This is an optimization exercise on Yosys and OpenROAD, whose aim is small area and a short achievable clock period, not a production implementation.
Only simulation tests tie the RTL to the original design; equivalence was not proved.
Not every run is shown, and edits may drop behaviour that the tests do not exercise.

==> config.mk <==
export PLATFORM = sky130hd
export DESIGN_NAME = ka10_top
export DESIGN_NICKNAME = ka10_top
export VERILOG_FILES = /design/flow/design.v
export SDC_FILE = /design/flow/constraint.sdc
export NUM_CORES = 4
export LEC_CHECK = 0
export CAP_MARGIN = 20
export CORE_MARGIN = 2
export CORE_UTILIZATION = 40
export SLEW_MARGIN = 20
==> design.v <==
module dly45ns(input clk, input reset, input in, output p);
	reg [2-1:0] r;
	always @(posedge clk or posedge reset) begin
		if(reset)
			r <= 0;
		else begin
			if(r)
				r <= r + 2'b1;
			if(in)
				r <= 1;
		end
	end
	assign p = r == 2;
endmodule
module dly65ns(input clk, input reset, input in, output p);
	reg [2-1:0] r;
	always @(posedge clk or posedge reset) begin
		if(reset)
			r <= 0;
		else begin
			if(r)
				r <= r + 2'b1;
			if(in)
				r <= 1;
		end
	end
	assign p = r == 3;
endmodule
module dly90ns(input clk, input reset, input in, output p);
	reg [3-1:0] r;
	always @(posedge clk or posedge reset) begin
		if(reset)
			r <= 0;
		else begin
			if(r)
				r <= r + 3'b1;
			if(in)
				r <= 1;
		end
	end
	assign p = r == 4;
endmodule
module dly100ns(input clk, input reset, input in, output p);
	reg [3-1:0] r;
	always @(posedge clk or posedge reset) begin
		if(reset)
			r <= 0;
		else begin
			if(r)
				r <= r + 3'b1;
			if(in)
				r <= 1;
		end
	end
	assign p = r == 5;
endmodule
module dly115ns(input clk, input reset, input in, output p);
	reg [3-1:0] r;
	always @(posedge clk or posedge reset) begin
		if(reset)
			r <= 0;
		else begin
			if(r)
				r <= r + 3'b1;
			if(in)
				r <= 1;
		end
	end
	assign p = r == 5;
endmodule
module dly140ns(input clk, input reset, input in, output p);
	reg [3-1:0] r;
	always @(posedge clk or posedge reset) begin
		if(reset)
			r <= 0;
		else begin
			if(r)
				r <= r + 3'b1;
			if(in)
				r <= 1;
		end
	end
	assign p = r == 7;
endmodule
module dly150ns(input clk, input reset, input in, output p);
	reg [3-1:0] r;
	always @(posedge clk or posedge reset) begin
		if(reset)
			r <= 0;
		else begin
			if(r)
				r <= r + 3'b1;
			if(in)
				r <= 1;
		end
	end
	assign p = r == 7;
endmodule
module dly165ns(input clk, input reset, input in, output p);
	reg [4-1:0] r;
	always @(posedge clk or posedge reset) begin
		if(reset)
			r <= 0;
		else begin
			if(r)
				r <= r + 4'b1;
			if(in)
				r <= 1;
		end
	end
	assign p = r == 8;
endmodule
module dly170ns(input clk, input reset, input in, output p);
	reg [4-1:0] r;
	always @(posedge clk or posedge reset) begin
		if(reset)
			r <= 0;
		else begin
			if(r)
				r <= r + 4'b1;
			if(in)
				r <= 1;
		end
	end
	assign p = r == 8;
endmodule
module dly190ns(input clk, input reset, input in, output p);
	reg [4-1:0] r;
	always @(posedge clk or posedge reset) begin
		if(reset)
			r <= 0;
		else begin
			if(r)
				r <= r + 4'b1;
			if(in)
				r <= 1;
		end
	end
	assign p = r == 9;
endmodule
module dly215ns(input clk, input reset, input in, output p);
	reg [4-1:0] r;
	always @(posedge clk or posedge reset) begin
		if(reset)
			r <= 0;
		else begin
			if(r)
				r <= r + 4'b1;
			if(in)
				r <= 1;
		end
	end
	assign p = r == 10;
endmodule
module dly240ns(input clk, input reset, input in, output p);
	reg [4-1:0] r;
	always @(posedge clk or posedge reset) begin
		if(reset)
			r <= 0;
		else begin
			if(r)
				r <= r + 4'b1;
			if(in)
				r <= 1;
		end
	end
	assign p = r == 12;
endmodule
module dly265ns(input clk, input reset, input in, output p);
	reg [4-1:0] r;
	always @(posedge clk or posedge reset) begin
		if(reset)
			r <= 0;
		else begin
			if(r)
				r <= r + 4'b1;
			if(in)
				r <= 1;
		end
	end
	assign p = r == 13;
endmodule
module dly280ns(input clk, input reset, input in, output p);
	reg [4-1:0] r;
	always @(posedge clk or posedge reset) begin
		if(reset)
			r <= 0;
		else begin
			if(r)
				r <= r + 4'b1;
			if(in)
				r <= 1;
		end
	end
	assign p = r == 14;
endmodule
module gdly0_2us(input clk, input reset, input p, input l, output q, output ql);
	reg [4-1:0] r;
	wire t;
	dcd dcd(.clk(clk), .reset(reset), .p(p), .l(l), .q(t));
	always @(posedge clk or posedge reset) begin
		if(reset) begin
			r <= 0;
		end else begin
			if(ql)
				r <= r + 1;
			if(t)
				r <= -10;
		end
	end
	assign ql = r != 0 | t;
	assign q = (r != -4'b1) & (r != 0) | t;
endmodule
module gdly1us(input clk, input reset, input p, input l, output q, output ql);
	reg [6-1:0] r;
	wire t;
	dcd dcd(.clk(clk), .reset(reset), .p(p), .l(l), .q(t));
	always @(posedge clk or posedge reset) begin
		if(reset) begin
			r <= 0;
		end else begin
			if(ql)
				r <= r + 1;
			if(t)
				r <= -50;
		end
	end
	assign ql = r != 0 | t;
	assign q = (r != -6'b1) & (r != 0) | t;
endmodule
module gdly1_5us(input clk, input reset, input p, input l, output q, output ql);
	reg [7-1:0] r;
	wire t;
	dcd dcd(.clk(clk), .reset(reset), .p(p), .l(l), .q(t));
	always @(posedge clk or posedge reset) begin
		if(reset) begin
			r <= 0;
		end else begin
			if(ql)
				r <= r + 1;
			if(t)
				r <= -75;
		end
	end
	assign ql = r != 0 | t;
	assign q = (r != -7'b1) & (r != 0) | t;
endmodule
module gdly2us(input clk, input reset, input p, input l, output q, output ql);
	reg [7-1:0] r;
	wire t;
	dcd dcd(.clk(clk), .reset(reset), .p(p), .l(l), .q(t));
	always @(posedge clk or posedge reset) begin
		if(reset) begin
			r <= 0;
		end else begin
			if(ql)
				r <= r + 1;
			if(t)
				r <= -100;
		end
	end
	assign ql = r != 0 | t;
	assign q = (r != -7'b1) & (r != 0) | t;
endmodule
module gdly2_5us(input clk, input reset, input p, input l, output q, output ql);
	reg [7-1:0] r;
	wire t;
	dcd dcd(.clk(clk), .reset(reset), .p(p), .l(l), .q(t));
	always @(posedge clk or posedge reset) begin
		if(reset) begin
			r <= 0;
		end else begin
			if(ql)
				r <= r + 1;
			if(t)
				r <= -125;
		end
	end
	assign ql = r != 0 | t;
	assign q = (r != -7'b1) & (r != 0) | t;
endmodule
module gdly100us(input clk, input reset, input p, input l, output q, output ql);
	reg [13-1:0] r;
	wire t;
	dcd dcd(.clk(clk), .reset(reset), .p(p), .l(l), .q(t));
	always @(posedge clk or posedge reset) begin
		if(reset) begin
			r <= 0;
		end else begin
			if(ql)
				r <= r + 1;
			if(t)
				r <= -5000;
		end
	end
	assign ql = r != 0 | t;
	assign q = (r != -13'b1) & (r != 0) | t;
endmodule
module clk60hz(
	input wire clk,
	input wire reset,
	output wire outclk
);
	reg [19:0] cnt;
	assign outclk = cnt == 833333;
	always @(posedge clk or posedge reset)
		if(reset)
			cnt <= 0;
		else if(outclk)
			cnt <= 0;
		else
			cnt <= cnt + 20'b1;
endmodule
module adr(input a, input b, input cin, input cins, input ckill, output s, output cout);
	wire c = cin | cins;
	assign s = a ^ b ^ c;
	assign cout = (a & b | (a^b)&c) & ~ckill;
endmodule
module pg(
	input clk,
	input reset,
	input in,
	output p
);
	reg [1:0] x;
	always @(posedge clk or posedge reset)
		if(reset)
			x <= 0;
		else
			x <= { x[0], in };
	assign p = x[0] & !x[1];
endmodule
module pa(input wire clk, input wire reset, input wire in, output wire p);
	reg [1:0] x;
	reg [1:0] init;
	always @(posedge clk or posedge reset)
		if(reset)
			init <= 0;
		else begin
			x <= { x[0], in };
			init <= { init[0], 1'b1 };
		end
	assign p = (&init) & x[0] & !x[1];
endmodule
module dcd(input clk, input reset, input p, input l, output q);
	reg [1:0] x;
	reg [1:0] init;
	reg [1:0] ll;
	always @(posedge clk or posedge reset)
		if(reset)
			init <= 0;
		else begin
			x <= { x[0], p };
			ll <= { ll[0], l };
			init <= { init[0], 1'b1 };
		end
	assign q = ll[1] & (&init) & x[0] & !x[1];
endmodule
module pa_dcd(input clk, input reset, input p, input l, output q);
	dcd dcd(clk, reset, p, l, q);
endmodule
module pa_dcd2(input clk, input reset,
		input p1, input l1,
		input p2, input l2,
		output q);
	wire q1, q2;
	dcd dcd1(clk, reset, p1, l1, q1);
	dcd dcd2(clk, reset, p2, l2, q2);
	assign q = q1 | q2;
endmodule
module pa_dcd4(input clk, input reset,
		input p1, input l1,
		input p2, input l2,
		input p3, input l3,
		input p4, input l4,
		output q);
	wire q1, q2, q3, q4;
	dcd dcd1(clk, reset, p1, l1, q1);
	dcd dcd2(clk, reset, p2, l2, q2);
	dcd dcd3(clk, reset, p3, l3, q3);
	dcd dcd4(clk, reset, p4, l4, q4);
	assign q = q1 | q2 | q3 | q4;
endmodule
module ka10(
	input wire clk,
	input wire reset,
	input wire key_stop_sw,
	input wire key_exa_sw,
	input wire key_ex_nxt_sw,
	input wire key_dep_sw,
	input wire key_dep_nxt_sw,
	input wire key_reset_sw,
	input wire key_exe_sw,
	input wire key_sta_sw,
	input wire key_rdi_sw,
	input wire key_cont_sw,
	input wire key_sing_inst,
	input wire key_sing_cycle,
	input wire key_adr_inst,
	input wire key_adr_rd,
	input wire key_adr_wr,
	input wire key_adr_stop,
	input wire key_adr_brk,
	input wire key_par_stop,
	input wire key_nxm_stop,
	input wire key_repeat_sw,
	input wire [0:35] ds,
	input wire [18:35] as,
	output wire membus_rd_rq,
	output wire membus_wr_rq,
	output wire membus_rq_cyc,
	output wire membus_wr_rs,	 
	output wire [21:35] membus_ma,
	output wire [18:21] membus_sel,
	output wire membus_fmc_select,
	output wire [0:35] membus_mb_out,
	input  wire membus_addr_ack,	 
	input  wire membus_rd_rs,	 
	input  wire [0:35] membus_mb_in,
	output wire iobus_iob_poweron,	 
	output wire iobus_iob_reset,	 
	output wire iobus_datao_clear,	 
	output wire iobus_datao_set,	 
	output wire iobus_cono_clear,	 
	output wire iobus_cono_set,	 
	output wire iobus_iob_fm_datai,
	output wire iobus_iob_fm_status,
	output wire iobus_rdi_pulse,	 
	output wire [3:9]  iobus_ios,
	output wire [0:35] iobus_iob_out,
	input  wire [1:7]  iobus_pi_req,
	input  wire [0:35] iobus_iob_in,
	input  wire iobus_iob_dr_split,
	input  wire iobus_rdi_data,	 
	output wire ind_run,
	output wire ind_pi_on,
	output wire pwr_on_ind,
	output wire ind_prog_stop,
	output wire ind_user,
	output wire ind_mem_stop,
	output wire [1:7] ind_pih,
	output wire [1:7] ind_pir,
	output wire [1:7] ind_pio,
	output wire [1:7] ind_iob_req,
	output wire [18:35] ind_pc_reg,
	output wire [0:17] ind_ir_reg,
	output wire [18:35] ind_ma_reg,
	output wire [0:35] ind_mi_reg,
	output wire ind_mi_prog,
	output wire [6:0] ind_ar,
	output wire [0:35] ind_ar_reg,
	output wire [0:35] ind_br_reg,
	output wire [0:35] ind_mq_reg,
	output wire [10:0] ind_ad,
	output wire [0:35] ind_ad_reg,
	output wire ind_sc,
	output wire [0:8] ind_sc_reg,
	output wire [0:8] ind_fe_reg,
	output wire [7:0] ind_scad,
	output wire [0:8] ind_scad_reg,
	output wire [2:0] ind_ir,
	output wire [11:0] ind_key,
	output wire [11:0] ind_opr,
	output wire [5:0] ind_fetch,
	output wire [4:0] ind_store,
	output wire [32:35] ind_fma,
	output wire [15:0] ind_pr_reg,
	output wire [15:0] ind_rl_reg,
	output wire [15:0] ind_rla_reg,
	output wire [9:0] ind_mem,
	output wire [4:0] ind_ex,
	output wire [1:0] ind_pi,
	output wire [1:0] ind_byte,
	output wire [13:0] ind_cpa,
	output wire [15:0] ind_misc,
	output wire [2:0] ind_nr,
	output wire [1:0] ind_as,
	input wire sw_power,
	input wire sc_stop_sw,
	input wire fm_enable_sw,
	input wire key_repeat_bypass_sw,
	input wire mi_prog_dis_sw,
	input wire [3:9] rdi_sel,
	input wire [17:0] s_address,
	input wire s_write,
	input wire s_read,
	input wire [35:0] s_writedata,
	output wire [35:0] s_readdata,
	output wire s_waitrequest
);
	assign ind_run = run;
	assign ind_pi_on = pi_act;
	assign ind_prog_stop = key_prog_stop;
	assign ind_user = ex_user;
	assign ind_mem_stop = mc_stop;
	assign ind_pih = pih;
	assign ind_pir = pir;
	assign ind_pio = pio;
	assign ind_iob_req = iobus_pi_req;
	assign ind_pc_reg = pc;
	assign ind_ir_reg = ir;
	assign ind_ma_reg = ma;
	assign ind_mi_reg = mi;
	assign ind_mi_prog = mi_prog;
	assign ind_ar = {
		ar_ov_flag,
		ar_cry0_flag, ar_cry1_flag, ar_fov,
		ar_fxu, ar_dck, ar_ov_cond };
	assign ind_ar_reg = ar;
	assign ind_br_reg = br;
	assign ind_mq_reg = mq;
	assign ind_ad = {
		ad_ar_p_en, ad_ar_m_en,
		ad_br_p_en, ad_br_m_en, ad_cry_36,
		ad_cry_ins, ad_p1_lh, ad_m1_lh,
		ad_md_p, ad_md_m, ad_cond };
	assign ind_ad_reg = ad;
	assign ind_sc = sc_stop;
	assign ind_sc_reg = sc;
	assign ind_fe_reg = fe;
	assign ind_scad = {
		scad_data0, scad_data1,
		scad_sc_comp, scad_inc_en, scad_br_en,
		scad_ar6_11_en, scad_200_en, scad_33_en };
	assign ind_scad_reg = scad;
	assign ind_ir = { ir_uuo, ir_lt_en, ir_rt_en };
	assign ind_key = {
		key_f1, key_sync_rq, key_sync,
		key_reset, key_examine, key_ex_nxt,
		key_deposit, key_dep_nxt, key_rdi,
		key_start, key_execute, key_cont };
	assign ind_opr = {
		if0, af2, ff1,
		ff2, ff4, e_uuof,
		e_xctf, e_long, ef0_long,
		sf1, sf6, sf8 };
	assign ind_fetch = {
		fce, fce_pse, fac_inh,
		fac2, fcc_aclt, fcc_acrt };
	assign ind_store = {
		sce, st_inh,
		sac2, sac_inh, sac_eq_0 };	 
	assign ind_fma = fma;
	assign ind_pr_reg = { prb, pr };
	assign ind_rl_reg = { rlb, rl };
	assign ind_rla_reg = { rlc, rla };
	assign ind_mem = {
		mc_rq,
		mc_rd, mc_wr, mc_req_cyc,
		mc_split_cyc_sync, mc_fm_en, mai_fma_sel,
		fma_ac, fma_ac2, fma_xr };
	assign ind_ex = {
		ex_ill_op, ex_pi_sync,
		ex_mode_sync, ex_iot_user, ex_rel };
	assign ind_pi = { pi_ov, pi_cyc };
	assign ind_byte = { lb_byte_load, db_byte_dep };
	assign ind_cpa = {
		cpa_pwr_fail, cpa_adr_break,
		cpa_par_err, cpa_par_enb, cpa_pdl_ov,
		cpa_mem_prot_flag, cpa_non_ex_mem, cpa_clk_en,
		cpa_clk_flag, cpa_fov_en, cpa_ar_ov_en,
		cpa_pia };
	assign ind_misc = {
		bltf1, mpf1, mpf2,
		msf1, byf4, byf5,
		byf6, dsf1, dsf7,
		faf1, fdf1, fdf3,
		key_rim, iot_f1, iot_go };
	assign ind_nr = { nr_sh_rt_cond, nr_normal, nr_round };
	assign ind_as = { as_eq_rla, as_eq_fma };
	wire ma_trap_offset = 0;
	wire ir_fp_trap_sw = 0;
	wire pn_par_even = 0;
	assign membus_rd_rq = mc_rd;
	assign membus_wr_rq = mc_wr;
	assign membus_rq_cyc = mc_req_cyc;
	assign membus_wr_rs = mc_wr_rs;
	assign membus_sel = mai[18:21];
	assign membus_ma = mai[21:35];
	assign membus_fmc_select = 0;
	assign membus_mb_out =
		mc_membus_fm_ar1 ? ar :
		0;
	assign iobus_iob_poweron = sw_power;	 
	assign iobus_iob_reset = iot_reset;	 
	wire iob_dr_split = iobus_iob_dr_split;
	assign iobus_ios = ir[3:9];
	assign iobus_datao_clear = iot_datao_clr;	 
	assign iobus_datao_set = iot_datao_set;	 
	assign iobus_cono_clear = iot_cono_clr;	 
	assign iobus_cono_set = iot_cono_set;	 
	assign iobus_iob_fm_datai = iob_datai;
	assign iobus_iob_fm_status = iob_status;
	assign iobus_rdi_pulse = iot_rdi_pulse;	 
	assign iobus_iob_out = iob_fm_ar ? ar :
		cpa_status ? cpa_iob :
		pi_status ? pi_iob :
		0;
	wire [1:7] iob_pi = iobus_pi_req | {7{ cpa_req_enable}}&cpa_req;
	wire [0:35] iob = iobus_iob_in | iobus_iob_out;
	wire iob_status = iot_data_xfer & (iot_consx | iot_coni);
	wire iob_datai = iot_datai & iot_data_xfer;
	wire iob_fm_ar = iot_out_going & iot_data_xfer;
	wire iob_rdi_data_posedge;
	wire iob_rdi_data_negedge;
	wire iob_rdi_data;
	gdly1us iob_dly0(.clk(clk), .reset(reset),
		.p(iobus_rdi_data), .l(1'b1),
		.q(iob_rdi_data));
	pa iob_pa0(clk, reset, iob_rdi_data, iob_rdi_data_posedge);
	pa iob_pa1(clk, reset, ~iob_rdi_data, iob_rdi_data_negedge);
	wire bio_cpa_sel = ir[3:9] == 0;
	wire bio_pi_sel = ir[3:9] == 1;
	wire mr_pwr_clr_enb = 0;
	wire mr_pwr_clr;
	pg mr_pg1(.clk(clk), .reset(reset), .in(sw_power), .p(mr_pwr_clr));
	assign pwr_on_ind = sw_power;
	wire mr_start;
	wire mr_clr;
	pa mr_pa1(.clk(clk), .reset(reset),
		.in(mr_pwr_clr |
		    kt0a & key_rdi & ~run |
		    kst2),
		.p(mr_start));
	pa mr_pa2(.clk(clk), .reset(reset),
		.in(mr_start |
		    kt1 & ~key_cont |
		    it0),
		.p(mr_clr));
	reg key_examine, key_ex_nxt;
	reg key_deposit, key_dep_nxt;
	reg key_reset;
	reg key_execute;
	reg key_start;
	reg key_rdi;
	reg key_cont;
	reg key_rept_sync;
	reg key_pi_inh;
	reg key_sync;
	reg key_sync_rq;
	reg run;
	reg key_rim;
	reg key_f1;
	reg key_rdi_part2;
	wire key_manual = key_rdi_sw | key_sta_sw |
		key_cont_sw | key_reset_sw |
		key_exe_sw | key_exa_sw |
		key_dep_sw | key_ex_nxt_sw |
		key_dep_nxt_sw;
	wire key_next = key_dep_nxt | key_ex_nxt;
	wire key_mem_ref = key_dep_nxt | key_ex_nxt | key_examine | key_deposit;
	wire key_ex_OR_ex_nxt = key_examine | key_ex_nxt;
	wire key_dep_OR_dep_nxt = key_deposit | key_dep_nxt;
	wire key_dep_OR_dep_nxt_OR_exe = key_deposit | key_dep_nxt | key_execute;
	wire key_as_strobe_en = key_examine | key_deposit | key_start;
	wire kt1_en = ~run &
		(key_start | key_rdi | key_examine | key_deposit | key_execute);
	wire key_sync_ops = key_examine | key_deposit | key_execute;
	wire key_mid_inst_stop = mc_stop | sc_stop;
	wire key_prog_stop = ir_jrst & ir[10];
	wire key_fcn_strobe;
	wire key_fcn_clr;
	wire key_rept_dly;
	wire key_clr = mr_clr;
	wire key_run_clr = kst1 |
		et0 & (key_prog_stop | key_sing_inst);
	wire key_it0_en = run & ~pi_ov & (e_xctf | ~key_sync);
	wire key_at_inh;
	wire kt0;
	wire kt0a;
	wire kt1;
	wire kt2;
	wire kt3;
	wire kt3a;
	wire kt4;
	wire knt1;
	wire knt2;
	wire knt3;
	wire kct0;
	wire kst1;
	wire kst2;
	wire key_rdi_dly;
	wire key_rdi_done = st1 & key_rim & pi_ov;
	wire key_done;
	wire key_rept_in, key_at_inh_in;
	pa_dcd4 key_pa1(.clk(clk), .reset(reset),
		.p1(mr_pwr_clr), .l1(1'b1),
		.p2(kt0), .l2(run & (key_ex_nxt | key_dep_nxt | key_start | key_rdi)),
		.p3(key_done), .l3(~key_rept_sync),
		.p4(~key_rept_dly), .l4(~key_rept_sync),
		.q(key_fcn_clr));
	pa_dcd key_pa2(.clk(clk), .reset(reset),
		.p(~key_manual_D),
		.l(~key_rept_sync),
		.q(key_fcn_strobe));
	pa_dcd2 key_pa3(.clk(clk), .reset(reset),
		.p1(~key_fcn_strobe_D), .l1(1'b1),
		.p2(~key_rept_dly), .l2(key_rept_sync),
		.q(kt0));
	pa key_pa4(.clk(clk), .reset(reset), .in(kt0), .p(kt0a));
	pa key_pa5(.clk(clk), .reset(reset),
		.in(kt0a_D & kt1_en |
		    knt3_D |
		    st9 & key_sync & ~e_xctf |
		    iob_rdi_data_posedge & key_rim),
		.p(kt1));
	pa key_pa6(.clk(clk), .reset(reset), .in(kt1_D), .p(kt2));
	pa key_pa7(.clk(clk), .reset(reset), .in(kt2_D), .p(kt3));
	pa key_pa8(.clk(clk), .reset(reset), .in(kt3_D), .p(kt3a));
	pa key_pa9(.clk(clk), .reset(reset),
		.in(kt3_D & key_start |
		    mc_rst1 & key_f1 |
		    kct0_D),
		.p(kt4));
	pa key_pa10(.clk(clk), .reset(reset),
		.in(kt0a & (key_cont & key_mid_inst_stop |
		            run & key_cont & ~key_mid_inst_stop) |
		    kt3a & key_execute |
		    kt4 |
		    kst2 |
		    key_run_clr & key_cont |
		    key_rdi_done),
		.p(key_done));
	pa key_pa11(.clk(clk), .reset(reset),
		.in(kt0a & key_next & ~run),
		.p(knt1));
	pa key_pa12(.clk(clk), .reset(reset),
		.in(knt1_D),
		.p(knt2));
	pa key_pa13(.clk(clk), .reset(reset),
		.in(knt2_D),
		.p(knt3));
	pa_dcd2 key_pa14(.clk(clk), .reset(reset),
		.p1(key_done), .l1(key_rept_sync),
		.p2(kt0), .l2(key_repeat_bypass_sw),
		.q(key_rept_in));
	pa key_pa15(.clk(clk), .reset(reset),
		.in(kt0a & ~run & key_cont & ~key_mid_inst_stop),
		.p(kct0));
	pa_dcd2 key_pa16(.clk(clk), .reset(reset),
		.p1(key_stop_sw), .l1(1'b1),
		.p2(kt0), .l2(key_reset & run),
		.q(kst1));
	pa_dcd key_pa17(.clk(clk), .reset(reset),
		.p(~key_at_inh), .l(key_reset),
		.q(kst2));
	wire key_manual_D;
	wire key_fcn_strobe_D;
	wire kt0a_D, kt1_D, kt2_D, kt3_D;
	wire knt1_D, knt2_D, knt3_D;
	wire kct0_D;
	wire kst1_D;
	gdly0_2us key_dly1(.clk(clk), .reset(reset),
		.p(key_manual), .l(~mr_pwr_clr_enb),
		.q(key_manual_D));
	gdly1us key_dly2(.clk(clk), .reset(reset),
		.p(key_fcn_strobe), .l(1'b1),
		.q(key_fcn_strobe_D));
	dly165ns key_dly3(.clk(clk), .reset(reset), .in(kt0a), .p(kt0a_D));
	dly90ns key_dly4(.clk(clk), .reset(reset), .in(kt1), .p(kt1_D));
	dly90ns key_dly5(.clk(clk), .reset(reset), .in(kt2), .p(kt2_D));
	dly265ns key_dly6(.clk(clk), .reset(reset), .in(kt3), .p(kt3_D));
	dly90ns key_dly7(.clk(clk), .reset(reset), .in(knt1), .p(knt1_D));
	dly90ns key_dly8(.clk(clk), .reset(reset), .in(knt2), .p(knt2_D));
	dly90ns key_dly9(.clk(clk), .reset(reset), .in(knt3), .p(knt3_D));
	dly165ns key_dly10(.clk(clk), .reset(reset), .in(kct0), .p(kct0_D));
	gdly1us key_dly11(.clk(clk), .reset(reset),
		.p(key_rept_in), .l(1'b1),
		.q(key_rept_dly));
	gdly100us key_dly12(.clk(clk), .reset(reset),
		.p(kst1), .l(1'b1),
		.q(kst1_D));
	gdly100us key_dly13(.clk(clk), .reset(reset),
		.p(key_at_inh_in), .l(1'b1),
		.q(key_at_inh));
	gdly1_5us key_dly14(.clk(clk), .reset(reset),
		.p(kt0), .l(key_rdi & ~run),
		.q(key_rdi_dly));
	wire key_rept_sync_clr;
	wire key_rept_sync_set = 1'b0;
	pa_dcd2 key_dcd1(.clk(clk), .reset(reset),
		.p1(key_done), .l1(~key_repeat_sw),
		.p2(key_reset_sw), .l2(1'b1),
		.q(key_rept_sync_clr));
	pa_dcd2 key_dcd2(.clk(clk), .reset(reset),
		.p1(kt0), .l1(key_reset & ~run),
		.p2(~kst1_D), .l2(1'b1),
		.q(key_at_inh_in));
	always @(posedge clk) begin
		if(mr_pwr_clr)
			key_rept_sync <= 0;
		if(key_fcn_clr) begin
			key_examine <= 0;
			key_ex_nxt <= 0;
			key_deposit <= 0;
			key_dep_nxt <= 0;
			key_reset <= 0;
			key_execute <= 0;
			key_start <= 0;
			key_rdi <= 0;
			key_cont <= 0;
		end
		if(mr_start) begin
			key_sync <= 0;
			key_sync_rq <= 0;
			run <= 0;
			key_rim <= 0;
		end
		if(key_clr) begin
			key_f1 <= 0;
			key_pi_inh <= 0;
		end
		if(ex_clr)
			key_rdi_part2 <= 0;
		if(iob_rdi_data_negedge)
			key_rdi_part2 <= 1;
		if(key_run_clr)
			run <= 0;
		if(key_fcn_strobe) begin
			key_examine <= key_exa_sw;
			key_ex_nxt <= key_ex_nxt_sw;
			key_deposit <= key_dep_sw;
			key_dep_nxt <= key_dep_nxt_sw;
			key_reset <= key_reset_sw;
			key_execute <= key_exe_sw;
			key_start <= key_sta_sw;
			key_rdi <= key_rdi_sw;
			key_cont <= key_cont_sw;
		end
		if((key_fcn_strobe | kt0) & key_repeat_sw)
			key_rept_sync <= 1;
		if(key_rept_sync_clr)
			key_rept_sync <= 0;
		if(key_rept_sync_set)
			key_rept_sync <= 1;
		if(key_rdi_done) begin
			key_rim <= 0;
			if(~key_sing_inst)
				run <= 1;
		end
		if(kt0a & key_cont & ~key_mid_inst_stop)
			run <= 1;
		if(kt0a & run & key_sync_ops)
			key_sync_rq <= 1;
		if(kt2 & key_execute)
			key_pi_inh <= 1;
		if(kt3) begin
			if(key_start)
				run <= 1;
			if(key_mem_ref)
				key_f1 <= 1;
			key_sync <= 0;
			key_sync_rq <= 0;
		end
		if(kt3a & key_rdi)
			key_rim <= 1;
		if(kt4)
			key_f1 <= 0;
		if(ft9 & key_sync_rq)
			key_sync <= 1;
		if(reset) begin
			key_rept_sync <= 0;
			key_examine <= 0;
			key_ex_nxt <= 0;
			key_deposit <= 0;
			key_dep_nxt <= 0;
			key_reset <= 0;
			key_execute <= 0;
			key_start <= 0;
			key_rdi <= 0;
			key_cont <= 0;
			key_sync <= 0;
			key_sync_rq <= 0;
			run <= 0;
			key_rim <= 0;
			key_f1 <= 0;
			key_pi_inh <= 0;
			key_rdi_part2 <= 0;
		end
	end
	reg if0;
	wire it0;
	wire it1;
	pa i_pa1(.clk(clk), .reset(reset),
		.in(kt4 & run |
		    pi_t0_D |
		    st9 & key_it0_en),
		.p(it0));
	pa i_pa2(.clk(clk), .reset(reset),
		.in(kt3a & (key_execute | key_rim) |
		    mc_rst1 & if0 |
		    mc_illeg_adr_del & if0 |
		    byt7a_D),
		.p(it1));
	always @(posedge clk) begin
		if(mr_start | it1 | key_at_inh)
			if0 <= 0;
		if(it0 | at4)
			if0 <= 1;
		if(reset) begin
			if0 <= 0;
		end
	end
	reg af2;
	wire at1;
	wire at2;
	wire at3;
	wire at4;
	wire at6;
	pa a_pa1(.clk(clk), .reset(reset),
		.in(it1 & ~pi_rq & ir[14:17] != 0),
		.p(at1));
	pa a_pa2(.clk(clk), .reset(reset),
		.in(at1_D & mc_fm_en |
		    mc_rst1 & af2),
		.p(at2));
	pa a_pa3(.clk(clk), .reset(reset),
		.in(at2_D |
		    it1 & ~pi_rq & ir[14:17] == 0 |
		    iot_t1),
		.p(at3));
	pa a_pa4(.clk(clk), .reset(reset),
		.in(at3_D & ir[13]),
		.p(at4));
	pa a_pa6(.clk(clk), .reset(reset),
		.in(at3_D & ~ir[13]),
		.p(at6));
	wire at1_D, at2_D, at3_D, at6_D;
	dly90ns a_dly1(.clk(clk), .reset(reset),
		.in(at1), .p(at1_D));
	dly90ns a_dly2(.clk(clk), .reset(reset),
		.in(at2), .p(at2_D));
	dly90ns a_dly3(.clk(clk), .reset(reset),
		.in(at3), .p(at3_D));
	dly90ns a_dly4(.clk(clk), .reset(reset),
		.in(at6), .p(at6_D));
	always @(posedge clk) begin
		if(mr_clr | at3)
			af2 <= 0;
		if(at1)
			af2 <= 1;
		if(reset) begin
			af2 <= 0;
		end
	end
	reg ff1;
	reg ff2;
	reg ff4;
	wire ft0;
	wire ft1;
	wire ft1a;
	wire ft2;
	wire ft3;
	wire ft4;
	wire ft4a;
	wire ft5;
	wire ft6;
	wire ft7;
	wire ft8;
	wire ft9;
	wire fce = ir_as_dir | ir_fwt_dir | hwt_dir |
		ir_skipx | ir_camx | ir_test_fce |
		ir_push | ir_fp_NOT_imm | ir_md_fce |
		byte_ptr_not_inc | lb_byte_load | iot_datao |
		ir_boole_dir & ~ir_boole_0 & ~ir_boole_5 & ~ir_boole_12 & ~ir_boole_17 |
		ir_ufa | db_byte_dep;
	wire fce_pse = ir_as_mem | ir_as_both | ir_fwt_self | hwt_self |
		ir_dfn | ir_exch | ir_xosx |
		byte_ptr_inc | iot_blk |
		ir_boole & ir[7] & ~ir_boole_0 & ~ir_boole_5 & ~ir_boole_12 & ~ir_boole_17 |
		hwt_3_let & hwt_mem;
	wire fac_inh = ir_fwt_dir | ir_fwt_imm | ir_fwt_self | hwt_self |
		ir_boole_0 | ir_boole_3 | ir_boole_14 | ir_boole_17 |
		ir_skips | byte_ptr_inc | byte_ptr_not_inc | lb_byte_load |
		ir_xct | ir_uuo | ir_iot | ir_254_7 | ir_jsr | ir_jsp |
		ir_hwt & ~hwt_3_let & ~hwt_mem;
	wire fac2 = ir_ashc | ir_rotc | ir_lshc | ir_div | ir_fdvl;
	wire fcc_aclt = ir_jra | ir_blt;
	wire fcc_acrt = ir_pop | ir_popj;
	pa f_pa1(.clk(clk), .reset(reset),
		.in(at6 & fce),
		.p(ft0));
	pa f_pa2(.clk(clk), .reset(reset),
		.in(at6_D & fce_pse),
		.p(ft1));
	pa f_pa3(.clk(clk), .reset(reset),
		.in(at6 & ~ir_fp_imm & ~fce_pse & ~fce |
		    mc_rst1 & ff1 |
		    ft8_D),
		.p(ft1a));
	pa f_pa4(.clk(clk), .reset(reset),
		.in(ft1a & ~fac_inh),
		.p(ft2));
	pa f_pa5(.clk(clk), .reset(reset),
		.in(ft2_D & mc_fm_en |
		    mc_rst1 & ff2),
		.p(ft3));
	pa f_pa6(.clk(clk), .reset(reset),
		.in(ft3_D & fac2),
		.p(ft4));
	pa f_pa7(.clk(clk), .reset(reset),
		.in(ft4_D & mc_fm_en),
		.p(ft5));
	pa f_pa8(.clk(clk), .reset(reset),
		.in(ft5_D |
		    mc_rst1 & ff4),
		.p(ft4a));
	pa f_pa9(.clk(clk), .reset(reset),
		.in(ft3_D & fcc_aclt |
		    blt_t3_D & ~pi_rq),
		.p(ft6));
	pa f_pa10(.clk(clk), .reset(reset),
		.in(ft3_D & fcc_acrt |
		    ft6_D),
		.p(ft7));
	pa f_pa11(.clk(clk), .reset(reset),
		.in(at6 & ir_fp_imm),
		.p(ft8));
	pa f_pa12(.clk(clk), .reset(reset),
		.in(ft1a & fac_inh |
		    ft3 & ~fac2 & ~fcc_aclt & ~fcc_acrt |
		    ft4a),
		.p(ft9));
	wire ft2_D, ft3_D, ft4_D, ft5_D, ft6_D, ft8_D;
	wire ft9_D1, ft9_D2;
	dly100ns f_dly1(.clk(clk), .reset(reset), .in(ft2), .p(ft2_D));
	dly90ns f_dly2(.clk(clk), .reset(reset), .in(ft3), .p(ft3_D));
	dly90ns f_dly3(.clk(clk), .reset(reset), .in(ft4), .p(ft4_D));
	dly90ns f_dly4(.clk(clk), .reset(reset), .in(ft5), .p(ft5_D));
	dly115ns f_dly5(.clk(clk), .reset(reset), .in(ft6), .p(ft6_D));
	dly65ns f_dly6(.clk(clk), .reset(reset), .in(ft8), .p(ft8_D));
	dly90ns f_dly7(.clk(clk), .reset(reset), .in(ft9), .p(ft9_D1));
	dly265ns f_dly8(.clk(clk), .reset(reset), .in(ft9), .p(ft9_D2));
	always @(posedge clk) begin
		if(mr_clr) begin
			ff1 <= 0;
			ff2 <= 0;
			ff4 <= 0;
		end
		if(ft0 | ft1)
			ff1 <= 1;
		if(ft1a)
			ff1 <= 0;
		if(ft2)
			ff2 <= 1;
		if(ft3)
			ff2 <= 0;
		if(ft4 | ft7)
			ff4 <= 1;
		if(ft4a)
			ff4 <= 0;
		if(reset) begin
			ff1 <= 0;
			ff2 <= 0;
			ff4 <= 0;
		end
	end
	reg e_uuof;
	reg e_xctf;
	wire e_long = ir_boole_2 | ir_boole_10 | ir_boole_13 | ir_boole_16 |
		hwt_e_long | ir_test |
		ir_26x_e_long | key_prog_stop | ir_dfn | ir_idiv | ir_fsc | ir_blt |
		ir_div_OR_fdvl | ir_jffo;
	wire ef0_long = ir_as | ir_21x | ir_3xx |
		ir_aobjp | ir_aobjn | ir_260_3 |
		ir_idiv | ir_fsb | iot_blk |
		ir_dfn | ir_fdv_NOT_l | ir_jffo;
	wire e_long_OR_st_inh = e_long | st_inh;
	wire et0;
	wire et0_del, et0_dela;
	wire et1;
	wire et2;
	wire et2b_del;
	pa e_pa1(.clk(clk), .reset(reset),
		.in(ft9_D1 & ~ef0_long |
		    ft9_D2 & ef0_long),
		.p(et0));
	pa e_pa2(.clk(clk), .reset(reset),
		.in(et0_del & e_long),
		.p(et1));
	pa e_pa3(.clk(clk), .reset(reset),
		.in(et1_D),
		.p(et2));
	wire et1_D;
	dly140ns e_dly1(.clk(clk), .reset(reset), .in(et0), .p(et0_del));
	dly165ns e_dly2(.clk(clk), .reset(reset), .in(et0), .p(et0_dela));
	dly215ns e_dly3(.clk(clk), .reset(reset), .in(et1), .p(et1_D));
	dly90ns e_dly4(.clk(clk), .reset(reset), .in(et2), .p(et2b_del));
	always @(posedge clk) begin
		if(mr_start | it1) begin
			e_uuof <= 0;
			e_xctf <= 0;
		end
		if(et0 & ir_uuo)
			e_uuof <= 1;
		if(et0 & (ir_uuo | ir_xct) | key_rdi_done)
			e_xctf <= 1;
		if(reset) begin
			e_uuof <= 0;
			e_xctf <= 0;
		end
	end
	reg sf1;
	reg sf6;
	reg sf8;
	wire sce = ir_jsr | ir_uuo | ir_fwt_mem |
		ir_fp_mem | ir_fp_both | ir_md_sce |
		iot_datai | iot_coni | hwt_sce |
		ir_boole & ir[7] & ~fce_pse |
		db_byte_dep;
	wire sar_ne_br = ir_push | ir_pushj | ir_pop |
		ir_jsa | ir_exch | ir_dfn;
	wire sac2 = ir_ashc | ir_fp_long | ir_md_sac2 |
		ir_lshc | ir_rotc;
	wire sac_eq_0 = ir[9:12] == 0;
	wire sac_inh = ir_md_sac_inh | db_byte_dep |
		ir_fp_mem | ir_boole_mem | ir_fwt_mem | hwt_mem |
		ir_cax | ir_jumpx | ir_txnx | ir_jsr | ir_254_7 | ir_uuo |
		ir_iot | ir_as_mem | ir_ibp |
		(ir_fwt_self | hwt_self | ir_skips) & sac_eq_0;
	wire st_inh =
		sr_op | ir_md | ir_fp | ir_blt | ir_iot | ir_fsc |
		ir_ufa | byte_ptr_inc | byte_ptr_not_inc |
		lb_byte_load | db_byte_dep | ir_jffo;
	wire sar_ne_br_OR_sac2 = sar_ne_br | sac2;
	wire sac_inh_OR_fm_en = sac_inh | mc_fm_en;
	wire sce_OR_fce_pse = sce | fce_pse;
	wire st0;
	wire st1;
	wire st1a;
	wire st2;
	wire st5;
	wire st6;
	wire st6a;
	wire st7;
	wire st8;
	wire st9;
	pa s_pa1(.clk(clk), .reset(reset),
		.in(iot_t4 & ~iot_consx |
		    iot_t5 |
		    blt_t3 & pi_rq |
		    et2 & ir_jffo & ~jffo_cycle |
		    jffo_t1_del & ~jffo_cycle |
		    sct4 & sr_op |
		    lbt1 | dbt5 |
		    mpt2 & ir[6] | mpt4 |
		    div_t5 |
		    nrt99 |
		    fdt8_del & ir_fdv_NOT_l |
		    fdt14),
		.p(st0));
	pa s_pa2(.clk(clk), .reset(reset),
		.in(et2b_del & ~st_inh |
		    et0_del & ~e_long_OR_st_inh |
		    st0_D),
		.p(st1));
	pa s_pa3(.clk(clk), .reset(reset),
		.in(st1 & ex_pi_sync & sac_inh_OR_fm_en &
		          ~sce_OR_fce_pse & ~sar_ne_br_OR_sac2 |
		    blt_t2 |
		    mc_rst1 & byf4 & ir_ibp),
		.p(st1a));
	pa s_pa4(.clk(clk), .reset(reset),
		.in(mc_rst1 & sf1 |
		    st1 & sac_inh_OR_fm_en & sar_ne_br_OR_sac2),
		.p(st2));
	pa s_pa5(.clk(clk), .reset(reset),
		.in(st1 & sac_inh_OR_fm_en & fce_pse & ~sar_ne_br_OR_sac2 |
		    st2 & fce_pse),
		.p(st5));
	pa s_pa6(.clk(clk), .reset(reset),
		.in(st1 & sac_inh_OR_fm_en & sce & ~sar_ne_br_OR_sac2 |
		    st2 & ~fce_pse & sar_ne_br |
		    st2 & sce & ~sar_ne_br),	 
		.p(st6));
	pa s_pa7(.clk(clk), .reset(reset),
		.in(mc_rst1 & sf6),
		.p(st6a));
	pa s_pa8(.clk(clk), .reset(reset),
		.in(st6a & sac2 |
		    st2 & ~sce_OR_fce_pse & ~sar_ne_br & sac2),
		.p(st7));
	pa s_pa9(.clk(clk), .reset(reset), .in(st7_D), .p(st8));
	pa s_pa10(.clk(clk), .reset(reset),
		.in(st1 & ~ex_pi_sync & sac_inh_OR_fm_en &
		          ~sce_OR_fce_pse & ~sar_ne_br_OR_sac2 |
		    st1a |
		    st2 & ~sce_OR_fce_pse & ~sar_ne_br_OR_sac2 |
		    st6a & ~sac2 |
		    st8 & mc_fm_en |
		    mc_rst1 & sf8 |
		    mc_illeg_adr_del & ~if0 |
		    dst7),
		.p(st9));
	wire st0_D, st1_D, st7_D;
	dly90ns s_dly1(.clk(clk), .reset(reset), .in(st0), .p(st0_D));
	dly90ns s_dly2(.clk(clk), .reset(reset), .in(st1), .p(st1_D));
	dly115ns s_dly3(.clk(clk), .reset(reset), .in(st7), .p(st7_D));
	always @(posedge clk) begin
		if(mr_clr) begin
			sf1 <= 0;
			sf6 <= 0;
			sf8 <= 0;
		end
		if(st1 & ~sac_inh_OR_fm_en)
			sf1 <= 1;
		if(st2)
			sf1 <= 0;
		if(st5 | st6)
			sf6 <= 1;
		if(st6a)
			sf6 <= 0;
		if(st8 & ~mc_fm_en)
			sf8 <= 1;
		if(st9)
			sf8 <= 0;
		if(reset) begin
			sf1 <= 0;
			sf6 <= 0;
			sf8 <= 0;
		end
	end
	reg pi_act;
	reg pi_ov;
	reg pi_cyc;
	reg [1:7] pih;
	reg [1:7] pir;
	reg [1:7] pio;
	wire [1:7] pi_req = pir & ~pih & pi_ok;
	wire [1:7] pi_ok = { pi_act, ~pir[1:6] & ~pih[1:6] & pi_ok[1:6] };
	wire [32:34] pi_enc;
	wire pi_rq = (pi_req != 0) & ~pi_cyc & ~key_pi_inh;
	wire pi_data_io = iot_datao | iot_datai;
	wire pi_sel = bio_pi_sel;
	wire pi_status = pi_sel & iob_status;
	wire pi_hold = pi_cyc & (~ir_iot | ~pi_ov & pi_data_io);
	wire pi_restore = ir_jrst & ir[9] |
		 pi_cyc & ~pi_ov & pi_data_io;
	wire pi_ov_en = pi_cyc | key_rim;
	wire pi_reset =
		mr_start |
		iot_cono_clr & pi_sel & iob[23];
	wire pi_cono_set = iot_cono_set & pi_sel;
	wire pio_set = pi_cono_set & iob[25];
	wire pio_clr = pi_cono_set & iob[26];
	wire pir_fm_iob1 = pi_cono_set & iob[24];
	wire pir_stb = mc_rq_pulse & ~pi_cyc;
	wire pih_fm_pi_chrq = ft9 & pi_hold;
	wire pi_ok_clrs_pih = et0 & pi_restore;
	wire pi_t0;
	assign pi_enc[32] = pi_req[4] | pi_req[5] | pi_req[6] | pi_req[7];
	assign pi_enc[33] = pi_req[2] | pi_req[3] | pi_req[6] | pi_req[7];
	assign pi_enc[34] = pi_req[1] | pi_req[3] | pi_req[5] | pi_req[7];
	wire [18:35] pi_iob = {
		cpa_pwr_fail, cpa_par_err, cpa_par_enb,
		pih, pi_act, pio };
	pa pi_pa0(.clk(clk), .reset(reset),
		.in(it1 & pi_rq |
		    st9 & pi_ov),
		.p(pi_t0));
	wire pi_t0_D;
	dly90ns pi_dly0(.clk(clk), .reset(reset), .in(pi_t0), .p(pi_t0_D));
	always @(posedge clk) begin
		if(mr_start) begin
			pi_ov <= 0;
			pi_cyc <= 0;
		end
		if(st1 & pi_hold)
			pi_cyc <= 0;
		if(pi_t0)
			pi_cyc <= 1;
		if(st1 & pi_hold | key_rdi_done)
			pi_ov <= 0;
		if(et0 & iot_blk & pi_ov_en & ad_cry[0])
			pi_ov <= 1;
		if(pi_reset) begin
			pih <= 0;
			pir <= 0;
			pio <= 0;
			pi_act <= 0;
		end else if(pir_stb)
			pir <= pir | iob_pi & pio;
		else if(pir_fm_iob1)
			pir <= pir | iob[29:35];
		else
if(pih)
			pir <= pir & ~pih;
		if(pih_fm_pi_chrq)
			pih <= pih | pi_req;
		if(pi_ok_clrs_pih)
			pih <= pih & ~pi_ok;
		if(pi_cono_set) begin
			if(iob[27] &  pi_act) pi_act <= 0;
			if(iob[28] & ~pi_act) pi_act <= 1;
		end
		if(pio_clr & ~pio_set)
			pio <= pio & ~iob[29:35];
		if(~pio_clr & pio_set)
			pio <= pio | iob[29:35];
		if(pio_clr & pio_set)
			pio <= pio ^ iob[29:35];
		if(reset) begin
			pi_ov <= 0;
			pi_cyc <= 0;
			pih <= 0;
			pir <= 0;
			pio <= 0;
			pi_act <= 0;
		end
	end
	reg ex_user;
	reg ex_ill_op;
	reg ex_pi_sync;
	reg ex_mode_sync;
	reg ex_iot_user;
	wire ex_clr = mr_start | iot_datao_clr & bio_cpa_sel;
	wire ex_set = iot_datao_set & bio_cpa_sel;
	wire ex_allow_iots = ex_iot_user | ~ex_user;
	wire ex_trap_cond = ex_pi_sync | ex_ill_op;
	wire ex_rel = ex_user & ~ex_trap_cond &
		~ma18_31_eq_0 & ~mai_fma_sel &
		~key_f1;
	wire ex_non_rel_uuo = ir_uuo &
		(~ex_user | ir[2] | ir[3] | ir[4:8] == 0);
	always @(posedge clk) begin
		if(mr_start) begin
			ex_user <= 0;
			ex_ill_op <= 0;
			ex_iot_user <= 0;
		end
		if(mr_clr) begin
			if(~pi_cyc)	 
				ex_pi_sync <= 0;
			ex_mode_sync <= 0;
		end else if(pi_cyc)
			ex_pi_sync <= 1;
		if(et0_del & ex_trap_cond & ar_fm_pcJ_et0)
			ex_user <= 0;
		if(mr_clr & ex_mode_sync)
			ex_user <= 1;
		if(et0 & ex_non_rel_uuo)
			ex_ill_op <= 1;
		if(et0_del & ar_fm_pcJ_et0 |
		   et0 & iot_blk)
			ex_ill_op <= 0;
		if(arf_flags_fm_brJ) begin
			if(~br[6])
				ex_iot_user <= 0;
			else if(br[6] & ~ex_user)
				ex_iot_user <= 1;
		end
		if(arf_flags_fm_brJ & br[5] |
		   et0 & ir_jrst & ir[12])
			ex_mode_sync <= 1;
		if(reset) begin
			ex_user <= 0;
			ex_ill_op <= 0;
			ex_iot_user <= 0;
			ex_pi_sync <= 0;
			ex_mode_sync <= 0;
		end
	end
	reg [18:25] pr;
	reg [18:25] prb;
	reg [18:25] rl;
	reg [18:25] rlb;
	reg pr_wr_prot;
	wire [18:25] rla = rl + ma[18:25];
	wire [18:25] rlc = rlb + ma[18:25];
	wire pr1_ill_adr = ma[18:25] > pr;
	wire pr2_ill_adr = ma[18:25] > prb;
	wire pra_ill_adr =
		ex_rel &
		pr1_ill_adr &
		(pr2_ill_adr | ~ma[18] | pr_wr_prot) &
		(pr2_ill_adr | ~ma[18] | mc_wr);
	always @(posedge clk) begin
		if(ex_clr) begin
			pr <= 0;
			prb <= 0;
			pr_wr_prot <= 0;
			rl <= 0;
			rlb <= 0;
		end
		if(ex_set) begin
			pr <= iob[0:7];
			prb <= iob[9:16];
			pr_wr_prot <= iob[17];
			rl <= iob[18:25];
			rlb <= iob[27:34];
		end
		if(reset) begin
			pr <= 0;
			prb <= 0;
			pr_wr_prot <= 0;
			rl <= 0;
			rlb <= 0;
		end
	end
	reg cpa_pwr_fail;
	reg cpa_adr_break;
	reg cpa_par_err;
	reg cpa_par_enb;
	reg cpa_pdl_ov;
	reg cpa_mem_prot_flag;
	reg cpa_non_ex_mem;
	reg cpa_clk_en;
	reg cpa_clk_flag;
	reg cpa_fov_en;
	reg cpa_ar_ov_en;
	reg [33:35] cpa_pia;
	wire cpa_req_enable =	 
		cpa_pwr_fail |
		cpa_adr_break |
		cpa_par_enb & cpa_par_err |
		cpa_pdl_ov |
		cpa_mem_prot_flag |
		cpa_non_ex_mem |
		cpa_clk_en & cpa_clk_flag |
		cpa_fov_en & ar_fov |
		cpa_ar_ov_en & ar_ov_flag;
	wire [1:7] cpa_req = { cpa_req_enable, 7'b0 } >> cpa_pia;
	wire cpa_status = bio_cpa_sel & iob_status;
	wire cpa_pdl_ov_set =
		et0 & (ir_push | ir_pushj) & ad_cry[0] |
		et0 & ir_pops & ~ad_cry[0];
	wire cpa_cono_set = iot_cono_set & bio_cpa_sel;
	wire [18:35] cpa_iob = {
		1'b0, cpa_pdl_ov, ex_iot_user,
		cpa_adr_break, cpa_mem_prot_flag, cpa_non_ex_mem,
		1'b0, cpa_clk_en, cpa_clk_flag,
		1'b0, cpa_fov_en, ar_fov,
		ma_trap_offset, cpa_ar_ov_en, ar_ov_flag,
		cpa_pia };
	wire cpa_adr_break_set;
	dcd cpa_dcd(.clk(clk), .reset(reset),
		.p(mc_adr_break_set), .l(1'b1),
		.q(cpa_adr_break_set));
	wire cpa_pwr_clk;
	clk60hz cpa_clk(.clk(clk), .reset(reset), .outclk(cpa_pwr_clk));
	always @(posedge clk) begin
		if(mr_start) begin
			cpa_pwr_fail <= 0;
			cpa_adr_break <= 0;
			cpa_par_err <= 0;
			cpa_par_enb <= 0;
			cpa_pdl_ov <= 0;
			cpa_mem_prot_flag <= 0;
			cpa_non_ex_mem <= 0;
			cpa_clk_en <= 0;
			cpa_clk_flag <= 0;
			cpa_fov_en <= 0;
			cpa_ar_ov_en <= 0;
			cpa_pia <= 0;
		end
		if(cpa_pdl_ov_set)
			cpa_pdl_ov <= 1;
		if(mc_non_ex_mem)
			cpa_non_ex_mem <= 1;
		if(mc_illeg_adr)
			cpa_mem_prot_flag <= 1;
		if(cpa_adr_break_set)
			cpa_adr_break <= 1;
		if(cpa_cono_set) begin
			if(iob[18]) cpa_pdl_ov <= 0;
			if(iob[21]) cpa_adr_break <= 0;
			if(iob[22]) cpa_mem_prot_flag <= 0;
			if(iob[23]) cpa_non_ex_mem <= 0;
			if(iob[24] &  cpa_clk_en) cpa_clk_en <= 0;
			if(iob[25] & ~cpa_clk_en) cpa_clk_en <= 1;
			if(iob[26]) cpa_clk_flag <= 0;
			if(iob[27] &  cpa_fov_en) cpa_fov_en <= 0;
			if(iob[28] & ~cpa_fov_en) cpa_fov_en <= 1;
			if(iob[30] &  cpa_ar_ov_en) cpa_ar_ov_en <= 0;
			if(iob[31] & ~cpa_ar_ov_en) cpa_ar_ov_en <= 1;
			cpa_pia <= iob[33:35];
		end
		if(pi_cono_set) begin
			if(iob[18]) cpa_pwr_fail <= 0;
			if(iob[19]) cpa_par_err <= 0;
			if(iob[20] &  cpa_par_enb) cpa_par_enb <= 0;
			if(iob[21] & ~cpa_par_enb) cpa_par_enb <= 1;
		end
		if(~key_sing_inst & cpa_pwr_clk)
			cpa_clk_flag <= 1;
		if(reset) begin
			cpa_pwr_fail <= 0;
			cpa_adr_break <= 0;
			cpa_par_err <= 0;
			cpa_par_enb <= 0;
			cpa_pdl_ov <= 0;
			cpa_mem_prot_flag <= 0;
			cpa_non_ex_mem <= 0;
			cpa_clk_en <= 0;
			cpa_clk_flag <= 0;
			cpa_fov_en <= 0;
			cpa_ar_ov_en <= 0;
			cpa_pia <= 0;
		end
	end
	reg [0:35] mq;
	wire mq_clr = mr_clr | ft6 | nrt7;
	wire mq_fm_adJ =
		et0 & mq_fm_adJ_et0 |
		et1 & (ir_idiv | jffo_f1) |
		et2 & ir_blt |
		ft4 | ft7 | ft4a |
		dbt2 |
		mst0 |
		div_t0 & ar[0] |
		div_t1 |
		dst5 |
		nlt1 | nlt4 |
		fdt13;
	wire mq_sh_lt =
		et2 & ir_idiv |
		jffo_t1 |
		sct3 & (sr_go_left | db_byte_dep | dsf1 | byf4) |
		div_t4 |
		dst3 |
		nrt2 & ~ir_fdvx;
	wire mq_sh_rt =
		sct3 & (sr_go_right | msf1 | faf1) |
		mpt2 |
		nrt10 & ~ir_fdvx |
		fdt3;
	wire mq_fm_adJ_et0 = ir_pops | ir_pushj;
	always @(posedge clk) begin
		if(mq_clr)
			mq <= 0;
		if(mq_fm_adJ)
			mq <= ad;
		if(et0 & jffo_swap) begin
			mq[31] <= 1;
			mq[34] <= 1;
		end
		if(mq_sh_lt)
			mq <= { mq0_sh_lt_inp, mq[2:7],
				mq7_sh_lt_inp, mq[9:35],
				mq35_sh_lt_inp };
		if(mq_sh_rt)
			mq <= { mq0_sh_rt_inp,
				mq1_sh_rt_inp, mq[1:6],
				mq8_sh_rt_inp, mq[8:34] };
		if(fmt3)
			mq[35] <= 0;
		if(reset) begin
			mq <= 0;
		end
	end
	wire armq_fp_sh_en = ir_fp | ir_ufa | ir_fsc;
	wire armq_byte_mask = byte_ptr_inc | byte_ptr_not_inc;
	wire armq_preserve_sign = (ir_ash | ir_ashc | armq_fp_sh_en) & ~dsf1;
	wire armq_mul_OR_ashx_OR_fp = armq_preserve_sign | msf1;
	wire armq_ar35_fm_mq0_en = ir_lshc | ir_rotc | ir_xdiv;
	wire armq_fdv_norm = ir_fdvx & ~dsf1;
	wire armq_lrc_OR_mul = ir_lshc | ir_rotc | msf1;
	wire armq_ashc_OR_mul_last = ir_ashc | ir_xmul & ~msf1;
	wire ar0_sh_lt_inp = armq_preserve_sign & ad[0] | ~armq_preserve_sign & ad[1];
	wire ar35_sh_lt_inp =
		ir_rot & ad[0] |
		armq_ar35_fm_mq0_en & mq[0] |
		ir_ashc & mq[1] |
		armq_fp_sh_en & ~armq_fdv_norm & mq[8];
	wire ar0_sh_rt_inp =
		armq_mul_OR_ashx_OR_fp & ad[0] |
		ir_rot & ad[35] |
		ir_rotc & mq[35];
	wire mq0_sh_lt_inp = mq[1] & ~ir_ashc | ad[0] & ir_ashc;
	wire mq7_sh_lt_inp = mq[8] & ~armq_fp_sh_en;
	wire mq35_sh_lt_inp = armq_byte_mask | ad[0] & ir_rotc | ~ad[0] & dsf1;
	wire mq0_sh_rt_inp =
		armq_lrc_OR_mul & ~armq_fp_sh_en & ad[35] |
		armq_ashc_OR_mul_last & ~armq_fp_sh_en & ad[0];
	wire mq1_sh_rt_inp = ir_ashc & ad[35] | ~ir_ashc & mq[0];
	wire mq8_sh_rt_inp = armq_fp_sh_en & ad[35] | ~armq_fp_sh_en & mq[7];
	reg [0:35] ar;
	wire ar_clr =	 
		et0 & (iot_datai | iot_coni | iot_consx) |
		mc_rd_rq_pulse |
		mc_rdwr_rq_pulse |
		kt1 | at1 |
		ft2 | ft4 |
		mst1 |
		nlt1 & scad[0] |
		fat4 |
		fdt9 |
		fdt12 & ~ar0_eq_scad0;
	wire arlt_clr =
		ar_clr |
		et0 & hwt_arlt_clr_et0 |
		et1 & ir_idiv |
		at3 |
		blt_t1;
	wire arrt_clr =
		ar_clr |
		et1 & ir_idiv |
		et0 & hwt_arrt_clr_et0;
	wire ar_sh_lt =
		sct3 & (db_byte_dep | sr_go_left | dsf1) |
		nrt2 |
		et2 & ir_idiv;	 
	wire ar_sh_rt =
		sct3 & (lb_byte_load | sr_go_right | msf1 | faf1) |
		nrt10 | nlt2 |
		fdt3 |
		fdt6 & ir[6];
	wire ar_fm_ds1 =
		kt2 & key_dep_OR_dep_nxt_OR_exe |
		iot_t3 & bio_cpa_sel & iob_datai;
	wire ar_fm_pcJ =
		et0 & ar_fm_pcJ_et0 |
		et1 & ir_jsa |
		knt1 |
		knt3;
	wire arrt_fm_pcJ = ar_fm_pcJ;
	wire arlt_fm_ir1 = et0 & ir_uuo;
	wire arlt_fm_flagsJ = et0 & ar_fm_flags_et0;
	wire ar_fm_fm1 =
		at2 & mc_fm_en |
		ft3 & mc_fm_en |
		ft5 |
		fmat1 & mc_rd |
		fdt10;
	wire ar_fm_iob1 = iot_t3;
	wire ar_swap = ft6 | ft8;
	wire arlt_fm_arrtJ =
		ar_swap |
		et0 & arlt_fm_arrt_et0 |
		et1 & arlt_fm_arrt_et1 |
		et2 & ar_swap_et2;
	wire arrt_fm_arltJ =
		ar_swap |
		et0 & arrt_fm_arlt_et0 |
		et1 & arrt_fm_arlt_et1 |
		et2 & ar_swap_et2;
	wire ar_fm_adJ =
		st2 & sar_ne_br |
		byt2 |
		dbt3 |
		mpt2 |
		div_t3 |
		dst3 |
		dst4 & ~mq[35] |
		div_t5 & dsf7_XOR_br0 |
		nrt7 |
		fmt3 |
		fat3a | fat8 |
		fdt8 & (dsf7 ^ br[0]) |
		fdt14;
	wire arlt_fm_adJ =
		ar_fm_adJ |
		et0 & arlt_fm_adJ_et0 |
		et1 & arlt_fm_adJ_et1;
	wire arrt_fm_adJ =
		ar_fm_adJ |
		et0 & arrt_fm_adJ_et0 |
		et1 & arrt_fm_adJ_et1 |
		at3 & af2 |
		jffo_t1;
	wire ar_fm_ad0 =
		et0 & ar_fm_ad0_et0 |
		et1 & ar_fm_ad0_et1 |
		et2 & ar_fm_adJ_et2;
	wire ar_fm_ad1 =
		et0 & ar_fm_ad1_et0 |
		et1 & ar_fm_ad1_et1 |
		et2 & ar_fm_adJ_et2 |
		dbt5;
	wire arlt_fm_ad0 = arlt_fm_adJ | ar_fm_ad0;
	wire arlt_fm_ad1 = arlt_fm_adJ | ar_fm_ad1;
	wire arrt_fm_ad0 = arrt_fm_adJ | ar_fm_ad0;
	wire arrt_fm_ad1 = arrt_fm_adJ | ar_fm_ad1;
	wire ar_fm_mqJ =
		st7 |
		blt_t3 |
		ft4a |
		dbt2 |
		mpt4 |
		div_t0 & ar[0] |
		div_t1 |
		dst5 |
		nlt1 & ~scad[0] |
		nlt4 |
		fdt11;
	wire ar_fm_mq0 =
		ar_fm_mqJ |
		et0 & ir_pops |
		et1 & ar_fm_mqJ_et1 |
		et2 & ar_fm_mqJ_et2 |
		lbt1 |
		dbt4;
	wire ar_fm_mq1 =
		ar_fm_mqJ |
		et0 & ir_pops |
		et1 & ar_fm_mqJ_et1 |
		et2 & ar_fm_mqJ_et2;
	wire arlt_fm_mq0 = ar_fm_mq0;
	wire arlt_fm_mq1 = ar_fm_mq1;
	wire arrt_fm_mq0 = ar_fm_mq0 | blt_t1;
	wire arrt_fm_mq1 = ar_fm_mq1 | blt_t1;
	wire ar0_5_fm_scad3_8J = byt4;
	wire ar1_8_fm_scad1_8J =
		et1 & ir_dfn |
		nrt5 |
		nlt3 & ad[9:35] != 0 |
		fdt12 & ar0_eq_scad0 & ~ad_eq_0;
	wire ar1_8_fm_ar0J =
		et1 & ir_fsc |
		fpt3 |
		fat5;
	wire ari_dfn_clr = ir_dfn & ~scad[0];
	wire ari_dfn_set = ir_dfn & scad[0];
	wire ar_fm_adJ_et0 =
		ir_as | ir_exch | ir_3xx | ir_aobjp | ir_aobjn | ir_push |
		iot_blk | ir_jra | ir_movnx |
		ar[0] & (ir_movmx | ir_idiv | ir_fdv_NOT_l) |
		ir_dfn | ir_boole_0 | ir_boole_6 |
		ir_boole_11 | ir_boole_12 | ir_boole_14;
	wire ar_fm_ad0_et0 =
		ar_fm_adJ_et0 |
		ir_boole_1 | ir_boole_4 | ir_boole_13 | ir_boole_16;
	wire ar_fm_ad1_et0 =
		ar_fm_adJ_et0 |
		ir_boole_2 | ir_boole_7 | ir_boole_10 | ir_boole_15 | ir_boole_17;
	wire arlt_fm_arrt_et0 =
		ir_movsx | ir_test_swap |
		hwt_lt_fm_rt_et0 | iot_cono |
		ir_blt | jffo_swap;
	wire arrt_fm_arlt_et0 =
		ir_movsx | ir_test_swap |
		hwt_rt_fm_lt_et0 |
		ir_blt | jffo_swap;
	wire arlt_fm_adJ_et0 = hwt_arlt_fm_adJ_et0 | ir_fsb;
	wire arrt_fm_adJ_et0 = hwt_arrt_fm_adJ_et0 | ir_fsb;
	wire ar_fm_pcJ_et0 = ir_pushj | ir_jsa | ir_jsp | ir_jsr | ir_jrst;
	wire ar_fm_flags_et0 = ir_jsr | ir_jsp | ir_pushj;
	wire arlt_fm_arrt_et1 = hwt_lt_fm_rt_et1 | ir_jsa;
	wire arrt_fm_arlt_et1 = hwt_rt_fm_lt_et1;
	wire arlt_fm_adJ_et1 = hwt_e_long & ir[3];
	wire arrt_fm_adJ_et1 = hwt_e_long & ~ir[3];
	wire ar_fm_ad0_et1 = ir_pop | ir_txzx | ir_txcx;
	wire ar_fm_ad1_et1 = ir_pop | ir_txcx | ir_txox;
	wire ar_fm_mqJ_et1 = ir_popj | ir_jra | ir_pushj | jffo_f1;
	wire ar_fm_adJ_et2 = ir_boole | ir_dfn;
	wire ar_swap_et2 = ir_test_swap | ir_jsa;
	wire ar_fm_mqJ_et2 = ir_pop | ir_blt;
	wire ar0_eq_br0 = ar[0] == br[0];
	wire ar0_eq_scad0 = ar[0] == scad[0];
	always @(posedge clk) begin: arctl
		integer i;
		if(arlt_fm_ir1)
			ar[0:12] <= ar[0:12] | ir[0:12];
		if(ar_fm_iob1)
			ar <= ar | iob;
		if(ar_fm_ds1)
			ar <= ar | ds;
		if(arlt_clr)
			ar[0:17] <= 0;
		if(arrt_clr)
			ar[18:35] <= 0;
		if(arlt_fm_arrtJ)
			ar[0:17] <= ar[18:35];
		if(arrt_fm_arltJ)
			ar[18:35] <= ar[0:17];
		if(ar_sh_lt)
			ar <= { ar0_sh_lt_inp, ad[2:35], ar35_sh_lt_inp };
		if(ar_sh_rt)
			ar <= { ar0_sh_rt_inp, ad[0:34] };
		if(arlt_fm_flagsJ) begin
			ar[0:6] <= { ar_ov_flag, ar_cry0_flag, ar_cry1_flag, ar_fov,
				byf6, ex_user, ex_iot_user };
			ar[11:12] <= { ar_fxu, ar_dck };
		end
		if(arrt_fm_pcJ)
			ar[18:35] <= pc;
		for(i = 0; i < 18; i = i+1) begin
			if(arlt_fm_ad0 & ~ad[i])
				ar[i] <= 0;
			if(arlt_fm_ad1 & ad[i])
				ar[i] <= 1;
			if(arrt_fm_ad0 & ~ad[i+18])
				ar[i+18] <= 0;
			if(arrt_fm_ad1 & ad[i+18])
				ar[i+18] <= 1;
			if(arlt_fm_mq0 & ~mq[i])
				ar[i] <= 0;
			if(arlt_fm_mq1 & mq[i])
				ar[i] <= 1;
			if(arrt_fm_mq0 & ~mq[i+18])
				ar[i+18] <= 0;
			if(arrt_fm_mq1 & mq[i+18])
				ar[i+18] <= 1;
		end
		if(ar0_5_fm_scad3_8J)
			ar[0:5] <= scad[3:8];
		if(ar1_8_fm_scad1_8J) begin
			ar[1:8] <= scad[1:8];
			if(ari_dfn_clr)
				ar[0] <= 0;
			if(ari_dfn_set)
				ar[0] <= 1;
		end
		if(ar1_8_fm_ar0J)
			ar[1:8] <= {8{ar[0]}};
		if(mc_rd)
			ar <= ar | membus_mb_in;
		if(ar_fm_fm1)
			ar <= ar | fm;
		if(reset) begin
			ar <= 0;
		end
	end
	reg ar_ov_flag;
	reg ar_cry0_flag;
	reg ar_cry1_flag;
	reg ar_fov;
	reg ar_fxu;
	reg ar_dck;
	reg ar_fxu_hold;	 
	wire ar_ov_cond = ad_cry[0] ^ ad_cry[1];
	wire ar0_XOR_ar1 = ar[0] ^ ar[1];
	wire arf_flags_fm_brJ = et0 & ir_jrst & ir[11];
	wire ar_jfcl_clr = et0 & ir_jfcl;
	wire arf_cry_stb =
		et0 & (ir_as | ir_3xx & ir[3] | ar_fm_adJ_et0 & ir_21x);
	wire ar_ov_set =
		mpt2 & ad[0] & mpf2 |
		mpt4 & ~ad_eq_0 |
		sct3 & ar0_XOR_ar1 & sr_go_left & ir_24x & ir[7:8] == 0 |
		dst7 |
		nrt4 & ~sc[0];
	always @(posedge clk) begin
		if(mr_start) begin
			ar_ov_flag = 0;
			ar_cry0_flag = 0;
			ar_cry1_flag = 0;
			ar_fov = 0;
			ar_fxu = 0;
			ar_dck = 0;
		end
		if(arf_cry_stb & ar_ov_cond | ar_ov_set)
			ar_ov_flag <= 1;
		if(arf_cry_stb & ad_cry[0])
			ar_cry0_flag <= 1;
		if(arf_cry_stb & ad_cry[1])
			ar_cry1_flag <= 1;
		if(ar_jfcl_clr & ir[9])
			ar_ov_flag <= 0;
		if(ar_jfcl_clr & ir[10])
			ar_cry0_flag <= 0;
		if(ar_jfcl_clr & ir[11])
			ar_cry1_flag <= 0;
		if(ar_jfcl_clr & ir[12])
			ar_fov <= 0;
		if(ar_ov_set & (ir_fp | ir_13x))
			ar_fov <= 1;
		if(dst7)
			ar_dck <= 1;
		if(mr_clr)
			ar_fxu_hold <= 0;
		if(nrt1 & ~nrf1 & sc_sc0_XOR_sc1 |
		   fdt4 & sc_sc0_XOR_sc1)
			ar_fxu_hold <= 1;
		if(nrt4 & ~sc[0] & ~ar_fxu_hold)
			ar_fxu <= 1;
		if(arf_flags_fm_brJ) begin
			ar_ov_flag <= br[0];
			ar_cry0_flag <= br[1];
			ar_cry1_flag <= br[2];
			ar_fov <= br[3];
			ar_fxu <= br[11];
			ar_dck <= br[12];
		end
		if(cpa_cono_set) begin
			if(iob[29]) ar_fov <= 0;
			if(iob[32]) ar_ov_flag <= 0;
		end
		if(reset) begin
			ar_ov_flag <= 0;
			ar_cry0_flag <= 0;
			ar_cry1_flag <= 0;
			ar_fov <= 0;
			ar_dck <= 0;
			ar_fxu_hold <= 0;
			ar_fxu <= 0;
		end
	end
	reg [0:35] br;
	wire br_fm_ar0 =
		br_fm_arJ |
		et1 & ir_test |
		iot_t4 & iot_consx |
		dbt3;
	wire br_fm_ar1 = br_fm_arJ;
	wire br_fm_arJ =
		et0 & br_fm_arJ_et0 |
		et1 & br_fm_arJ_et1 |
		et2 & ir_dfn |
		at1 | at3 |
		ft1a & ~ir_jrst |
		dbt2 |
		mst0 |
		fat3a |
		fdt9;
	wire br1_8_clr = (fpt3 | fat7) & ~br[0];
	wire br1_8_set = (fpt3 | fat7) & br[0];
	wire br_fm_arJ_et0 = ir_jsa | ir_exch | ir_fsb |
		hwt_e_long | ir_dfn | ir_fsc;
	wire br_fm_arJ_et1 = ir_pushj | ir_pop;
	always @(posedge clk) begin: brctl
		integer i;
		for(i = 0; i < 36; i = i+1) begin
			if(br_fm_ar0 & ~ar[i])
				br[i] <= 0;
			if(br_fm_ar1 & ar[i])
				br[i] <= 1;
		end
		if(br1_8_clr)
			br[1:8] <= 0;
		if(br1_8_set)
			br[1:8] <= 8'o377;
		if(reset) begin
			br <= 0;
		end
	end
	reg ad_ar_p_en;
	reg ad_ar_m_en;
	reg ad_br_p_en;
	reg ad_br_m_en;
	reg ad_cry_ins;
	reg ad_p1_lh;
	reg ad_m1_lh;
	reg ad_cry_36;
	wire ad_cry_allow =
		ad_ar_p_en & ad_br_p_en |
		ad_ar_p_en & ad_br_m_en |
		ad_ar_m_en & ad_br_p_en |
		ad_ar_m_en & ad_br_m_en |
		ad_cry_36;
	wire ad_cond = ad[0] ^ (ad_cry[0] ^ ad_cry[1]);
	wire ad_md_p =
		msf1 & mq[35] & ~mq[34] |
		dsf1 & (ad[0] ^ br[0]);
	wire ad_md_m =
		msf1 & ~mq[35] & mq[34] |
		dsf1 & (ad[0] == br[0]);
	wire ad_ar_p_en_clr =
		ft9 & ~ad_ar_p_en_ft9 |
		et0 & ad_br_p_only_en_et0 |
		et1 & ir_test |
		et2 & ~st_inh |
		st0 |
		dbt1 |
		dst4 & dsf7 |
		dst5 & ir[1] |
		fdt7 | fdt13;
	wire ad_ar_p_en_set =
		mr_clr |
		et0 & ir_idiv |
		sct0 |
		div_t1 |
		dst1 |
		dst5 & ~ir[1] |
		nrt0 |
		fat4 |
		fdt1 | fdt8;
	wire ad_ar_m_en_clr =
		et0 & ad_br_p_only_en_et0 |
		et0 & ir_idiv |
		et2 & ~st_inh |
		st0 |
		sct0 |
		dbt3 |
		div_t1 |
		dst5 & ~ir[1] |
		fpt3 |
		fdt8;
	wire ad_ar_m_en_set =
		ft9 & ad_ar_m_en_ft9 |
		et1 & ir_boole |
		dbt2 |
		dst4 & dsf7 |
		dst5 & ir[1] |
		fdt7;
	wire ad_br_p_en_clr =
		at3 |
		et1 & ir_boole |
		sct3 & ~ad_md_p |
		dbt2 |
		mst1 |
		mpt3 |
		dst3 & ~ad_md_p |
		dst4 |
		nrt0 |
		fat5 |
		fdt2;
	wire ad_br_p_en_set =
		mr_clr | at4 |
		ft9 & ad_br_p_en_ft9 |
		et0 & ad_br_p_only_en_et0 |
		et1 & ir_test |
		et2 & ~st_inh |
		st0 |
		iot_t3 |
		sct3 & ad_md_p |
		byt7a |
		dbt1 | dbt3 |
		dst1 & br[0] |
		dst3 & ad_md_p |
		fmt1 |
		fat1 | fat6 |
		fdt1 & br[0] |
		fdt13;
	wire ad_br_m_en_clr =
		mr_clr |
		et0 & ad_br_p_only_en_et0 |
		et1 & (ir_boole | ir_test) |
		et2 & ~st_inh |
		st0 |
		blt_t3 |
		sct3 & ~ad_md_m |
		mst1 & ~mq[35] |
		mpt3 |
		dst3 & ~ad_md_m |
		dst4 |
		nrt0 |
		fat1 |
		fdt2;
	wire ad_br_m_en_set =
		ft9 & ad_br_m_en_ft9 |
		blt_t1 |
		sct3 & ad_md_m |
		mst1 & mq[35] |
		dst1 & ~br[0] |
		dst3 & ad_md_m |
		fdt1 & ~br[0];
	wire ad_clr = mr_clr | dst1;
	wire ad_cry_ins_clr = et1 | st0;
	wire ad_cry_ins_set =
		ft9 & ad_cry_ins_ft9 |
		mpt3 & ar[0];
	wire ad_cry36_clr =
		et0 & (ir_idiv | ad_br_p_only_en_et0) |
		et0 & ir_dfn & ad[9:35] != 0 |
		et2 & ~st_inh |
		st0 |
		blt_t1 |
		sct3 & ~ad_md_m |
		byt7a |
		mst1 & ~mq[35] |
		mpt3 |
		div_t1 & ~div_low_zero_cond |
		dst3 & ~ad_md_m |
		dst4 & ~dsf7 |
		nrt0 |
		fpt3 |
		fat1 |
		fdt2 | fdt8;
	wire ad_cry36_set =
		ft9 & ad_cry36_ft9 |
		et1 & jffo_f1 |
		sct3 & ad_md_m |
		mst1 & mq[35] |
		div_t0 & ar[0] |
		dst1 & ~br[0] |
		dst3 & ad_md_m |
		dst4 & dsf7 |
		dst5 |
		nrt6 |
		fdt1 & ~br[0] |
		fdt7;
	wire [0:35] ad_cry_kill = {
		5'b0, ~ad_cry_allow,
		8'b0, ~ad_cry_allow,
		8'b0, ~ad_cry_allow,
		8'b0, ~ad_cry_allow,
		3'b0 };
	wire [0:35] ad_ar_inp = {36{ad_ar_p_en}} & ar | {36{ad_ar_m_en}} & ~ar;
	wire [0:35] ad_br_inp =
		({36{ad_br_p_en}} & br | {36{ad_br_m_en}} & ~br) &
		 ~{ 17'b0, ad_m1_lh, 18'b0 } |
		{ 17'b0, ad_p1_lh, 18'b0 };
	wire [0:35] ad;
	wire [0:36] ad_cry;
	assign ad_cry[36] = ad_cry_36;
	wire [35:0] ad_p, ad_g;
	genvar i;
	generate
		for(i = 0; i < 36; i = i + 1) begin : adgen
			wire a = ad_ar_inp[35-i];
			wire b = ad_br_inp[35-i];
			wire k = ad_cry_kill[35-i];
			if(i == 0) begin : b0
				assign ad_p[0] = 1'b0;
				assign ad_g[0] = ((a & b) | ((a ^ b) & (ad_cry_ins | ad_cry_36))) & ~k;
			end else begin : bn
				assign ad_p[i] = (a ^ b) & ~k;
				assign ad_g[i] = ((a & b) | ((a ^ b) & ad_cry_ins)) & ~k;
			end
		end
	endgenerate
	wire [35:0] ad_gl [0:6];
	wire [35:0] ad_pl [0:6];
	assign ad_gl[0] = ad_g;
	assign ad_pl[0] = ad_p;
	genvar l, j;
	generate
		for(l = 0; l < 6; l = l + 1) begin : adlvl
			for(j = 0; j < 36; j = j + 1) begin : adbit
				if(((j >> l) & 1) == 1) begin : comb
					localparam integer s = ((j >> l) << l) - 1;
					assign ad_gl[l+1][j] = ad_gl[l][j] | ad_pl[l][j] & ad_gl[l][s];
					assign ad_pl[l+1][j] = ad_pl[l][j] & ad_pl[l][s];
				end else begin : pass
					assign ad_gl[l+1][j] = ad_gl[l][j];
					assign ad_pl[l+1][j] = ad_pl[l][j];
				end
			end
		end
		for(j = 0; j < 36; j = j + 1) begin : adsum
			assign ad_cry[35-j] = ad_gl[6][j];
			wire c = (j == 0) ? ad_cry_36 : ad_gl[6][j > 0 ? j-1 : 0];
			assign ad[35-j] = ad_ar_inp[35-j] ^ ad_br_inp[35-j] ^ (c | ad_cry_ins);
		end
	endgenerate
	wire ad_eq_0 = ad == 0;
	wire ad_inc_both_ft9 = ir_aobjp | ir_aobjn |
		ir_push | ir_pushj |
		iot_blk | ir_blt;
	wire ad_ar_negate_ft9 = ir_21x | ir_idiv | ir_fdv_NOT_l;
	wire ad_minus_br_ft9 = ir_sub | ir_fsb | ir_cax | ir_dfn;
	wire ad_br_pm_ft9 = ir_soxx | ir_pops | hwt_br_pm_en_ft9;
	wire ad_ar_p_en_ft9 = ad_inc_both_ft9 |
		ir_as | ir_3xx | ir_pops | ir_txcx |
		byte_ptr_inc | ir_jffo;
	wire ad_ar_m_en_ft9 = ad_ar_negate_ft9 |
		ir_boole_6 | ir_boole_11 | ir_boole_12 | ir_boole_17 |
		ir_div_OR_fdvl;
	wire ad_br_p_en_ft9 = ad_br_pm_ft9 |
		ir_add | ir_exch | ir_jsa | ir_jra | ir_txox | ir_hwt |
		ir_xmul | ir_boole_1 | ir_boole_6 | ir_boole_7 | ir_boole_10 | ir_boole_16;
	wire ad_br_m_en_ft9 = ad_br_pm_ft9 | ad_minus_br_ft9 |
		ir_txcx | ir_txzx | ir_boole_2 | ir_boole_4 |
		ir_boole_11 | ir_boole_13 | ir_boole_14 | ir_boole_15;
	wire ad_cry_ins_ft9 = ir_boole_6 | ir_boole_11 | ir_txcx;
	wire ad_cry36_ft9 = ad_inc_both_ft9 | ad_minus_br_ft9 |
		ad_ar_negate_ft9 | ir_aoxx | byte_ptr_inc;
	wire ad_br_p_only_en_et0 = hwt_e_long | ir_pops |
		~e_long_OR_st_inh;
	always @(posedge clk) begin
		if(ad_clr) begin
			ad_cry_ins <= 0;
			ad_p1_lh <= 0;
			ad_m1_lh <= 0;
			if(~ad_cry36_set)	 
				ad_cry_36 <= 0;
		end
		if(ad_cry_ins_clr)
			ad_cry_ins <= 0;
		if(ad_cry_ins_set)
			ad_cry_ins <= 1;
		if(ad_cry36_clr)
			ad_cry_36 <= 0;
		if(ad_cry36_set)
			ad_cry_36 <= 1;
		if(et0 & ~ir_blt | et2)
			ad_p1_lh <= 0;
		if(ft9 & ad_inc_both_ft9)
			ad_p1_lh <= 1;
		if(et0)
			ad_m1_lh <= 0;
		if(ft9 & ir_pops)
			ad_m1_lh <= 1;
		if(ad_ar_p_en_clr) ad_ar_p_en <= 0;
		if(ad_ar_m_en_clr | ad_clr) ad_ar_m_en <= 0;
		if(ad_ar_p_en_set) ad_ar_p_en <= 1;
		if(ad_ar_m_en_set) ad_ar_m_en <= 1;
		if(ad_br_p_en_clr) ad_br_p_en <= 0;
		if(ad_br_m_en_clr) ad_br_m_en <= 0;
		if(ad_br_p_en_set) ad_br_p_en <= 1;
		if(ad_br_m_en_set) ad_br_m_en <= 1;
		if(reset) begin
			ad_cry_ins <= 0;
			ad_p1_lh <= 0;
			ad_m1_lh <= 0;
			ad_cry_36 <= 0;
			ad_ar_p_en <= 0;
			ad_ar_m_en <= 0;
			ad_br_p_en <= 0;
			ad_br_m_en <= 0;
		end
	end
	reg [18:35] pc;
	wire pc_inc_inh =
		ir_xct | ir_uuo | iot_blk |
		ir_blt | pi_cyc | key_pi_inh |
		ir_134_7 & ~byf5;
	wire pc_cond_p =
		ir[6:8] == 4 |			 
		~ir[6] & ir[7] & ad_eq_0 |	 
		ir[6] & ~ir[8] & ~ad_eq_0;	 
	wire pc_cond_r =
		~ir[6] & ir[8] & ad[0] |	 
		ir[6] & ~ir[7] & ~ad[0] |	 
		ir[6] & ~ad_eq_0 & ~ad[0];	 
	wire pc_cond_q =
		~ir[6] & ir[8] & ad_cond |	 
		ir[6] & ~ir[7] & ~ad_cond |	 
		ir[6] & ~ad_eq_0 & ~ad_cond;	 
	wire pc_fm_ma =
		et0 & (pc_set_et0 | ir_jumps & (pc_cond_r | pc_cond_p)) |
		et2 & (ir_popj | ir_jra) |
		knt1 |
		knt3 |
		kt3 & key_start;
	wire pc_inc =
		et0 & ir_skips & (pc_cond_p | pc_cond_r) |
		et0 & ir_cax & (pc_cond_p | pc_cond_q) |
		et0 & iot_blk & ~pi_cyc & ~ad_cry[0] |
		et2 & pc_inc_et2 |
		ft9 & ~pc_inc_inh |
		knt2 |
		iot_t5 & (iot_conso & ~ad_eq_0 |
		          iot_consz & ad_eq_0) |
		blt_t2;
	wire pc_set_et0 =
		ir_aobjp & ~ad[0] |
		ir_aobjn & ad[0] |
		ir_jffo & ~ad_eq_0 |
		ar_fm_pcJ_et0 |
		ir_jfcl &
			(ir[9] & ar_ov_flag |
			 ir[10] & ar_cry0_flag |
			 ir[11] & ar_cry1_flag |
			 ir[12] & ar_fov);
	wire pc_inc_et2 =
		ir_test & (ir[6:7] == 1 & ad_eq_0 |
		           ir[6:7] == 2 |
		           ir[6:7] == 3 & ~ad_eq_0) |
		ir_jsr | ir_jsa;
	always @(posedge clk) begin
		if(pc_fm_ma)
			pc <= ma;
		if(pc_inc)
			pc <= pc + 1;
		if(reset) begin
			pc <= 0;
		end
	end
	reg [0:17] ir;
	reg ir_lt_en;
	reg ir_rt_en;
	wire ir_rdi_setup = kt3 & key_rdi;
	wire ir_lt_clr = mr_clr;
	wire ir_rt_clr = mr_clr | at4 | at6 & ir_134_7;
	wire ir_uuo = ir[0:1] == 0 &
			(ir_fp_trap_sw |
			 ir[2] == 0 |
			 ir[3] == 0 & (ir[4] == 0 | ir[5] == 0)) |
		ir_jrsta & ~ex_allow_iots & (ir[9] | ir[10]) |
		ir_iota & ~ex_allow_iots & ~ex_pi_sync;
	wire ir_0xx = ir[0:2] == 0;
	wire ir_1xx = ir[0:2] == 1;
	wire ir_2xx = ir[0:2] == 2;
	wire ir_3xx = ir[0:2] == 3;
	wire ir_boole = ir[0:2] == 4;
	wire ir_hwt = ir[0:2] == 5;
	wire ir_test = ir[0:2] == 6;
	wire ir_iota = ir[0:2] == 7;
	wire ir_iot = ir_iota & ~ir_uuo;
	wire ir_20x = ir_2xx & ir[3:5] == 0;
	wire ir_21x = ir_2xx & ir[3:5] == 1;
	wire ir_xmul = ir_2xx & ir[3:5] == 2;
	wire ir_xdiv = ir_2xx & ir[3:5] == 3;
	wire ir_24x = ir_2xx & ir[3:5] == 4;
	wire ir_25x = ir_2xx & ir[3:5] == 5;
	wire ir_26x = ir_2xx & ir[3:5] == 6;
	wire ir_as = ir_2xx & ir[3:5] == 7;
	wire ir_13x = ir[0:5] == 6'o13 & ~ir_uuo;
	wire ir_134_7 = ir_13x & ir[6];
	wire ir_ufa = ir_13x & ir[6:8] == 0;
	wire ir_dfn = ir_13x & ir[6:8] == 1;
	wire ir_fsc = ir_13x & ir[6:8] == 2;
	wire ir_ibp = ir_13x & ir[6:8] == 3;
	wire ir_ildb = ir_13x & ir[6:8] == 4;
	wire ir_ldb = ir_13x & ir[6:8] == 5;
	wire ir_idpb = ir_13x & ir[6:8] == 6;
	wire ir_dpb = ir_13x & ir[6:8] == 7;
	wire ir_fp = ir_1xx & ir[3] & ~ir_uuo;
	wire ir_fad = ir_fp & ir[4:5] == 0;
	wire ir_fsb = ir_fp & ir[4:5] == 1;
	wire ir_fmp = ir_fp & ir[4:5] == 2;
	wire ir_fdvx = ir_fp & ir[4:5] == 3;
	wire ir_fp_dir = ir_fp & ir[7:8] == 0;
	wire ir_fp_l_i = ir_fp & ir[7:8] == 1;
	wire ir_fp_mem = ir_fp & ir[7:8] == 2;
	wire ir_fp_both = ir_fp & ir[7:8] == 3;
	wire ir_fp_long = ir_fp_l_i & ~ir[6];
	wire ir_fp_imm = ir_fp_l_i & ir[6];
	wire ir_fp_NOT_imm = ir_fp & (~ir[6] | ir[7] | ~ir[8]);
	wire ir_fdvl = ir_fdvx & ir_fp_long;
	wire ir_fdv_NOT_l = ir_fdvx & ~ir_fp_long;
	wire ir_fwt = ir_20x | ir_21x;
	wire ir_movex = ir_fwt & ir[5:6] == 0;
	wire ir_movsx = ir_fwt & ir[5:6] == 1;
	wire ir_movnx = ir_fwt & ir[5:6] == 2;
	wire ir_movmx = ir_fwt & ir[5:6] == 3;
	wire ir_fwt_dir = ir_fwt & ir[7:8] == 0;
	wire ir_fwt_imm = ir_fwt & ir[7:8] == 1;
	wire ir_fwt_mem = ir_fwt & ir[7:8] == 2;
	wire ir_fwt_self = ir_fwt & ir[7:8] == 3;
	wire ir_idiv = ir_xdiv & ~ir[6];
	wire ir_div = ir_xdiv & ir[6];
	wire ir_md = ir_2xx & ~ir[3] & ir[4];
	wire ir_md_sce = ir_md & ir[7];
	wire ir_md_fce = ir_md & (ir[7] | ~ir[8]);
	wire ir_md_sac_inh = ir_md & ir[7] & ~ir[8];
	wire ir_md_sac2 = ~ir_md_sac_inh & (ir_xdiv | ir_xmul & ir[6]);
	wire ir_ash = ir_24x & ir[6:8] == 0;
	wire ir_rot = ir_24x & ir[6:8] == 1;
	wire ir_lsh = ir_24x & ir[6:8] == 2;
	wire ir_jffo = ir_24x & ir[6:8] == 3;
	wire ir_ashc = ir_24x & ir[6:8] == 4;
	wire ir_rotc = ir_24x & ir[6:8] == 5;
	wire ir_lshc = ir_24x & ir[6:8] == 6;
	wire ir_247 = ir_24x & ir[6:8] == 7;
	wire ir_254_7 = ir_25x & ir[6];
	wire ir_exch = ir_25x & ir[6:8] == 0;
	wire ir_blt = ir_25x & ir[6:8] == 1;
	wire ir_aobjp = ir_25x & ir[6:8] == 2;
	wire ir_aobjn = ir_25x & ir[6:8] == 3;
	wire ir_jrsta = ir_25x & ir[6:8] == 4;
	wire ir_jfcl = ir_25x & ir[6:8] == 5;
	wire ir_xct = ir_25x & ir[6:8] == 6;
	wire ir_257 = ir_25x & ir[6:8] == 7;
	wire ir_jrst = ir_jrsta & ~ir_uuo;
	wire ir_26x_e_long = ir_26x & ~ir_jsp;
	wire ir_260_3 = ir_26x & ~ir[6];
	wire ir_pushj = ir_26x & ir[6:8] == 0;
	wire ir_push = ir_26x & ir[6:8] == 1;
	wire ir_pop = ir_26x & ir[6:8] == 2;
	wire ir_popj = ir_26x & ir[6:8] == 3;
	wire ir_jsr = ir_26x & ir[6:8] == 4;
	wire ir_jsp = ir_26x & ir[6:8] == 5;
	wire ir_jsa = ir_26x & ir[6:8] == 6;
	wire ir_jra = ir_26x & ir[6:8] == 7;
	wire ir_pops = ir_pop | ir_popj;
	wire ir_add = ir_as & ~ir[6];
	wire ir_sub = ir_as & ir[6];
	wire ir_as_dir = ir_as & ir[7:8] == 0;
	wire ir_as_imm = ir_as & ir[7:8] == 1;
	wire ir_as_mem = ir_as & ir[7:8] == 2;
	wire ir_as_both = ir_as & ir[7:8] == 3;
	wire ir_caix = ir_3xx & ir[3:5] == 0;
	wire ir_camx = ir_3xx & ir[3:5] == 1;
	wire ir_jumpx = ir_3xx & ir[3:5] == 2;
	wire ir_skipx = ir_3xx & ir[3:5] == 3;
	wire ir_aojx = ir_3xx & ir[3:5] == 4;
	wire ir_aosx = ir_3xx & ir[3:5] == 5;
	wire ir_sojx = ir_3xx & ir[3:5] == 6;
	wire ir_sosx = ir_3xx & ir[3:5] == 7;
	wire ir_cax = ir_caix | ir_camx;
	wire ir_jumps = ir_jumpx | ir_aojx | ir_sojx;
	wire ir_aoxx = ir_aojx | ir_aosx;
	wire ir_soxx = ir_sojx | ir_sosx;
	wire ir_xosx = ir_3xx & ir[3] & ir[5];
	wire ir_skips = ir_3xx & ir[5] & ~ir_camx;
	wire ir_boole_0 = ir_boole & ir[3:6] == 0;
	wire ir_boole_1 = ir_boole & ir[3:6] == 1;
	wire ir_boole_2 = ir_boole & ir[3:6] == 2;
	wire ir_boole_3 = ir_boole & ir[3:6] == 3;
	wire ir_boole_4 = ir_boole & ir[3:6] == 4;
	wire ir_boole_5 = ir_boole & ir[3:6] == 5;
	wire ir_boole_6 = ir_boole & ir[3:6] == 6;
	wire ir_boole_7 = ir_boole & ir[3:6] == 7;
	wire ir_boole_10 = ir_boole & ir[3:6] == 8;
	wire ir_boole_11 = ir_boole & ir[3:6] == 9;
	wire ir_boole_12 = ir_boole & ir[3:6] == 10;
	wire ir_boole_13 = ir_boole & ir[3:6] == 11;
	wire ir_boole_14 = ir_boole & ir[3:6] == 12;
	wire ir_boole_15 = ir_boole & ir[3:6] == 13;
	wire ir_boole_16 = ir_boole & ir[3:6] == 14;
	wire ir_boole_17 = ir_boole & ir[3:6] == 15;
	wire ir_boole_dir = ir_boole & ir[7:8] == 0;
	wire ir_boole_mem = ir_boole & ir[7:8] == 2;
	wire ir_txnx = ir_test & ir[3:4] == 0;
	wire ir_txzx = ir_test & ir[3:4] == 1;
	wire ir_txcx = ir_test & ir[3:4] == 2;
	wire ir_txox = ir_test & ir[3:4] == 3;
	wire ir_test_fce = ir_test & ir[5];
	wire ir_test_swap = ir_test & ir[8];
	wire ir_div_OR_fdvl = ir_div | ir_fdvl;
	always @(posedge clk) begin
		if(ir_lt_en)
			ir[0:12] <= ir[0:12] | membus_mb_in[0:12];
		if(ir_rt_en)
			ir[13:17] <= ir[13:17] | membus_mb_in[13:17];
		if(ir_lt_clr)
			ir[0:12] <= 0;
		if(ir_rt_clr)
			ir[13:17] <= 0;
		if(it1) begin
			ir_lt_en <= 0;
			ir_rt_en <= 0;
		end
		if(ft1a)
			ir_rt_en <= 0;
		if(at4 | at6 & ir_134_7)
			ir_rt_en <= 1;
		if(kt2 & key_execute | it0) begin
			ir_lt_en <= 1;
			ir_rt_en <= 1;
		end
		if(st1 & key_rim)
			ir[12] <= 0;
		if(et0 & iot_blk)
			ir[12] <= 1;
		if(ir_rdi_setup) begin
			ir[0:2] <= 3'o7;
			ir[3:9] <= rdi_sel;
			ir[12] <= ~key_rdi_part2;
		end
		if(reset) begin
			ir <= 0;
			ir_lt_en <= 0;
			ir_rt_en <= 0;
		end
	end
	wire hwt_3_let = ir_hwt & ir[4:5] == 0;
	wire hwt_z = ir_hwt & ir[4:5] == 1;
	wire hwt_o = ir_hwt & ir[4:5] == 2;
	wire hwt_e = ir_hwt & ir[4:5] == 3;
	wire hwt_dir = ir_hwt & ir[7:8] == 0;
	wire hwt_imm = ir_hwt & ir[7:8] == 1;
	wire hwt_mem = ir_hwt & ir[7:8] == 2;
	wire hwt_self = ir_hwt & ir[7:8] == 3;
	wire hwt_e_long = hwt_3_let & ir[6] & ~ir[7];
	wire hwt_sce = hwt_mem & ~hwt_3_let;
	wire hwt_e_test =
		(ir[3]^ir[6]) & ar[18] |
		~(ir[3]^ir[6]) & ar[0];
	wire hwt_br_pm_en_ft9 = ir_hwt & ir[4];
	wire hwt_lt_fm_rt_et0 = ir_hwt & ir[6] & ~hwt_e_long & ~ir[3];
	wire hwt_rt_fm_lt_et0 = ir_hwt & ir[6] & ~hwt_e_long & ir[3];
	wire hwt_lt_fm_rt_et1 = ir_hwt & ir[6] & hwt_e_long & ~ir[3];
	wire hwt_rt_fm_lt_et1 = ir_hwt & ir[6] & hwt_e_long & ir[3];
	wire hwt_arrt_clr_et0 = hwt_e & ~hwt_e_test & ~ir[3] |
		hwt_z & ~ir[3];
	wire hwt_arlt_clr_et0 = hwt_e & ~hwt_e_test & ir[3] |
		hwt_z & ir[3];
	wire hwt_arrt_fm_adJ_et0 = hwt_e & hwt_e_test & ~ir[3] |
		hwt_e_long |
		hwt_3_let & hwt_mem & ~ir[3] |
		hwt_3_let & ~ir[7] & ir[3] |
		hwt_o & ~ir[3];
	wire hwt_arlt_fm_adJ_et0 = hwt_e & hwt_e_test & ir[3] |
		hwt_e_long |
		hwt_3_let & hwt_mem & ir[3] |
		hwt_3_let & ~ir[7] & ~ir[3] |
		hwt_o & ir[3];
	reg jffo_f1;
	wire jffo_swap = ir_jffo & ad[0:17] == 0;
	wire jffo_t1;
	wire jffo_t1_del;
	wire jffo_cycle = jffo_f1 & ~mq[0];
	pa jffo_pa1(.clk(clk), .reset(reset),
		.in((et2b_del | jffo_t1_del) & jffo_cycle),
		.p(jffo_t1));
	dly170ns jffo_dly1(.clk(clk), .reset(reset), .in(jffo_t1), .p(jffo_t1_del));
	always @(posedge clk) begin
		if(mr_clr)
			jffo_f1 <= 0;
		if(et0 & ir_jffo & ~ad_eq_0)
			jffo_f1 <= 1;
		if(reset) begin
			jffo_f1 <= 0;
		end
	end
	reg bltf1;
	wire blt_t1;
	wire blt_t2;
	wire blt_t3;
	pa blt_pa1(.clk(clk), .reset(reset),
		.in(mc_rst1 & bltf1),
		.p(blt_t1));
	pa blt_pa2(.clk(clk), .reset(reset),
		.in(blt_t1_D & ~ad[17]),
		.p(blt_t2));
	pa blt_pa3(.clk(clk), .reset(reset),
		.in(blt_t1_D & ad[17]),
		.p(blt_t3));
	wire blt_t1_D, blt_t3_D;
	dly265ns blt_dly1(.clk(clk), .reset(reset), .in(blt_t1), .p(blt_t1_D));
	dly90ns blt_dly3(.clk(clk), .reset(reset), .in(blt_t3), .p(blt_t3_D));
	always @(posedge clk) begin
		if(mr_clr | blt_t1)
			bltf1 <= 0;
		if(et2 & ir_blt)
			bltf1 <= 1;
		if(reset) begin
			bltf1 <= 0;
		end
	end
	reg byf4;
	reg byf5;
	reg byf6;
	wire byte_ptr_inc = (ir_ildb | ir_idpb | ir_ibp) & ~byf5 & ~byf6;
	wire byte_ptr_not_inc = (ir_ldb | ir_dpb | byf6) & ir_134_7 & ~byf5;
	wire lb_byte_load = (ir_ildb | ir_ldb) & byf5;
	wire db_byte_dep = (ir_idpb | ir_dpb) & byf5;
	wire byt1;
	wire byt2;
	wire byt3;
	wire byt4;
	wire byt6;
	wire byt7;
	wire byt7a;
	wire lbt1;
	wire dbt1;
	wire dbt2;
	wire dbt3;
	wire dbt4;
	wire dbt5;
	pa by_pa1(.clk(clk), .reset(reset),
		.in(et0 & byte_ptr_inc),
		.p(byt1));
	pa by_pa2(.clk(clk), .reset(reset),
		.in(byt1_D & scad[0]),
		.p(byt2));
	pa by_pa3(.clk(clk), .reset(reset), .in(byt2_D), .p(byt3));
	pa by_pa4(.clk(clk), .reset(reset),
		.in(byt1_D & ~scad[0] |
		    byt3_D),
		.p(byt4));
	pa by_pa5(.clk(clk), .reset(reset),
		.in(et0 & byte_ptr_not_inc),
		.p(byt6));
	pa by_pa6(.clk(clk), .reset(reset),
		.in(byt6_D | mc_rst1 & byf4 & ~ir_ibp),
		.p(byt7));
	pa by_pa7(.clk(clk), .reset(reset),
		.in(sct4 & byf4),
		.p(byt7a));
	pa by_pa8(.clk(clk), .reset(reset), .in(sct4 & lb_byte_load), .p(lbt1));
	pa by_pa9(.clk(clk), .reset(reset), .in(sct4 & db_byte_dep), .p(dbt1));
	pa by_pa10(.clk(clk), .reset(reset), .in(dbt1_D), .p(dbt2));
	pa by_pa11(.clk(clk), .reset(reset), .in(dbt2_D), .p(dbt3));
	pa by_pa12(.clk(clk), .reset(reset), .in(dbt3_D), .p(dbt4));
	pa by_pa13(.clk(clk), .reset(reset), .in(dbt4_D), .p(dbt5));
	wire byt1_D, byt2_D, byt3_D, byt6_D, byt7a_D;
	wire dbt1_D, dbt2_D, dbt3_D, dbt4_D;
	dly215ns by_dly1(.clk(clk), .reset(reset), .in(byt1), .p(byt1_D));
	dly90ns by_dly2(.clk(clk), .reset(reset), .in(byt2), .p(byt2_D));
	dly115ns by_dly3(.clk(clk), .reset(reset), .in(byt3), .p(byt3_D));
	dly190ns by_dly4(.clk(clk), .reset(reset), .in(byt6), .p(byt6_D));
	dly65ns by_dly5(.clk(clk), .reset(reset), .in(byt7a), .p(byt7a_D));
	dly115ns by_dly6(.clk(clk), .reset(reset), .in(dbt1), .p(dbt1_D));
	dly115ns by_dly7(.clk(clk), .reset(reset), .in(dbt2), .p(dbt2_D));
	dly90ns by_dly8(.clk(clk), .reset(reset), .in(dbt3), .p(dbt3_D));
	dly90ns by_dly9(.clk(clk), .reset(reset), .in(dbt4), .p(dbt4_D));
	always @(posedge clk) begin
		if(mr_clr | st1a | byt7a)
			byf4 <= 0;
		if(byt4 | byt6)
			byf4 <= 1;
		if(mr_clr)
			byf5 <= 0;
		if(byt7a)
			byf5 <= 1;
		if(mr_start |
		   arlt_fm_flagsJ |
		   arf_flags_fm_brJ & ~br[4] |
		   lbt1 | dbt1)
			byf6 <= 0;
		if(arf_flags_fm_brJ & br[4] | byt7a)
			byf6 <= 1;
		if(reset) begin
			byf4 <= 0;
			byf5 <= 0;
			byf6 <= 0;
		end
	end
	reg iot_f1;
	reg iot_go;
	wire iot_blki = ir_iot & ir[10:12] == 0;
	wire iot_datai = ir_iot & ir[10:12] == 1;
	wire iot_blko = ir_iot & ir[10:12] == 2;
	wire iot_datao = ir_iot & ir[10:12] == 3;
	wire iot_cono = ir_iot & ir[10:12] == 4;
	wire iot_coni = ir_iot & ir[10:12] == 5;
	wire iot_consz = ir_iot & ir[10:12] == 6;
	wire iot_conso = ir_iot & ir[10:12] == 7;
	wire iot_consx = iot_conso | iot_consz;
	wire iot_blk = iot_blki | iot_blko;
	wire iot_out_going = iot_cono | iot_datao;
	wire iot_t0;
	wire iot_t1;
	wire iot_t2;
	wire iot_t3;
	wire iot_t4;
	wire iot_t5;
	wire iot_rdi_pulse;
	wire iot_initial_setup_dly;
	wire iot_restart_dly;
	wire iot_data_dly;
	wire iot_reset_dly;
	wire iot_data_xfer = iot_restart_dly | iot_data_dly;
	wire iob_bus_reset = iot_reset_dly & ~iot_data_dly;
	wire iot_datao_clr;
	wire iot_datao_set;
	wire iot_cono_clr;
	wire iot_cono_set;
	wire iot_reset;
	dcd iot_dcd1(.clk(clk), .reset(reset),
		.p(iot_go & ~iot_reset_dly), .l(1'b1),
		.q(iot_t0));
	dcd iot_dcd2(.clk(clk), .reset(reset),
		.p(~iot_initial_setup_dly), .l(1'b1),
		.q(iot_t2));
	dcd iot_dcd3(.clk(clk), .reset(reset),
		.p(~iot_restart_dly), .l(1'b1),
		.q(iot_t3));
	dcd iot_dcd4(.clk(clk), .reset(reset),
		.p(~iot_data_dly), .l(1'b1),
		.q(iot_t4));
	dcd iot_dcd5(.clk(clk), .reset(reset),
		.p(~key_rdi_dly), .l(1'b1),
		.q(iot_rdi_pulse));
	pa iot_pa1(.clk(clk), .reset(reset),
		.in(iot_t4_D & iot_consx),
		.p(iot_t5));
	pa iot_pa2(.clk(clk), .reset(reset),
		.in(mc_rst1 & iot_f1),
		.p(iot_t1));
	pa iot_pa3(.clk(clk), .reset(reset),
		.in(iot_t2 & iot_datao),
		.p(iot_datao_clr));
	pa iot_pa4(.clk(clk), .reset(reset),
		.in(iot_t2 & iot_cono),
		.p(iot_cono_clr));
	pa iot_pa5(.clk(clk), .reset(reset),
		.in(iot_t3 & iot_datao),
		.p(iot_datao_set));
	pa iot_pa6(.clk(clk), .reset(reset),
		.in(iot_t3 & iot_cono),
		.p(iot_cono_set));
	pa iot_pa7(.clk(clk), .reset(reset),
		.in(mr_start |
		    cpa_cono_set & iob[19]),
		.p(iot_reset));
	wire iot_t4_D;
	gdly1us iot_dly1(.clk(clk), .reset(reset),
		.p(iot_t0), .l(1'b1),
		.q(iot_initial_setup_dly));
	gdly2us iot_dly2(.clk(clk), .reset(reset),
		.p(iot_t0), .l(1'b1),
		.q(iot_restart_dly));
	gdly1_5us iot_dly3(.clk(clk), .reset(reset),
		.p(iot_t2), .l(1'b1),
		.q(iot_data_dly));
	gdly2_5us iot_dly4(.clk(clk), .reset(reset),
		.p(iot_t3), .l(1'b1),
		.q(iot_reset_dly));
	dly190ns iot_dly5(.clk(clk), .reset(reset),
		.in(iot_t4),
		.p(iot_t4_D));
	always @(posedge clk) begin
		if(mr_clr | iot_t1)
			iot_f1 <= 0;
		if(et0 & iot_blk)
			iot_f1 <= 1;
		if(mr_start | iot_t2)
			iot_go <= 0;
		if(et0 & ir_iot & ~iot_blk)
			iot_go <= 1;
		if(reset) begin
			iot_f1 <= 0;
			iot_go <= 0;
		end
	end
	reg [0:8] sc;
	wire [0:8] scad = scad_inp_a + scad_inp_b + scad_inc_en;
	wire [0:8] scad_inp_a = scad_sc_comp ? ~sc : sc;
	wire [0:8] scad_inp_b = {9{scad_data1}} & sc_data | {9{scad_data0}} & ~sc_data;
	wire [0:8] sc_data =
		{9{scad_br_en}} & br[0:8] |
		{6{scad_ar6_11_en}} & ar[6:11] |
		{5{scad_33_en}} & (5'o33 & ~fdf3) |
		(scad_200_en << 7);
	always @(posedge clk) begin
		if(sc_clr)
			sc <= 0;
		if(sc_fm_scadJ)
			sc <= scad;
		if(sc_fm_ar0_5_1)
			sc[3:8] <= sc[3:8] | ar[0:5];
		if(sc_fm_ar0_8_1)
			sc <= sc | ar[0:8];
		if(sc_fm_br1)
			sc <= sc | { br[18], br[28:35] };
		if(sc_inc)
			sc <= sc + 1;
		if(sc_md_setup)
			sc <= sc | 9'o735;
		if(sc_fp_setup) begin
			sc[0:7] <= sc[0:7] | 9'o744>>1;
			if(~ir[5])
				sc[8] <= 1;
		end
		if(sc_fm_fe1)
			sc <= sc | fe;
		if(byt3)
			sc <= sc | 'o44;
		if(fdt5 & ~ir[6])
			sc[8] <= 1;
		if(reset) begin
			sc <= 0;
		end
	end
	reg scad_data0;
	reg scad_data1;
	reg scad_sc_comp;
	reg scad_inc_en;
	reg scad_br_en;
	reg scad_ar6_11_en;
	reg scad_200_en;
	reg scad_33_en;
	wire sc_sc0_XOR_sc1 = sc[0] ^ sc[1];
	wire sc0_eq_ar0 = sc[0] == ar[0];
	wire sc_clr =
		mr_clr |
		byt2 | byt4 |
		fpt3 & ~ir[5] |
		fat4 |
		fdt4 | fdt9;
	wire sc_inc = sct1;
	wire sc_fm_scadJ =
		srt1 |
		byt7 |
		et0 & (byf5 | ir_dfn) |
		et2 & ir_fsc |
		nrt2 | nrt3 | nrt4 | nrt6 | nrt10 | nlt1 |
		fpt1 | fpt2 |
		fpt3 & ir[5] |
		fat2 | fat3 | fat7 |
		fat8 & br[0];
	wire sc_fm_fe1 = fmt3 | fdt6;
	wire sc_fm_ar0_5_1 = byt1 | byt7a;
	wire sc_fm_br1 = et0 & (ir_fsc | sr_op);
	wire sc_fm_ar0_8_1 = fpt0 | fat1 | fdt11;
	wire sc_negate_setup =
		et0 & sr_go_left |
		byt7a |
		fat2 & ~scad[0] & ar0_eq_br0;
	wire scad_sc_inc_setup =
		sct0 |
		nrt0 | nrt2 |
		fpt3 |
		fat2 & scad[0] & ~ar0_eq_br0;
	wire scad_sc_comp_setup =
		nrt1 | nrt3 |
		fpt0 & ar[0] |
		fat2 & ~scad[0] & ~ar0_eq_br0 |
		fat7;
	wire scad_sc_p_br_setup =
		ft9 & ir_dfn |
		et0 & ir_fsc & ~ar[0] |
		fat1 & ~ar0_eq_br0 |
		fat6;
	wire scad_sc_m_br_setup =
		et0 & ir_fsc & ar[0] |
		fat1 & ar0_eq_br0;
	wire sc_md_setup = et0 & ir_md;
	wire sc_fp_setup = fmt1 | fdt5;
	wire scad_all_dis =
		mr_clr |
		et0 & ir_dfn |
		nrt4 & ~ar[0] |
		nlt2 |
		fat2 & scad[0] & ar0_eq_br0;
	wire scad_misc_clr =
		scad_all_dis |
		scad_sc_inc_setup |
		scad_sc_p_br_setup |
		scad_sc_m_br_setup;
	wire sc_p_en =
		scad_sc_p_br_setup |
		fpt2 & ir[5] |
		fdt11 & ar[0];
	wire sc_m_en =
		byt1 | byt6 |
		nlt0 |
		scad_sc_m_br_setup |
		fpt2 & ~ir[5] |
		fdt11 & ~ar[0];
	always @(posedge clk) begin
		if(scad_all_dis) begin
			scad_data0 <= 0;
			scad_data1 <= 0;
			scad_sc_comp <= 0;
			scad_inc_en <= 0;
			scad_br_en <= 0;
			scad_ar6_11_en <= 0;
		end
		if(scad_misc_clr) begin
			scad_200_en <= 0;
			scad_33_en <= 0;
		end
		if(scad_sc_comp_setup) begin
			scad_data0 <= 0;
			scad_data1 <= 0;
			scad_sc_comp <= 1;
			scad_inc_en <= 0;
		end
		if(sc_negate_setup) begin
			scad_data0 <= 0;
			scad_data1 <= 0;
			scad_sc_comp <= 1;
			scad_inc_en <= 1;
		end
		if(scad_sc_inc_setup) begin
			scad_data0 <= 0;
			scad_data1 <= 0;
			scad_sc_comp <= 0;
			scad_inc_en <= 1;
			scad_br_en <= 0;
		end
		if(sc_p_en) begin
			scad_data0 <= 0;
			scad_data1 <= 1;
			scad_sc_comp <= 0;
			scad_inc_en <= 0;
		end
		if(sc_m_en) begin
			scad_data0 <= 1;
			scad_data1 <= 0;
			scad_sc_comp <= 0;
			if(~ir_fsc)
				scad_inc_en <= 1;
		end
		if(fpt1) begin
			if(fp_exp_add)
				scad_data0 <= 1;
			else
				scad_data1 <= 1;
			scad_sc_comp <= 0;
			if(ir[5])
				scad_inc_en <= 1;
		end
		if(fpt2)
			scad_br_en <= 0;
		if(scad_sc_p_br_setup | scad_sc_m_br_setup | fpt1)
			scad_br_en <= 1;
		if(byt1 | byt6)
			scad_ar6_11_en <= 1;
		if(byt7a)
			scad_ar6_11_en <= 0;
		if(nlt0 | fdt11)
			scad_33_en <= 1;
		if(fpt2)
			scad_200_en <= 1;
		if(reset) begin
			scad_data0 <= 0;
			scad_data1 <= 0;
			scad_sc_comp <= 0;
			scad_inc_en <= 0;
			scad_br_en <= 0;
			scad_ar6_11_en <= 0;
			scad_200_en <= 0;
			scad_33_en <= 0;
		end
	end
	reg sc_stop;
	wire sr_op = ~ir_jffo & ~ir_247 & ir_24x;
	wire sr_go_left = sr_op & ~br[18];
	wire sr_go_right = sr_op & br[18];
	wire sc_sbr_et0 = db_byte_dep | lb_byte_load | sr_go_right;
	wire srt1;
	wire sct0;
	wire sct1;
	wire sct2;
	wire sct3;
	wire sct4;
	wire sct4_del;
	pa sr_pa1(.clk(clk), .reset(reset), .in(et0_D & sr_go_left), .p(srt1));
	pa sc_pa2(.clk(clk), .reset(reset),
		.in(et0_D & sc_sbr_et0 |
		    srt1 |
		    byt7 |
		    mst1 |
		    dst2 |
		    fat5),
		.p(sct0));
	pa sc_pa3(.clk(clk), .reset(reset),
		.in((sct0_D | sct3_D) & ~sc_stop & sc[0] |
		    kt0a & sc_stop),
		.p(sct1));
	pa sc_pa4(.clk(clk), .reset(reset),
		.in(sct1 & (ad_br_p_en | ad_br_m_en)),
		.p(sct2));
	pa sc_pa5(.clk(clk), .reset(reset),
		.in(sct1 & ~ad_br_p_en & ~ad_br_m_en |
		    sct2_D),
		.p(sct3));
	pa sc_pa6(.clk(clk), .reset(reset),
		.in((sct0_D | sct3_D) & ~sc[0]),
		.p(sct4));
	wire et0_D;
	wire sct0_D, sct2_D, sct3_D;
	dly140ns sr_dly1(.clk(clk), .reset(reset), .in(et0), .p(et0_D));
	dly165ns sc_dly1(.clk(clk), .reset(reset), .in(sct0), .p(sct0_D));
	dly280ns sc_dly2(.clk(clk), .reset(reset), .in(sct2), .p(sct2_D));
	dly150ns sc_dly3(.clk(clk), .reset(reset), .in(sct3), .p(sct3_D));
	dly165ns sc_dly4(.clk(clk), .reset(reset), .in(sct4), .p(sct4_del));
	always @(posedge clk) begin
		if(mr_clr | sct4)
			sc_stop <= 0;
		if(sct0 & sc_stop_sw)
			sc_stop <= 1;
		if(reset) begin
			sc_stop <= 0;
		end
	end
	reg mpf1;
	reg mpf2;
	reg msf1;
	wire mpt2;
	wire mpt3;
	wire mpt4;
	wire mst0;
	wire mst1;
	pa ms_pa1(.clk(clk), .reset(reset),
		.in(et0 & ir_xmul |
		    fmt1_D),
		.p(mst0));
	pa ms_pa2(.clk(clk), .reset(reset), .in(mst0_D), .p(mst1));
	pa ms_pa3(.clk(clk), .reset(reset),
		.in(sct4_del & mpf1),
		.p(mpt2));
	pa ms_pa4(.clk(clk), .reset(reset), .in(mpt2_D & ~ir[6]), .p(mpt3));
	pa ms_pa5(.clk(clk), .reset(reset), .in(mpt3_D), .p(mpt4));
	wire mst0_D, mpt2_D, mpt3_D;
	dly115ns ms_dly1(.clk(clk), .reset(reset), .in(mst0), .p(mst0_D));
	dly115ns ms_dly2(.clk(clk), .reset(reset), .in(mpt2), .p(mpt2_D));
	dly165ns ms_dly3(.clk(clk), .reset(reset), .in(mpt3), .p(mpt3_D));
	always @(posedge clk) begin
		if(mr_clr) begin
			mpf1 <= 0;
			mpf2 <= 0;
			msf1 <= 0;
		end
		if(mpt2)
			mpf1 <= 0;
		if(et0 & ir_xmul)
			mpf1 <= 1;
		if(mst0 & ar[0] & br[0])
			mpf2 <= 1;
		if(sct4)
			msf1 <= 0;
		if(mst1)
			msf1 <= 1;
		if(reset) begin
			mpf1 <= 0;
			mpf2 <= 0;
			msf1 <= 0;
		end
	end
	reg dsf1;
	reg dsf7;
	wire div_t0;
	wire div_t1;
	wire div_t3;
	wire div_t4;
	wire div_t4_del;
	wire div_t5;
	wire dst1;
	wire dst2;
	wire dst3;
	wire dst4;
	wire dst5;
	wire dst5_del;
	wire dst7;
	wire div_low_zero_cond = ir[1] & ad_cry[1] | ~ir[0] & ad[8:35] == 0;
	wire dsf7_XOR_br0 = dsf7 ^ br[0];
	pa div_pa1(.clk(clk), .reset(reset),
		.in(et0 & ir_div_OR_fdvl),
		.p(div_t0));
	pa div_pa2(.clk(clk), .reset(reset),
		.in(et2 & ir_idiv |
		    div_t4_del & ~ir_fdvl |
		    fdt5),
		.p(dst1));
	pa div_pa3(.clk(clk), .reset(reset),
		.in(et2 & ir_div_OR_fdvl & dsf7),
		.p(div_t1));
	pa div_pa4(.clk(clk), .reset(reset),
		.in(div_t1_D),
		.p(div_t3));
	pa div_pa5(.clk(clk), .reset(reset),
		.in(div_t3 | et2 & ir_div_OR_fdvl & ~dsf7),
		.p(div_t4));
	pa div_pa6(.clk(clk), .reset(reset),
		.in(dst1_D & ad[0]),
		.p(dst2));
	pa div_pa7(.clk(clk), .reset(reset),
		.in(dst1_D & ~ad[0]),
		.p(dst7));
	pa div_pa8(.clk(clk), .reset(reset),
		.in(sct4_del & dsf1),
		.p(dst3));
	pa div_pa9(.clk(clk), .reset(reset),
		.in(dst3_D),
		.p(dst4));
	pa div_pa10(.clk(clk), .reset(reset),
		.in(dst4_D),
		.p(dst5));
	pa div_pa11(.clk(clk), .reset(reset),
		.in(dst5_del & ir[1]),
		.p(div_t5));
	wire div_t1_D, dst1_D, dst3_D, dst4_D;
	dly240ns div_dly1(.clk(clk), .reset(reset), .in(div_t1), .p(div_t1_D));
	dly115ns div_dly2(.clk(clk), .reset(reset), .in(div_t4), .p(div_t4_del));
	dly280ns div_dly3(.clk(clk), .reset(reset), .in(dst1), .p(dst1_D));
	dly240ns div_dly4(.clk(clk), .reset(reset), .in(dst3), .p(dst3_D));
	dly240ns div_dly5(.clk(clk), .reset(reset), .in(dst4), .p(dst4_D));
	dly240ns div_dly6(.clk(clk), .reset(reset), .in(dst5), .p(dst5_del));
	always @(posedge clk) begin
		if(mr_clr) begin
			dsf1 <= 0;
			dsf7 <= 0;
		end
		if(dst4)
			dsf1 <= 0;
		if(dst1)
			dsf1 <= 1;
		if(div_t0 & ar[0] |
		   et0 & ar[0] & (ir_idiv | ir_fdv_NOT_l))
			dsf7 <= 1;
		if(reset) begin
			dsf1 <= 0;
			dsf7 <= 0;
		end
	end
	reg nrf1;
	wire nr_all_zero = ad_eq_0 & (mq[8:35] == 0 | ir_fdvx);
	wire nr_normal = (ar[0] ^ ar[9]) | ad[9] & ad[10:35] == 0 | ir_ufa;
	wire nr_sh_rt_cond = (ar[0] ^ ar[8]) | ad[9:35] == 0;
	wire nr_round = ~nrf1 & ir[6] & mq[8] & (mq[9:35] != 0 & ~ar[0]);
	wire nrt0;
	wire nrt0_del;
	wire nrt10;
	wire nrt1;
	wire nrt2;
	wire nrt3;
	wire nrt4;
	wire nrt5;
	wire nrt6;
	wire nrt7;
	wire nrt99;
	wire nlt0;
	wire nlt1;
	wire nlt2;
	wire nlt3;
	wire nlt4;
	pa pa_nrt1(.clk(clk), .reset(reset),
		.in(et2 & ir_fsc |
		    nrt7 |
		    fmt3 |
		    fat8 |
		    fdt6),
		.p(nrt0));
	pa pa_nrt2(.clk(clk), .reset(reset),
		.in(nrt0_del & nr_sh_rt_cond),
		.p(nrt10));
	pa pa_nrt3(.clk(clk), .reset(reset),
		.in(nrt0_del & ~nr_all_zero),
		.p(nrt1));
	pa pa_nrt4(.clk(clk), .reset(reset),
		.in((nrt1_D | nrt2_D) & ~nr_normal),
		.p(nrt2));
	pa pa_nrt5(.clk(clk), .reset(reset),
		.in((nrt1_D | nrt2_D) & nr_normal),
		.p(nrt3));
	pa pa_nrt6(.clk(clk), .reset(reset),
		.in(nrt3_D & ~nr_round),
		.p(nrt4));
	pa pa_nrt7(.clk(clk), .reset(reset), .in(nrt4_D), .p(nrt5));
	pa pa_nrt8(.clk(clk), .reset(reset),
		.in(nrt3_D & nr_round),
		.p(nrt6));
	pa pa_nrt9(.clk(clk), .reset(reset), .in(nrt6_D), .p(nrt7));
	pa pa_nrt10(.clk(clk), .reset(reset),
		.in(nrt5 & ~ir_fdvx & ir_fp_long),
		.p(nlt0));
	pa pa_nrt11(.clk(clk), .reset(reset), .in(nlt0_D), .p(nlt1));
	pa pa_nrt12(.clk(clk), .reset(reset), .in(nlt1_D), .p(nlt2));
	pa pa_nrt13(.clk(clk), .reset(reset), .in(nlt2_D), .p(nlt3));
	pa pa_nrt14(.clk(clk), .reset(reset), .in(nlt3_D), .p(nlt4));
	pa pa_nrt15(.clk(clk), .reset(reset),
		.in(nlt4 |
		    nrt0_del & nr_all_zero |
		    nrt5 & ~ir_fdvx & ~ir_fp_long),
		.p(nrt99));
	wire nrt1_D, nrt2_D, nrt3_D, nrt4_D, nrt6_D;
	wire nlt0_D, nlt1_D, nlt2_D, nlt3_D;
	dly215ns pa_dly1(.clk(clk), .reset(reset), .in(nrt0), .p(nrt0_del));
	dly215ns pa_dly2(.clk(clk), .reset(reset), .in(nrt1), .p(nrt1_D));
	dly215ns pa_dly3(.clk(clk), .reset(reset), .in(nrt2), .p(nrt2_D));
	dly165ns pa_dly4(.clk(clk), .reset(reset), .in(nrt3), .p(nrt3_D));
	dly140ns pa_dly5(.clk(clk), .reset(reset), .in(nrt4), .p(nrt4_D));
	dly240ns pa_dly6(.clk(clk), .reset(reset), .in(nrt6), .p(nrt6_D));
	dly190ns pa_dly7(.clk(clk), .reset(reset), .in(nlt0), .p(nlt0_D));
	dly115ns pa_dly8(.clk(clk), .reset(reset), .in(nlt1), .p(nlt1_D));
	dly190ns pa_dly9(.clk(clk), .reset(reset), .in(nlt2), .p(nlt2_D));
	dly65ns pa_dly10(.clk(clk), .reset(reset), .in(nlt3), .p(nlt3_D));
	always @(posedge clk) begin
		if(mr_clr)
			nrf1 <= 0;
		if(nrt6 | fdt6)
			nrf1 <= 1;
		if(reset) begin
			nrf1 <= 0;
		end
	end
	reg [0:8] fe;
	wire fe_clr = mr_clr | fdt2;
	wire fe_fm_scad1 = fpt3 | fdt3;
	always @(posedge clk) begin
		if(fe_clr)
			fe <= 0;
		if(fe_fm_scad1)
			fe <= fe | scad;
		if(reset) begin
			fe <= 0;
		end
	end
	wire fp_exp_add = ir[5] ^ br[0];
	wire fpt0;
	wire fpt1;
	wire fpt2;
	wire fpt3;
	wire fpt3_del;
	wire fmt1;
	wire fmt3;
	pa fp_pa1(.clk(clk), .reset(reset),
		.in(et0_del & ir_fdv_NOT_l |
		    et0 & ir_fmp |
		    div_t4_del & ir_fdvl),
		.p(fpt0));
	pa fp_pa2(.clk(clk), .reset(reset), .in(fpt0_D), .p(fpt1));
	pa fp_pa3(.clk(clk), .reset(reset), .in(fpt1_D), .p(fpt2));
	pa fp_pa4(.clk(clk), .reset(reset), .in(fpt2_D), .p(fpt3));
	pa fm_pa1(.clk(clk), .reset(reset), .in(fpt3_del & ~ir[5]), .p(fmt1));
	pa fm_pa2(.clk(clk), .reset(reset), .in(sct4_del & ir_fmp), .p(fmt3));
	wire fpt0_D, fpt1_D, fpt2_D;
	wire fmt1_D;
	dly140ns fp_dly1(.clk(clk), .reset(reset), .in(fpt0), .p(fpt0_D));
	dly140ns fp_dly2(.clk(clk), .reset(reset), .in(fpt1), .p(fpt1_D));
	dly140ns fp_dly3(.clk(clk), .reset(reset), .in(fpt2), .p(fpt2_D));
	dly65ns fp_dly4(.clk(clk), .reset(reset), .in(fpt3), .p(fpt3_del));
	dly90ns fm_dly1(.clk(clk), .reset(reset), .in(fmt1), .p(fmt1_D));
	reg faf1;
	wire fat1;
	wire fat2;
	wire fat3;
	wire fat3a;
	wire fat4;
	wire fat5;
	wire fat6;
	wire fat7;
	wire fat8;
	pa fa_pa1(.clk(clk), .reset(reset),
		.in(et0_del & (ir_fad | ir_fsb | ir_ufa)),
		.p(fat1));
	pa fa_pa2(.clk(clk), .reset(reset), .in(fat1_D), .p(fat2));
	pa fa_pa3(.clk(clk), .reset(reset), .in(fat2_D), .p(fat3));
	pa fa_pa4(.clk(clk), .reset(reset), .in(fat3 & sc0_eq_ar0), .p(fat3a));
	pa fa_pa5(.clk(clk), .reset(reset),
		.in(fat3_D & sc[0] & (~sc[1] | ~sc[2])),	 
		.p(fat4));
	pa fa_pa6(.clk(clk), .reset(reset),
		.in(fat3_D & (~sc[0] | sc[1] & sc[2])),		 
		.p(fat5));
	pa fa_pa7(.clk(clk), .reset(reset),
		.in(sct4 & faf1 | fat4),
		.p(fat6));
	pa fa_pa8(.clk(clk), .reset(reset), .in(fat6_D), .p(fat7));
	pa fa_pa9(.clk(clk), .reset(reset), .in(fat7_D), .p(fat8));
	wire fat1_D, fat2_D, fat3_D, fat6_D, fat7_D;
	dly190ns fa_dly1(.clk(clk), .reset(reset), .in(fat1), .p(fat1_D));
	dly165ns fa_dly2(.clk(clk), .reset(reset), .in(fat2), .p(fat2_D));
	dly140ns fa_dly3(.clk(clk), .reset(reset), .in(fat3), .p(fat3_D));
	dly165ns fa_dly4(.clk(clk), .reset(reset), .in(fat6), .p(fat6_D));
	dly140ns fa_dly5(.clk(clk), .reset(reset), .in(fat7), .p(fat7_D));
	always @(posedge clk) begin
		if(mr_clr | fat6)
			faf1 <= 0;
		if(fat5)
			faf1 <= 1;
		if(reset) begin
			faf1 <= 0;
		end
	end
	reg fdf1;
	reg fdf3;
	wire fdt1;
	wire fdt2;
	wire fdt3;
	wire fdt4;
	wire fdt5;
	wire fdt6;
	wire fdt7;
	wire fdt8;
	wire fdt8_del;
	wire fdt9;
	wire fdt10;
	wire fdt11;
	wire fdt12;
	wire fdt13;
	wire fdt14;
	pa fd_pa1(.clk(clk), .reset(reset),
		.in(fpt3_del & ir[5]),
		.p(fdt1));
	pa fd_pa2(.clk(clk), .reset(reset),
		.in(fdt1_D & ~ar[0]),
		.p(fdt2));
	pa fd_pa3(.clk(clk), .reset(reset), .in(fdt2_D), .p(fdt3));
	pa fd_pa4(.clk(clk), .reset(reset),
		.in(fdt1_D & ar[0] |
		    fdt3),
		.p(fdt4));
	pa fd_pa5(.clk(clk), .reset(reset), .in(fdt4_D), .p(fdt5));
	pa fd_pa6(.clk(clk), .reset(reset), .in(dst5_del & ~ir[1]), .p(fdt6));
	pa fd_pa7(.clk(clk), .reset(reset), .in(nrt5 & ir_fdvx), .p(fdt7));
	pa fd_pa8(.clk(clk), .reset(reset), .in(fdt7_D), .p(fdt8));
	pa fd_pa9(.clk(clk), .reset(reset), .in(fdt8_del & ir_fdvl), .p(fdt9));
	pa fd_pa10(.clk(clk), .reset(reset), .in(fdt9_D & mc_fm_en), .p(fdt10));
	pa fd_pa11(.clk(clk), .reset(reset),
		.in(fdt10_D |
		    mc_rst1 & fdf1),
		.p(fdt11));
	pa fd_pa12(.clk(clk), .reset(reset), .in(fdt11_D), .p(fdt12));
	pa fd_pa13(.clk(clk), .reset(reset), .in(fdt12_D), .p(fdt13));
	pa fd_pa14(.clk(clk), .reset(reset), .in(fdt13_D), .p(fdt14));
	wire fdt1_D, fdt2_D, fdt4_D, fdt7_D, fdt9_D;
	wire fdt10_D, fdt11_D, fdt12_D, fdt13_D;
	dly280ns fd_dly1(.clk(clk), .reset(reset), .in(fdt1), .p(fdt1_D));
	dly115ns fd_dly2(.clk(clk), .reset(reset), .in(fdt2), .p(fdt2_D));
	dly90ns fd_dly3(.clk(clk), .reset(reset), .in(fdt4), .p(fdt4_D));
	dly190ns fd_dly4(.clk(clk), .reset(reset), .in(fdt7), .p(fdt7_D));
	dly90ns fd_dly5(.clk(clk), .reset(reset), .in(fdt8), .p(fdt8_del));
	dly115ns fd_dly6(.clk(clk), .reset(reset), .in(fdt9), .p(fdt9_D));
	dly65ns fd_dly7(.clk(clk), .reset(reset), .in(fdt10), .p(fdt10_D));
	dly215ns fd_dly8(.clk(clk), .reset(reset), .in(fdt11), .p(fdt11_D));
	dly140ns fd_dly9(.clk(clk), .reset(reset), .in(fdt12), .p(fdt12_D));
	dly90ns fd_dly10(.clk(clk), .reset(reset), .in(fdt13), .p(fdt13_D));
	always @(posedge clk) begin
		if(mr_clr | fdt11)
			fdf1 <= 0;
		if(fdt9)
			fdf1 <= 1;
		if(mr_clr)
			fdf3 <= 0;
		if(fdt3)
			fdf3 <= 1;
		if(reset) begin
			fdf1 <= 0;
			fdf3 <= 0;
		end
	end
	reg [0:35] mi;
	reg mi_prog;
	wire mi_prog_en = bio_pi_sel & ~mi_prog_dis_sw;
	wire mi_load;
	wire mit0;
	wire mit1;
	pa mi_pa1(.clk(clk), .reset(reset),
		.in(mc_rst1 & key_f1 |
		    iot_datao_set & mi_prog_en |
		    mit1 & ~mi_prog),
		.p(mi_load));
	pa mi_pa2(.clk(clk), .reset(reset),
		.in(mc_rst0 & as_cond & mc_rd |
		    ar_fm_fm1 & as_eq_fma),
		.p(mit0));
	pa mi_pa3(.clk(clk), .reset(reset),
		.in(mit0_D |
		    st1 & as_eq_fma & ~sac_inh |
		    st8 & as_eq_fma |
		    mc_rst0 & as_cond & ~mc_rd),
		.p(mit1));
	wire mit0_D;
	pa mi_dly1(.clk(clk), .reset(reset), .in(mit0), .p(mit0_D));
	always @(posedge clk) begin
		if(mr_pwr_clr)
			mi <= 0;
		if(mi_load)
			mi <= ar;
		if(mr_start | key_f1 | mi_prog_dis_sw)
			mi_prog <= 0;
		if(iot_datao_set & mi_prog_en)
			mi_prog <= 1;
		if(reset) begin
			mi <= 0;
			mi_prog <= 0;
		end
	end
	wire as_eq_fma = as == { 14'b0, fma };
	wire as_eq_rla = as[18:25] == mai[18:25] & as[26:35] == ma[26:35];
	wire as_cond = as_eq_rla & ~mai_fma_sel | as_eq_fma & mai_fma_sel;
	reg [18:35] ma;
	wire ma18_31_eq_0 = ma[18:31] == 0;
	wire ma_fm_arJ =
		ft7 |
		et1 & (ir_blt | ir_jra | ir_push | ir_popj | ir_jrst) |
		et2 & br_fm_arJ_et1 |
		knt2 |
		kt1 & key_next |
		at4 |
		at6 & ~ir_uuo;
	wire ma_fm_asJ = kt2 & key_as_strobe_en;
	wire ma_fm_pcJ = it0 & ~pi_cyc & ~e_xctf;
	wire ma_fm_pich1 = it0 & pi_cyc;
	wire ma_clr = it1 | pi_t0 & pi_ov;
	always @(posedge clk) begin
		if(ma_clr)
			ma <= 0;
		if(ma_fm_arJ)
			ma <= ar[18:35];
		if(ma_fm_asJ)
			ma <= as;
		if(ma_fm_pcJ)
			ma <= pc;
		if(ma_fm_pich1) begin
			ma[30] <= 1;
			ma[32:34] <= ma[32:34] | pi_enc;
		end
		if(ma_fm_pich1 & ma_trap_offset |
		   et0 & ma_trap_offset & ex_non_rel_uuo)
			ma[29] <= 1;
		if(it0 & (pi_ov | e_uuof))
			ma[35] <= 1;
		if(et0) begin
			if(ir_uuo)
				ma[30] <= 1;
			if(ir_uuo & ir_1xx)
				ma[31] <= 1;
		end
		if(reset) begin
			ma <= 0;
		end
	end
	reg mai_fma_sel;
	wire [18:35] mai;
	assign mai[32:35] = mai_fma_sel ? fma : ma[32:35];
	assign mai[26:31] = mai_fma_sel ? 0 : ma[26:31];
	assign mai[18:25] =
		{8{ex_rel & ~pr1_ill_adr}} & rla |
		{8{ex_rel & pr1_ill_adr}} & rlc |
		{8{~ex_rel & ~mai_fma_sel}} & ma[18:25];
	wire mai_cmc_adr_ack = membus_addr_ack;
	wire mai_cmc_rd_rs = membus_rd_rs;
	always @(posedge clk) begin
		if(mr_start | mc_rst0)
			mai_fma_sel <= 0;
		if(mc_fm_rd_rq | mc_fm_wr_rq)
			mai_fma_sel <= 1;
		if(reset) begin
			mai_fma_sel <= 0;
		end
	end
	reg mc_rd;
	reg mc_wr;
	reg mc_rq;
	reg mc_stop;
	reg mc_split_cyc_sync;
	reg mc_par_stop;
	reg mc_ignore_parity;
	wire mc_req_cyc = (mc_rd | mc_wr) & mc_rq &
		(~ma18_31_eq_0 | ~mc_fm_en);
	wire mc_sw_cond =
		key_adr_inst & if0 |
		key_adr_rd & ~if0 & mc_rd |
		key_adr_wr & ~mc_rd & mc_wr;
	wire mc_stop_en =
		key_sing_cycle |
		as_cond & key_adr_stop & mc_sw_cond;
	wire mc_adr_break_set = mc_rq & mc_sw_cond & as_cond & key_adr_brk;
	wire mc_split_cyc_en =
		key_adr_stop | key_sing_cycle |
		~mc_fm_en | iob_dr_split;
	wire mc_fm_en = fm_enable_sw;
	wire mc_fm_rd_rq;
	wire mc_fm_wr_rq;
	wire mc_rdwr_rs;
	wire mc_rd_rq_pulse;
	wire mc_wr_rq_pulse;
	wire mc_rdwr_rq_pulse;
	wire mc_rq_pulse;
	wire mc_rq_set;
	wire mc_illeg_adr;
	wire mc_illeg_adr_del;
	wire mc_adr_ack;
	wire mc_rd_rs;
	wire mc_wr_rs;
	wire mc_membus_fm_ar1;
	wire mc_bus_wr_rs;
	wire mc_rst0;
	wire mc_rst1;
	wire mc_non_ex_mem;
	wire mc_nxm_rst;
	wire mc_nxm_rd;
	wire mc_stop_set;
	pa mc_pa1(.clk(clk), .reset(reset),
		.in(mc_fm_rd_rq |
		    kt3 & key_ex_OR_ex_nxt |
		    it0 |
		    at4 |
		    ft0 |
		    ft1 & (mc_split_cyc_sync | ma18_31_eq_0) |
		    ft7),
		.p(mc_rd_rq_pulse));
	pa mc_pa2(.clk(clk), .reset(reset),
		.in(mc_fm_wr_rq |
		    mc_rdwr_rs & mc_split_cyc_sync |
		    kt3 & key_dep_OR_dep_nxt |
		    et2 & ir_blt |
		    st6),
		.p(mc_wr_rq_pulse));
	pa mc_pa3(.clk(clk), .reset(reset),
		.in(ft1 & ~mc_split_cyc_sync & ~ma18_31_eq_0),
		.p(mc_rdwr_rq_pulse));
	pa mc_pa4(.clk(clk), .reset(reset),
		.in(et0 & iot_blk |
		    st5 |
		    byt4),
		.p(mc_rdwr_rs));
	pa mc_pa5(.clk(clk), .reset(reset),
		.in((at1 | ft2 | ft4 | fdt9) & ~mc_fm_en),
		.p(mc_fm_rd_rq));
	pa mc_pa6(.clk(clk), .reset(reset),
		.in(st1 & ~sac_inh_OR_fm_en |
		    st8 & ~mc_fm_en),
		.p(mc_fm_wr_rq));
	pa mc_pa7(.clk(clk), .reset(reset),
		.in(mc_rd_rq_pulse | mc_wr_rq_pulse | mc_rdwr_rq_pulse),
		.p(mc_rq_pulse));
	pa mc_pa8(.clk(clk), .reset(reset),
		.in(mc_rq_pulse_D2 & ex_user & pra_ill_adr),
		.p(mc_illeg_adr));
	pa mc_pa9(.clk(clk), .reset(reset),
		.in(mc_rq_pulse_D2 & ex_user & ~pra_ill_adr & ~ma18_31_eq_0 |
		    mc_rq_pulse_D1 & (~ex_user | ma18_31_eq_0)),
		.p(mc_rq_set));
	pa mc_pa10(.clk(clk), .reset(reset),
		.in(fmat2 | mai_cmc_adr_ack | mc_nxm_rst),
		.p(mc_adr_ack));
	pa mc_pa11(.clk(clk), .reset(reset),
		.in(mai_cmc_rd_rs),
		.p(mc_rd_rs));
	pa mc_pa12(.clk(clk), .reset(reset),
		.in(kt3 & key_execute |
		    mc_rdwr_rs_D & ~mc_split_cyc_sync |
		    mc_adr_ack & (fma_ma_en | mc_wr & ~mc_rd)),
		.p(mc_wr_rs));
	pa mc_pa13(.clk(clk), .reset(reset),
		.in(mc_wr_rs),
		.p(mc_membus_fm_ar1));
	pa mc_pa14(.clk(clk), .reset(reset),
		.in(mc_wr_rs_D),
		.p(mc_bus_wr_rs));
	pa mc_pa15(.clk(clk), .reset(reset),
		.in(mc_rd_rs_D & (~pn_par_even | mc_ignore_parity) & ~mc_stop & mc_par_stop |
		    mai_cmc_rd_rs & ~mc_stop & ~mc_par_stop |
		    mc_wr_rs & ~mc_stop |
		    mc_nxm_rd & ~mc_stop |
		    kt0a & mc_stop & key_cont
		),
		.p(mc_rst0));
	pa mc_pa16(.clk(clk), .reset(reset),
		.in(mc_rst0_D),
		.p(mc_rst1));
	pa_dcd mc_pa17(.clk(clk), .reset(reset),
		.p(~mc_rq_pulse_D3), .l(mc_rq & ~mc_stop),
		.q(mc_non_ex_mem));
	pa mc_pa18(.clk(clk), .reset(reset),
		.in(mc_non_ex_mem & ~key_nxm_stop),
		.p(mc_nxm_rst));
	pa mc_pa19(.clk(clk), .reset(reset),
		.in(mc_nxm_rst & mc_rd),
		.p(mc_nxm_rd));
	wire mc_rq_pulse_D1, mc_rq_pulse_D2, mc_rq_pulse_D3;
	wire mc_wr_rs_D, mc_rd_rs_D, mc_rdwr_rs_D;
	wire mc_rst0_D;
	dly45ns mc_dly1(.clk(clk), .reset(reset), .in(mc_rq_pulse), .p(mc_rq_pulse_D1));
	dly140ns mc_dly2(.clk(clk), .reset(reset), .in(mc_rq_pulse), .p(mc_rq_pulse_D2));
	dly215ns mc_dly3(.clk(clk), .reset(reset), .in(mc_rq_pulse), .p(mc_stop_set));
	dly190ns mc_dly4(.clk(clk), .reset(reset), .in(mc_wr_rs), .p(mc_wr_rs_D));
	dly140ns mc_dly5(.clk(clk), .reset(reset), .in(mc_rd_rs), .p(mc_rd_rs_D));
	dly65ns mc_dly6(.clk(clk), .reset(reset), .in(mc_rdwr_rs), .p(mc_rdwr_rs_D));
	dly65ns mc_dly7(.clk(clk), .reset(reset), .in(mc_rst0), .p(mc_rst0_D));
	dly265ns mc_dly8(.clk(clk), .reset(reset), .in(mc_illeg_adr), .p(mc_illeg_adr_del));
	gdly100us mc_dly9(.clk(clk), .reset(reset),
		.p(mc_rq_pulse), .l(1'b1),
		.q(mc_rq_pulse_D3));
	always @(posedge clk) begin
		if(mr_start) begin
			mc_rd <= 0;
			mc_wr <= 0;
			mc_rq <= 0;
			mc_stop <= 0;
			mc_ignore_parity <= 0;
		end
		if(mr_clr) begin
			mc_split_cyc_sync <= 0;
			mc_par_stop <= 0;
		end
		if(mc_stop_set) begin
			if(key_par_stop)
				mc_par_stop <= 1;
			if(mc_stop_en |
			   mc_non_ex_mem & key_nxm_stop)
				mc_stop <= 1;
		end
		if(mc_wr_rq_pulse | mc_rst1)
			mc_rd <= 0;
		if(mc_rd_rq_pulse | mc_rdwr_rq_pulse)
			mc_rd <= 1;
		if(mc_rd_rq_pulse)
			mc_wr <= 0;
		if(mc_wr_rq_pulse | mc_rdwr_rq_pulse)
			mc_wr <= 1;
		if(mc_rq_pulse) begin
			mc_stop <= 0;
			mc_par_stop <= 0;
			mc_ignore_parity <= 0;
		end
		if(mc_rq_set)
			mc_rq <= 1;
		if(mc_adr_ack)
			mc_rq <= 0;
		if(kt0a & ~key_cont | mc_rst1)
			mc_stop <= 0;
		if(it1 & mc_split_cyc_en |
		   ft1 & ma18_31_eq_0)
			mc_split_cyc_sync <= 1;
		if(reset) begin
			mc_rd <= 0;
			mc_wr <= 0;
			mc_rq <= 0;
			mc_stop <= 0;
			mc_ignore_parity <= 0;
			mc_split_cyc_sync <= 0;
			mc_par_stop <= 0;
		end
	end
	reg [0:35] fmem[0:15];
	reg fma_xr;
	reg fma_ac;
	reg fma_ac2;
	wire fma_ma_en = mc_rq & ma18_31_eq_0 & mc_fm_en;
	wire fma_xr_en = fma_xr & ~fma_ma_en;
	wire fma_ac_en = fma_ac & ~fma_ma_en;
	wire fma_ac2_en = fma_ac2 & ~fma_ma_en;
	wire [32:35] fma =
		{4{fma_ma_en}} & ma[32:35] |
		{4{fma_xr_en}} & ir[14:17] |
		{4{fma_ac_en}} & ir[9:12] |
		{4{fma_ac2_en}} & (ir[9:12]+1);
	wire [0:35] fm = fmem[fma];
	wire fmat1;
	wire fmat2;
	wire fma_fm_arJ =
		fmat1 & mc_wr |
		st1 & mc_fm_en & ~sac_inh |
		st8 & mc_fm_en;
	pa fma_pa1(.clk(clk), .reset(reset),
		.in(mc_rq_set_D & fma_ma_en),
		.p(fmat1));
	pa fma_pa2(.clk(clk), .reset(reset),
		.in(fmat1_D),
		.p(fmat2));
	wire mc_rq_set_D, fmat1_D;
	dly115ns fma_dly1(.clk(clk), .reset(reset), .in(mc_rq_set), .p(mc_rq_set_D));
	dly65ns fma_dly2(.clk(clk), .reset(reset), .in(fmat1), .p(fmat1_D));
	always @(posedge clk) begin
		if(mr_clr | at4 | byt7a) begin
			fma_xr <= 1;
			fma_ac <= 0;
			fma_ac2 <= 0;
		end
		if(at3) begin
			fma_xr <= 0;
			fma_ac <= 1;
		end
		if(ft3 & fac2) begin
			fma_ac <= 0;
			fma_ac2 <= 1;
		end
		if(ft4a) begin
			fma_ac <= 1;
			fma_ac2 <= 0;
		end
		if(fma_fm_arJ)
			fmem[fma] <= ar;
		if(et0 & (ir_ufa | ir_jffo) |
		   st2) begin
			fma_ac <= 0;
			fma_ac2 <= 1;
		end
		if(s_write)
			fmem[s_address[3:0]] <= s_writedata;
		if(reset) begin
			fma_xr <= 0;
			fma_ac <= 0;
			fma_ac2 <= 0;
		end
	end
	assign s_readdata = fmem[s_address[3:0]];
	assign s_waitrequest = 0;
endmodule
module ka10_top(
	input wire clk,
	input wire reset,
	input wire sw_power,
	input wire key_stop_sw,
	input wire key_exa_sw,
	input wire key_ex_nxt_sw,
	input wire key_dep_sw,
	input wire key_dep_nxt_sw,
	input wire key_reset_sw,
	input wire key_exe_sw,
	input wire key_sta_sw,
	input wire key_rdi_sw,
	input wire key_cont_sw,
	input wire key_sing_inst,
	input wire key_sing_cycle,
	input wire key_adr_inst,
	input wire key_adr_rd,
	input wire key_adr_wr,
	input wire key_adr_stop,
	input wire key_adr_brk,
	input wire key_par_stop,
	input wire key_nxm_stop,
	input wire key_repeat_sw,
	input wire [0:35] ds,
	input wire [18:35] as,
	input wire sc_stop_sw,
	input wire fm_enable_sw,
	input wire key_repeat_bypass_sw,
	input wire mi_prog_dis_sw,
	input wire [3:9] rdi_sel,
	output wire membus_rd_rq,
	output wire membus_wr_rq,
	output wire membus_rq_cyc,
	output wire membus_wr_rs,
	output wire [21:35] membus_ma,
	output wire [18:21] membus_sel,
	output wire [0:35] membus_mb_out,
	input  wire membus_addr_ack,
	input  wire membus_rd_rs,
	input  wire [0:35] membus_mb_in,
	output wire iobus_iob_reset,
	output wire iobus_datao_clear,
	output wire iobus_datao_set,
	output wire iobus_cono_clear,
	output wire iobus_cono_set,
	output wire iobus_iob_fm_datai,
	output wire iobus_iob_fm_status,
	output wire iobus_rdi_pulse,
	output wire [3:9] iobus_ios,
	output wire [0:35] iobus_iob_out,
	input  wire [1:7] iobus_pi_req,
	input  wire [0:35] iobus_iob_in,
	input  wire iobus_iob_dr_split,
	input  wire iobus_rdi_data,
	output wire ind_run,
	output wire ind_pi_on,
	output wire ind_prog_stop,
	output wire ind_user,
	output wire ind_mem_stop,
	output wire [1:7] ind_pih,
	output wire [1:7] ind_pir,
	output wire [1:7] ind_pio,
	output wire [18:35] ind_pc_reg,
	output wire [0:17] ind_ir_reg,
	output wire [18:35] ind_ma_reg,
	output wire [0:35] ind_mi_reg,
	output wire ind_mi_prog
);
	wire [35:0] s_readdata;
	wire s_waitrequest;
	ka10 ka10(
		.clk(clk),
		.reset(reset),
		.key_stop_sw(key_stop_sw),
		.key_exa_sw(key_exa_sw),
		.key_ex_nxt_sw(key_ex_nxt_sw),
		.key_dep_sw(key_dep_sw),
		.key_dep_nxt_sw(key_dep_nxt_sw),
		.key_reset_sw(key_reset_sw),
		.key_exe_sw(key_exe_sw),
		.key_sta_sw(key_sta_sw),
		.key_rdi_sw(key_rdi_sw),
		.key_cont_sw(key_cont_sw),
		.key_sing_inst(key_sing_inst),
		.key_sing_cycle(key_sing_cycle),
		.key_adr_inst(key_adr_inst),
		.key_adr_rd(key_adr_rd),
		.key_adr_wr(key_adr_wr),
		.key_adr_stop(key_adr_stop),
		.key_adr_brk(key_adr_brk),
		.key_par_stop(key_par_stop),
		.key_nxm_stop(key_nxm_stop),
		.key_repeat_sw(key_repeat_sw),
		.ds(ds),
		.as(as),
		.membus_rd_rq(membus_rd_rq),
		.membus_wr_rq(membus_wr_rq),
		.membus_rq_cyc(membus_rq_cyc),
		.membus_wr_rs(membus_wr_rs),
		.membus_ma(membus_ma),
		.membus_sel(membus_sel),
		.membus_fmc_select(),
		.membus_mb_out(membus_mb_out),
		.membus_addr_ack(membus_addr_ack),
		.membus_rd_rs(membus_rd_rs),
		.membus_mb_in(membus_mb_in),
		.iobus_iob_poweron(),
		.iobus_iob_reset(iobus_iob_reset),
		.iobus_datao_clear(iobus_datao_clear),
		.iobus_datao_set(iobus_datao_set),
		.iobus_cono_clear(iobus_cono_clear),
		.iobus_cono_set(iobus_cono_set),
		.iobus_iob_fm_datai(iobus_iob_fm_datai),
		.iobus_iob_fm_status(iobus_iob_fm_status),
		.iobus_rdi_pulse(iobus_rdi_pulse),
		.iobus_ios(iobus_ios),
		.iobus_iob_out(iobus_iob_out),
		.iobus_pi_req(iobus_pi_req),
		.iobus_iob_in(iobus_iob_in),
		.iobus_iob_dr_split(iobus_iob_dr_split),
		.iobus_rdi_data(iobus_rdi_data),
		.ind_run(ind_run),
		.ind_pi_on(ind_pi_on),
		.pwr_on_ind(),
		.ind_prog_stop(ind_prog_stop),
		.ind_user(ind_user),
		.ind_mem_stop(ind_mem_stop),
		.ind_pih(ind_pih),
		.ind_pir(ind_pir),
		.ind_pio(ind_pio),
		.ind_iob_req(),
		.ind_pc_reg(ind_pc_reg),
		.ind_ir_reg(ind_ir_reg),
		.ind_ma_reg(ind_ma_reg),
		.ind_mi_reg(ind_mi_reg),
		.ind_mi_prog(ind_mi_prog),
		.ind_ar(), .ind_ar_reg(), .ind_br_reg(), .ind_mq_reg(),
		.ind_ad(), .ind_ad_reg(), .ind_sc(), .ind_sc_reg(),
		.ind_fe_reg(), .ind_scad(), .ind_scad_reg(), .ind_ir(),
		.ind_key(), .ind_opr(), .ind_fetch(), .ind_store(),
		.ind_fma(), .ind_pr_reg(), .ind_rl_reg(), .ind_rla_reg(),
		.ind_mem(), .ind_ex(), .ind_pi(), .ind_byte(), .ind_cpa(),
		.ind_misc(), .ind_nr(), .ind_as(),
		.sw_power(sw_power),
		.sc_stop_sw(sc_stop_sw),
		.fm_enable_sw(fm_enable_sw),
		.key_repeat_bypass_sw(key_repeat_bypass_sw),
		.mi_prog_dis_sw(mi_prog_dis_sw),
		.rdi_sel(rdi_sel),
		.s_address(18'd0),
		.s_write(1'b0),
		.s_read(1'b0),
		.s_writedata(36'd0),
		.s_readdata(s_readdata),
		.s_waitrequest(s_waitrequest)
	);
endmodule
==> run.sh <==
#!/bin/bash
# synth_recipe.tcl (not shown) runs the flow's synth.tcl, then flattens the netlist and writes it again
# the make line also repeats each setting of config.mk as NAME=value (left out here)
make -C /OpenROAD-flow-scripts/flow DESIGN_CONFIG=/design/flow/config.mk WORK_HOME=/design/flow/orfs CLKGATE_MAP_FILE= SYNTH_SCRIPT=/design/flow/synth_recipe.tcl finish
==> constraint.sdc <==
create_clock -name core_clock -period 28.0 [get_ports {clk}]
set_input_delay 5.6000 -clock core_clock [delete_from_list [all_inputs] [get_ports {clk}]]
set_output_delay 5.6000 -clock core_clock [all_outputs]
set_load 0.01 [all_outputs]
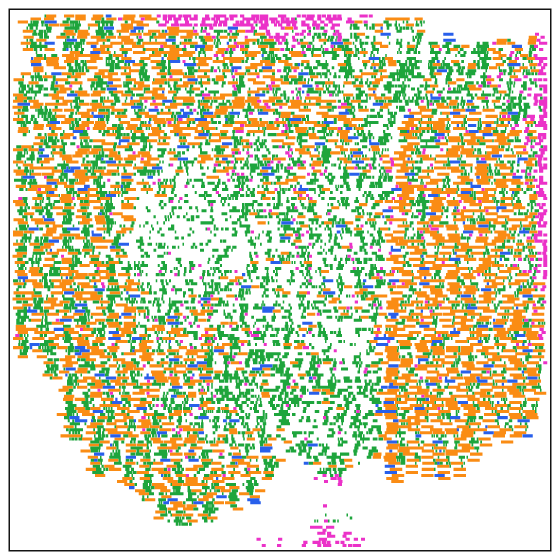
(run_1/placement_by_type.png)
| color | class | cells |
|---|---|---|
| blue | clock drivers and dummy loads | 357 |
| orange | sequential cells | 1762 |
| green | combinational and other logic | 6960 |
| magenta | remaining buffers and delay cells | 698 |
# rows: 175
post-route cell area: 107000 um^2
fraction of area in registers: 44.2%
area of the core: 227000 um^2

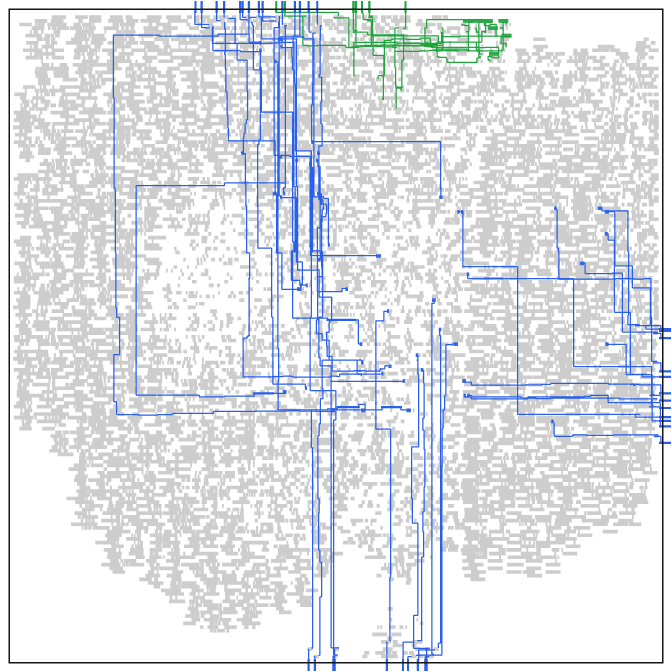
(run_1/io_fan.png)
| color | port | direction | edge | end cells | buffers | wire |
|---|---|---|---|---|---|---|
| blue | membus_mb_in | input | 14 north, 12 east, 10 south | 55 | 36 | 9970 um |
| green | ind_pih | output | north | 7 | 7 | 1480 um |
Ports: 398
port bufs: 397

==> flow_summary.ini, run 1 <==
[timing]
finalCriticalPeriod_ns = 14.66
holdWs_ns = 0.401
rsz0062_at_grt = no
tightest_slew_ns = 1.25
timing.fmax_mhz = 68.2
relSlewSlack_pct = 16.7
final-hold-violation-count = 0
post-route-worst-setup-slack_ns = 13.34
setup_tns_ns = 0
setup_viol = 0
fin_skew_ns = 0.0534
finalMaxSlewViolations = 0
fin_crit_sh_pct = 52.4

[synthesis]
synth.area.mux_share_pct = 2.59
netlist_area_um2 = 91700
synth_ff_type = edfxtp_1
syn_avg_cell_area_um2 = 9.91
synth_top_area_cell = edfxtp_1
synth_cells = 9245
synth.distinct_cells = 116
yosysTopAreaCellShare_pct = 31.8
synth_seq_cells = 1762
synth_warnings = 25
synth-simple-area-share_pct = 20.3
synthTopCellsByCount = nand2_1, edfxtp_1, nor2_1
synth_top_family_by_area = simple AND/OR/NAND/NOR gates
synth-edff-count = 970
synth_xor_xnor_area_share_pct = 3.00
yosysMostFrequentCell = nand2_1
syn_nets = 9771
ys_seq_area_share_pct = 51.4
async_flop_share_pct = 23.8
ys_top_cells_by_area = edfxtp_1, dfrtp_1, dfxtp_1
synth_compound_area_share_pct = 14.1
synth_fa_ha_area_share_pct = 4.89

[cts]
cts_root_buf = clkbuf_16
cts_hold_buf = 0
cts_made_buffers = 191
cts_tree = yes
ctsResizeCount = 0
h-tree-depth = 4
clockBufferDepth = 3
post_cts_buffers = 0
path_clk_slew_ns = 0.06
clk_latency_ns = 0.90
cts_sinks = 1762

[finish]
seq_cell_count = 1762
buffer_area_share_pct = 5.90
n_fill_cell = 21200
layout-drive-gt1-share_pct = 8.98
nonClockInverterCount = 364
layoutNonFillerInstCount = 12800
fin_util_pct = 46.9
area_growth_syn_to_layout_pct = 16.4
layout.non_clock_buffers = 698
multi_input_area_share_pct = 39.1
nMultiInputCombCells = 6596
final_nets = 10100
dominant_cells = registers
regArea_um2 = 47100
num_antenna_cells = 30
nClkBuffers = 267
multi_input_area_um2 = 41700
clock_area_share_pct = 5.99

[floorplanning]
tap_cells = 3009
start_util_pct = 40.3
die_width_um = 483
fp.dieArea_um2 = 233000
die_y_um = 483

[critical_path]
cp_max_fo = 33
r2r_cells = 19
required_ns = 22.40
startpoint_type = input port
end_kind = output pin
cp.arrival_ns = 9.06
regToRegSetupSlack_ns = 20.06
r2r-start = ka10.ad_br_m_en
criticalPathCategory = in -> out
regToRegEndpoint = ka10.pc[33]

[global_route]
grtUsageTotal_pct = 33.2
use_met3_pct = 8.30
grt_use_met2_pct = 49.3
busiest_layer = met2
grtUsageMet1_pct = 41.5
grt_pass1_vias = 75500
grt_pass1_wl_um = 556000
antenna_found_initial = 56
grt_overflow = 0
grt_max_degree = 183

[placed_design]
place_inst = 12400
placed_area_um2 = 100000
gp_congestion = 1.02
hpwlAfterDp_um = 282000
dp_slack_ns = 13.40

[run]
cap_viol_max_count = 0

[worst_hold_path]
whs_path_depth = 0
hold_class = reg -> reg
min_from = ka10.mr_pg1.x[0]
hold_end = ka10.mr_pg1.x[1]

[detailed_routing]
ant_nets = 0
vias_per_cell = 6.23
vias = 79900
first_iter_violations = 10300
wl_um = 396000
avgRoutedWirePerCell_um = 30.9
dr.pass1.iters = 9
drc = 0

[status]
status = timing/DRC/antenna clean
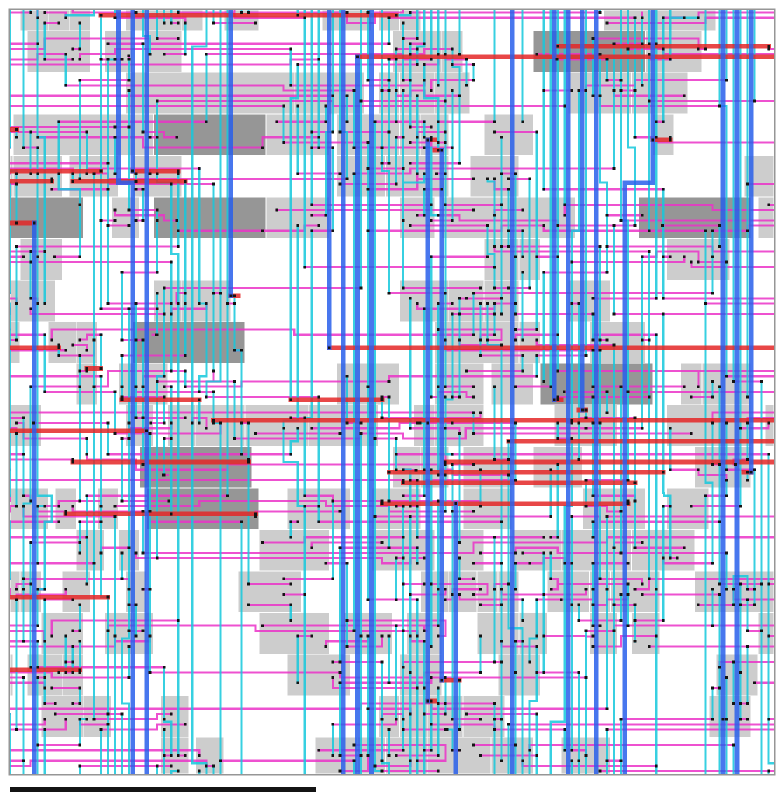
(run_1/detail.png)
The bar under the picture is 20 um long. Region (216, 120) to (266, 170) um. Cells in gray, sequential cells in the stronger gray; small squares are vias.
| color | layer |
|---|---|
| red | metal 3 |
| cyan | metal 2 |
| magenta | metal 1 |
| blue | metal 4 |
sequential cells in the window: 9
most frequent: nor2_1 (15), mux2_2 (14), a21oi_1 (10)
cells with their middle in the window: 140
netlist names of flops here include: ka10.br (9)

==> run 1: flip-flops by register name, summed over array words and instances, names as in the netlist, 18 cells and up <==
| register | count |
|---|---|
| ka10.ar | 36 |
| ka10.br | 36 |
| ka10.ma | 18 |
| ka10.mi | 36 |
| ka10.fmem | 576 |
| ka10.pc | 18 |
| ka10.mq | 36 |
| ka10.cpa_clk.cnt | 20 |
| ka10.ir | 18 |
==> run 1: worst max path at each step <==
stage | endpoint | cells after the start | start | slack (ns)
2_1_floorplan | ka10.a_dly1.r[0] | 3 | reset | 7.54
3_3_place_gp | membus_ma[32] | 8 | fm_enable_sw | 13.45
3_5_place_dp | membus_ma[32] | 8 | fm_enable_sw | 13.40
4_1_cts | membus_ma[32] | 8 | fm_enable_sw | 13.39
5_1_grt | membus_ma[32] | 8 | fm_enable_sw | 13.27
6_report | membus_ma[32] | 8 | fm_enable_sw | 13.34
==> run 1: layout by cell type (no fill, tap or decap), types with 35 or more instances in the layout <==
cell type and instances:
nor3b_1 133, mux2_2 94, a21oi_1 533, a211oi_1 91, nand2b_1 172, a22oi_1 72
o21ai_0 299, clkbuf_1 55, nand4_1 66, xor2_1 127, dfxtp_1 367, and3_1 134
mux2i_1 119, and2_1 114, nor2_1 850, a31oi_1 118, a221oi_1 91, dfrtp_1 420
inv_1 359, buf_4 294, nor2b_1 121, a311oi_1 97, nor4_1 75, clkbuf_16 191
or3_1 42, nand2_1 1135, xnor2_1 179, o31ai_1 35, nand3b_1 133, ha_1 350
o211ai_1 59, clkdlybuf4s50_1 396, nand3_1 519, o22ai_1 46, edfxtp_1 970, nor3_1 176
==> run 1: cells by family (layout without fill, tap and decap cells) <==
group,Yosys count,in the layout
and+or+nand+nor,3817,3817
AOI/OAI and AO/OA,1892,1892
DFF,1762,1762
buffers and inverters,887,1419
adders and majority gates,355,355
xor gates and xnor gates,311,311
muxes,220,220
other,1,31
==> run 1: worst max-delay path: stages <==
cell and delay, ns:
clkdlybuf4s50_1 0.46, buf_4 0.33, nand3_1 0.78, nor2_1 0.55
a31oi_4 0.04, buf_4 0.38, mux2_2 0.39, clkdlybuf4s50_1 0.50
==> run 1: routing by layer <==
metal	up-vias	share of wire [%]	wire (um)
li1	34400	-	-
met1	39600	38	151000
met2	4563	43	171000
met3	1226	9.9	39100
met4	34	8.8	34700
met5	-	0.12	457
==> run_1/congestion.png <==
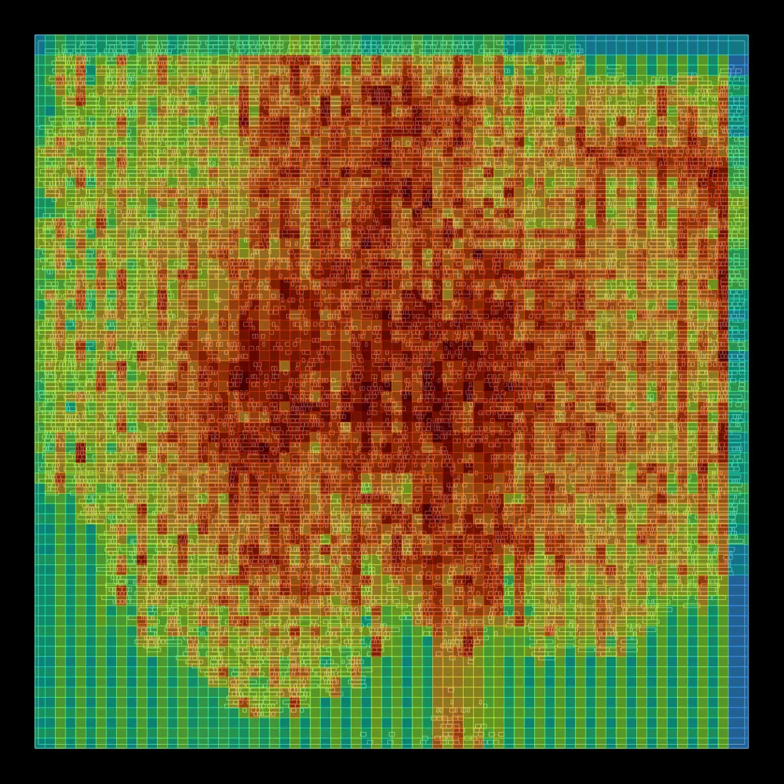

--- run 2 (diff from run 1) ---
--- a/design.v
+++ b/design.v
@@ -335,2 +335,4 @@
 	reg [1:0] init;
+	always @(posedge clk)
+		x <= { x[0], in };
 	always @(posedge clk or posedge reset)
@@ -338,8 +340,18 @@
 			init <= 0;
-		else begin
-			x <= { x[0], in };
+		else
 			init <= { init[0], 1'b1 };
-		end
 	assign p = (&init) & x[0] & !x[1];
 endmodule
+module pa1(input wire clk, input wire reset, input wire in, output wire p);
+	reg x;
+	reg [1:0] init;
+	always @(posedge clk)
+		x <= in;
+	always @(posedge clk or posedge reset)
+		if(reset)
+			init <= 0;
+		else
+			init <= { init[0], 1'b1 };
+	assign p = (&init) & x;
+endmodule
 module dcd(input clk, input reset, input p, input l, output q);
@@ -348,2 +360,6 @@
 	reg [1:0] ll;
+	always @(posedge clk) begin
+		x <= { x[0], p };
+		ll <= { ll[0], l };
+	end
 	always @(posedge clk or posedge reset)
@@ -351,7 +367,4 @@
 			init <= 0;
-		else begin
-			x <= { x[0], p };
-			ll <= { ll[0], l };
+		else
 			init <= { init[0], 1'b1 };
-		end
 	assign q = ll[1] & (&init) & x[0] & !x[1];
@@ -575,6 +588,13 @@
 	assign membus_wr_rq = mc_wr;
-	assign membus_rq_cyc = mc_req_cyc;
+	wire mc_req_cyc_v = (mc_rd | mc_wr) & mc_rq;
+	assign membus_rq_cyc = fm_enable_sw ? mc_req_cyc_v & ~ma18_31_eq_0 : mc_req_cyc_v;
 	assign membus_wr_rs = mc_wr_rs;
 	assign membus_sel = mai[18:21];
-	assign membus_ma = mai[21:35];
+	wire [32:35] mai_fma_nomem =
+		{4{fma_xr}} & ir[14:17] |
+		{4{fma_ac}} & ir[9:12] |
+		{4{fma_ac2}} & (ir[9:12]+1);
+	wire [32:35] mai_v0 = mai_fma_sel ? mai_fma_nomem : ma[32:35];
+	wire [32:35] mai_v1 = (~mai_fma_sel | mc_rq & ma18_31_eq_0) ? ma[32:35] : mai_v0;
+	assign membus_ma = { mai[21:31], fm_enable_sw ? mai_v1 : mai_v0 };
 	assign membus_fmc_select = 0;
@@ -706,5 +726,5 @@
 		.p(kt1));
-	pa key_pa6(.clk(clk), .reset(reset), .in(kt1_D), .p(kt2));
-	pa key_pa7(.clk(clk), .reset(reset), .in(kt2_D), .p(kt3));
-	pa key_pa8(.clk(clk), .reset(reset), .in(kt3_D), .p(kt3a));
+	pa1 key_pa6(.clk(clk), .reset(reset), .in(kt1_D), .p(kt2));
+	pa1 key_pa7(.clk(clk), .reset(reset), .in(kt2_D), .p(kt3));
+	pa1 key_pa8(.clk(clk), .reset(reset), .in(kt3_D), .p(kt3a));
 	pa key_pa9(.clk(clk), .reset(reset),
@@ -723,9 +743,9 @@
 		.p(key_done));
-	pa key_pa11(.clk(clk), .reset(reset),
+	pa1 key_pa11(.clk(clk), .reset(reset),
 		.in(kt0a & key_next & ~run),
 		.p(knt1));
-	pa key_pa12(.clk(clk), .reset(reset),
+	pa1 key_pa12(.clk(clk), .reset(reset),
 		.in(knt1_D),
 		.p(knt2));
-	pa key_pa13(.clk(clk), .reset(reset),
+	pa1 key_pa13(.clk(clk), .reset(reset),
 		.in(knt2_D),
@@ -736,3 +756,3 @@
 		.q(key_rept_in));
-	pa key_pa15(.clk(clk), .reset(reset),
+	pa1 key_pa15(.clk(clk), .reset(reset),
 		.in(kt0a & ~run & key_cont & ~key_mid_inst_stop),
@@ -909,3 +929,3 @@
 	wire at6;
-	pa a_pa1(.clk(clk), .reset(reset),
+	pa1 a_pa1(.clk(clk), .reset(reset),
 		.in(it1 & ~pi_rq & ir[14:17] != 0),
@@ -921,6 +941,6 @@
 		.p(at3));
-	pa a_pa4(.clk(clk), .reset(reset),
+	pa1 a_pa4(.clk(clk), .reset(reset),
 		.in(at3_D & ir[13]),
 		.p(at4));
-	pa a_pa6(.clk(clk), .reset(reset),
+	pa1 a_pa6(.clk(clk), .reset(reset),
 		.in(at3_D & ~ir[13]),
@@ -979,6 +999,6 @@
 	wire fcc_acrt = ir_pop | ir_popj;
-	pa f_pa1(.clk(clk), .reset(reset),
+	pa1 f_pa1(.clk(clk), .reset(reset),
 		.in(at6 & fce),
 		.p(ft0));
-	pa f_pa2(.clk(clk), .reset(reset),
+	pa1 f_pa2(.clk(clk), .reset(reset),
 		.in(at6_D & fce_pse),
@@ -990,3 +1010,3 @@
 		.p(ft1a));
-	pa f_pa4(.clk(clk), .reset(reset),
+	pa1 f_pa4(.clk(clk), .reset(reset),
 		.in(ft1a & ~fac_inh),
@@ -997,6 +1017,6 @@
 		.p(ft3));
-	pa f_pa6(.clk(clk), .reset(reset),
+	pa1 f_pa6(.clk(clk), .reset(reset),
 		.in(ft3_D & fac2),
 		.p(ft4));
-	pa f_pa7(.clk(clk), .reset(reset),
+	pa1 f_pa7(.clk(clk), .reset(reset),
 		.in(ft4_D & mc_fm_en),
@@ -1015,3 +1035,3 @@
 		.p(ft7));
-	pa f_pa11(.clk(clk), .reset(reset),
+	pa1 f_pa11(.clk(clk), .reset(reset),
 		.in(at6 & ir_fp_imm),
@@ -1077,6 +1097,6 @@
 		.p(et0));
-	pa e_pa2(.clk(clk), .reset(reset),
+	pa1 e_pa2(.clk(clk), .reset(reset),
 		.in(et0_del & e_long),
 		.p(et1));
-	pa e_pa3(.clk(clk), .reset(reset),
+	pa1 e_pa3(.clk(clk), .reset(reset),
 		.in(et1_D),
@@ -1175,3 +1195,3 @@
 		.p(st6));
-	pa s_pa7(.clk(clk), .reset(reset),
+	pa1 s_pa7(.clk(clk), .reset(reset),
 		.in(mc_rst1 & sf6),
@@ -1182,3 +1202,3 @@
 		.p(st7));
-	pa s_pa9(.clk(clk), .reset(reset), .in(st7_D), .p(st8));
+	pa1 s_pa9(.clk(clk), .reset(reset), .in(st7_D), .p(st8));
 	pa s_pa10(.clk(clk), .reset(reset),
@@ -2483,9 +2503,9 @@
 	wire blt_t3;
-	pa blt_pa1(.clk(clk), .reset(reset),
+	pa1 blt_pa1(.clk(clk), .reset(reset),
 		.in(mc_rst1 & bltf1),
 		.p(blt_t1));
-	pa blt_pa2(.clk(clk), .reset(reset),
+	pa1 blt_pa2(.clk(clk), .reset(reset),
 		.in(blt_t1_D & ~ad[17]),
 		.p(blt_t2));
-	pa blt_pa3(.clk(clk), .reset(reset),
+	pa1 blt_pa3(.clk(clk), .reset(reset),
 		.in(blt_t1_D & ad[17]),
@@ -2524,9 +2544,9 @@
 	wire dbt5;
-	pa by_pa1(.clk(clk), .reset(reset),
+	pa1 by_pa1(.clk(clk), .reset(reset),
 		.in(et0 & byte_ptr_inc),
 		.p(byt1));
-	pa by_pa2(.clk(clk), .reset(reset),
+	pa1 by_pa2(.clk(clk), .reset(reset),
 		.in(byt1_D & scad[0]),
 		.p(byt2));
-	pa by_pa3(.clk(clk), .reset(reset), .in(byt2_D), .p(byt3));
+	pa1 by_pa3(.clk(clk), .reset(reset), .in(byt2_D), .p(byt3));
 	pa by_pa4(.clk(clk), .reset(reset),
@@ -2535,3 +2555,3 @@
 		.p(byt4));
-	pa by_pa5(.clk(clk), .reset(reset),
+	pa1 by_pa5(.clk(clk), .reset(reset),
 		.in(et0 & byte_ptr_not_inc),
@@ -2541,11 +2561,11 @@
 		.p(byt7));
-	pa by_pa7(.clk(clk), .reset(reset),
+	pa1 by_pa7(.clk(clk), .reset(reset),
 		.in(sct4 & byf4),
 		.p(byt7a));
-	pa by_pa8(.clk(clk), .reset(reset), .in(sct4 & lb_byte_load), .p(lbt1));
-	pa by_pa9(.clk(clk), .reset(reset), .in(sct4 & db_byte_dep), .p(dbt1));
-	pa by_pa10(.clk(clk), .reset(reset), .in(dbt1_D), .p(dbt2));
-	pa by_pa11(.clk(clk), .reset(reset), .in(dbt2_D), .p(dbt3));
-	pa by_pa12(.clk(clk), .reset(reset), .in(dbt3_D), .p(dbt4));
-	pa by_pa13(.clk(clk), .reset(reset), .in(dbt4_D), .p(dbt5));
+	pa1 by_pa8(.clk(clk), .reset(reset), .in(sct4 & lb_byte_load), .p(lbt1));
+	pa1 by_pa9(.clk(clk), .reset(reset), .in(sct4 & db_byte_dep), .p(dbt1));
+	pa1 by_pa10(.clk(clk), .reset(reset), .in(dbt1_D), .p(dbt2));
+	pa1 by_pa11(.clk(clk), .reset(reset), .in(dbt2_D), .p(dbt3));
+	pa1 by_pa12(.clk(clk), .reset(reset), .in(dbt3_D), .p(dbt4));
+	pa1 by_pa13(.clk(clk), .reset(reset), .in(dbt4_D), .p(dbt5));
 	wire byt1_D, byt2_D, byt3_D, byt6_D, byt7a_D;
@@ -2629,18 +2649,18 @@
 		.q(iot_rdi_pulse));
-	pa iot_pa1(.clk(clk), .reset(reset),
+	pa1 iot_pa1(.clk(clk), .reset(reset),
 		.in(iot_t4_D & iot_consx),
 		.p(iot_t5));
-	pa iot_pa2(.clk(clk), .reset(reset),
+	pa1 iot_pa2(.clk(clk), .reset(reset),
 		.in(mc_rst1 & iot_f1),
 		.p(iot_t1));
-	pa iot_pa3(.clk(clk), .reset(reset),
+	pa1 iot_pa3(.clk(clk), .reset(reset),
 		.in(iot_t2 & iot_datao),
 		.p(iot_datao_clr));
-	pa iot_pa4(.clk(clk), .reset(reset),
+	pa1 iot_pa4(.clk(clk), .reset(reset),
 		.in(iot_t2 & iot_cono),
 		.p(iot_cono_clr));
-	pa iot_pa5(.clk(clk), .reset(reset),
+	pa1 iot_pa5(.clk(clk), .reset(reset),
 		.in(iot_t3 & iot_datao),
 		.p(iot_datao_set));
-	pa iot_pa6(.clk(clk), .reset(reset),
+	pa1 iot_pa6(.clk(clk), .reset(reset),
 		.in(iot_t3 & iot_cono),
@@ -2885,3 +2905,3 @@
 	wire sct4_del;
-	pa sr_pa1(.clk(clk), .reset(reset), .in(et0_D & sr_go_left), .p(srt1));
+	pa1 sr_pa1(.clk(clk), .reset(reset), .in(et0_D & sr_go_left), .p(srt1));
 	pa sc_pa2(.clk(clk), .reset(reset),
@@ -2898,3 +2918,3 @@
 		.p(sct1));
-	pa sc_pa4(.clk(clk), .reset(reset),
+	pa1 sc_pa4(.clk(clk), .reset(reset),
 		.in(sct1 & (ad_br_p_en | ad_br_m_en)),
@@ -2936,8 +2956,8 @@
 		.p(mst0));
-	pa ms_pa2(.clk(clk), .reset(reset), .in(mst0_D), .p(mst1));
-	pa ms_pa3(.clk(clk), .reset(reset),
+	pa1 ms_pa2(.clk(clk), .reset(reset), .in(mst0_D), .p(mst1));
+	pa1 ms_pa3(.clk(clk), .reset(reset),
 		.in(sct4_del & mpf1),
 		.p(mpt2));
-	pa ms_pa4(.clk(clk), .reset(reset), .in(mpt2_D & ~ir[6]), .p(mpt3));
-	pa ms_pa5(.clk(clk), .reset(reset), .in(mpt3_D), .p(mpt4));
+	pa1 ms_pa4(.clk(clk), .reset(reset), .in(mpt2_D & ~ir[6]), .p(mpt3));
+	pa1 ms_pa5(.clk(clk), .reset(reset), .in(mpt3_D), .p(mpt4));
 	wire mst0_D, mpt2_D, mpt3_D;
@@ -2985,3 +3005,3 @@
 	wire dsf7_XOR_br0 = dsf7 ^ br[0];
-	pa div_pa1(.clk(clk), .reset(reset),
+	pa1 div_pa1(.clk(clk), .reset(reset),
 		.in(et0 & ir_div_OR_fdvl),
@@ -2993,6 +3013,6 @@
 		.p(dst1));
-	pa div_pa3(.clk(clk), .reset(reset),
+	pa1 div_pa3(.clk(clk), .reset(reset),
 		.in(et2 & ir_div_OR_fdvl & dsf7),
 		.p(div_t1));
-	pa div_pa4(.clk(clk), .reset(reset),
+	pa1 div_pa4(.clk(clk), .reset(reset),
 		.in(div_t1_D),
@@ -3002,18 +3022,18 @@
 		.p(div_t4));
-	pa div_pa6(.clk(clk), .reset(reset),
+	pa1 div_pa6(.clk(clk), .reset(reset),
 		.in(dst1_D & ad[0]),
 		.p(dst2));
-	pa div_pa7(.clk(clk), .reset(reset),
+	pa1 div_pa7(.clk(clk), .reset(reset),
 		.in(dst1_D & ~ad[0]),
 		.p(dst7));
-	pa div_pa8(.clk(clk), .reset(reset),
+	pa1 div_pa8(.clk(clk), .reset(reset),
 		.in(sct4_del & dsf1),
 		.p(dst3));
-	pa div_pa9(.clk(clk), .reset(reset),
+	pa1 div_pa9(.clk(clk), .reset(reset),
 		.in(dst3_D),
 		.p(dst4));
-	pa div_pa10(.clk(clk), .reset(reset),
+	pa1 div_pa10(.clk(clk), .reset(reset),
 		.in(dst4_D),
 		.p(dst5));
-	pa div_pa11(.clk(clk), .reset(reset),
+	pa1 div_pa11(.clk(clk), .reset(reset),
 		.in(dst5_del & ir[1]),
@@ -3072,6 +3092,6 @@
 		.p(nrt0));
-	pa pa_nrt2(.clk(clk), .reset(reset),
+	pa1 pa_nrt2(.clk(clk), .reset(reset),
 		.in(nrt0_del & nr_sh_rt_cond),
 		.p(nrt10));
-	pa pa_nrt3(.clk(clk), .reset(reset),
+	pa1 pa_nrt3(.clk(clk), .reset(reset),
 		.in(nrt0_del & ~nr_all_zero),
@@ -3084,17 +3104,17 @@
 		.p(nrt3));
-	pa pa_nrt6(.clk(clk), .reset(reset),
+	pa1 pa_nrt6(.clk(clk), .reset(reset),
 		.in(nrt3_D & ~nr_round),
 		.p(nrt4));
-	pa pa_nrt7(.clk(clk), .reset(reset), .in(nrt4_D), .p(nrt5));
-	pa pa_nrt8(.clk(clk), .reset(reset),
+	pa1 pa_nrt7(.clk(clk), .reset(reset), .in(nrt4_D), .p(nrt5));
+	pa1 pa_nrt8(.clk(clk), .reset(reset),
 		.in(nrt3_D & nr_round),
 		.p(nrt6));
-	pa pa_nrt9(.clk(clk), .reset(reset), .in(nrt6_D), .p(nrt7));
-	pa pa_nrt10(.clk(clk), .reset(reset),
+	pa1 pa_nrt9(.clk(clk), .reset(reset), .in(nrt6_D), .p(nrt7));
+	pa1 pa_nrt10(.clk(clk), .reset(reset),
 		.in(nrt5 & ~ir_fdvx & ir_fp_long),
 		.p(nlt0));
-	pa pa_nrt11(.clk(clk), .reset(reset), .in(nlt0_D), .p(nlt1));
-	pa pa_nrt12(.clk(clk), .reset(reset), .in(nlt1_D), .p(nlt2));
-	pa pa_nrt13(.clk(clk), .reset(reset), .in(nlt2_D), .p(nlt3));
-	pa pa_nrt14(.clk(clk), .reset(reset), .in(nlt3_D), .p(nlt4));
+	pa1 pa_nrt11(.clk(clk), .reset(reset), .in(nlt0_D), .p(nlt1));
+	pa1 pa_nrt12(.clk(clk), .reset(reset), .in(nlt1_D), .p(nlt2));
+	pa1 pa_nrt13(.clk(clk), .reset(reset), .in(nlt2_D), .p(nlt3));
+	pa1 pa_nrt14(.clk(clk), .reset(reset), .in(nlt3_D), .p(nlt4));
 	pa pa_nrt15(.clk(clk), .reset(reset),
@@ -3150,7 +3170,7 @@
 		.p(fpt0));
-	pa fp_pa2(.clk(clk), .reset(reset), .in(fpt0_D), .p(fpt1));
-	pa fp_pa3(.clk(clk), .reset(reset), .in(fpt1_D), .p(fpt2));
-	pa fp_pa4(.clk(clk), .reset(reset), .in(fpt2_D), .p(fpt3));
-	pa fm_pa1(.clk(clk), .reset(reset), .in(fpt3_del & ~ir[5]), .p(fmt1));
-	pa fm_pa2(.clk(clk), .reset(reset), .in(sct4_del & ir_fmp), .p(fmt3));
+	pa1 fp_pa2(.clk(clk), .reset(reset), .in(fpt0_D), .p(fpt1));
+	pa1 fp_pa3(.clk(clk), .reset(reset), .in(fpt1_D), .p(fpt2));
+	pa1 fp_pa4(.clk(clk), .reset(reset), .in(fpt2_D), .p(fpt3));
+	pa1 fm_pa1(.clk(clk), .reset(reset), .in(fpt3_del & ~ir[5]), .p(fmt1));
+	pa1 fm_pa2(.clk(clk), .reset(reset), .in(sct4_del & ir_fmp), .p(fmt3));
 	wire fpt0_D, fpt1_D, fpt2_D;
@@ -3172,12 +3192,12 @@
 	wire fat8;
-	pa fa_pa1(.clk(clk), .reset(reset),
+	pa1 fa_pa1(.clk(clk), .reset(reset),
 		.in(et0_del & (ir_fad | ir_fsb | ir_ufa)),
 		.p(fat1));
-	pa fa_pa2(.clk(clk), .reset(reset), .in(fat1_D), .p(fat2));
-	pa fa_pa3(.clk(clk), .reset(reset), .in(fat2_D), .p(fat3));
-	pa fa_pa4(.clk(clk), .reset(reset), .in(fat3 & sc0_eq_ar0), .p(fat3a));
-	pa fa_pa5(.clk(clk), .reset(reset),
+	pa1 fa_pa2(.clk(clk), .reset(reset), .in(fat1_D), .p(fat2));
+	pa1 fa_pa3(.clk(clk), .reset(reset), .in(fat2_D), .p(fat3));
+	pa1 fa_pa4(.clk(clk), .reset(reset), .in(fat3 & sc0_eq_ar0), .p(fat3a));
+	pa1 fa_pa5(.clk(clk), .reset(reset),
 		.in(fat3_D & sc[0] & (~sc[1] | ~sc[2])),	 
 		.p(fat4));
-	pa fa_pa6(.clk(clk), .reset(reset),
+	pa1 fa_pa6(.clk(clk), .reset(reset),
 		.in(fat3_D & (~sc[0] | sc[1] & sc[2])),		 
@@ -3187,4 +3207,4 @@
 		.p(fat6));
-	pa fa_pa8(.clk(clk), .reset(reset), .in(fat6_D), .p(fat7));
-	pa fa_pa9(.clk(clk), .reset(reset), .in(fat7_D), .p(fat8));
+	pa1 fa_pa8(.clk(clk), .reset(reset), .in(fat6_D), .p(fat7));
+	pa1 fa_pa9(.clk(clk), .reset(reset), .in(fat7_D), .p(fat8));
 	wire fat1_D, fat2_D, fat3_D, fat6_D, fat7_D;
@@ -3221,9 +3241,9 @@
 	wire fdt14;
-	pa fd_pa1(.clk(clk), .reset(reset),
+	pa1 fd_pa1(.clk(clk), .reset(reset),
 		.in(fpt3_del & ir[5]),
 		.p(fdt1));
-	pa fd_pa2(.clk(clk), .reset(reset),
+	pa1 fd_pa2(.clk(clk), .reset(reset),
 		.in(fdt1_D & ~ar[0]),
 		.p(fdt2));
-	pa fd_pa3(.clk(clk), .reset(reset), .in(fdt2_D), .p(fdt3));
+	pa1 fd_pa3(.clk(clk), .reset(reset), .in(fdt2_D), .p(fdt3));
 	pa fd_pa4(.clk(clk), .reset(reset),
@@ -3232,8 +3252,8 @@
 		.p(fdt4));
-	pa fd_pa5(.clk(clk), .reset(reset), .in(fdt4_D), .p(fdt5));
-	pa fd_pa6(.clk(clk), .reset(reset), .in(dst5_del & ~ir[1]), .p(fdt6));
-	pa fd_pa7(.clk(clk), .reset(reset), .in(nrt5 & ir_fdvx), .p(fdt7));
-	pa fd_pa8(.clk(clk), .reset(reset), .in(fdt7_D), .p(fdt8));
-	pa fd_pa9(.clk(clk), .reset(reset), .in(fdt8_del & ir_fdvl), .p(fdt9));
-	pa fd_pa10(.clk(clk), .reset(reset), .in(fdt9_D & mc_fm_en), .p(fdt10));
+	pa1 fd_pa5(.clk(clk), .reset(reset), .in(fdt4_D), .p(fdt5));
+	pa1 fd_pa6(.clk(clk), .reset(reset), .in(dst5_del & ~ir[1]), .p(fdt6));
+	pa1 fd_pa7(.clk(clk), .reset(reset), .in(nrt5 & ir_fdvx), .p(fdt7));
+	pa1 fd_pa8(.clk(clk), .reset(reset), .in(fdt7_D), .p(fdt8));
+	pa1 fd_pa9(.clk(clk), .reset(reset), .in(fdt8_del & ir_fdvl), .p(fdt9));
+	pa1 fd_pa10(.clk(clk), .reset(reset), .in(fdt9_D & mc_fm_en), .p(fdt10));
 	pa fd_pa11(.clk(clk), .reset(reset),
@@ -3242,5 +3262,5 @@
 		.p(fdt11));
-	pa fd_pa12(.clk(clk), .reset(reset), .in(fdt11_D), .p(fdt12));
-	pa fd_pa13(.clk(clk), .reset(reset), .in(fdt12_D), .p(fdt13));
-	pa fd_pa14(.clk(clk), .reset(reset), .in(fdt13_D), .p(fdt14));
+	pa1 fd_pa12(.clk(clk), .reset(reset), .in(fdt11_D), .p(fdt12));
+	pa1 fd_pa13(.clk(clk), .reset(reset), .in(fdt12_D), .p(fdt13));
+	pa1 fd_pa14(.clk(clk), .reset(reset), .in(fdt13_D), .p(fdt14));
 	wire fdt1_D, fdt2_D, fdt4_D, fdt7_D, fdt9_D;
@@ -3293,3 +3313,3 @@
 	wire mit0_D;
-	pa mi_dly1(.clk(clk), .reset(reset), .in(mit0), .p(mit0_D));
+	pa1 mi_dly1(.clk(clk), .reset(reset), .in(mit0), .p(mit0_D));
 	always @(posedge clk) begin
@@ -3430,3 +3450,3 @@
 		.p(mc_wr_rq_pulse));
-	pa mc_pa3(.clk(clk), .reset(reset),
+	pa1 mc_pa3(.clk(clk), .reset(reset),
 		.in(ft1 & ~mc_split_cyc_sync & ~ma18_31_eq_0),
@@ -3448,3 +3468,3 @@
 		.p(mc_rq_pulse));
-	pa mc_pa8(.clk(clk), .reset(reset),
+	pa1 mc_pa8(.clk(clk), .reset(reset),
 		.in(mc_rq_pulse_D2 & ex_user & pra_ill_adr),
@@ -3466,6 +3486,6 @@
 		.p(mc_wr_rs));
-	pa mc_pa13(.clk(clk), .reset(reset),
+	pa1 mc_pa13(.clk(clk), .reset(reset),
 		.in(mc_wr_rs),
 		.p(mc_membus_fm_ar1));
-	pa mc_pa14(.clk(clk), .reset(reset),
+	pa1 mc_pa14(.clk(clk), .reset(reset),
 		.in(mc_wr_rs_D),
@@ -3480,3 +3500,3 @@
 		.p(mc_rst0));
-	pa mc_pa16(.clk(clk), .reset(reset),
+	pa1 mc_pa16(.clk(clk), .reset(reset),
 		.in(mc_rst0_D),
@@ -3486,6 +3506,6 @@
 		.q(mc_non_ex_mem));
-	pa mc_pa18(.clk(clk), .reset(reset),
+	pa1 mc_pa18(.clk(clk), .reset(reset),
 		.in(mc_non_ex_mem & ~key_nxm_stop),
 		.p(mc_nxm_rst));
-	pa mc_pa19(.clk(clk), .reset(reset),
+	pa1 mc_pa19(.clk(clk), .reset(reset),
 		.in(mc_nxm_rst & mc_rd),
@@ -3577,6 +3597,6 @@
 		st8 & mc_fm_en;
-	pa fma_pa1(.clk(clk), .reset(reset),
+	pa1 fma_pa1(.clk(clk), .reset(reset),
 		.in(mc_rq_set_D & fma_ma_en),
 		.p(fmat1));
-	pa fma_pa2(.clk(clk), .reset(reset),
+	pa1 fma_pa2(.clk(clk), .reset(reset),
 		.in(fmat1_D),
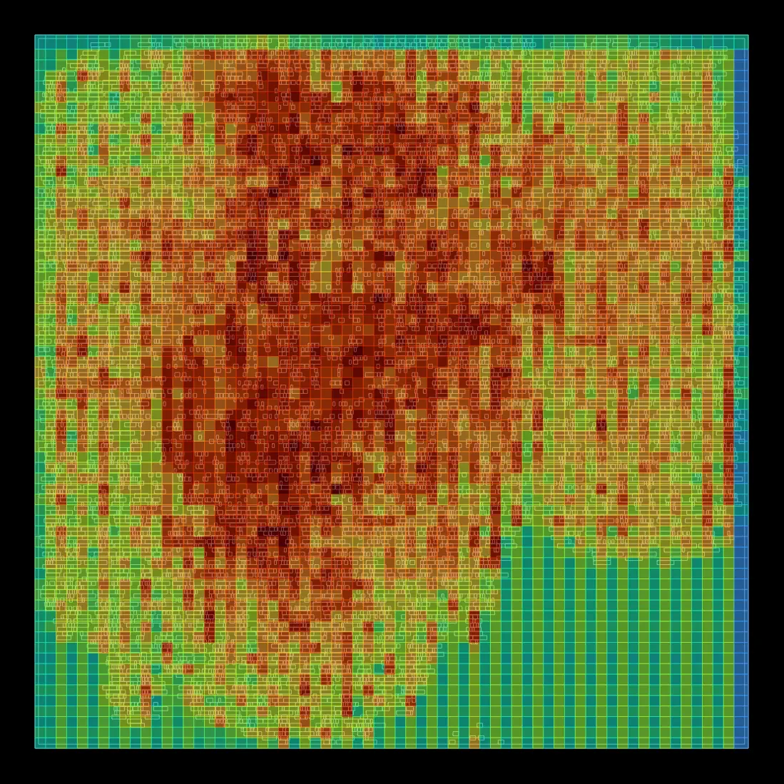
(run_2/congestion.png)
global routing's busiest layer: met2
GRT met2 Usage: 49.6%
Total GRT Usage: 33.4%
fin util: 46.9%

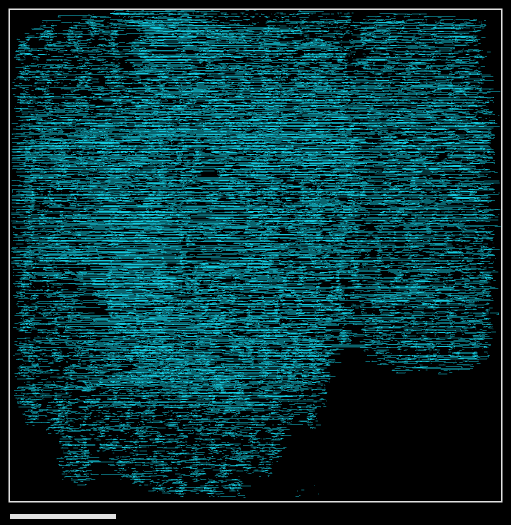
(run_2/layer_met1.png)
The bar under the picture is 100 um long.
wire length on this layer: 145 mm
nets with wire on the layer: 9241
final WL: 372000 um
Via Count: 77200

==> run 2 against run 1 <==
Against the previous run:
- synthesized cell count is 1.4% lower
- clock-buffer cell count is the same
- core utilization about the same
==> flow_summary.ini, run 2 <==
[floorplanning]
die_y_um = 465
ios = 398
fp.dieArea_um2 = 216000
start_util_pct = 40.1
die_width_um = 465
core-area_um2 = 211000
num_rows = 169

[synthesis]
yosysMostFrequentCell = nand2_1
syn_avg_cell_area_um2 = 9.31
synth_ff_type = dfxtp_1
yosysTopAreaCellShare_pct = 20.4
synth_seq_cells = 1662
syn_nets = 9645
ys_top_cells_by_area = edfxtp_1, dfxtp_1, dfrtp_1
synth_warnings = 26
netlist_area_um2 = 84900
synth.distinct_cells = 118
synth_cells = 9119
synth_top_area_cell = edfxtp_1
async_flop_share_pct = 25.3
synthTopCellsByCount = nand2_1, nor2_1, dfxtp_1
ys_seq_area_share_pct = 48.5
synth-edff-count = 576

[global_route]
grt_pass1_wl_um = 526000
antenna_found_initial = 53
grt_pass1_vias = 72400
grt_max_degree = 144
grt_overflow = 0

[finish]
layout-drive-gt1-share_pct = 8.71
fin_area_um2 = 99200
layoutNonFillerInstCount = 12400
largest_register = ka10.fmem
final_common_cell = nand2_1
largest_reg_flops = 576
area_growth_syn_to_layout_pct = 16.8
final_cell_mix = nand2_1, nor2_1, dfxtp_1
final_nets = 9940

[critical_path]
end_kind = output pin
startpoint_type = input port
worstPathCellList = clkdlybuf4s50_1, buf_4, and2_1, nand2_1, buf_4, and2_0, mux2_2, clkdlybuf4s50_1
slowest_delay_ns = 0.48
criticalPathCategory = in -> out
cp_max_fo = 13
cp.arrival_ns = 8.18
required_ns = 22.40
cp_slowest_cell = clkdlybuf4s50_1
regToRegSetupSlack_ns = 19.90

[detailed_routing]
dr.pass1.iters = 9
vias_per_cell = 6.21
first_iter_violations = 10500
drc = 0
avgRoutedWirePerCell_um = 30.0
ant_nets = 0

[cts]
clk_latency_ns = 0.91
cts_root_buf = clkbuf_16
path_clk_slew_ns = 0.06
cts_made_buffers = 184
cts_hold_buf = 0
post_cts_buffers = 0
h-tree-depth = 4
ctsResizeCount = 0
cts_sinks = 1662
clockBufferDepth = 3
cts_tree = yes

[placed_design]
place_inst = 12000
dp_slack_ns = 14.29
hpwlAfterDp_um = 264000
gp_congestion = 1.01
port_buffers = 397
placed_area_um2 = 92700

[run]
cap_viol_max_count = 0

[timing]
relSlewSlack_pct = 16.2
tightest_slew_ns = 1.25
fin_skew_ns = 0.0988
finalMaxSlewViolations = 0
post-route-worst-setup-slack_ns = 14.22
final-hold-violation-count = 0
fin_crit_sh_pct = 49.2
timing.fmax_mhz = 72.6
setup_viol = 0
finalCriticalPeriod_ns = 13.78
rsz0062_at_grt = no
setup_tns_ns = 0

[worst_hold_path]
hold_class = reg -> reg

[status]
status = timing/DRC/antenna clean
[run 2: changes by cell type in the layout (fill, tap and decap cells not counted), moves of 51 or more]
cell,previous run,this run
and3_1,134,195
nor3b_1,133,64
nand2_1,1135,1279
and2_1,114,63
dfxtp_1,367,651
edfxtp_1,970,576
a21oi_1,533,625
nor2b_1,121,60
nand3b_1,133,78
[run 2: final cells by class]
type	instances	area (um^2)
Antenna cell	29	72.6
Clock buffer	267	5320
Clock inverter	77	1020
Fill cell	20000	112000
Inverter	346	1310
Multi-Input combinational cell	6561	40800
Sequential cell	1662	41200
Tap cell	2821	3530
Timing Repair Buffer	659	6000
[run 2: worst max-delay path, delay by kind of cell]
family | cells | cell delay, ns
and+or+nand+nor | 3 | 0.67
muxes | 1 | 0.39
buffers and inverters | 4 | 1.49
[run 2: kinds of logic after synthesis]
family,count (synthesis),synth area share (%)
DFF,1662,48.5
xor gates and xnor gates,314,3.26
AOI/OAI and AO/OA,1960,15.5
muxes,247,3.07
other,1,0.00442
buffers and inverters,896,4.03
adders and majority gates,355,5.28
and+or+nand+nor,3684,20.4
[run 2: final timing paths]
kind | startpoint | to | depth (start not counted)
max in group asynchronous | reset | ka10.key_dly13.r[2] | 4
min in group asynchronous | reset | ka10.mr_pg1.x[0] | 2
setup / recovery | fm_enable_sw | membus_ma[35] | 8
hold reg to reg | ka10.s_pa3.x[0] | ka10.s_pa3.x[1] | 0
setup reg to reg | ka10.ar[33] | ka10.pc[20] | 17
hold / removal | ka10.s_pa3.x[0] | ka10.s_pa3.x[1] | 0
[run 2: metrics by stage]
| step | hold slack [ns] |
|---|---|
| after global routing | 0.314 |
| after CTS | 0.299 |
| after detailed placement | 0.312 |
| final | 0.305 |
| after floorplan | 0.310 |
| after global placement | 0.312 |
[run 2: layer usage]
layer  wire length (um)  GRT usage (%)  vias up
li1                   -              -    33400
met1             145000           43.3    38000
met2             160000           49.6     4616
met3              39800           8.37     1149
met4              27100           21.3       28
met5                234              0        -
==> run_2/placement_by_type.png <==
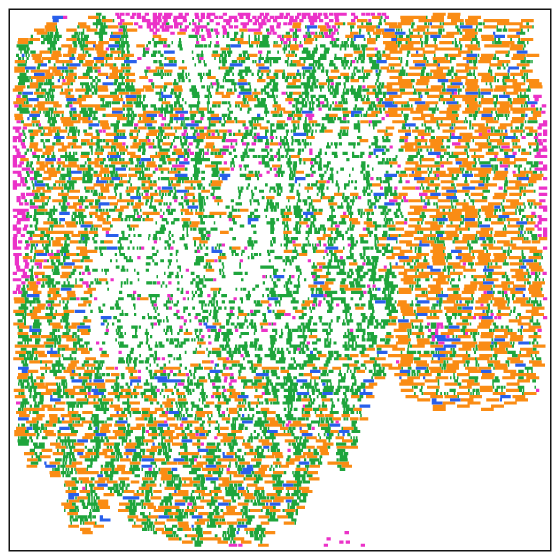

--- run 3 (diff from run 2) ---
--- a/design.v
+++ b/design.v
@@ -5,10 +5,10 @@
 			r <= 0;
-		else begin
-			if(r)
-				r <= r + 2'b1;
-			if(in)
-				r <= 1;
-		end
+		else if(in)
+			r <= 2'd1;
+		else if(p)
+			r <= 0;
+		else
+			r <= { r[0:0], r[1] ^ r[0] };
 	end
-	assign p = r == 2;
+	assign p = r == 2'd3;
 endmodule
@@ -19,10 +19,10 @@
 			r <= 0;
-		else begin
-			if(r)
-				r <= r + 2'b1;
-			if(in)
-				r <= 1;
-		end
+		else if(in)
+			r <= 2'd1;
+		else if(p)
+			r <= 0;
+		else
+			r <= { r[0:0], r[1] ^ r[0] };
 	end
-	assign p = r == 3;
+	assign p = r == 2'd2;
 endmodule
@@ -33,10 +33,10 @@
 			r <= 0;
-		else begin
-			if(r)
-				r <= r + 3'b1;
-			if(in)
-				r <= 1;
-		end
+		else if(in)
+			r <= 3'd1;
+		else if(p)
+			r <= 0;
+		else
+			r <= { r[1:0], r[2] ^ r[1] };
 	end
-	assign p = r == 4;
+	assign p = r == 3'd3;
 endmodule
@@ -47,10 +47,10 @@
 			r <= 0;
-		else begin
-			if(r)
-				r <= r + 3'b1;
-			if(in)
-				r <= 1;
-		end
+		else if(in)
+			r <= 3'd1;
+		else if(p)
+			r <= 0;
+		else
+			r <= { r[1:0], r[2] ^ r[1] };
 	end
-	assign p = r == 5;
+	assign p = r == 3'd7;
 endmodule
@@ -61,10 +61,10 @@
 			r <= 0;
-		else begin
-			if(r)
-				r <= r + 3'b1;
-			if(in)
-				r <= 1;
-		end
+		else if(in)
+			r <= 3'd1;
+		else if(p)
+			r <= 0;
+		else
+			r <= { r[1:0], r[2] ^ r[1] };
 	end
-	assign p = r == 5;
+	assign p = r == 3'd7;
 endmodule
@@ -75,10 +75,10 @@
 			r <= 0;
-		else begin
-			if(r)
-				r <= r + 3'b1;
-			if(in)
-				r <= 1;
-		end
+		else if(in)
+			r <= 3'd1;
+		else if(p)
+			r <= 0;
+		else
+			r <= { r[1:0], r[2] ^ r[1] };
 	end
-	assign p = r == 7;
+	assign p = r == 3'd4;
 endmodule
@@ -89,10 +89,10 @@
 			r <= 0;
-		else begin
-			if(r)
-				r <= r + 3'b1;
-			if(in)
-				r <= 1;
-		end
+		else if(in)
+			r <= 3'd1;
+		else if(p)
+			r <= 0;
+		else
+			r <= { r[1:0], r[2] ^ r[1] };
 	end
-	assign p = r == 7;
+	assign p = r == 3'd4;
 endmodule
@@ -103,10 +103,10 @@
 			r <= 0;
-		else begin
-			if(r)
-				r <= r + 4'b1;
-			if(in)
-				r <= 1;
-		end
+		else if(in)
+			r <= 4'd1;
+		else if(p)
+			r <= 0;
+		else
+			r <= { r[2:0], r[3] ^ r[2] };
 	end
-	assign p = r == 8;
+	assign p = r == 4'd10;
 endmodule
@@ -117,10 +117,10 @@
 			r <= 0;
-		else begin
-			if(r)
-				r <= r + 4'b1;
-			if(in)
-				r <= 1;
-		end
+		else if(in)
+			r <= 4'd1;
+		else if(p)
+			r <= 0;
+		else
+			r <= { r[2:0], r[3] ^ r[2] };
 	end
-	assign p = r == 8;
+	assign p = r == 4'd10;
 endmodule
@@ -131,10 +131,10 @@
 			r <= 0;
-		else begin
-			if(r)
-				r <= r + 4'b1;
-			if(in)
-				r <= 1;
-		end
+		else if(in)
+			r <= 4'd1;
+		else if(p)
+			r <= 0;
+		else
+			r <= { r[2:0], r[3] ^ r[2] };
 	end
-	assign p = r == 9;
+	assign p = r == 4'd5;
 endmodule
@@ -145,10 +145,10 @@
 			r <= 0;
-		else begin
-			if(r)
-				r <= r + 4'b1;
-			if(in)
-				r <= 1;
-		end
+		else if(in)
+			r <= 4'd1;
+		else if(p)
+			r <= 0;
+		else
+			r <= { r[2:0], r[3] ^ r[2] };
 	end
-	assign p = r == 10;
+	assign p = r == 4'd11;
 endmodule
@@ -159,10 +159,10 @@
 			r <= 0;
-		else begin
-			if(r)
-				r <= r + 4'b1;
-			if(in)
-				r <= 1;
-		end
+		else if(in)
+			r <= 4'd1;
+		else if(p)
+			r <= 0;
+		else
+			r <= { r[2:0], r[3] ^ r[2] };
 	end
-	assign p = r == 12;
+	assign p = r == 4'd15;
 endmodule
@@ -173,10 +173,10 @@
 			r <= 0;
-		else begin
-			if(r)
-				r <= r + 4'b1;
-			if(in)
-				r <= 1;
-		end
+		else if(in)
+			r <= 4'd1;
+		else if(p)
+			r <= 0;
+		else
+			r <= { r[2:0], r[3] ^ r[2] };
 	end
-	assign p = r == 13;
+	assign p = r == 4'd14;
 endmodule
@@ -187,10 +187,10 @@
 			r <= 0;
-		else begin
-			if(r)
-				r <= r + 4'b1;
-			if(in)
-				r <= 1;
-		end
+		else if(in)
+			r <= 4'd1;
+		else if(p)
+			r <= 0;
+		else
+			r <= { r[2:0], r[3] ^ r[2] };
 	end
-	assign p = r == 14;
+	assign p = r == 4'd12;
 endmodule
@@ -199,15 +199,16 @@
 	wire t;
+	wire last = r == 4'd11;
 	dcd dcd(.clk(clk), .reset(reset), .p(p), .l(l), .q(t));
 	always @(posedge clk or posedge reset) begin
-		if(reset) begin
+		if(reset)
 			r <= 0;
-		end else begin
-			if(ql)
-				r <= r + 1;
-			if(t)
-				r <= -10;
-		end
+		else if(t)
+			r <= 4'd1;
+		else if(last)
+			r <= 0;
+		else
+			r <= { r[2:0], r[3] ^ r[2] };
 	end
 	assign ql = r != 0 | t;
-	assign q = (r != -4'b1) & (r != 0) | t;
+	assign q = (r != 0) & ~last | t;
 endmodule
@@ -216,15 +217,16 @@
 	wire t;
+	wire last = r == 6'd26;
 	dcd dcd(.clk(clk), .reset(reset), .p(p), .l(l), .q(t));
 	always @(posedge clk or posedge reset) begin
-		if(reset) begin
+		if(reset)
 			r <= 0;
-		end else begin
-			if(ql)
-				r <= r + 1;
-			if(t)
-				r <= -50;
-		end
+		else if(t)
+			r <= 6'd1;
+		else if(last)
+			r <= 0;
+		else
+			r <= { r[4:0], r[5] ^ r[4] };
 	end
 	assign ql = r != 0 | t;
-	assign q = (r != -6'b1) & (r != 0) | t;
+	assign q = (r != 0) & ~last | t;
 endmodule
@@ -233,15 +235,16 @@
 	wire t;
+	wire last = r == 7'd53;
 	dcd dcd(.clk(clk), .reset(reset), .p(p), .l(l), .q(t));
 	always @(posedge clk or posedge reset) begin
-		if(reset) begin
+		if(reset)
 			r <= 0;
-		end else begin
-			if(ql)
-				r <= r + 1;
-			if(t)
-				r <= -75;
-		end
+		else if(t)
+			r <= 7'd1;
+		else if(last)
+			r <= 0;
+		else
+			r <= { r[5:0], r[6] ^ r[5] };
 	end
 	assign ql = r != 0 | t;
-	assign q = (r != -7'b1) & (r != 0) | t;
+	assign q = (r != 0) & ~last | t;
 endmodule
@@ -250,15 +253,16 @@
 	wire t;
+	wire last = r == 7'd93;
 	dcd dcd(.clk(clk), .reset(reset), .p(p), .l(l), .q(t));
 	always @(posedge clk or posedge reset) begin
-		if(reset) begin
+		if(reset)
 			r <= 0;
-		end else begin
-			if(ql)
-				r <= r + 1;
-			if(t)
-				r <= -100;
-		end
+		else if(t)
+			r <= 7'd1;
+		else if(last)
+			r <= 0;
+		else
+			r <= { r[5:0], r[6] ^ r[5] };
 	end
 	assign ql = r != 0 | t;
-	assign q = (r != -7'b1) & (r != 0) | t;
+	assign q = (r != 0) & ~last | t;
 endmodule
@@ -267,15 +271,16 @@
 	wire t;
+	wire last = r == 7'd112;
 	dcd dcd(.clk(clk), .reset(reset), .p(p), .l(l), .q(t));
 	always @(posedge clk or posedge reset) begin
-		if(reset) begin
+		if(reset)
 			r <= 0;
-		end else begin
-			if(ql)
-				r <= r + 1;
-			if(t)
-				r <= -125;
-		end
+		else if(t)
+			r <= 7'd1;
+		else if(last)
+			r <= 0;
+		else
+			r <= { r[5:0], r[6] ^ r[5] };
 	end
 	assign ql = r != 0 | t;
-	assign q = (r != -7'b1) & (r != 0) | t;
+	assign q = (r != 0) & ~last | t;
 endmodule
@@ -284,15 +289,16 @@
 	wire t;
+	wire last = r == 13'd6578;
 	dcd dcd(.clk(clk), .reset(reset), .p(p), .l(l), .q(t));
 	always @(posedge clk or posedge reset) begin
-		if(reset) begin
+		if(reset)
 			r <= 0;
-		end else begin
-			if(ql)
-				r <= r + 1;
-			if(t)
-				r <= -5000;
-		end
+		else if(t)
+			r <= 13'd1;
+		else if(last)
+			r <= 0;
+		else
+			r <= { r[11:0], r[12] ^ r[11] };
 	end
 	assign ql = r != 0 | t;
-	assign q = (r != -13'b1) & (r != 0) | t;
+	assign q = (r != 0) & ~last | t;
 endmodule
@@ -304,3 +310,4 @@
 	reg [19:0] cnt;
-	assign outclk = cnt == 833333;
+	wire [19:0] r = cnt;
+	assign outclk = cnt == 20'd468554;
 	always @(posedge clk or posedge reset)
@@ -311,3 +318,3 @@
 		else
-			cnt <= cnt + 20'b1;
+			cnt <= { r[18:0], r[19] ~^ r[16] };
 endmodule
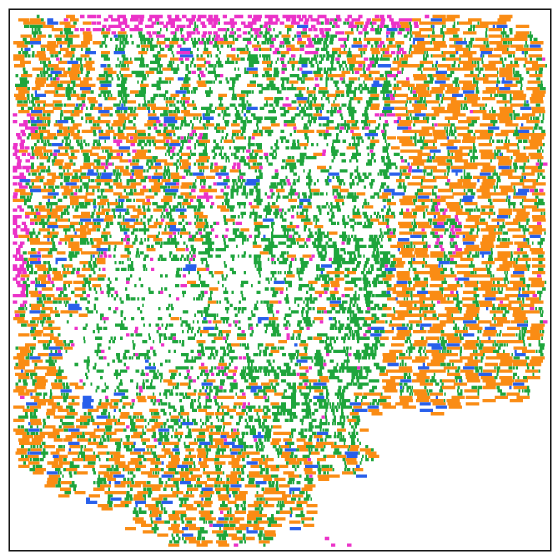
(run_3/placement_by_type.png)
| color | class | cells |
|---|---|---|
| magenta | remaining buffers and delay cells | 672 |
| green | combinational and other logic | 6073 |
| orange | sequential cells | 1662 |
| blue | clock drivers and dummy loads | 334 |
area of the core: 195000 um^2
post-route cell area: 92300 um^2
# rows: 162
fraction of area in registers: 44.6%

==> run 3 against run 2 <==
Against the previous run:
- still clean on timing, DRC and antenna
- sequential share of layout area up 3.1 points
- register-to-register slack worse by 0.51 ns
- global-route usage up 0.88 points
- worst setup slack better by 0.18 ns
- non-clock buffer count up 13
- fmax up 1.3%
- critical endpoint unchanged
==> flow_summary.ini, run 3 <==
[placed_design]
gp_congestion = 1.02
port_buffers = 397
hpwlAfterDp_um = 247000

[synthesis]
ys_seq_area_share_pct = 52.3
synth_top_area_cell = edfxtp_1
synthTopCellsByCount = nand2_1, dfxtp_1, nor2_1
synth.distinct_cells = 110
synth-edff-count = 576
netlist_area_um2 = 78600
syn_nets = 8582
syn_avg_cell_area_um2 = 9.49
synth_cells = 8288
yosysMostFrequentCell = nand2_1
synth_ff_type = dfxtp_1
ys_top_cells_by_area = edfxtp_1, dfxtp_1, dfrtp_1
yosysTopAreaCellShare_pct = 22.0
synth_warnings = 26
async_flop_share_pct = 25.3
synth_seq_cells = 1662

[timing]
fin_skew_ns = 0.0756
timing.fmax_mhz = 73.6
holdWs_ns = 0.326
finalCriticalPeriod_ns = 13.59
setup_tns_ns = 0
final-hold-violation-count = 0
relSlewSlack_pct = 13.1
rsz0062_at_grt = no
setup_viol = 0
fin_crit_sh_pct = 48.5
tightest_slew_ns = 1.29
finalMaxSlewViolations = 0

[global_route]
antenna_found_initial = 36
grt_overflow = 0
grt_pass1_wl_um = 495000
grt_max_degree = 153
grt_pass1_vias = 67100

[worst_hold_path]
hold_class = reg -> reg

[finish]
n_fill_cell = 18300
final_cell_mix = nand2_1, dfxtp_1, nor2_1
area_growth_syn_to_layout_pct = 17.4
largest_reg_flops = 576
layout-drive-gt1-share_pct = 9.03
final_common_cell = nand2_1
final_nets = 8880
largest_register = ka10.fmem

[cts]
clockBufferDepth = 3
cts_made_buffers = 177
h-tree-depth = 4
cts_tree = yes
ctsResizeCount = 0
path_clk_slew_ns = 0.06
cts_hold_buf = 0
clk_latency_ns = 0.88
cts_sinks = 1662
post_cts_buffers = 0
cts_root_buf = clkbuf_16

[floorplanning]
start_util_pct = 40.3
fp.dieArea_um2 = 200000
ios = 398
die_width_um = 447
die_y_um = 447

[critical_path]
criticalPathCategory = in -> out
startpoint_type = input port
cp.arrival_ns = 7.99
end_kind = output pin
cp_max_fo = 14
slowest_delay_ns = 0.48
cp_slowest_cell = clkdlybuf4s50_1
required_ns = 22.40
worstPathCellList = clkdlybuf4s50_1, buf_4, nand3_1, buf_4, and2_0, mux2_2, clkdlybuf4s50_1

[detailed_routing]
first_iter_violations = 10200
vias = 71700
vias_per_cell = 6.28
drc = 0
avgRoutedWirePerCell_um = 30.9
ant_nets = 0
dr.pass1.iters = 8
wl_um = 353000

[run]
cap_viol_max_count = 0

[status]
status = timing/DRC/antenna clean
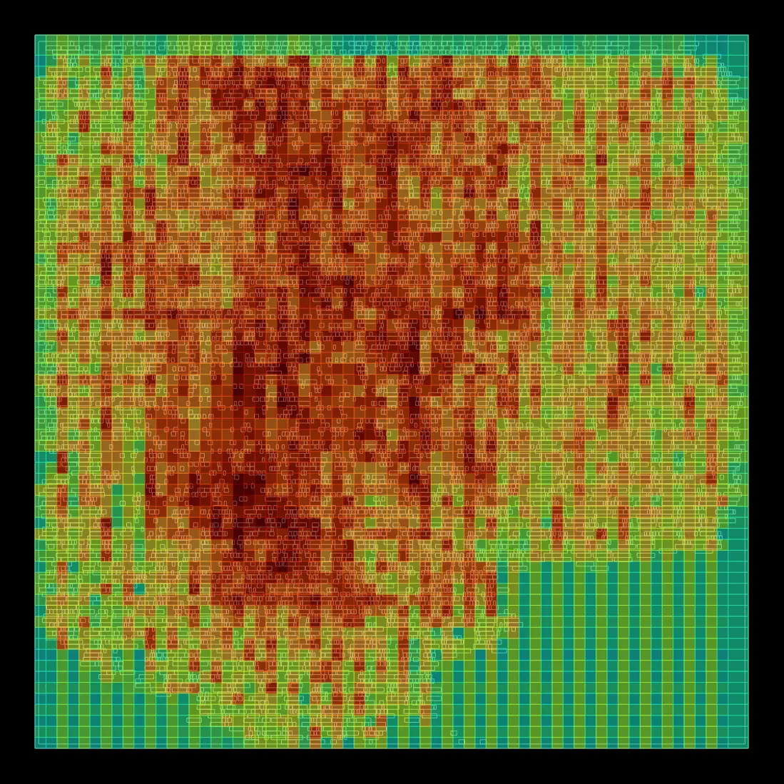
(run_3/congestion.png)
met3 GRT Util: 8.98%
fin util: 47.3%
GRT met2 Usage: 50.6%
Total GRT Usage: 34.3%
GR met1 Demand/Resource: 44.3%

## run 3: cell types whose count changed after synthesis, sizes merged, moves of 98 or more
| cell | change |
|---|---|
| ha | -232 |
| nor2 | -183 |
| inv | -153 |
| and2 | +139 |
| a21oi | -136 |
| xnor2 | -124 |
| nand2 | -103 |
| mux2i | -98 |
## run 3: stage by stage
step / utilization [%] / cell area, um^2 / setup WS [ns] / cells
2_1_floorplan: - / 78600 / 5.01 / 8288
3_3_place_gp: 44.2 / 86200 / 14.40 / 11000
3_5_place_dp: 44.2 / 86200 / 14.43 / 11000
4_1_cts: 47.2 / 92100 / 14.41 / 11400
5_1_grt: 47.2 / 92200 / 14.34 / 11400
6_report: 47.3 / 92300 / 14.41 / 11400
## run 3: logic make-up after synthesis
family	synth area share, %
flip-flops	52.3
buffers and inverters	3.67
AND/OR/NAND/NOR	22.2
XOR/XNOR	1.39
other	0.00477
adder cells (fa/ha/maj)	2.00
multiplexers	1.72
AO/OA/AOI/OAI	16.7
## run 3: layer usage
layer	track usage [%]	share of wire [%]	up-vias
met5	0	0.020	-
met3	8.98	11	1093
li1	-	-	30900
met1	44.3	39	35200
met4	22.4	7.5	10
met2	50.6	43	4420
## run 3: worst paths after layout
path,start,depth (start not counted),endpoint,slack (ns)
setup reg to reg,ka10.ar[34],18,ka10.pc[27],19.39
max in group asynchronous,reset,5,ka10.fd_dly10.r[2],20.09
setup / recovery,fm_enable_sw,7,membus_ma[35],14.41
hold / removal,ka10.key_dcd2.dcd1.ll[0],0,ka10.key_dcd2.dcd1.ll[1],0.33
min in group asynchronous,reset,2,ka10.iot_dly3.r[1],4.88
hold reg to reg,ka10.key_dcd2.dcd1.ll[0],0,ka10.key_dcd2.dcd1.ll[1],0.33
## run 3: final cells by class
type	instances	area [um^2]	area share (%)
diodes	41	103	0.111
clock buffers	249	4990	5.40
clock inverters	85	918	0.995
inverters	193	732	0.793
multi-input cells	5880	35000	38.0
flip-flops and latches	1662	41100	44.6
well taps	2624	3280	3.56
repair buffers	672	6070	6.58
## run 3: critical path, delay by kind of cell
kind | cells | cell delay (ns)
and+or+nand+nor | 2 | 0.53
buffers and inverters | 4 | 1.41
muxes | 1 | 0.38
==> run_3/layer_met1.png <==
The bar under the picture is 100 um long.
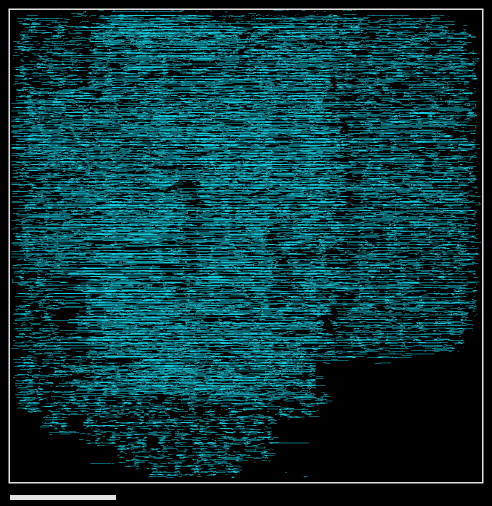

--- run 4 (diff from run 3) ---
==> flow/run.sh (new file) <==
#!/bin/bash
# The standard layout (standard.sh, the standard flow's own ORFS run with the standard
# synthesis), with two changes to how it is made:
#  - the port buffers that buffer_ports inserts are sky130_fd_sc_hd__buf_2
#    instead of the resizer's default pick (clkdlybuf4s50_1, a delay cell);
#  - repair_timing is asked for 16 ns of setup margin, so it also works on
#    the paths from inputs to outputs, which otherwise never violate.
# The clock period and constraints are the design's (constraint.sdc).
# Each tool's full output stays in orfs/logs/; standard.sh's own output goes
# to standard_sh.log in this folder.
set -euo pipefail
cd "$(dirname "$0")/.."
bash standard.sh \
  "SETUP_SLACK_MARGIN=16" \
  "BUFFER_PORTS_ARGS=-buffer_cell sky130_fd_sc_hd__buf_2" \
  finish > standard_sh.log 2>&1
==> standard.sh (new file) <==
#!/bin/bash
# synth_recipe.tcl (not shown) runs the flow's synth.tcl, then flattens the netlist and writes it again
# the make line also repeats each setting of config.mk as NAME=value (left out here)
make -C /OpenROAD-flow-scripts/flow DESIGN_CONFIG=/design/flow/config.mk WORK_HOME=/design/flow/orfs CLKGATE_MAP_FILE= SYNTH_SCRIPT=/design/flow/synth_recipe.tcl "${@:-finish}"
--- a/config.mk
+++ b/config.mk
@@ -9,3 +9,7 @@
 export CORE_MARGIN = 2
-export CORE_UTILIZATION = 40
+export CORE_UTILIZATION = 55
+export CTS_BUF_LIST = sky130_fd_sc_hd__clkbuf_8
+export CTS_CLUSTER_DIAMETER = 50
+export CTS_CLUSTER_SIZE = 15
+export PLACE_DENSITY = 0.65
 export SLEW_MARGIN = 20
removed: run.sh
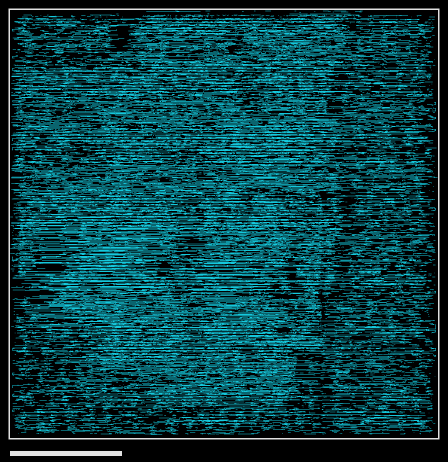
(run_4/layer_met1.png)
The bar under the picture is 100 um long.
nets with wire on the layer: 8349
share of all routed wire: 37%
wire length on this layer: 124 mm
longest straight run: 90.2 um
main direction: horizontal
final WL: 334000 um
GR met1 Demand/Resource: 58.2%
Via Count: 72500

==> run 4 against run 3 <==
Against the previous run:
- clock-buffer cell count decreased by 68
- routed wire length decreased by 5.4%
- largest cell class unchanged
- critical endpoint unchanged
- still clean on timing, DRC and antenna
==> flow_summary.ini, run 4 <==
[critical_path]
r2r_cells = 18
timing.critical_path.buf_inv = 2
cp_slowest_cell = mux2_4
cp_top_family = simple AND/OR/NAND/NOR gates
cp_max_fo = 2
worstPathCellList = buf_12, nand3_4, and2_4, mux2_4, buf_6
required_ns = 22.40
startpoint_type = input port
criticalPathCategory = in -> out
r2r-start = ka10.ar[35]
regToRegSetupSlack_ns = 19.59
end_kind = output pin
slowest_delay_ns = 0.30
regToRegEndpoint = ka10.ar[18]
cp.arrival_ns = 6.52

[synthesis]
synth_seq_cells = 1662
yosysMostFrequentCell = nand2_1
syn_avg_cell_area_um2 = 9.49
synth_warnings = 26
yosysTopAreaCellShare_pct = 22.0
synth_ff_type = dfxtp_1
synth_cells = 8288
synth.distinct_cells = 110
synthTopCellsByCount = nand2_1, dfxtp_1, nor2_1
syn_nets = 8582
ys_seq_area_share_pct = 52.3
netlist_area_um2 = 78600
synth_top_area_cell = edfxtp_1
synth-edff-count = 576
async_flop_share_pct = 25.3
ys_top_cells_by_area = edfxtp_1, dfxtp_1, dfrtp_1

[finish]
layout-drive-gt1-share_pct = 13.2
largest_reg_flops = 576
final_common_cell = nand2_1
largest_register = ka10.fmem
n_fill_cell = 12000
final_cell_mix = nand2_1, dfxtp_1, nor2_1
area_growth_syn_to_layout_pct = 10.4
multi_input_area_um2 = 35000
regArea_um2 = 41100
final_nets = 8846

[timing]
finalCriticalPeriod_ns = 12.12
timing.fmax_mhz = 82.5
setup_tns_ns = 0
fin_skew_ns = 0.105
holdWs_ns = 0.335
rsz0062_at_grt = yes
tightest_slew_ns = 1.33
finalMaxSlewViolations = 0
final-hold-violation-count = 0
relSlewSlack_pct = 10.5
fin_crit_sh_pct = 43.3
setup_viol = 0

[cts]
cts_sinks = 1662
clockBufferDepth = 3
cts_made_buffers = 164
ctsResizeCount = 5
cts_hold_buf = 0
clk_latency_ns = 0.96
path_clk_slew_ns = 0.09
post_cts_buffers = 4
cts_tree = yes
cts_root_buf = clkbuf_8
h-tree-depth = 4

[floorplanning]
start_util_pct = 55.5
fp.dieArea_um2 = 146000
core-area_um2 = 142000
ios = 398
die_y_um = 382
die_width_um = 382

[global_route]
grtUsageTotal_pct = 44.5
grt_pass1_vias = 67000
grt_overflow = 0
antenna_found_initial = 49
grt_pass1_wl_um = 474000
grt_max_degree = 169

[run]
cap_viol_max_count = 0

[detailed_routing]
drc = 0
avgRoutedWirePerCell_um = 31.5
first_iter_violations = 10600
wl_met3_um = 46000
wl_met1_um = 124000
ant_nets = 0
vias_per_cell = 6.84
routed.top_layer = met5
dr.pass1.iters = 7
dr_wl_met2_um = 138000

[worst_hold_path]
hold_end = ka10.key_dcd2.dcd1.ll[1]
whs_path_depth = 0
min_from = ka10.key_dcd2.dcd1.ll[0]
hold_class = reg -> reg

[placed_design]
gp_congestion = 1.08
hpwlAfterDp_um = 235000
port_buffers = 397
placed_area_um2 = 83100

[status]
status = timing/DRC/antenna clean
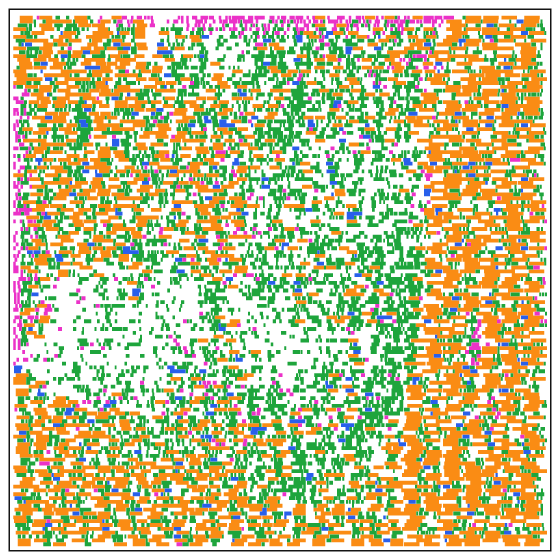
(run_4/placement_by_type.png)
| color | class | cells |
|---|---|---|
| green | combinational and other logic | 6073 |
| orange | sequential cells | 1662 |
| magenta | remaining buffers and delay cells | 651 |
| blue | clock drivers and dummy loads | 309 |
post-route cell area: 86800 um^2
# rows: 138
fraction of area in registers: 47.4%

==> run 4: cell types whose count changed in the layout (fill, tap and decap cells not counted), sizes merged <==
cell and delta:
inv +71, clkinvlp +2, diode -22, clkinv -30, clkdlybuf4s50 -396, buf +376, clkbuf -69
==> run 4: worst max path at each step <==
stage,slack (ns),end,cells after the start,from
2_1_floorplan,15.83,membus_ma[35],6,fm_enable_sw
3_3_place_gp,15.37,membus_ma[35],5,fm_enable_sw
3_5_place_dp,15.35,membus_ma[35],5,fm_enable_sw
4_1_cts,15.93,membus_ma[35],5,fm_enable_sw
5_1_grt,15.89,membus_ma[35],5,fm_enable_sw
6_report,15.88,membus_ma[35],5,fm_enable_sw
==> run 4: cells by family (layout without fill, tap and decap cells) <==
group	after synthesis	count (layout)	synth area share, %
adders and majority gates	123	123	2.00
and+or+nand+nor	3575	3575	22.2
buffers and inverters	746	1153	3.67
other	1	20	0.00477
AOI/OAI and AO/OA	1936	1936	16.7
muxes	125	125	1.72
DFF	1662	1662	52.3
xor gates and xnor gates	120	120	1.39
==> run 4: routing by layer <==
metal | global-route usage, % | vias up
met5 | 0.761 | -
met4 | 28.2 | 32
met3 | 14.2 | 1336
met2 | 63.7 | 5292
met1 | 58.2 | 35100
li1 | - | 30800
==> run 4: stage by stage <==
stage | util [%] | instances | setup slack (ns)
floorplan | - | 8288 | 15.83
global placement | 58.6 | 10300 | 15.37
detailed placement | 58.6 | 10300 | 15.35
CTS | 61.2 | 10600 | 15.93
global route | 61.2 | 10600 | 15.89
finish | 61.2 | 10600 | 15.88
==> run 4: layout make-up <==
cell class              count  share of cell area [%]
diodes                     19                  0.0548
inverters                 193                   0.843
flip-flops and latches   1662                    47.4
multi-input cells        5880                    40.4
well taps                1890                    2.72
clock inverters           128                    1.18
repair buffers            651                    4.58
clock buffers             181                    2.87
==> run 4: worst register-to-register path: cells and delay by family (launching register included) <==
| kind | cells | cell delay [ns] |
|---|---|---|
| simple gates | 4 | 1.52 |
| buf+inv | 2 | 0.68 |
| xor+xnor | 1 | 0.20 |
| flops | 1 | 1.02 |
| fa+ha+maj | 1 | 0.43 |
| compound gates | 9 | 3.92 |
| mux | 1 | 0.59 |
==> run_4/io_fan.png <==
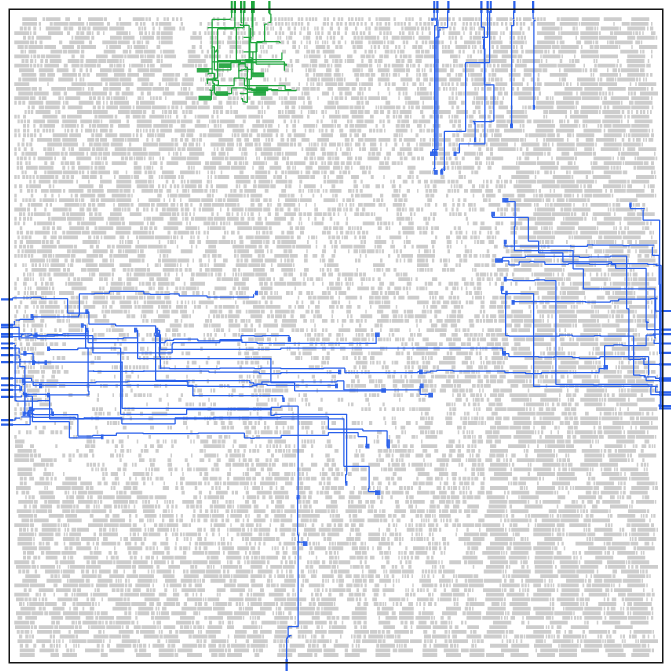

--- run 5 (diff from run 4) ---
--- a/design.v
+++ b/design.v
@@ -2,3 +2,3 @@
 	reg [2-1:0] r;
-	always @(posedge clk or posedge reset) begin
+	always @(posedge clk) begin
 		if(reset)
@@ -16,3 +16,3 @@
 	reg [2-1:0] r;
-	always @(posedge clk or posedge reset) begin
+	always @(posedge clk) begin
 		if(reset)
@@ -30,3 +30,3 @@
 	reg [3-1:0] r;
-	always @(posedge clk or posedge reset) begin
+	always @(posedge clk) begin
 		if(reset)
@@ -44,3 +44,3 @@
 	reg [3-1:0] r;
-	always @(posedge clk or posedge reset) begin
+	always @(posedge clk) begin
 		if(reset)
@@ -58,3 +58,3 @@
 	reg [3-1:0] r;
-	always @(posedge clk or posedge reset) begin
+	always @(posedge clk) begin
 		if(reset)
@@ -72,3 +72,3 @@
 	reg [3-1:0] r;
-	always @(posedge clk or posedge reset) begin
+	always @(posedge clk) begin
 		if(reset)
@@ -86,3 +86,3 @@
 	reg [3-1:0] r;
-	always @(posedge clk or posedge reset) begin
+	always @(posedge clk) begin
 		if(reset)
@@ -100,3 +100,3 @@
 	reg [4-1:0] r;
-	always @(posedge clk or posedge reset) begin
+	always @(posedge clk) begin
 		if(reset)
@@ -114,3 +114,3 @@
 	reg [4-1:0] r;
-	always @(posedge clk or posedge reset) begin
+	always @(posedge clk) begin
 		if(reset)
@@ -128,3 +128,3 @@
 	reg [4-1:0] r;
-	always @(posedge clk or posedge reset) begin
+	always @(posedge clk) begin
 		if(reset)
@@ -142,3 +142,3 @@
 	reg [4-1:0] r;
-	always @(posedge clk or posedge reset) begin
+	always @(posedge clk) begin
 		if(reset)
@@ -156,3 +156,3 @@
 	reg [4-1:0] r;
-	always @(posedge clk or posedge reset) begin
+	always @(posedge clk) begin
 		if(reset)
@@ -170,3 +170,3 @@
 	reg [4-1:0] r;
-	always @(posedge clk or posedge reset) begin
+	always @(posedge clk) begin
 		if(reset)
@@ -184,3 +184,3 @@
 	reg [4-1:0] r;
-	always @(posedge clk or posedge reset) begin
+	always @(posedge clk) begin
 		if(reset)
@@ -201,3 +201,3 @@
 	dcd dcd(.clk(clk), .reset(reset), .p(p), .l(l), .q(t));
-	always @(posedge clk or posedge reset) begin
+	always @(posedge clk) begin
 		if(reset)
@@ -219,3 +219,3 @@
 	dcd dcd(.clk(clk), .reset(reset), .p(p), .l(l), .q(t));
-	always @(posedge clk or posedge reset) begin
+	always @(posedge clk) begin
 		if(reset)
@@ -237,3 +237,3 @@
 	dcd dcd(.clk(clk), .reset(reset), .p(p), .l(l), .q(t));
-	always @(posedge clk or posedge reset) begin
+	always @(posedge clk) begin
 		if(reset)
@@ -255,3 +255,3 @@
 	dcd dcd(.clk(clk), .reset(reset), .p(p), .l(l), .q(t));
-	always @(posedge clk or posedge reset) begin
+	always @(posedge clk) begin
 		if(reset)
@@ -273,3 +273,3 @@
 	dcd dcd(.clk(clk), .reset(reset), .p(p), .l(l), .q(t));
-	always @(posedge clk or posedge reset) begin
+	always @(posedge clk) begin
 		if(reset)
@@ -291,3 +291,3 @@
 	dcd dcd(.clk(clk), .reset(reset), .p(p), .l(l), .q(t));
-	always @(posedge clk or posedge reset) begin
+	always @(posedge clk) begin
 		if(reset)
@@ -312,3 +312,3 @@
 	assign outclk = cnt == 20'd468554;
-	always @(posedge clk or posedge reset)
+	always @(posedge clk)
 		if(reset)
@@ -3597,3 +3597,9 @@
 		{4{fma_ac2_en}} & (ir[9:12]+1);
-	wire [0:35] fm = fmem[fma];
+	reg [0:35] fm;
+	always @(*) begin: fmrd
+		integer k;
+		fm = 0;
+		for(k = 0; k < 16; k = k + 1)
+			fm = fm | ({36{fma == k}} & fmem[k]);
+	end
 	wire fmat1;
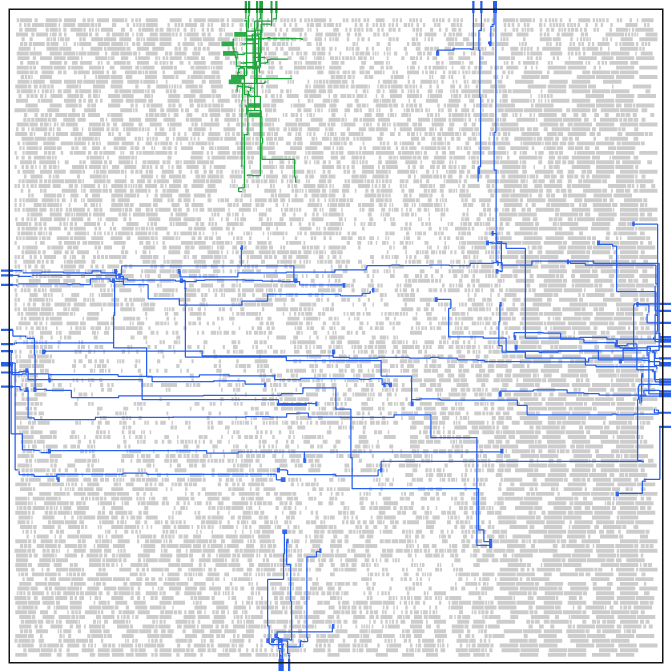
(run_5/io_fan.png)
| color | port | direction | edge | end cells | buffers | wire |
|---|---|---|---|---|---|---|
| blue | membus_mb_in | input | 18 east, 10 west, 4 north, 4 south | 56 | 36 | 5960 um |
| green | ind_pih | output | north | 7 | 7 | 822 um |

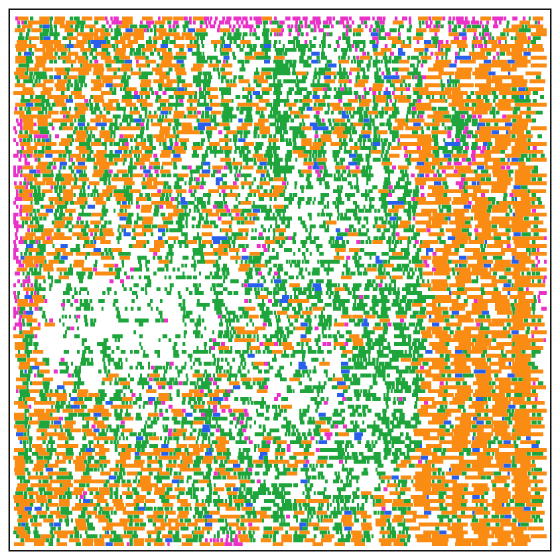
(run_5/placement_by_type.png)
| color | class | cells |
|---|---|---|
| orange | sequential cells | 1662 |
| blue | clock drivers and dummy loads | 266 |
| green | combinational and other logic | 5657 |
| magenta | remaining buffers and delay cells | 636 |
area of the core: 136000 um^2
# rows: 135
fraction of area in registers: 46.8%
fin util: 61.4%
post-route cell area: 83500 um^2

==> run 5 against run 4 <==
Against the previous run:
- via count down 2.2%
- still clean
- final cell count down 5.4%
- clock skew down 0.055 ns
- design area down 3.9%
==> flow_summary.ini, run 5 <==
[placed_design]
dp_slack_ns = 15.16
gp_congestion = 1.07
placed_area_um2 = 80000
hpwlAfterDp_um = 240000
port_buffers = 397
place_inst = 9730

[cts]
clk_latency_ns = 0.97
cts_sinks = 1662
clockBufferDepth = 3
cts_hold_buf = 0
cts_tree = yes
cts_root_buf = clkbuf_8
cts_made_buffers = 156
path_clk_slew_ns = 0.09
h-tree-depth = 4

[floorplanning]
ios = 398
start_util_pct = 55.6
die_width_um = 374
fp.dieArea_um2 = 140000
die_y_um = 374

[synthesis]
synth_cells = 7827
synth-edff-count = 576
synth_compound_area_share_pct = 19.3
synth_fa_ha_area_share_pct = 1.94
synth-simple-area-share_pct = 20.0
synth_xor_xnor_area_share_pct = 1.31
yosysTopAreaCellShare_pct = 28.7
netlist_area_um2 = 75500
synth_top_area_cell = dfxtp_1
async_flop_share_pct = 0.241
synth.area.mux_share_pct = 2.27
ys_seq_area_share_pct = 51.7
synth_warnings = 26
synth_seq_cells = 1662
ys_top_cells_by_area = dfxtp_1, edfxtp_1, nor2_1
synth_top_family_by_area = simple AND/OR/NAND/NOR gates
yosysMostFrequentCell = dfxtp_1
synthTopCellsByCount = dfxtp_1, nor2_1, edfxtp_1
syn_avg_cell_area_um2 = 9.64
synth_ff_type = dfxtp_1
syn_nets = 8112
synth.distinct_cells = 114

[timing]
fin_skew_ns = 0.0499
finalMaxSlewViolations = 0
fin_crit_sh_pct = 43.1
relSlewSlack_pct = 8.22
holdWs_ns = 0.333
post-route-worst-setup-slack_ns = 15.92
timing.fmax_mhz = 82.8
tightest_slew_ns = 1.36
rsz0062_at_grt = yes
finalCriticalPeriod_ns = 12.08
setup_tns_ns = 0
setup_viol = 0
final-hold-violation-count = 0

[critical_path]
criticalPathCategory = in -> out
startpoint_type = input port
worstPathCellList = buf_16, nand3_4, nand2_4, buf_6, nand2_2, o21ai_1, buf_2
timing.critical_path.buf_inv = 3
cp.arrival_ns = 6.48
cp_slowest_cell = nand2_4
cp_top_family = buffers and inverters
required_ns = 22.40
r2r_cells = 18
r2r-start = ka10.ar[35]
slowest_delay_ns = 0.17
regToRegSetupSlack_ns = 19.87
cp_max_fo = 6
regToRegEndpoint = ka10.pc[32]
worst-path-stages = 7
end_kind = output pin

[finish]
final_cell_mix = dfxtp_1, nor2_1, edfxtp_1
final_common_cell = dfxtp_1
largest_reg_flops = 576
largest_register = ka10.fmem
final_nets = 8398
layoutNonFillerInstCount = 10000
area_growth_syn_to_layout_pct = 10.6
layout-drive-gt1-share_pct = 14.0

[global_route]
grt_pass1_wl_um = 472000
antenna_found_initial = 37
grt_max_degree = 135
grt_pass1_vias = 64300
grtUsageTotal_pct = 46.7
grt_overflow = 0

[detailed_routing]
drc = 0
vias = 71000
wl_um = 339000
ant_nets = 0
vias_per_cell = 7.07
avgRoutedWirePerCell_um = 33.8
dr.pass1.iters = 10
first_iter_violations = 11900

[run]
cap_viol_max_count = 0

[worst_hold_path]
min_from = ka10.key_dcd1.dcd1.ll[0]
hold_class = reg -> reg
hold_end = ka10.key_dcd1.dcd1.ll[1]
whs_path_depth = 0

[status]
status = timing/DRC/antenna clean
run 5: changes by cell type after synthesis, moves of 111 or more:
cell      before   now
nand2_1     1179   550
nor2_1       647   801
dfxtp_1      666  1082
a22oi_1       51   226
dfrtp_1      420     4
nand3_1      423   232
a311oi_1     130    19
run 5: what timing repair did:
item | CTS | global route
pin swaps | 1 | 1
resized for setup | 8 | 9
setup endpoints to repair | 4 | 4
endpoints found under the hold margin | 0 | 0
buffers inserted | 4 | 1
gates cloned | 1 | 0
run 5: cell families (layout without fill, tap and decap cells):
kind of cell,Yosys count,after routing
buffers and inverters,673,1066
adder cells (fa/ha/maj),114,114
AO/OA/AOI/OAI,2135,2135
multiplexers,159,159
AND/OR/NAND/NOR,2972,2973
flip-flops,1662,1662
other,1,33
XOR/XNOR,111,111
run 5: layout make-up:
| class | count | area (um^2) |
|---|---|---|
| clock inverters | 101 | 990 |
| fillers | 11600 | 52400 |
| diodes | 32 | 80.1 |
| well taps | 1781 | 2230 |
| clock buffers | 165 | 2270 |
| repair buffers | 636 | 3840 |
| multi-input cells | 5493 | 34400 |
| inverters | 164 | 618 |
| flip-flops and latches | 1662 | 39100 |
run 5: layer usage:
metal | part of all wire, % | GRT usage (%) | vias to the layer above | routed length [um]
met4 | 7.9 | 30.1 | 24 | 26900
met3 | 15 | 17.0 | 1367 | 51600
met5 | 0.078 | 0.412 | - | 264
met2 | 40 | 65.6 | 5667 | 137000
met1 | 36 | 60.4 | 34100 | 123000
li1 | - | - | 29800 | -
run 5: worst max path at each step:
stage	startpoint	endpoint
2_1_floorplan	fm_enable_sw	membus_ma[33]
3_3_place_gp	fm_enable_sw	membus_ma[33]
3_5_place_dp	fm_enable_sw	membus_ma[33]
4_1_cts	fm_enable_sw	membus_ma[33]
5_1_grt	fm_enable_sw	membus_ma[34]
6_report	fm_enable_sw	membus_ma[34]
==> run_5/layer_met1.png <==
The bar under the picture is 100 um long.
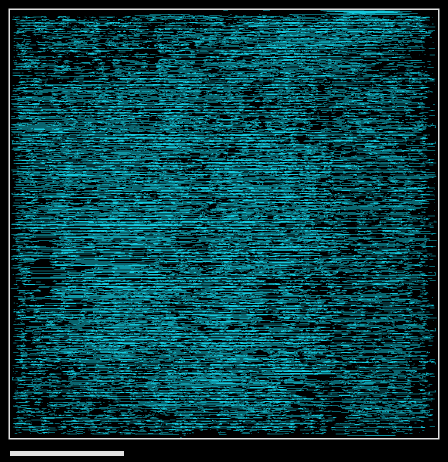

--- run 6 (diff from run 5) ---
--- a/design.v
+++ b/design.v
@@ -6,9 +6,7 @@
 		else if(in)
-			r <= 2'd1;
-		else if(p)
-			r <= 0;
+			r <= 2'd3;
 		else
-			r <= { r[0:0], r[1] ^ r[0] };
+			r <= { r[0:0], (r[1] ^ r[0]) & ~p };
 	end
-	assign p = r == 2'd3;
+	assign p = r == 2'd2;
 endmodule
@@ -21,6 +19,4 @@
 			r <= 2'd1;
-		else if(p)
-			r <= 0;
 		else
-			r <= { r[0:0], r[1] ^ r[0] };
+			r <= { r[0:0], (r[1] ^ r[0]) & ~p };
 	end
@@ -34,9 +30,7 @@
 		else if(in)
-			r <= 3'd1;
-		else if(p)
-			r <= 0;
+			r <= 3'd3;
 		else
-			r <= { r[1:0], r[2] ^ r[1] };
+			r <= { r[1:0], (r[2] ^ r[1]) & ~p };
 	end
-	assign p = r == 3'd3;
+	assign p = r == 3'd4;
 endmodule
@@ -48,9 +42,7 @@
 		else if(in)
-			r <= 3'd1;
-		else if(p)
-			r <= 0;
+			r <= 3'd5;
 		else
-			r <= { r[1:0], r[2] ^ r[1] };
+			r <= { r[1:0], (r[2] ^ r[1]) & ~p };
 	end
-	assign p = r == 3'd7;
+	assign p = r == 3'd4;
 endmodule
@@ -62,9 +54,7 @@
 		else if(in)
-			r <= 3'd1;
-		else if(p)
-			r <= 0;
+			r <= 3'd5;
 		else
-			r <= { r[1:0], r[2] ^ r[1] };
+			r <= { r[1:0], (r[2] ^ r[1]) & ~p };
 	end
-	assign p = r == 3'd7;
+	assign p = r == 3'd4;
 endmodule
@@ -77,6 +67,4 @@
 			r <= 3'd1;
-		else if(p)
-			r <= 0;
 		else
-			r <= { r[1:0], r[2] ^ r[1] };
+			r <= { r[1:0], (r[2] ^ r[1]) & ~p };
 	end
@@ -91,6 +79,4 @@
 			r <= 3'd1;
-		else if(p)
-			r <= 0;
 		else
-			r <= { r[1:0], r[2] ^ r[1] };
+			r <= { r[1:0], (r[2] ^ r[1]) & ~p };
 	end
@@ -104,9 +90,7 @@
 		else if(in)
-			r <= 4'd1;
-		else if(p)
-			r <= 0;
+			r <= 4'd10;
 		else
-			r <= { r[2:0], r[3] ^ r[2] };
+			r <= { r[2:0], (r[3] ^ r[2]) & ~p };
 	end
-	assign p = r == 4'd10;
+	assign p = r == 4'd8;
 endmodule
@@ -118,9 +102,7 @@
 		else if(in)
-			r <= 4'd1;
-		else if(p)
-			r <= 0;
+			r <= 4'd10;
 		else
-			r <= { r[2:0], r[3] ^ r[2] };
+			r <= { r[2:0], (r[3] ^ r[2]) & ~p };
 	end
-	assign p = r == 4'd10;
+	assign p = r == 4'd8;
 endmodule
@@ -132,9 +114,7 @@
 		else if(in)
-			r <= 4'd1;
-		else if(p)
-			r <= 0;
+			r <= 4'd13;
 		else
-			r <= { r[2:0], r[3] ^ r[2] };
+			r <= { r[2:0], (r[3] ^ r[2]) & ~p };
 	end
-	assign p = r == 4'd5;
+	assign p = r == 4'd8;
 endmodule
@@ -146,9 +126,7 @@
 		else if(in)
-			r <= 4'd1;
-		else if(p)
-			r <= 0;
+			r <= 4'd6;
 		else
-			r <= { r[2:0], r[3] ^ r[2] };
+			r <= { r[2:0], (r[3] ^ r[2]) & ~p };
 	end
-	assign p = r == 4'd11;
+	assign p = r == 4'd8;
 endmodule
@@ -160,9 +138,7 @@
 		else if(in)
-			r <= 4'd1;
-		else if(p)
-			r <= 0;
+			r <= 4'd9;
 		else
-			r <= { r[2:0], r[3] ^ r[2] };
+			r <= { r[2:0], (r[3] ^ r[2]) & ~p };
 	end
-	assign p = r == 4'd15;
+	assign p = r == 4'd8;
 endmodule
@@ -174,9 +150,7 @@
 		else if(in)
-			r <= 4'd1;
-		else if(p)
-			r <= 0;
+			r <= 4'd4;
 		else
-			r <= { r[2:0], r[3] ^ r[2] };
+			r <= { r[2:0], (r[3] ^ r[2]) & ~p };
 	end
-	assign p = r == 4'd14;
+	assign p = r == 4'd8;
 endmodule
@@ -188,9 +162,7 @@
 		else if(in)
-			r <= 4'd1;
-		else if(p)
-			r <= 0;
+			r <= 4'd2;
 		else
-			r <= { r[2:0], r[3] ^ r[2] };
+			r <= { r[2:0], (r[3] ^ r[2]) & ~p };
 	end
-	assign p = r == 4'd12;
+	assign p = r == 4'd8;
 endmodule
@@ -199,3 +171,3 @@
 	wire t;
-	wire last = r == 4'd11;
+	wire last = r == 4'd8;
 	dcd dcd(.clk(clk), .reset(reset), .p(p), .l(l), .q(t));
@@ -205,7 +177,5 @@
 		else if(t)
-			r <= 4'd1;
-		else if(last)
-			r <= 0;
+			r <= 4'd6;
 		else
-			r <= { r[2:0], r[3] ^ r[2] };
+			r <= { r[2:0], (r[3] ^ r[2]) & ~last };
 	end
@@ -217,3 +187,3 @@
 	wire t;
-	wire last = r == 6'd26;
+	wire last = r == 6'd32;
 	dcd dcd(.clk(clk), .reset(reset), .p(p), .l(l), .q(t));
@@ -223,7 +193,5 @@
 		else if(t)
-			r <= 6'd1;
-		else if(last)
-			r <= 0;
+			r <= 6'd10;
 		else
-			r <= { r[4:0], r[5] ^ r[4] };
+			r <= { r[4:0], (r[5] ^ r[4]) & ~last };
 	end
@@ -235,3 +203,3 @@
 	wire t;
-	wire last = r == 7'd53;
+	wire last = r == 7'd64;
 	dcd dcd(.clk(clk), .reset(reset), .p(p), .l(l), .q(t));
@@ -241,7 +209,5 @@
 		else if(t)
-			r <= 7'd1;
-		else if(last)
-			r <= 0;
+			r <= 7'd104;
 		else
-			r <= { r[5:0], r[6] ^ r[5] };
+			r <= { r[5:0], (r[6] ^ r[5]) & ~last };
 	end
@@ -253,3 +219,3 @@
 	wire t;
-	wire last = r == 7'd93;
+	wire last = r == 7'd64;
 	dcd dcd(.clk(clk), .reset(reset), .p(p), .l(l), .q(t));
@@ -259,7 +225,5 @@
 		else if(t)
-			r <= 7'd1;
-		else if(last)
-			r <= 0;
+			r <= 7'd72;
 		else
-			r <= { r[5:0], r[6] ^ r[5] };
+			r <= { r[5:0], (r[6] ^ r[5]) & ~last };
 	end
@@ -271,3 +235,3 @@
 	wire t;
-	wire last = r == 7'd112;
+	wire last = r == 7'd64;
 	dcd dcd(.clk(clk), .reset(reset), .p(p), .l(l), .q(t));
@@ -277,7 +241,5 @@
 		else if(t)
-			r <= 7'd1;
-		else if(last)
-			r <= 0;
+			r <= 7'd4;
 		else
-			r <= { r[5:0], r[6] ^ r[5] };
+			r <= { r[5:0], (r[6] ^ r[5]) & ~last };
 	end
@@ -289,3 +251,3 @@
 	wire t;
-	wire last = r == 13'd6578;
+	wire last = r == 13'd4096;
 	dcd dcd(.clk(clk), .reset(reset), .p(p), .l(l), .q(t));
@@ -295,7 +257,5 @@
 		else if(t)
-			r <= 13'd1;
-		else if(last)
-			r <= 0;
+			r <= 13'd4952;
 		else
-			r <= { r[11:0], r[12] ^ r[11] };
+			r <= { r[11:0], (r[12] ^ r[11]) & ~last };
 	end
--- a/config.mk
+++ b/config.mk
@@ -7,3 +7,3 @@
 export LEC_CHECK = 0
-export CAP_MARGIN = 20
+export CAP_MARGIN = 10
 export CORE_MARGIN = 2
@@ -14,2 +14,2 @@
 export PLACE_DENSITY = 0.65
-export SLEW_MARGIN = 20
+export SLEW_MARGIN = 10
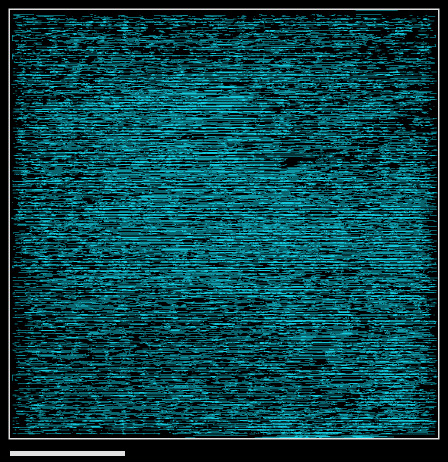
(run_6/layer_met1.png)
The bar under the picture is 100 um long.
nets with wire on the layer: 7919
longest straight run: 124 um
share of all routed wire: 38%
Via Count: 70100
GR met1 Demand/Resource: 61.5%
final WL: 332000 um

==> run 6 against run 5 <==
Against the previous run:
- die area shrank 0.52%
- clock-buffer cell count grew 12
- via count shrank 1.3%
- hold slack lost 0.010 ns
- largest cell class unchanged
==> flow_summary.ini, run 6 <==
[status]
status = timing/DRC/antenna clean

[worst_hold_path]
hold_class = reg -> reg

[placed_design]
gp_congestion = 1.05
place_inst = 9737
port_buffers = 397
hpwlAfterDp_um = 233000

[finish]
layout-drive-gt1-share_pct = 14.6
nClkBuffers = 177
final_common_cell = dfxtp_1
dominant_cells = registers
n_fill_cell = 11500
nonClockInverterCount = 140
buffer_area_share_pct = 4.81
num_antenna_cells = 16
layoutNonFillerInstCount = 10000
multi_input_area_um2 = 33900
area_growth_syn_to_layout_pct = 10.9
seq_cell_count = 1662
layout.non_clock_buffers = 656
final_nets = 8400
largest_reg_flops = 576
clock_area_share_pct = 4.21
final_cell_mix = dfxtp_1, nor2_1, a21oi_1
largest_register = ka10.fmem
nMultiInputCombCells = 5501
regArea_um2 = 39100
multi_input_area_share_pct = 40.7

[synthesis]
yosysMostFrequentCell = dfxtp_1
netlist_area_um2 = 75100
synth_warnings = 26
synth_fa_ha_area_share_pct = 1.72
yosysTopAreaCellShare_pct = 28.8
synth_compound_area_share_pct = 19.1
synthTopCellsByCount = dfxtp_1, nor2_1, a21oi_1
synth_cells = 7833
synth-simple-area-share_pct = 20.1
synth.distinct_cells = 120
synth.area.mux_share_pct = 2.32
synth_xor_xnor_area_share_pct = 1.30
syn_avg_cell_area_um2 = 9.59
synth-edff-count = 576
async_flop_share_pct = 0.241
ys_top_cells_by_area = dfxtp_1, edfxtp_1, nor2_1
synth_top_family_by_area = simple AND/OR/NAND/NOR gates
synth_ff_type = dfxtp_1
synth_top_area_cell = dfxtp_1
syn_nets = 8104
synth_seq_cells = 1662
ys_seq_area_share_pct = 52.0

[cts]
cts_tree = yes
clockBufferDepth = 3
cts_sinks = 1662
cts_root_buf = clkbuf_8
cts_hold_buf = 0
cts_made_buffers = 168
clk_latency_ns = 0.97
h-tree-depth = 4
path_clk_slew_ns = 0.09

[timing]
setup_tns_ns = 0
rsz0062_at_grt = yes
finalMaxSlewViolations = 0
relSlewSlack_pct = 7.96
setup_viol = 0
holdWs_ns = 0.323
final-hold-violation-count = 0
tightest_slew_ns = 1.38
fin_skew_ns = 0.0450
timing.fmax_mhz = 82.6
finalCriticalPeriod_ns = 12.11
fin_crit_sh_pct = 43.3

[global_route]
antenna_found_initial = 29
grt_pass1_vias = 63400
grt_max_degree = 178
grt_pass1_wl_um = 465000
grt_overflow = 0
grtUsageTotal_pct = 46.0

[critical_path]
cp_top_family = simple AND/OR/NAND/NOR gates
criticalPathCategory = in -> out
startpoint_type = input port
cp_slowest_cell = mux2_4
timing.critical_path.buf_inv = 2
required_ns = 22.40
cp_max_fo = 5
cp.arrival_ns = 6.51
end_kind = output pin
worstPathCellList = buf_12, nand3_4, nand2_4, mux2_4, buf_6
slowest_delay_ns = 0.33

[floorplanning]
start_util_pct = 55.4
num_rows = 135
die_y_um = 373
die_width_um = 373
tap_cells = 1781
fp.dieArea_um2 = 139000
ios = 398

[run]
cap_viol_max_count = 0

[detailed_routing]
dr.pass1.iters = 9
drc = 0
vias_per_cell = 6.98
ant_nets = 0
first_iter_violations = 11300
avgRoutedWirePerCell_um = 33.1
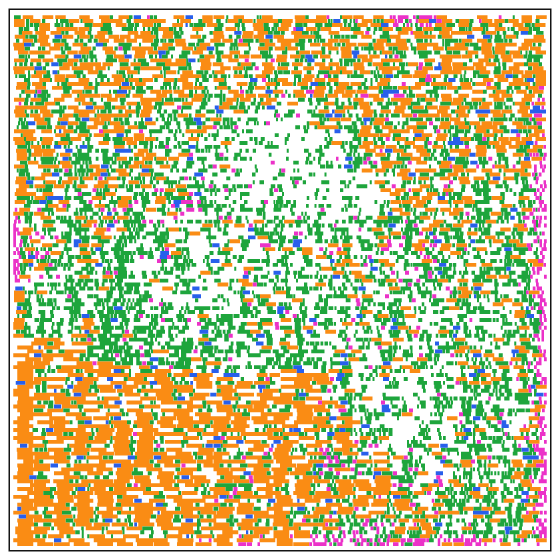
(run_6/placement_by_type.png)
| color | class | cells |
|---|---|---|
| orange | sequential cells | 1662 |
| blue | clock drivers and dummy loads | 276 |
| green | combinational and other logic | 5641 |
| magenta | remaining buffers and delay cells | 656 |
fin util: 61.5%
area of the core: 135000 um^2
fraction of area in registers: 46.9%
post-route cell area: 83200 um^2

-- run 6: cell count changes in the layout (fill, tap and decap cells not counted), sizes merged, moves of 41 or more --
cell / delta
nand3: -51
a22oi: -44
nor2: +113
and2: -111
o21ai: +41
-- run 6: worst paths after layout --
kind,start,endpoint,slack [ns],depth (start not counted)
worst min register to register,ka10.key_dcd1.dcd1.ll[0],ka10.key_dcd1.dcd1.ll[1],0.32,0
worst max-delay path,fm_enable_sw,membus_ma[33],15.89,5
max in group asynchronous,reset,ka10.iob_dly0.dcd.init[0],21.85,3
min in group asynchronous,reset,ka10.mr_pg1.x[1],4.80,2
worst min-delay path,ka10.key_dcd1.dcd1.ll[0],ka10.key_dcd1.dcd1.ll[1],0.32,0
worst max register to register,ka10.ar[24],ka10.ar[5],20.20,16
-- run 6: layer usage --
metal	vias to the layer above	track usage, %	routed length [um]
li1	29700	-	-
met1	33600	61.5	125000
met2	5616	63.1	132000
met3	1100	17.3	50900
met4	24	27.0	23400
met5	-	0.515	272
-- run 6: worst reg2reg max path: stages, from the launching register on --
cell and delay [ns]:
dfxtp_1 1.24, buf_4 0.47, mux2_2 0.38, ha_1 0.41, nand3_1 0.25, nor2_1 0.17
a21boi_0 0.42, o211ai_1 0.14, and4_1 0.43, nor4_1 0.54, nand4_1 0.41, nor3_4 0.72
nand2_1 0.53, a22o_1 0.56, or4_1 0.57, o22ai_1 0.32, a31o_1 0.20
-- run 6: timing repair --
item / 4_1_cts / 5_1_grt
resized for setup: 12 / 0
hold endpoints to repair: 0 / 0
pin swaps: 2 / 0
endpoints found under the setup margin: 4 / 4
buffers inserted: 2 / 0
-- run 6: logic make-up (layout without fill, tap and decap cells) --
group                      count (synthesis)  in the layout
and+or+nand+nor                         3002           3002
adders and majority gates                100            100
xor gates and xnor gates                 108            108
DFF                                     1662           1662
buffers and inverters                    670           1072
muxes                                    161            161
AOI/OAI and AO/OA                       2129           2129
other                                      1             17
-- run 6: per-stage QoR --
stage               worst slack (ns)  cell area [um^2]
global placement               15.17             79600
global route                   15.91             83200
finish                         15.89             83200
CTS                            15.91             83200
floorplan                      16.04             75100
detailed placement             15.07             79600
==> run_6/io_fan.png <==
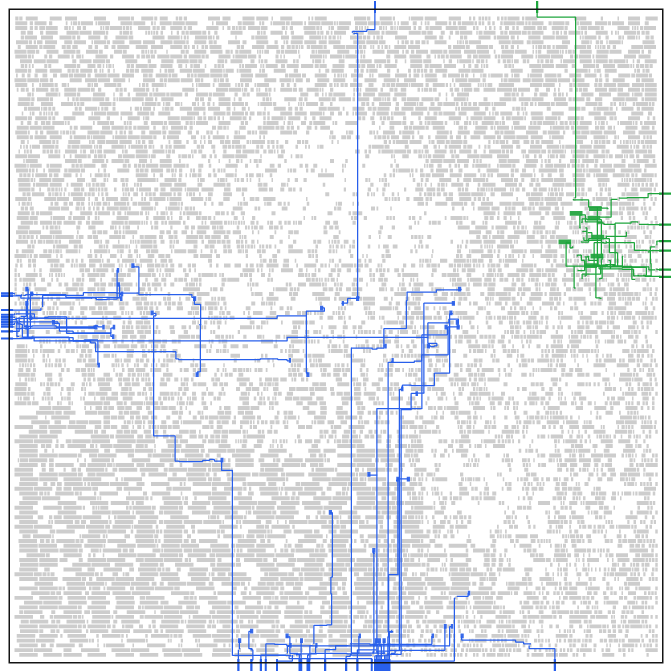

--- run 7 (diff from run 6) ---
--- a/flow/run.sh
+++ b/flow/run.sh
@@ -3,3 +3,3 @@
 # synthesis), with two changes to how it is made:
-#  - the port buffers that buffer_ports inserts are sky130_fd_sc_hd__buf_2
+#  - the port buffers that buffer_ports inserts are sky130_fd_sc_hd__buf_1
 #    instead of the resizer's default pick (clkdlybuf4s50_1, a delay cell);
@@ -14,3 +14,3 @@
   "SETUP_SLACK_MARGIN=16" \
-  "BUFFER_PORTS_ARGS=-buffer_cell sky130_fd_sc_hd__buf_2" \
+  "BUFFER_PORTS_ARGS=-buffer_cell sky130_fd_sc_hd__buf_1" \
   finish > standard_sh.log 2>&1
--- a/config.mk
+++ b/config.mk
@@ -7,5 +7,5 @@
 export LEC_CHECK = 0
-export CAP_MARGIN = 10
+export CAP_MARGIN = 25
 export CORE_MARGIN = 2
-export CORE_UTILIZATION = 55
+export CORE_UTILIZATION = 62
 export CTS_BUF_LIST = sky130_fd_sc_hd__clkbuf_8
@@ -13,3 +13,3 @@
 export CTS_CLUSTER_SIZE = 15
-export PLACE_DENSITY = 0.65
-export SLEW_MARGIN = 10
+export PLACE_DENSITY = 0.7
+export SLEW_MARGIN = 20
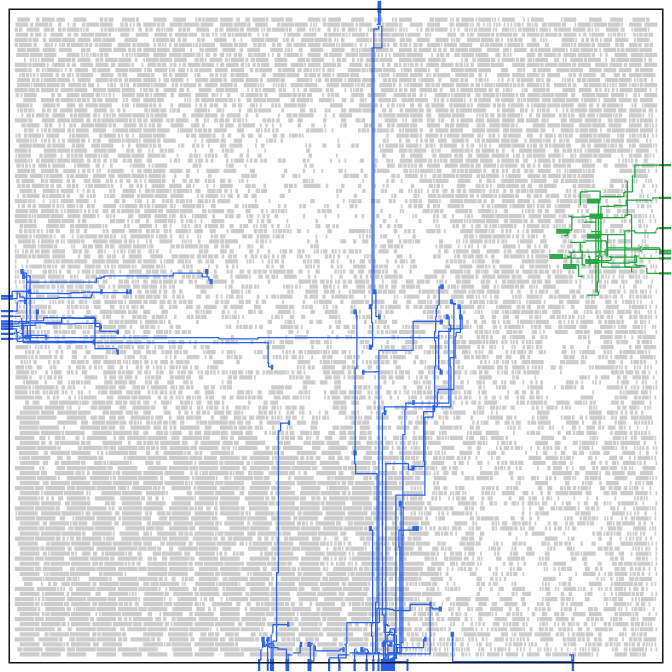
(run_7/io_fan.png)
| color | port | direction | edge | end cells | buffers | wire |
|---|---|---|---|---|---|---|
| green | ind_pih | output | east | 7 | 7 | 703 um |
| blue | membus_mb_in | input | 24 south, 10 west, 2 north | 56 | 36 | 3670 um |

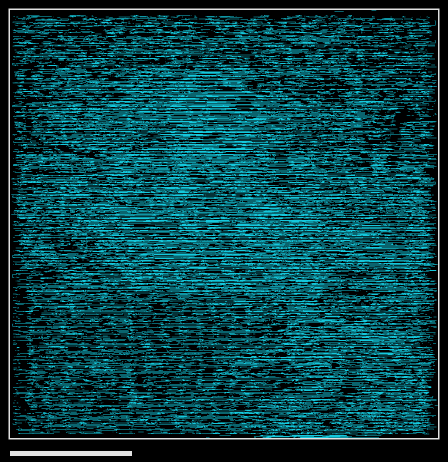
(run_7/layer_met1.png)
The bar under the picture is 100 um long.
wire length on this layer: 113 mm
longest straight run: 111 um
share of all routed wire: 35%
main direction: horizontal
nets with wire on the layer: 7929
Via Count: 71500
final WL: 325000 um
GR met1 Demand/Resource: 63.9%

==> run 7 against run 6 <==
Against the previous run:
- final cell count is 1.7% lower
- fmax is 1.2% lower
- design area is 1.1% lower
==> flow_summary.ini, run 7 <==
[floorplanning]
start_util_pct = 62.6
ios = 398
num_rows = 127
die_width_um = 352
fp.dieArea_um2 = 124000
die_y_um = 352
core-area_um2 = 120000

[synthesis]
synth.distinct_cells = 120
synth_seq_cells = 1662
ys_top_cells_by_area = dfxtp_1, edfxtp_1, nor2_1
synth_ff_type = dfxtp_1
netlist_area_um2 = 75100
ys_seq_area_share_pct = 52.0
async_flop_share_pct = 0.241
synth_top_area_cell = dfxtp_1
synth_cells = 7833
syn_avg_cell_area_um2 = 9.59
synth-edff-count = 576
synth_warnings = 26
yosysMostFrequentCell = dfxtp_1
syn_nets = 8104
yosysTopAreaCellShare_pct = 28.8
synthTopCellsByCount = dfxtp_1, nor2_1, a21oi_1

[timing]
fin_skew_ns = 0.0482
setup_viol = 0
timing.fmax_mhz = 81.6
final-hold-violation-count = 0
finalCriticalPeriod_ns = 12.26
setup_tns_ns = 0
fin_crit_sh_pct = 43.8
finalMaxSlewViolations = 0
rsz0062_at_grt = yes
holdWs_ns = 0.333
relSlewSlack_pct = 7.82
tightest_slew_ns = 1.38

[cts]
cts_root_buf = clkbuf_8
cts_tree = yes
clk_latency_ns = 0.97
cts_sinks = 1662
path_clk_slew_ns = 0.09
clockBufferDepth = 3
cts_hold_buf = 0
h-tree-depth = 4
cts_made_buffers = 160

[worst_hold_path]
hold_class = reg -> reg

[global_route]
grt_use_met2_pct = 68.7
grt_pass1_vias = 65300
use_met3_pct = 23.4
busiest_layer = met2
grtUsageTotal_pct = 50.7
grt_pass1_wl_um = 460000
antenna_found_initial = 33
grt_max_degree = 132
grt_overflow = 0

[run]
cap_viol_max_count = 0

[finish]
final_common_cell = dfxtp_1
area_growth_syn_to_layout_pct = 9.63
final_cell_mix = dfxtp_1, nor2_1, a21oi_1
n_fill_cell = 9303
largest_register = ka10.fmem
layout-drive-gt1-share_pct = 9.59
largest_reg_flops = 576
final_nets = 8400
fin_area_um2 = 82300

[detailed_routing]
routed.top_layer = met5
avgRoutedWirePerCell_um = 33.0
drc = 0
dr_wl_met2_um = 128000
vias_per_cell = 7.24
ant_nets = 0
dr.pass1.iters = 15
wl_met1_um = 113000
wl_met3_um = 57200
first_iter_violations = 12900

[critical_path]
timing.critical_path.buf_inv = 3
cp_common_cell = buf_6
cp_top_family = simple AND/OR/NAND/NOR gates
slowest_delay_ns = 0.32
required_ns = 22.40
end_kind = output pin
worstPathCellList = buf_1, buf_6, nand3_4, nand2_4, mux2_4, buf_6
cp_slowest_cell = mux2_4
startpoint_type = input port
criticalPathCategory = in -> out
cp.arrival_ns = 6.66
cp_max_fo = 5

[placed_design]
hpwlAfterDp_um = 228000
port_buffers = 397
placed_area_um2 = 78900
gp_congestion = 1.08

[status]
status = timing/DRC/antenna clean
==> run 7: path summary, 6_finish.rpt <==
| kind | slack, ns | end | cells after the start | startpoint |
|---|---|---|---|---|
| min in group asynchronous | 5.48 | ka10.iob_dly0.dcd.init[0] | 3 | reset |
| setup / recovery | 15.74 | membus_ma[34] | 6 | fm_enable_sw |
| hold / removal | 0.33 | ka10.key_dly14.dcd.ll[1] | 0 | ka10.key_dly14.dcd.ll[0] |
| max in group asynchronous | 21.39 | ka10.mr_pg1.x[0] | 4 | reset |
| hold reg to reg | 0.33 | ka10.key_dly14.dcd.ll[1] | 0 | ka10.key_dly14.dcd.ll[0] |
| setup reg to reg | 20.04 | ka10.pc[30] | 18 | ka10.ar[34] |
==> run 7: kinds of logic after synthesis <==
logic type	count (synthesis)	share of synthesized area, %
adders and majority gates	100	1.72
buffers and inverters	670	3.45
DFF	1662	52.0
other	1	0.00499
muxes	161	2.32
xor gates and xnor gates	108	1.30
AOI/OAI and AO/OA	2129	19.1
and+or+nand+nor	3002	20.1
==> run 7: per-stage QoR <==
| stage | instances | setup WS [ns] | util [%] |
|---|---|---|---|
| after global placement | 9568 | 15.15 | 65.8 |
| final | 9866 | 15.74 | 68.6 |
| after detailed placement | 9570 | 15.13 | 65.8 |
| after floorplan | 7833 | 16.04 | - |
| after global routing | 9838 | 15.77 | 68.6 |
| after CTS | 9826 | 15.79 | 68.5 |
==> run 7: repair_timing <==
action	4_1_cts	5_1_grt
gates resized for setup	13	0
setup endpoints to repair	4	4
hold endpoints to repair	0	0
pin swaps	1	0
gates cloned	0	0
buffers inserted	2	1
==> run 7: final cells by class <==
class                      instances  area (um^2)  area share (%)
sequential                      1662        39100            47.5
multi-input combinational       5501        33900            41.2
timing repair buffer             664         3560            4.33
clock buffer                     164         2260            2.74
tap                             1612         2020            2.45
clock inverter                    90          875            1.06
inverter                         140          531           0.645
antenna                           33         82.6           0.100
==> run 7: worst register-to-register path, delay by kind of cell, from the launching register on <==
kind / cells / cell delay, ns
AOI/OAI and AO/OA: 6 / 2.42
adders and majority gates: 1 / 0.38
buffers and inverters: 2 / 0.83
DFF: 1 / 0.87
muxes: 3 / 1.02
and+or+nand+nor: 6 / 2.32
==> run_7/congestion.png <==
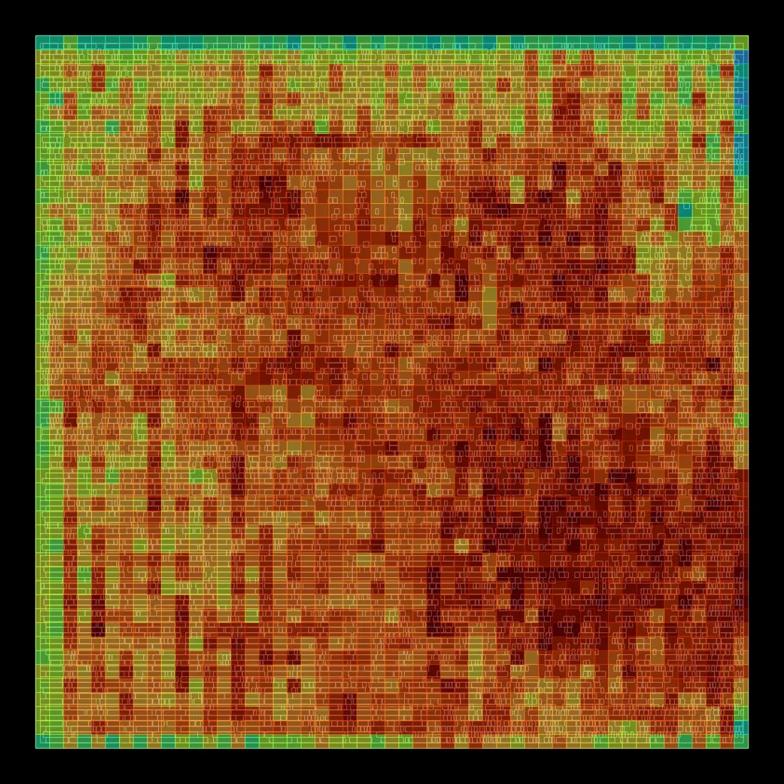

--- run 8 (diff from run 7) ---
--- a/design.v
+++ b/design.v
@@ -308,3 +308,3 @@
 		else
-			init <= { init[0], 1'b1 };
+			init <= { init[0], ~reset };
 	assign p = (&init) & x[0] & !x[1];
@@ -320,3 +320,3 @@
 		else
-			init <= { init[0], 1'b1 };
+			init <= { init[0], ~reset };
 	assign p = (&init) & x;
@@ -335,3 +335,3 @@
 		else
-			init <= { init[0], 1'b1 };
+			init <= { init[0], ~reset };
 	assign q = ll[1] & (&init) & x[0] & !x[1];
==> flow/run.sh (replaced) <==
#!/bin/bash
# The standard layout (standard.sh, the standard flow's own ORFS run with the standard
# synthesis), with these changes to how it is made:
#  - after the standard synthesis (run unchanged), OpenROAD's restructure
#    remaps the combinational logic for area (restructure.tcl), with a copy of the
#    platform's Liberty file that leaves out the platform's don't-use cells;
#  - the port buffers that buffer_ports inserts are sky130_fd_sc_hd__buf_1
#    instead of the resizer's default pick (clkdlybuf4s50_1, a delay cell);
#  - repair_timing is asked for 16 ns of setup margin, so it also works on
#    the paths from inputs to outputs, which otherwise never violate.
# The clock period and constraints are the design's (constraint.sdc).
# Each tool's full output is in orfs/logs/ or in a .log file in this folder.
set -euo pipefail
cd "$(dirname "$0")/.."
knobs=("SETUP_SLACK_MARGIN=16" "BUFFER_PORTS_ARGS=-buffer_cell sky130_fd_sc_hd__buf_1")
bash standard.sh "${knobs[@]}" synth > standard_synth.log 2>&1
python3 flow/libfilter.py "$FLOW_HOME/platforms/sky130hd/lib/sky130_fd_sc_hd__tt_025C_1v80.lib" \
  rmp.lib '*probe*' '*lpflow*' > libfilter.log 2>&1
mkdir -p rmp_work
RES=orfs/results/sky130hd/ka10_top/base openroad -exit flow/restructure.tcl > restructure.log 2>&1
bash standard.sh "${knobs[@]}" finish > standard_finish.log 2>&1
==> flow/libfilter.py (new file) <==
#!/usr/bin/env python3
# Copy a Liberty file without the cells whose names match the given patterns.
import re, sys, fnmatch
src, dst = sys.argv[1], sys.argv[2]
pats = sys.argv[3:]
text = open(src).read()
out = []
i = 0
cell = re.compile(r'cell\s*\(\s*"?([A-Za-z0-9_]+)"?\s*\)\s*\{')
while True:
    m = cell.search(text, i)
    if not m:
        out.append(text[i:]); break
    name = m.group(1)
    # find the matching brace
    depth = 0; j = m.end() - 1
    while True:
        c = text[j]
        if c == '{': depth += 1
        elif c == '}':
            depth -= 1
            if depth == 0: break
        j += 1
    if any(fnmatch.fnmatch(name, p) for p in pats):
        out.append(text[i:m.start()])
    else:
        out.append(text[i:j+1])
    i = j + 1
open(dst, 'w').write(''.join(out))
==> flow/restructure.tcl (new file) <==
# Area recovery on the synthesized netlist before floorplanning: OpenROAD's
# restructure remaps the combinational logic between the registers with ABC
# (registers and ports are left as they are). The result replaces
# 1_synth.odb, from which ORFS continues with the floorplan.
set res $::env(RES)
read_liberty $::env(FLOW_HOME)/platforms/sky130hd/lib/sky130_fd_sc_hd__tt_025C_1v80.lib
read_db $res/1_synth.odb
read_sdc $res/1_synth.sdc
source $::env(FLOW_HOME)/platforms/sky130hd/setRC.tcl
set_dont_use [get_lib_cells {*probe* *lpflow*}]
report_design_area
restructure -target area -liberty_file rmp.lib \
  -tielo_port sky130_fd_sc_hd__conb_1/LO -tiehi_port sky130_fd_sc_hd__conb_1/HI \
  -work_dir rmp_work -abc_logfile rmp_abc.log
report_design_area
write_db $res/1_synth.odb
--- a/config.mk
+++ b/config.mk
@@ -9,3 +9,3 @@
 export CORE_MARGIN = 2
-export CORE_UTILIZATION = 62
+export CORE_UTILIZATION = 55
 export CTS_BUF_LIST = sky130_fd_sc_hd__clkbuf_8
@@ -13,3 +13,3 @@
 export CTS_CLUSTER_SIZE = 15
-export PLACE_DENSITY = 0.7
+export PLACE_DENSITY = 0.65
 export SLEW_MARGIN = 20
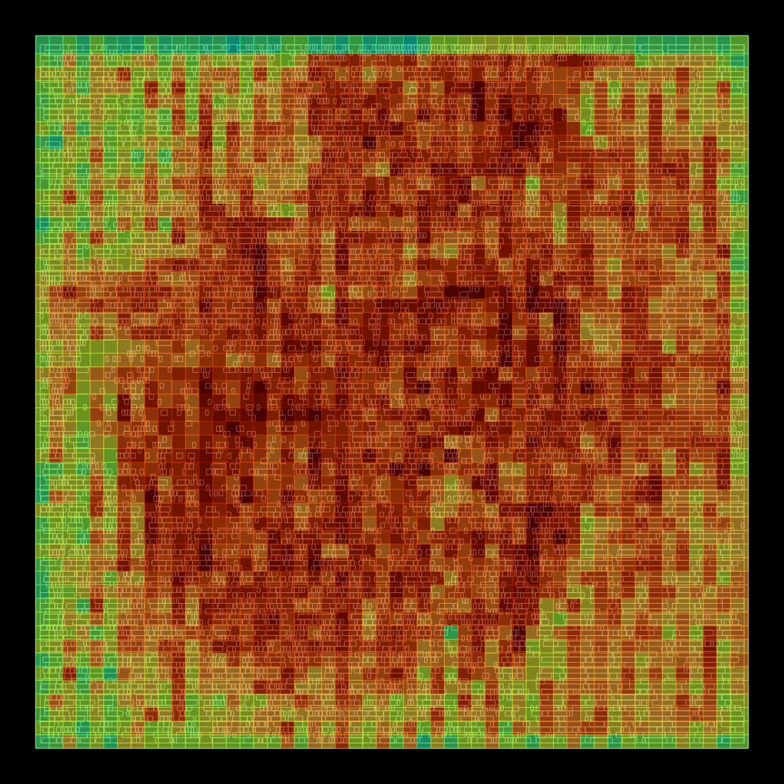
(run_8/congestion.png)
Total GRT Usage: 48.6%
met3 GRT Util: 19.9%
GR met1 Demand/Resource: 59.9%

==> run 8 against run 7 <==
Against the previous run:
- sequential share of layout area rose by 1.9 points
- final cell count fell by 2.4%
- critical path type unchanged
==> flow_summary.ini, run 8 <==
[critical_path]
timing.critical_path.buf_inv = 4
cp.arrival_ns = 6.49
startpoint_type = input port
required_ns = 22.40
end_kind = output pin

[timing]
finalCriticalPeriod_ns = 12.09
final-hold-violation-count = 0
setup_tns_ns = 0
holdWs_ns = 0.325

[synthesis]
syn_avg_cell_area_um2 = 9.94

[finish]
final_cell_mix = dfxtp_1, nor2_1, clkinv_1
largest_reg_flops = 576
n_fill_cell = 10600

[detailed_routing]
vias_per_cell = 7.19
dr.pass1.iters = 14
avgRoutedWirePerCell_um = 34.0
ant_nets = 0

[floorplanning]
die_y_um = 361
fp.dieArea_um2 = 130000

[cts]
post_cts_buffers = 5
clk_latency_ns = 1.00
cts_sinks = 1662

[status]
status = timing/DRC/antenna clean

[run]
cap_viol_max_count = 0

[placed_design]
placed_area_um2 = 75800
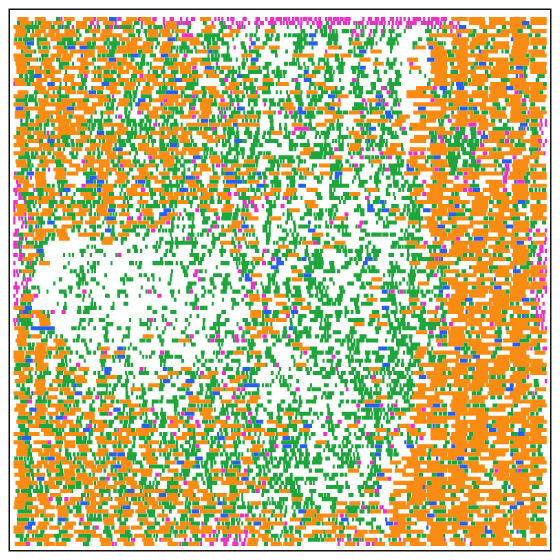
(run_8/placement_by_type.png)
| color | class | cells |
|---|---|---|
| orange | sequential cells | 1662 |
| green | combinational and other logic | 5382 |
| magenta | remaining buffers and delay cells | 651 |
| blue | clock drivers and dummy loads | 263 |
area of the core: 126000 um^2
fin util: 62.7%
# rows: 130
post-route cell area: 79100 um^2
fraction of area in registers: 49.4%

run 8: final timing paths:
check / startpoint / endpoint / slack (ns) / depth (start not counted)
min in group asynchronous: reset / ka10.iob_dly0.dcd.init[0] / 5.93 / 3
max in group asynchronous: reset / ka10.a_pa1.init[1] / 21.48 / 3
hold / removal: ka10.key_pa17.dcd.ll[0] / ka10.key_pa17.dcd.ll[1] / 0.33 / 0
setup reg to reg: ka10.ad_br_p_en / ka10.ar[2] / 16.10 / 28
setup / recovery: fm_enable_sw / membus_ma[32] / 15.91 / 7
hold reg to reg: ka10.key_pa17.dcd.ll[0] / ka10.key_pa17.dcd.ll[1] / 0.33 / 0
run 8: area by class of cell:
cell class / instances / area share, %
sequential: 1662 / 49.4
multi-input combinational: 4551 / 35.8
timing repair buffer: 651 / 4.34
inverter: 831 / 3.96
clock buffer: 163 / 2.84
tap: 1650 / 2.61
clock inverter: 100 / 0.975
antenna: 24 / 0.0760
run 8: routing by layer:
layer,part of all wire [%],track usage (%)
met3,15,19.9
met4,8.7,34.0
met5,0.10,0
met1,35,59.9
met2,41,69.0

==> screenshots <==
Close-up of the layout.
panel A
The bar under the picture is 20 um long. Region (162, 87) to (212, 137) um. Cells in gray, sequential cells in the stronger gray; small squares are vias.
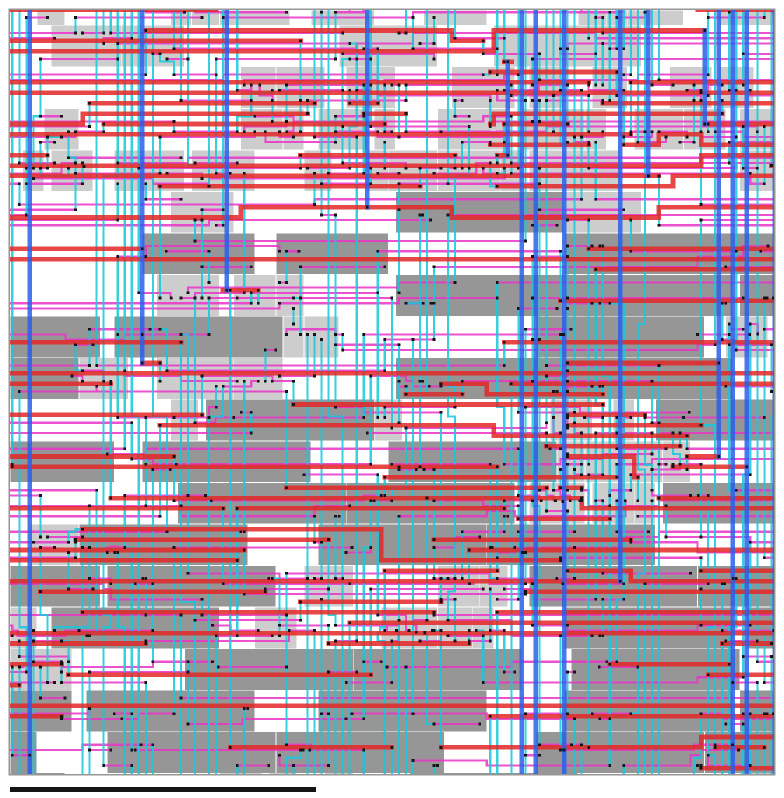
panel B
The bar under the picture is 20 um long. Region (151, 81) to (201, 131) um. Cells in gray, sequential cells in the stronger gray; small squares are vias.
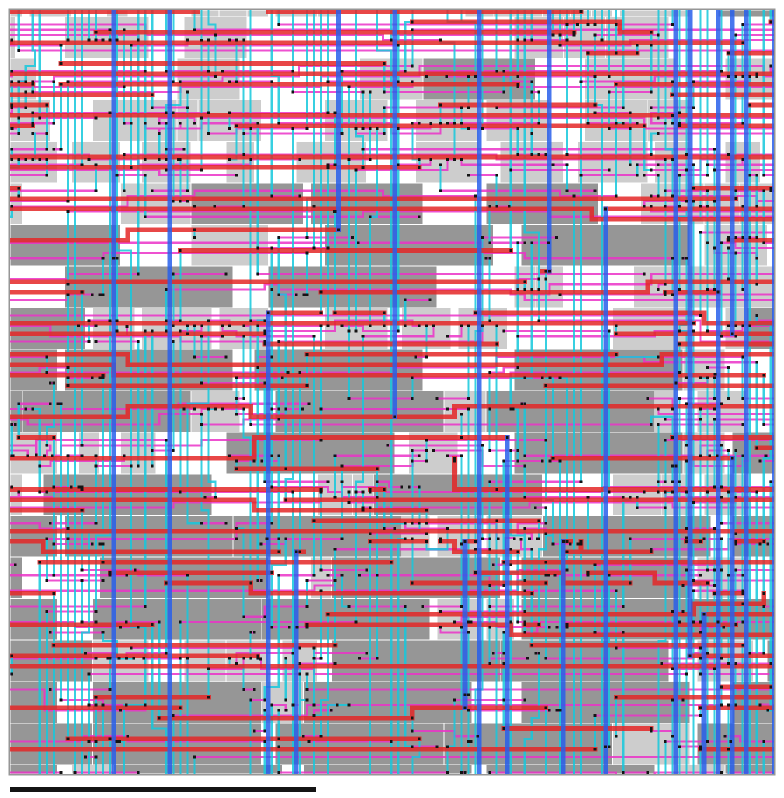
panel C
The bar under the picture is 20 um long. Region (207, 114) to (257, 164) um. Cells in gray, sequential cells in the stronger gray; small squares are vias.
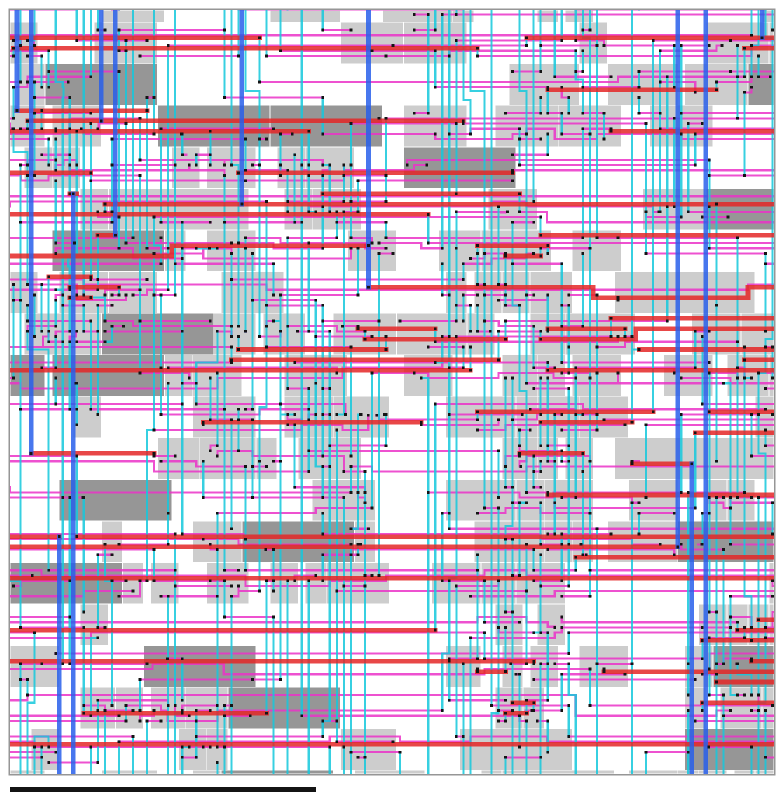
panel D
The bar under the picture is 20 um long. Region (155, 83) to (205, 133) um. Cells in gray, sequential cells in the stronger gray; small squares are vias.
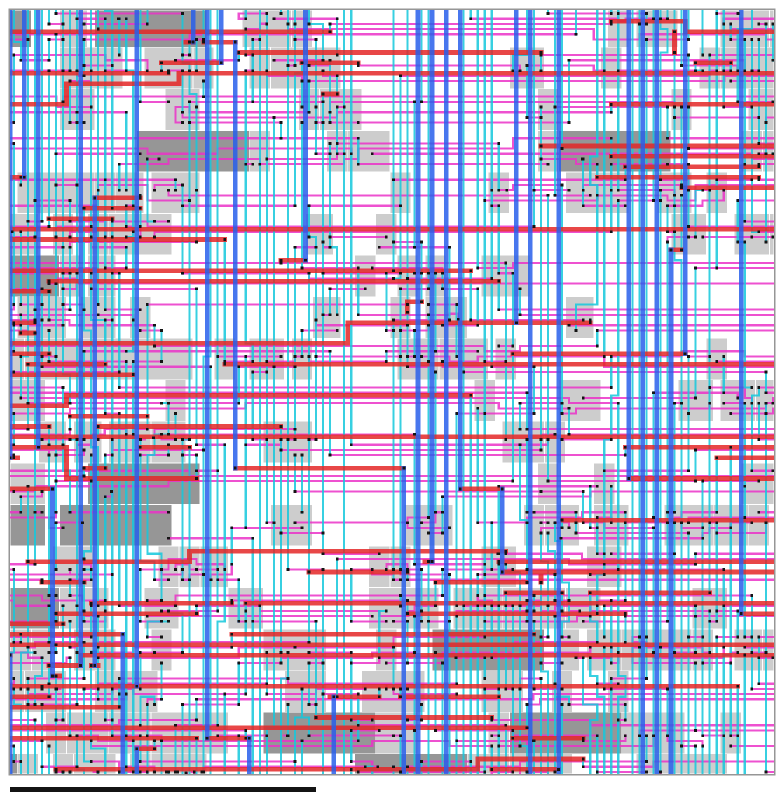
The one with the largest die is panel C.
run 8 -> panel D
run 7 -> panel B
run 6 -> panel A
run 2 -> panel C

Key to panel B:
| color | layer |
|---|---|
| cyan | metal 2 |
| red | metal 3 |
| blue | metal 4 |
| magenta | metal 1 |
sequential cells in the window: 36
most frequent: edfxtp_1 (32), mux2_2 (8), a22oi_1 (7)
cells with their middle in the window: 114
netlist names of flops here include: ka10.fmem (32), ka10.br (4)

-- re-timing with driven ports --
Ports are ideal in the flow. The routed layouts listed here were re-timed in OpenROAD.
Step 1: set_driving_cell puts a clkbuf_16 on clk and a buf_2 on each other input, an assumption about the parent block.
Step 2 times the ports against the registers' clock, not the clock port: input delays grow and output delays shrink by t, the midpoint of the rising clock arrivals with the driver on.
a / b / c = ideal / step 1 / step 2; a / b = the first two.
run	t (ns)	setup slack, ns	worst setup path at the end	worst data-port slew with drivers (ns)	cell pins on the clock port's net
run 1	0.955	13.338 / 13.310 / 13.310	input to output	0.17	1
run 2	0.948	14.224 / 14.198 / 14.198	input to output	0.14	1
run 3	0.942	14.407 / 14.385 / 14.385	input to output	0.14	1
run 4	1.002	15.885 / 15.817 / 15.817	input to output	0.17	1
run 5	1.032	15.925 / 15.827 / 15.827	input to output	0.15	1
run 6	1.028	15.889 / 15.825 / 15.825	input to output	0.13	1
run 7	1.029	15.743 / 15.713 / 15.713	input to output	0.14	1
run 8	1.053	15.911 / 15.860 / 15.860	input to output	0.13	1
After both steps setup and hold are still met in every run listed. The setup slack of run 5, which loses most, moves by -0.098 ns with the drivers and by -0.098 ns with both steps.
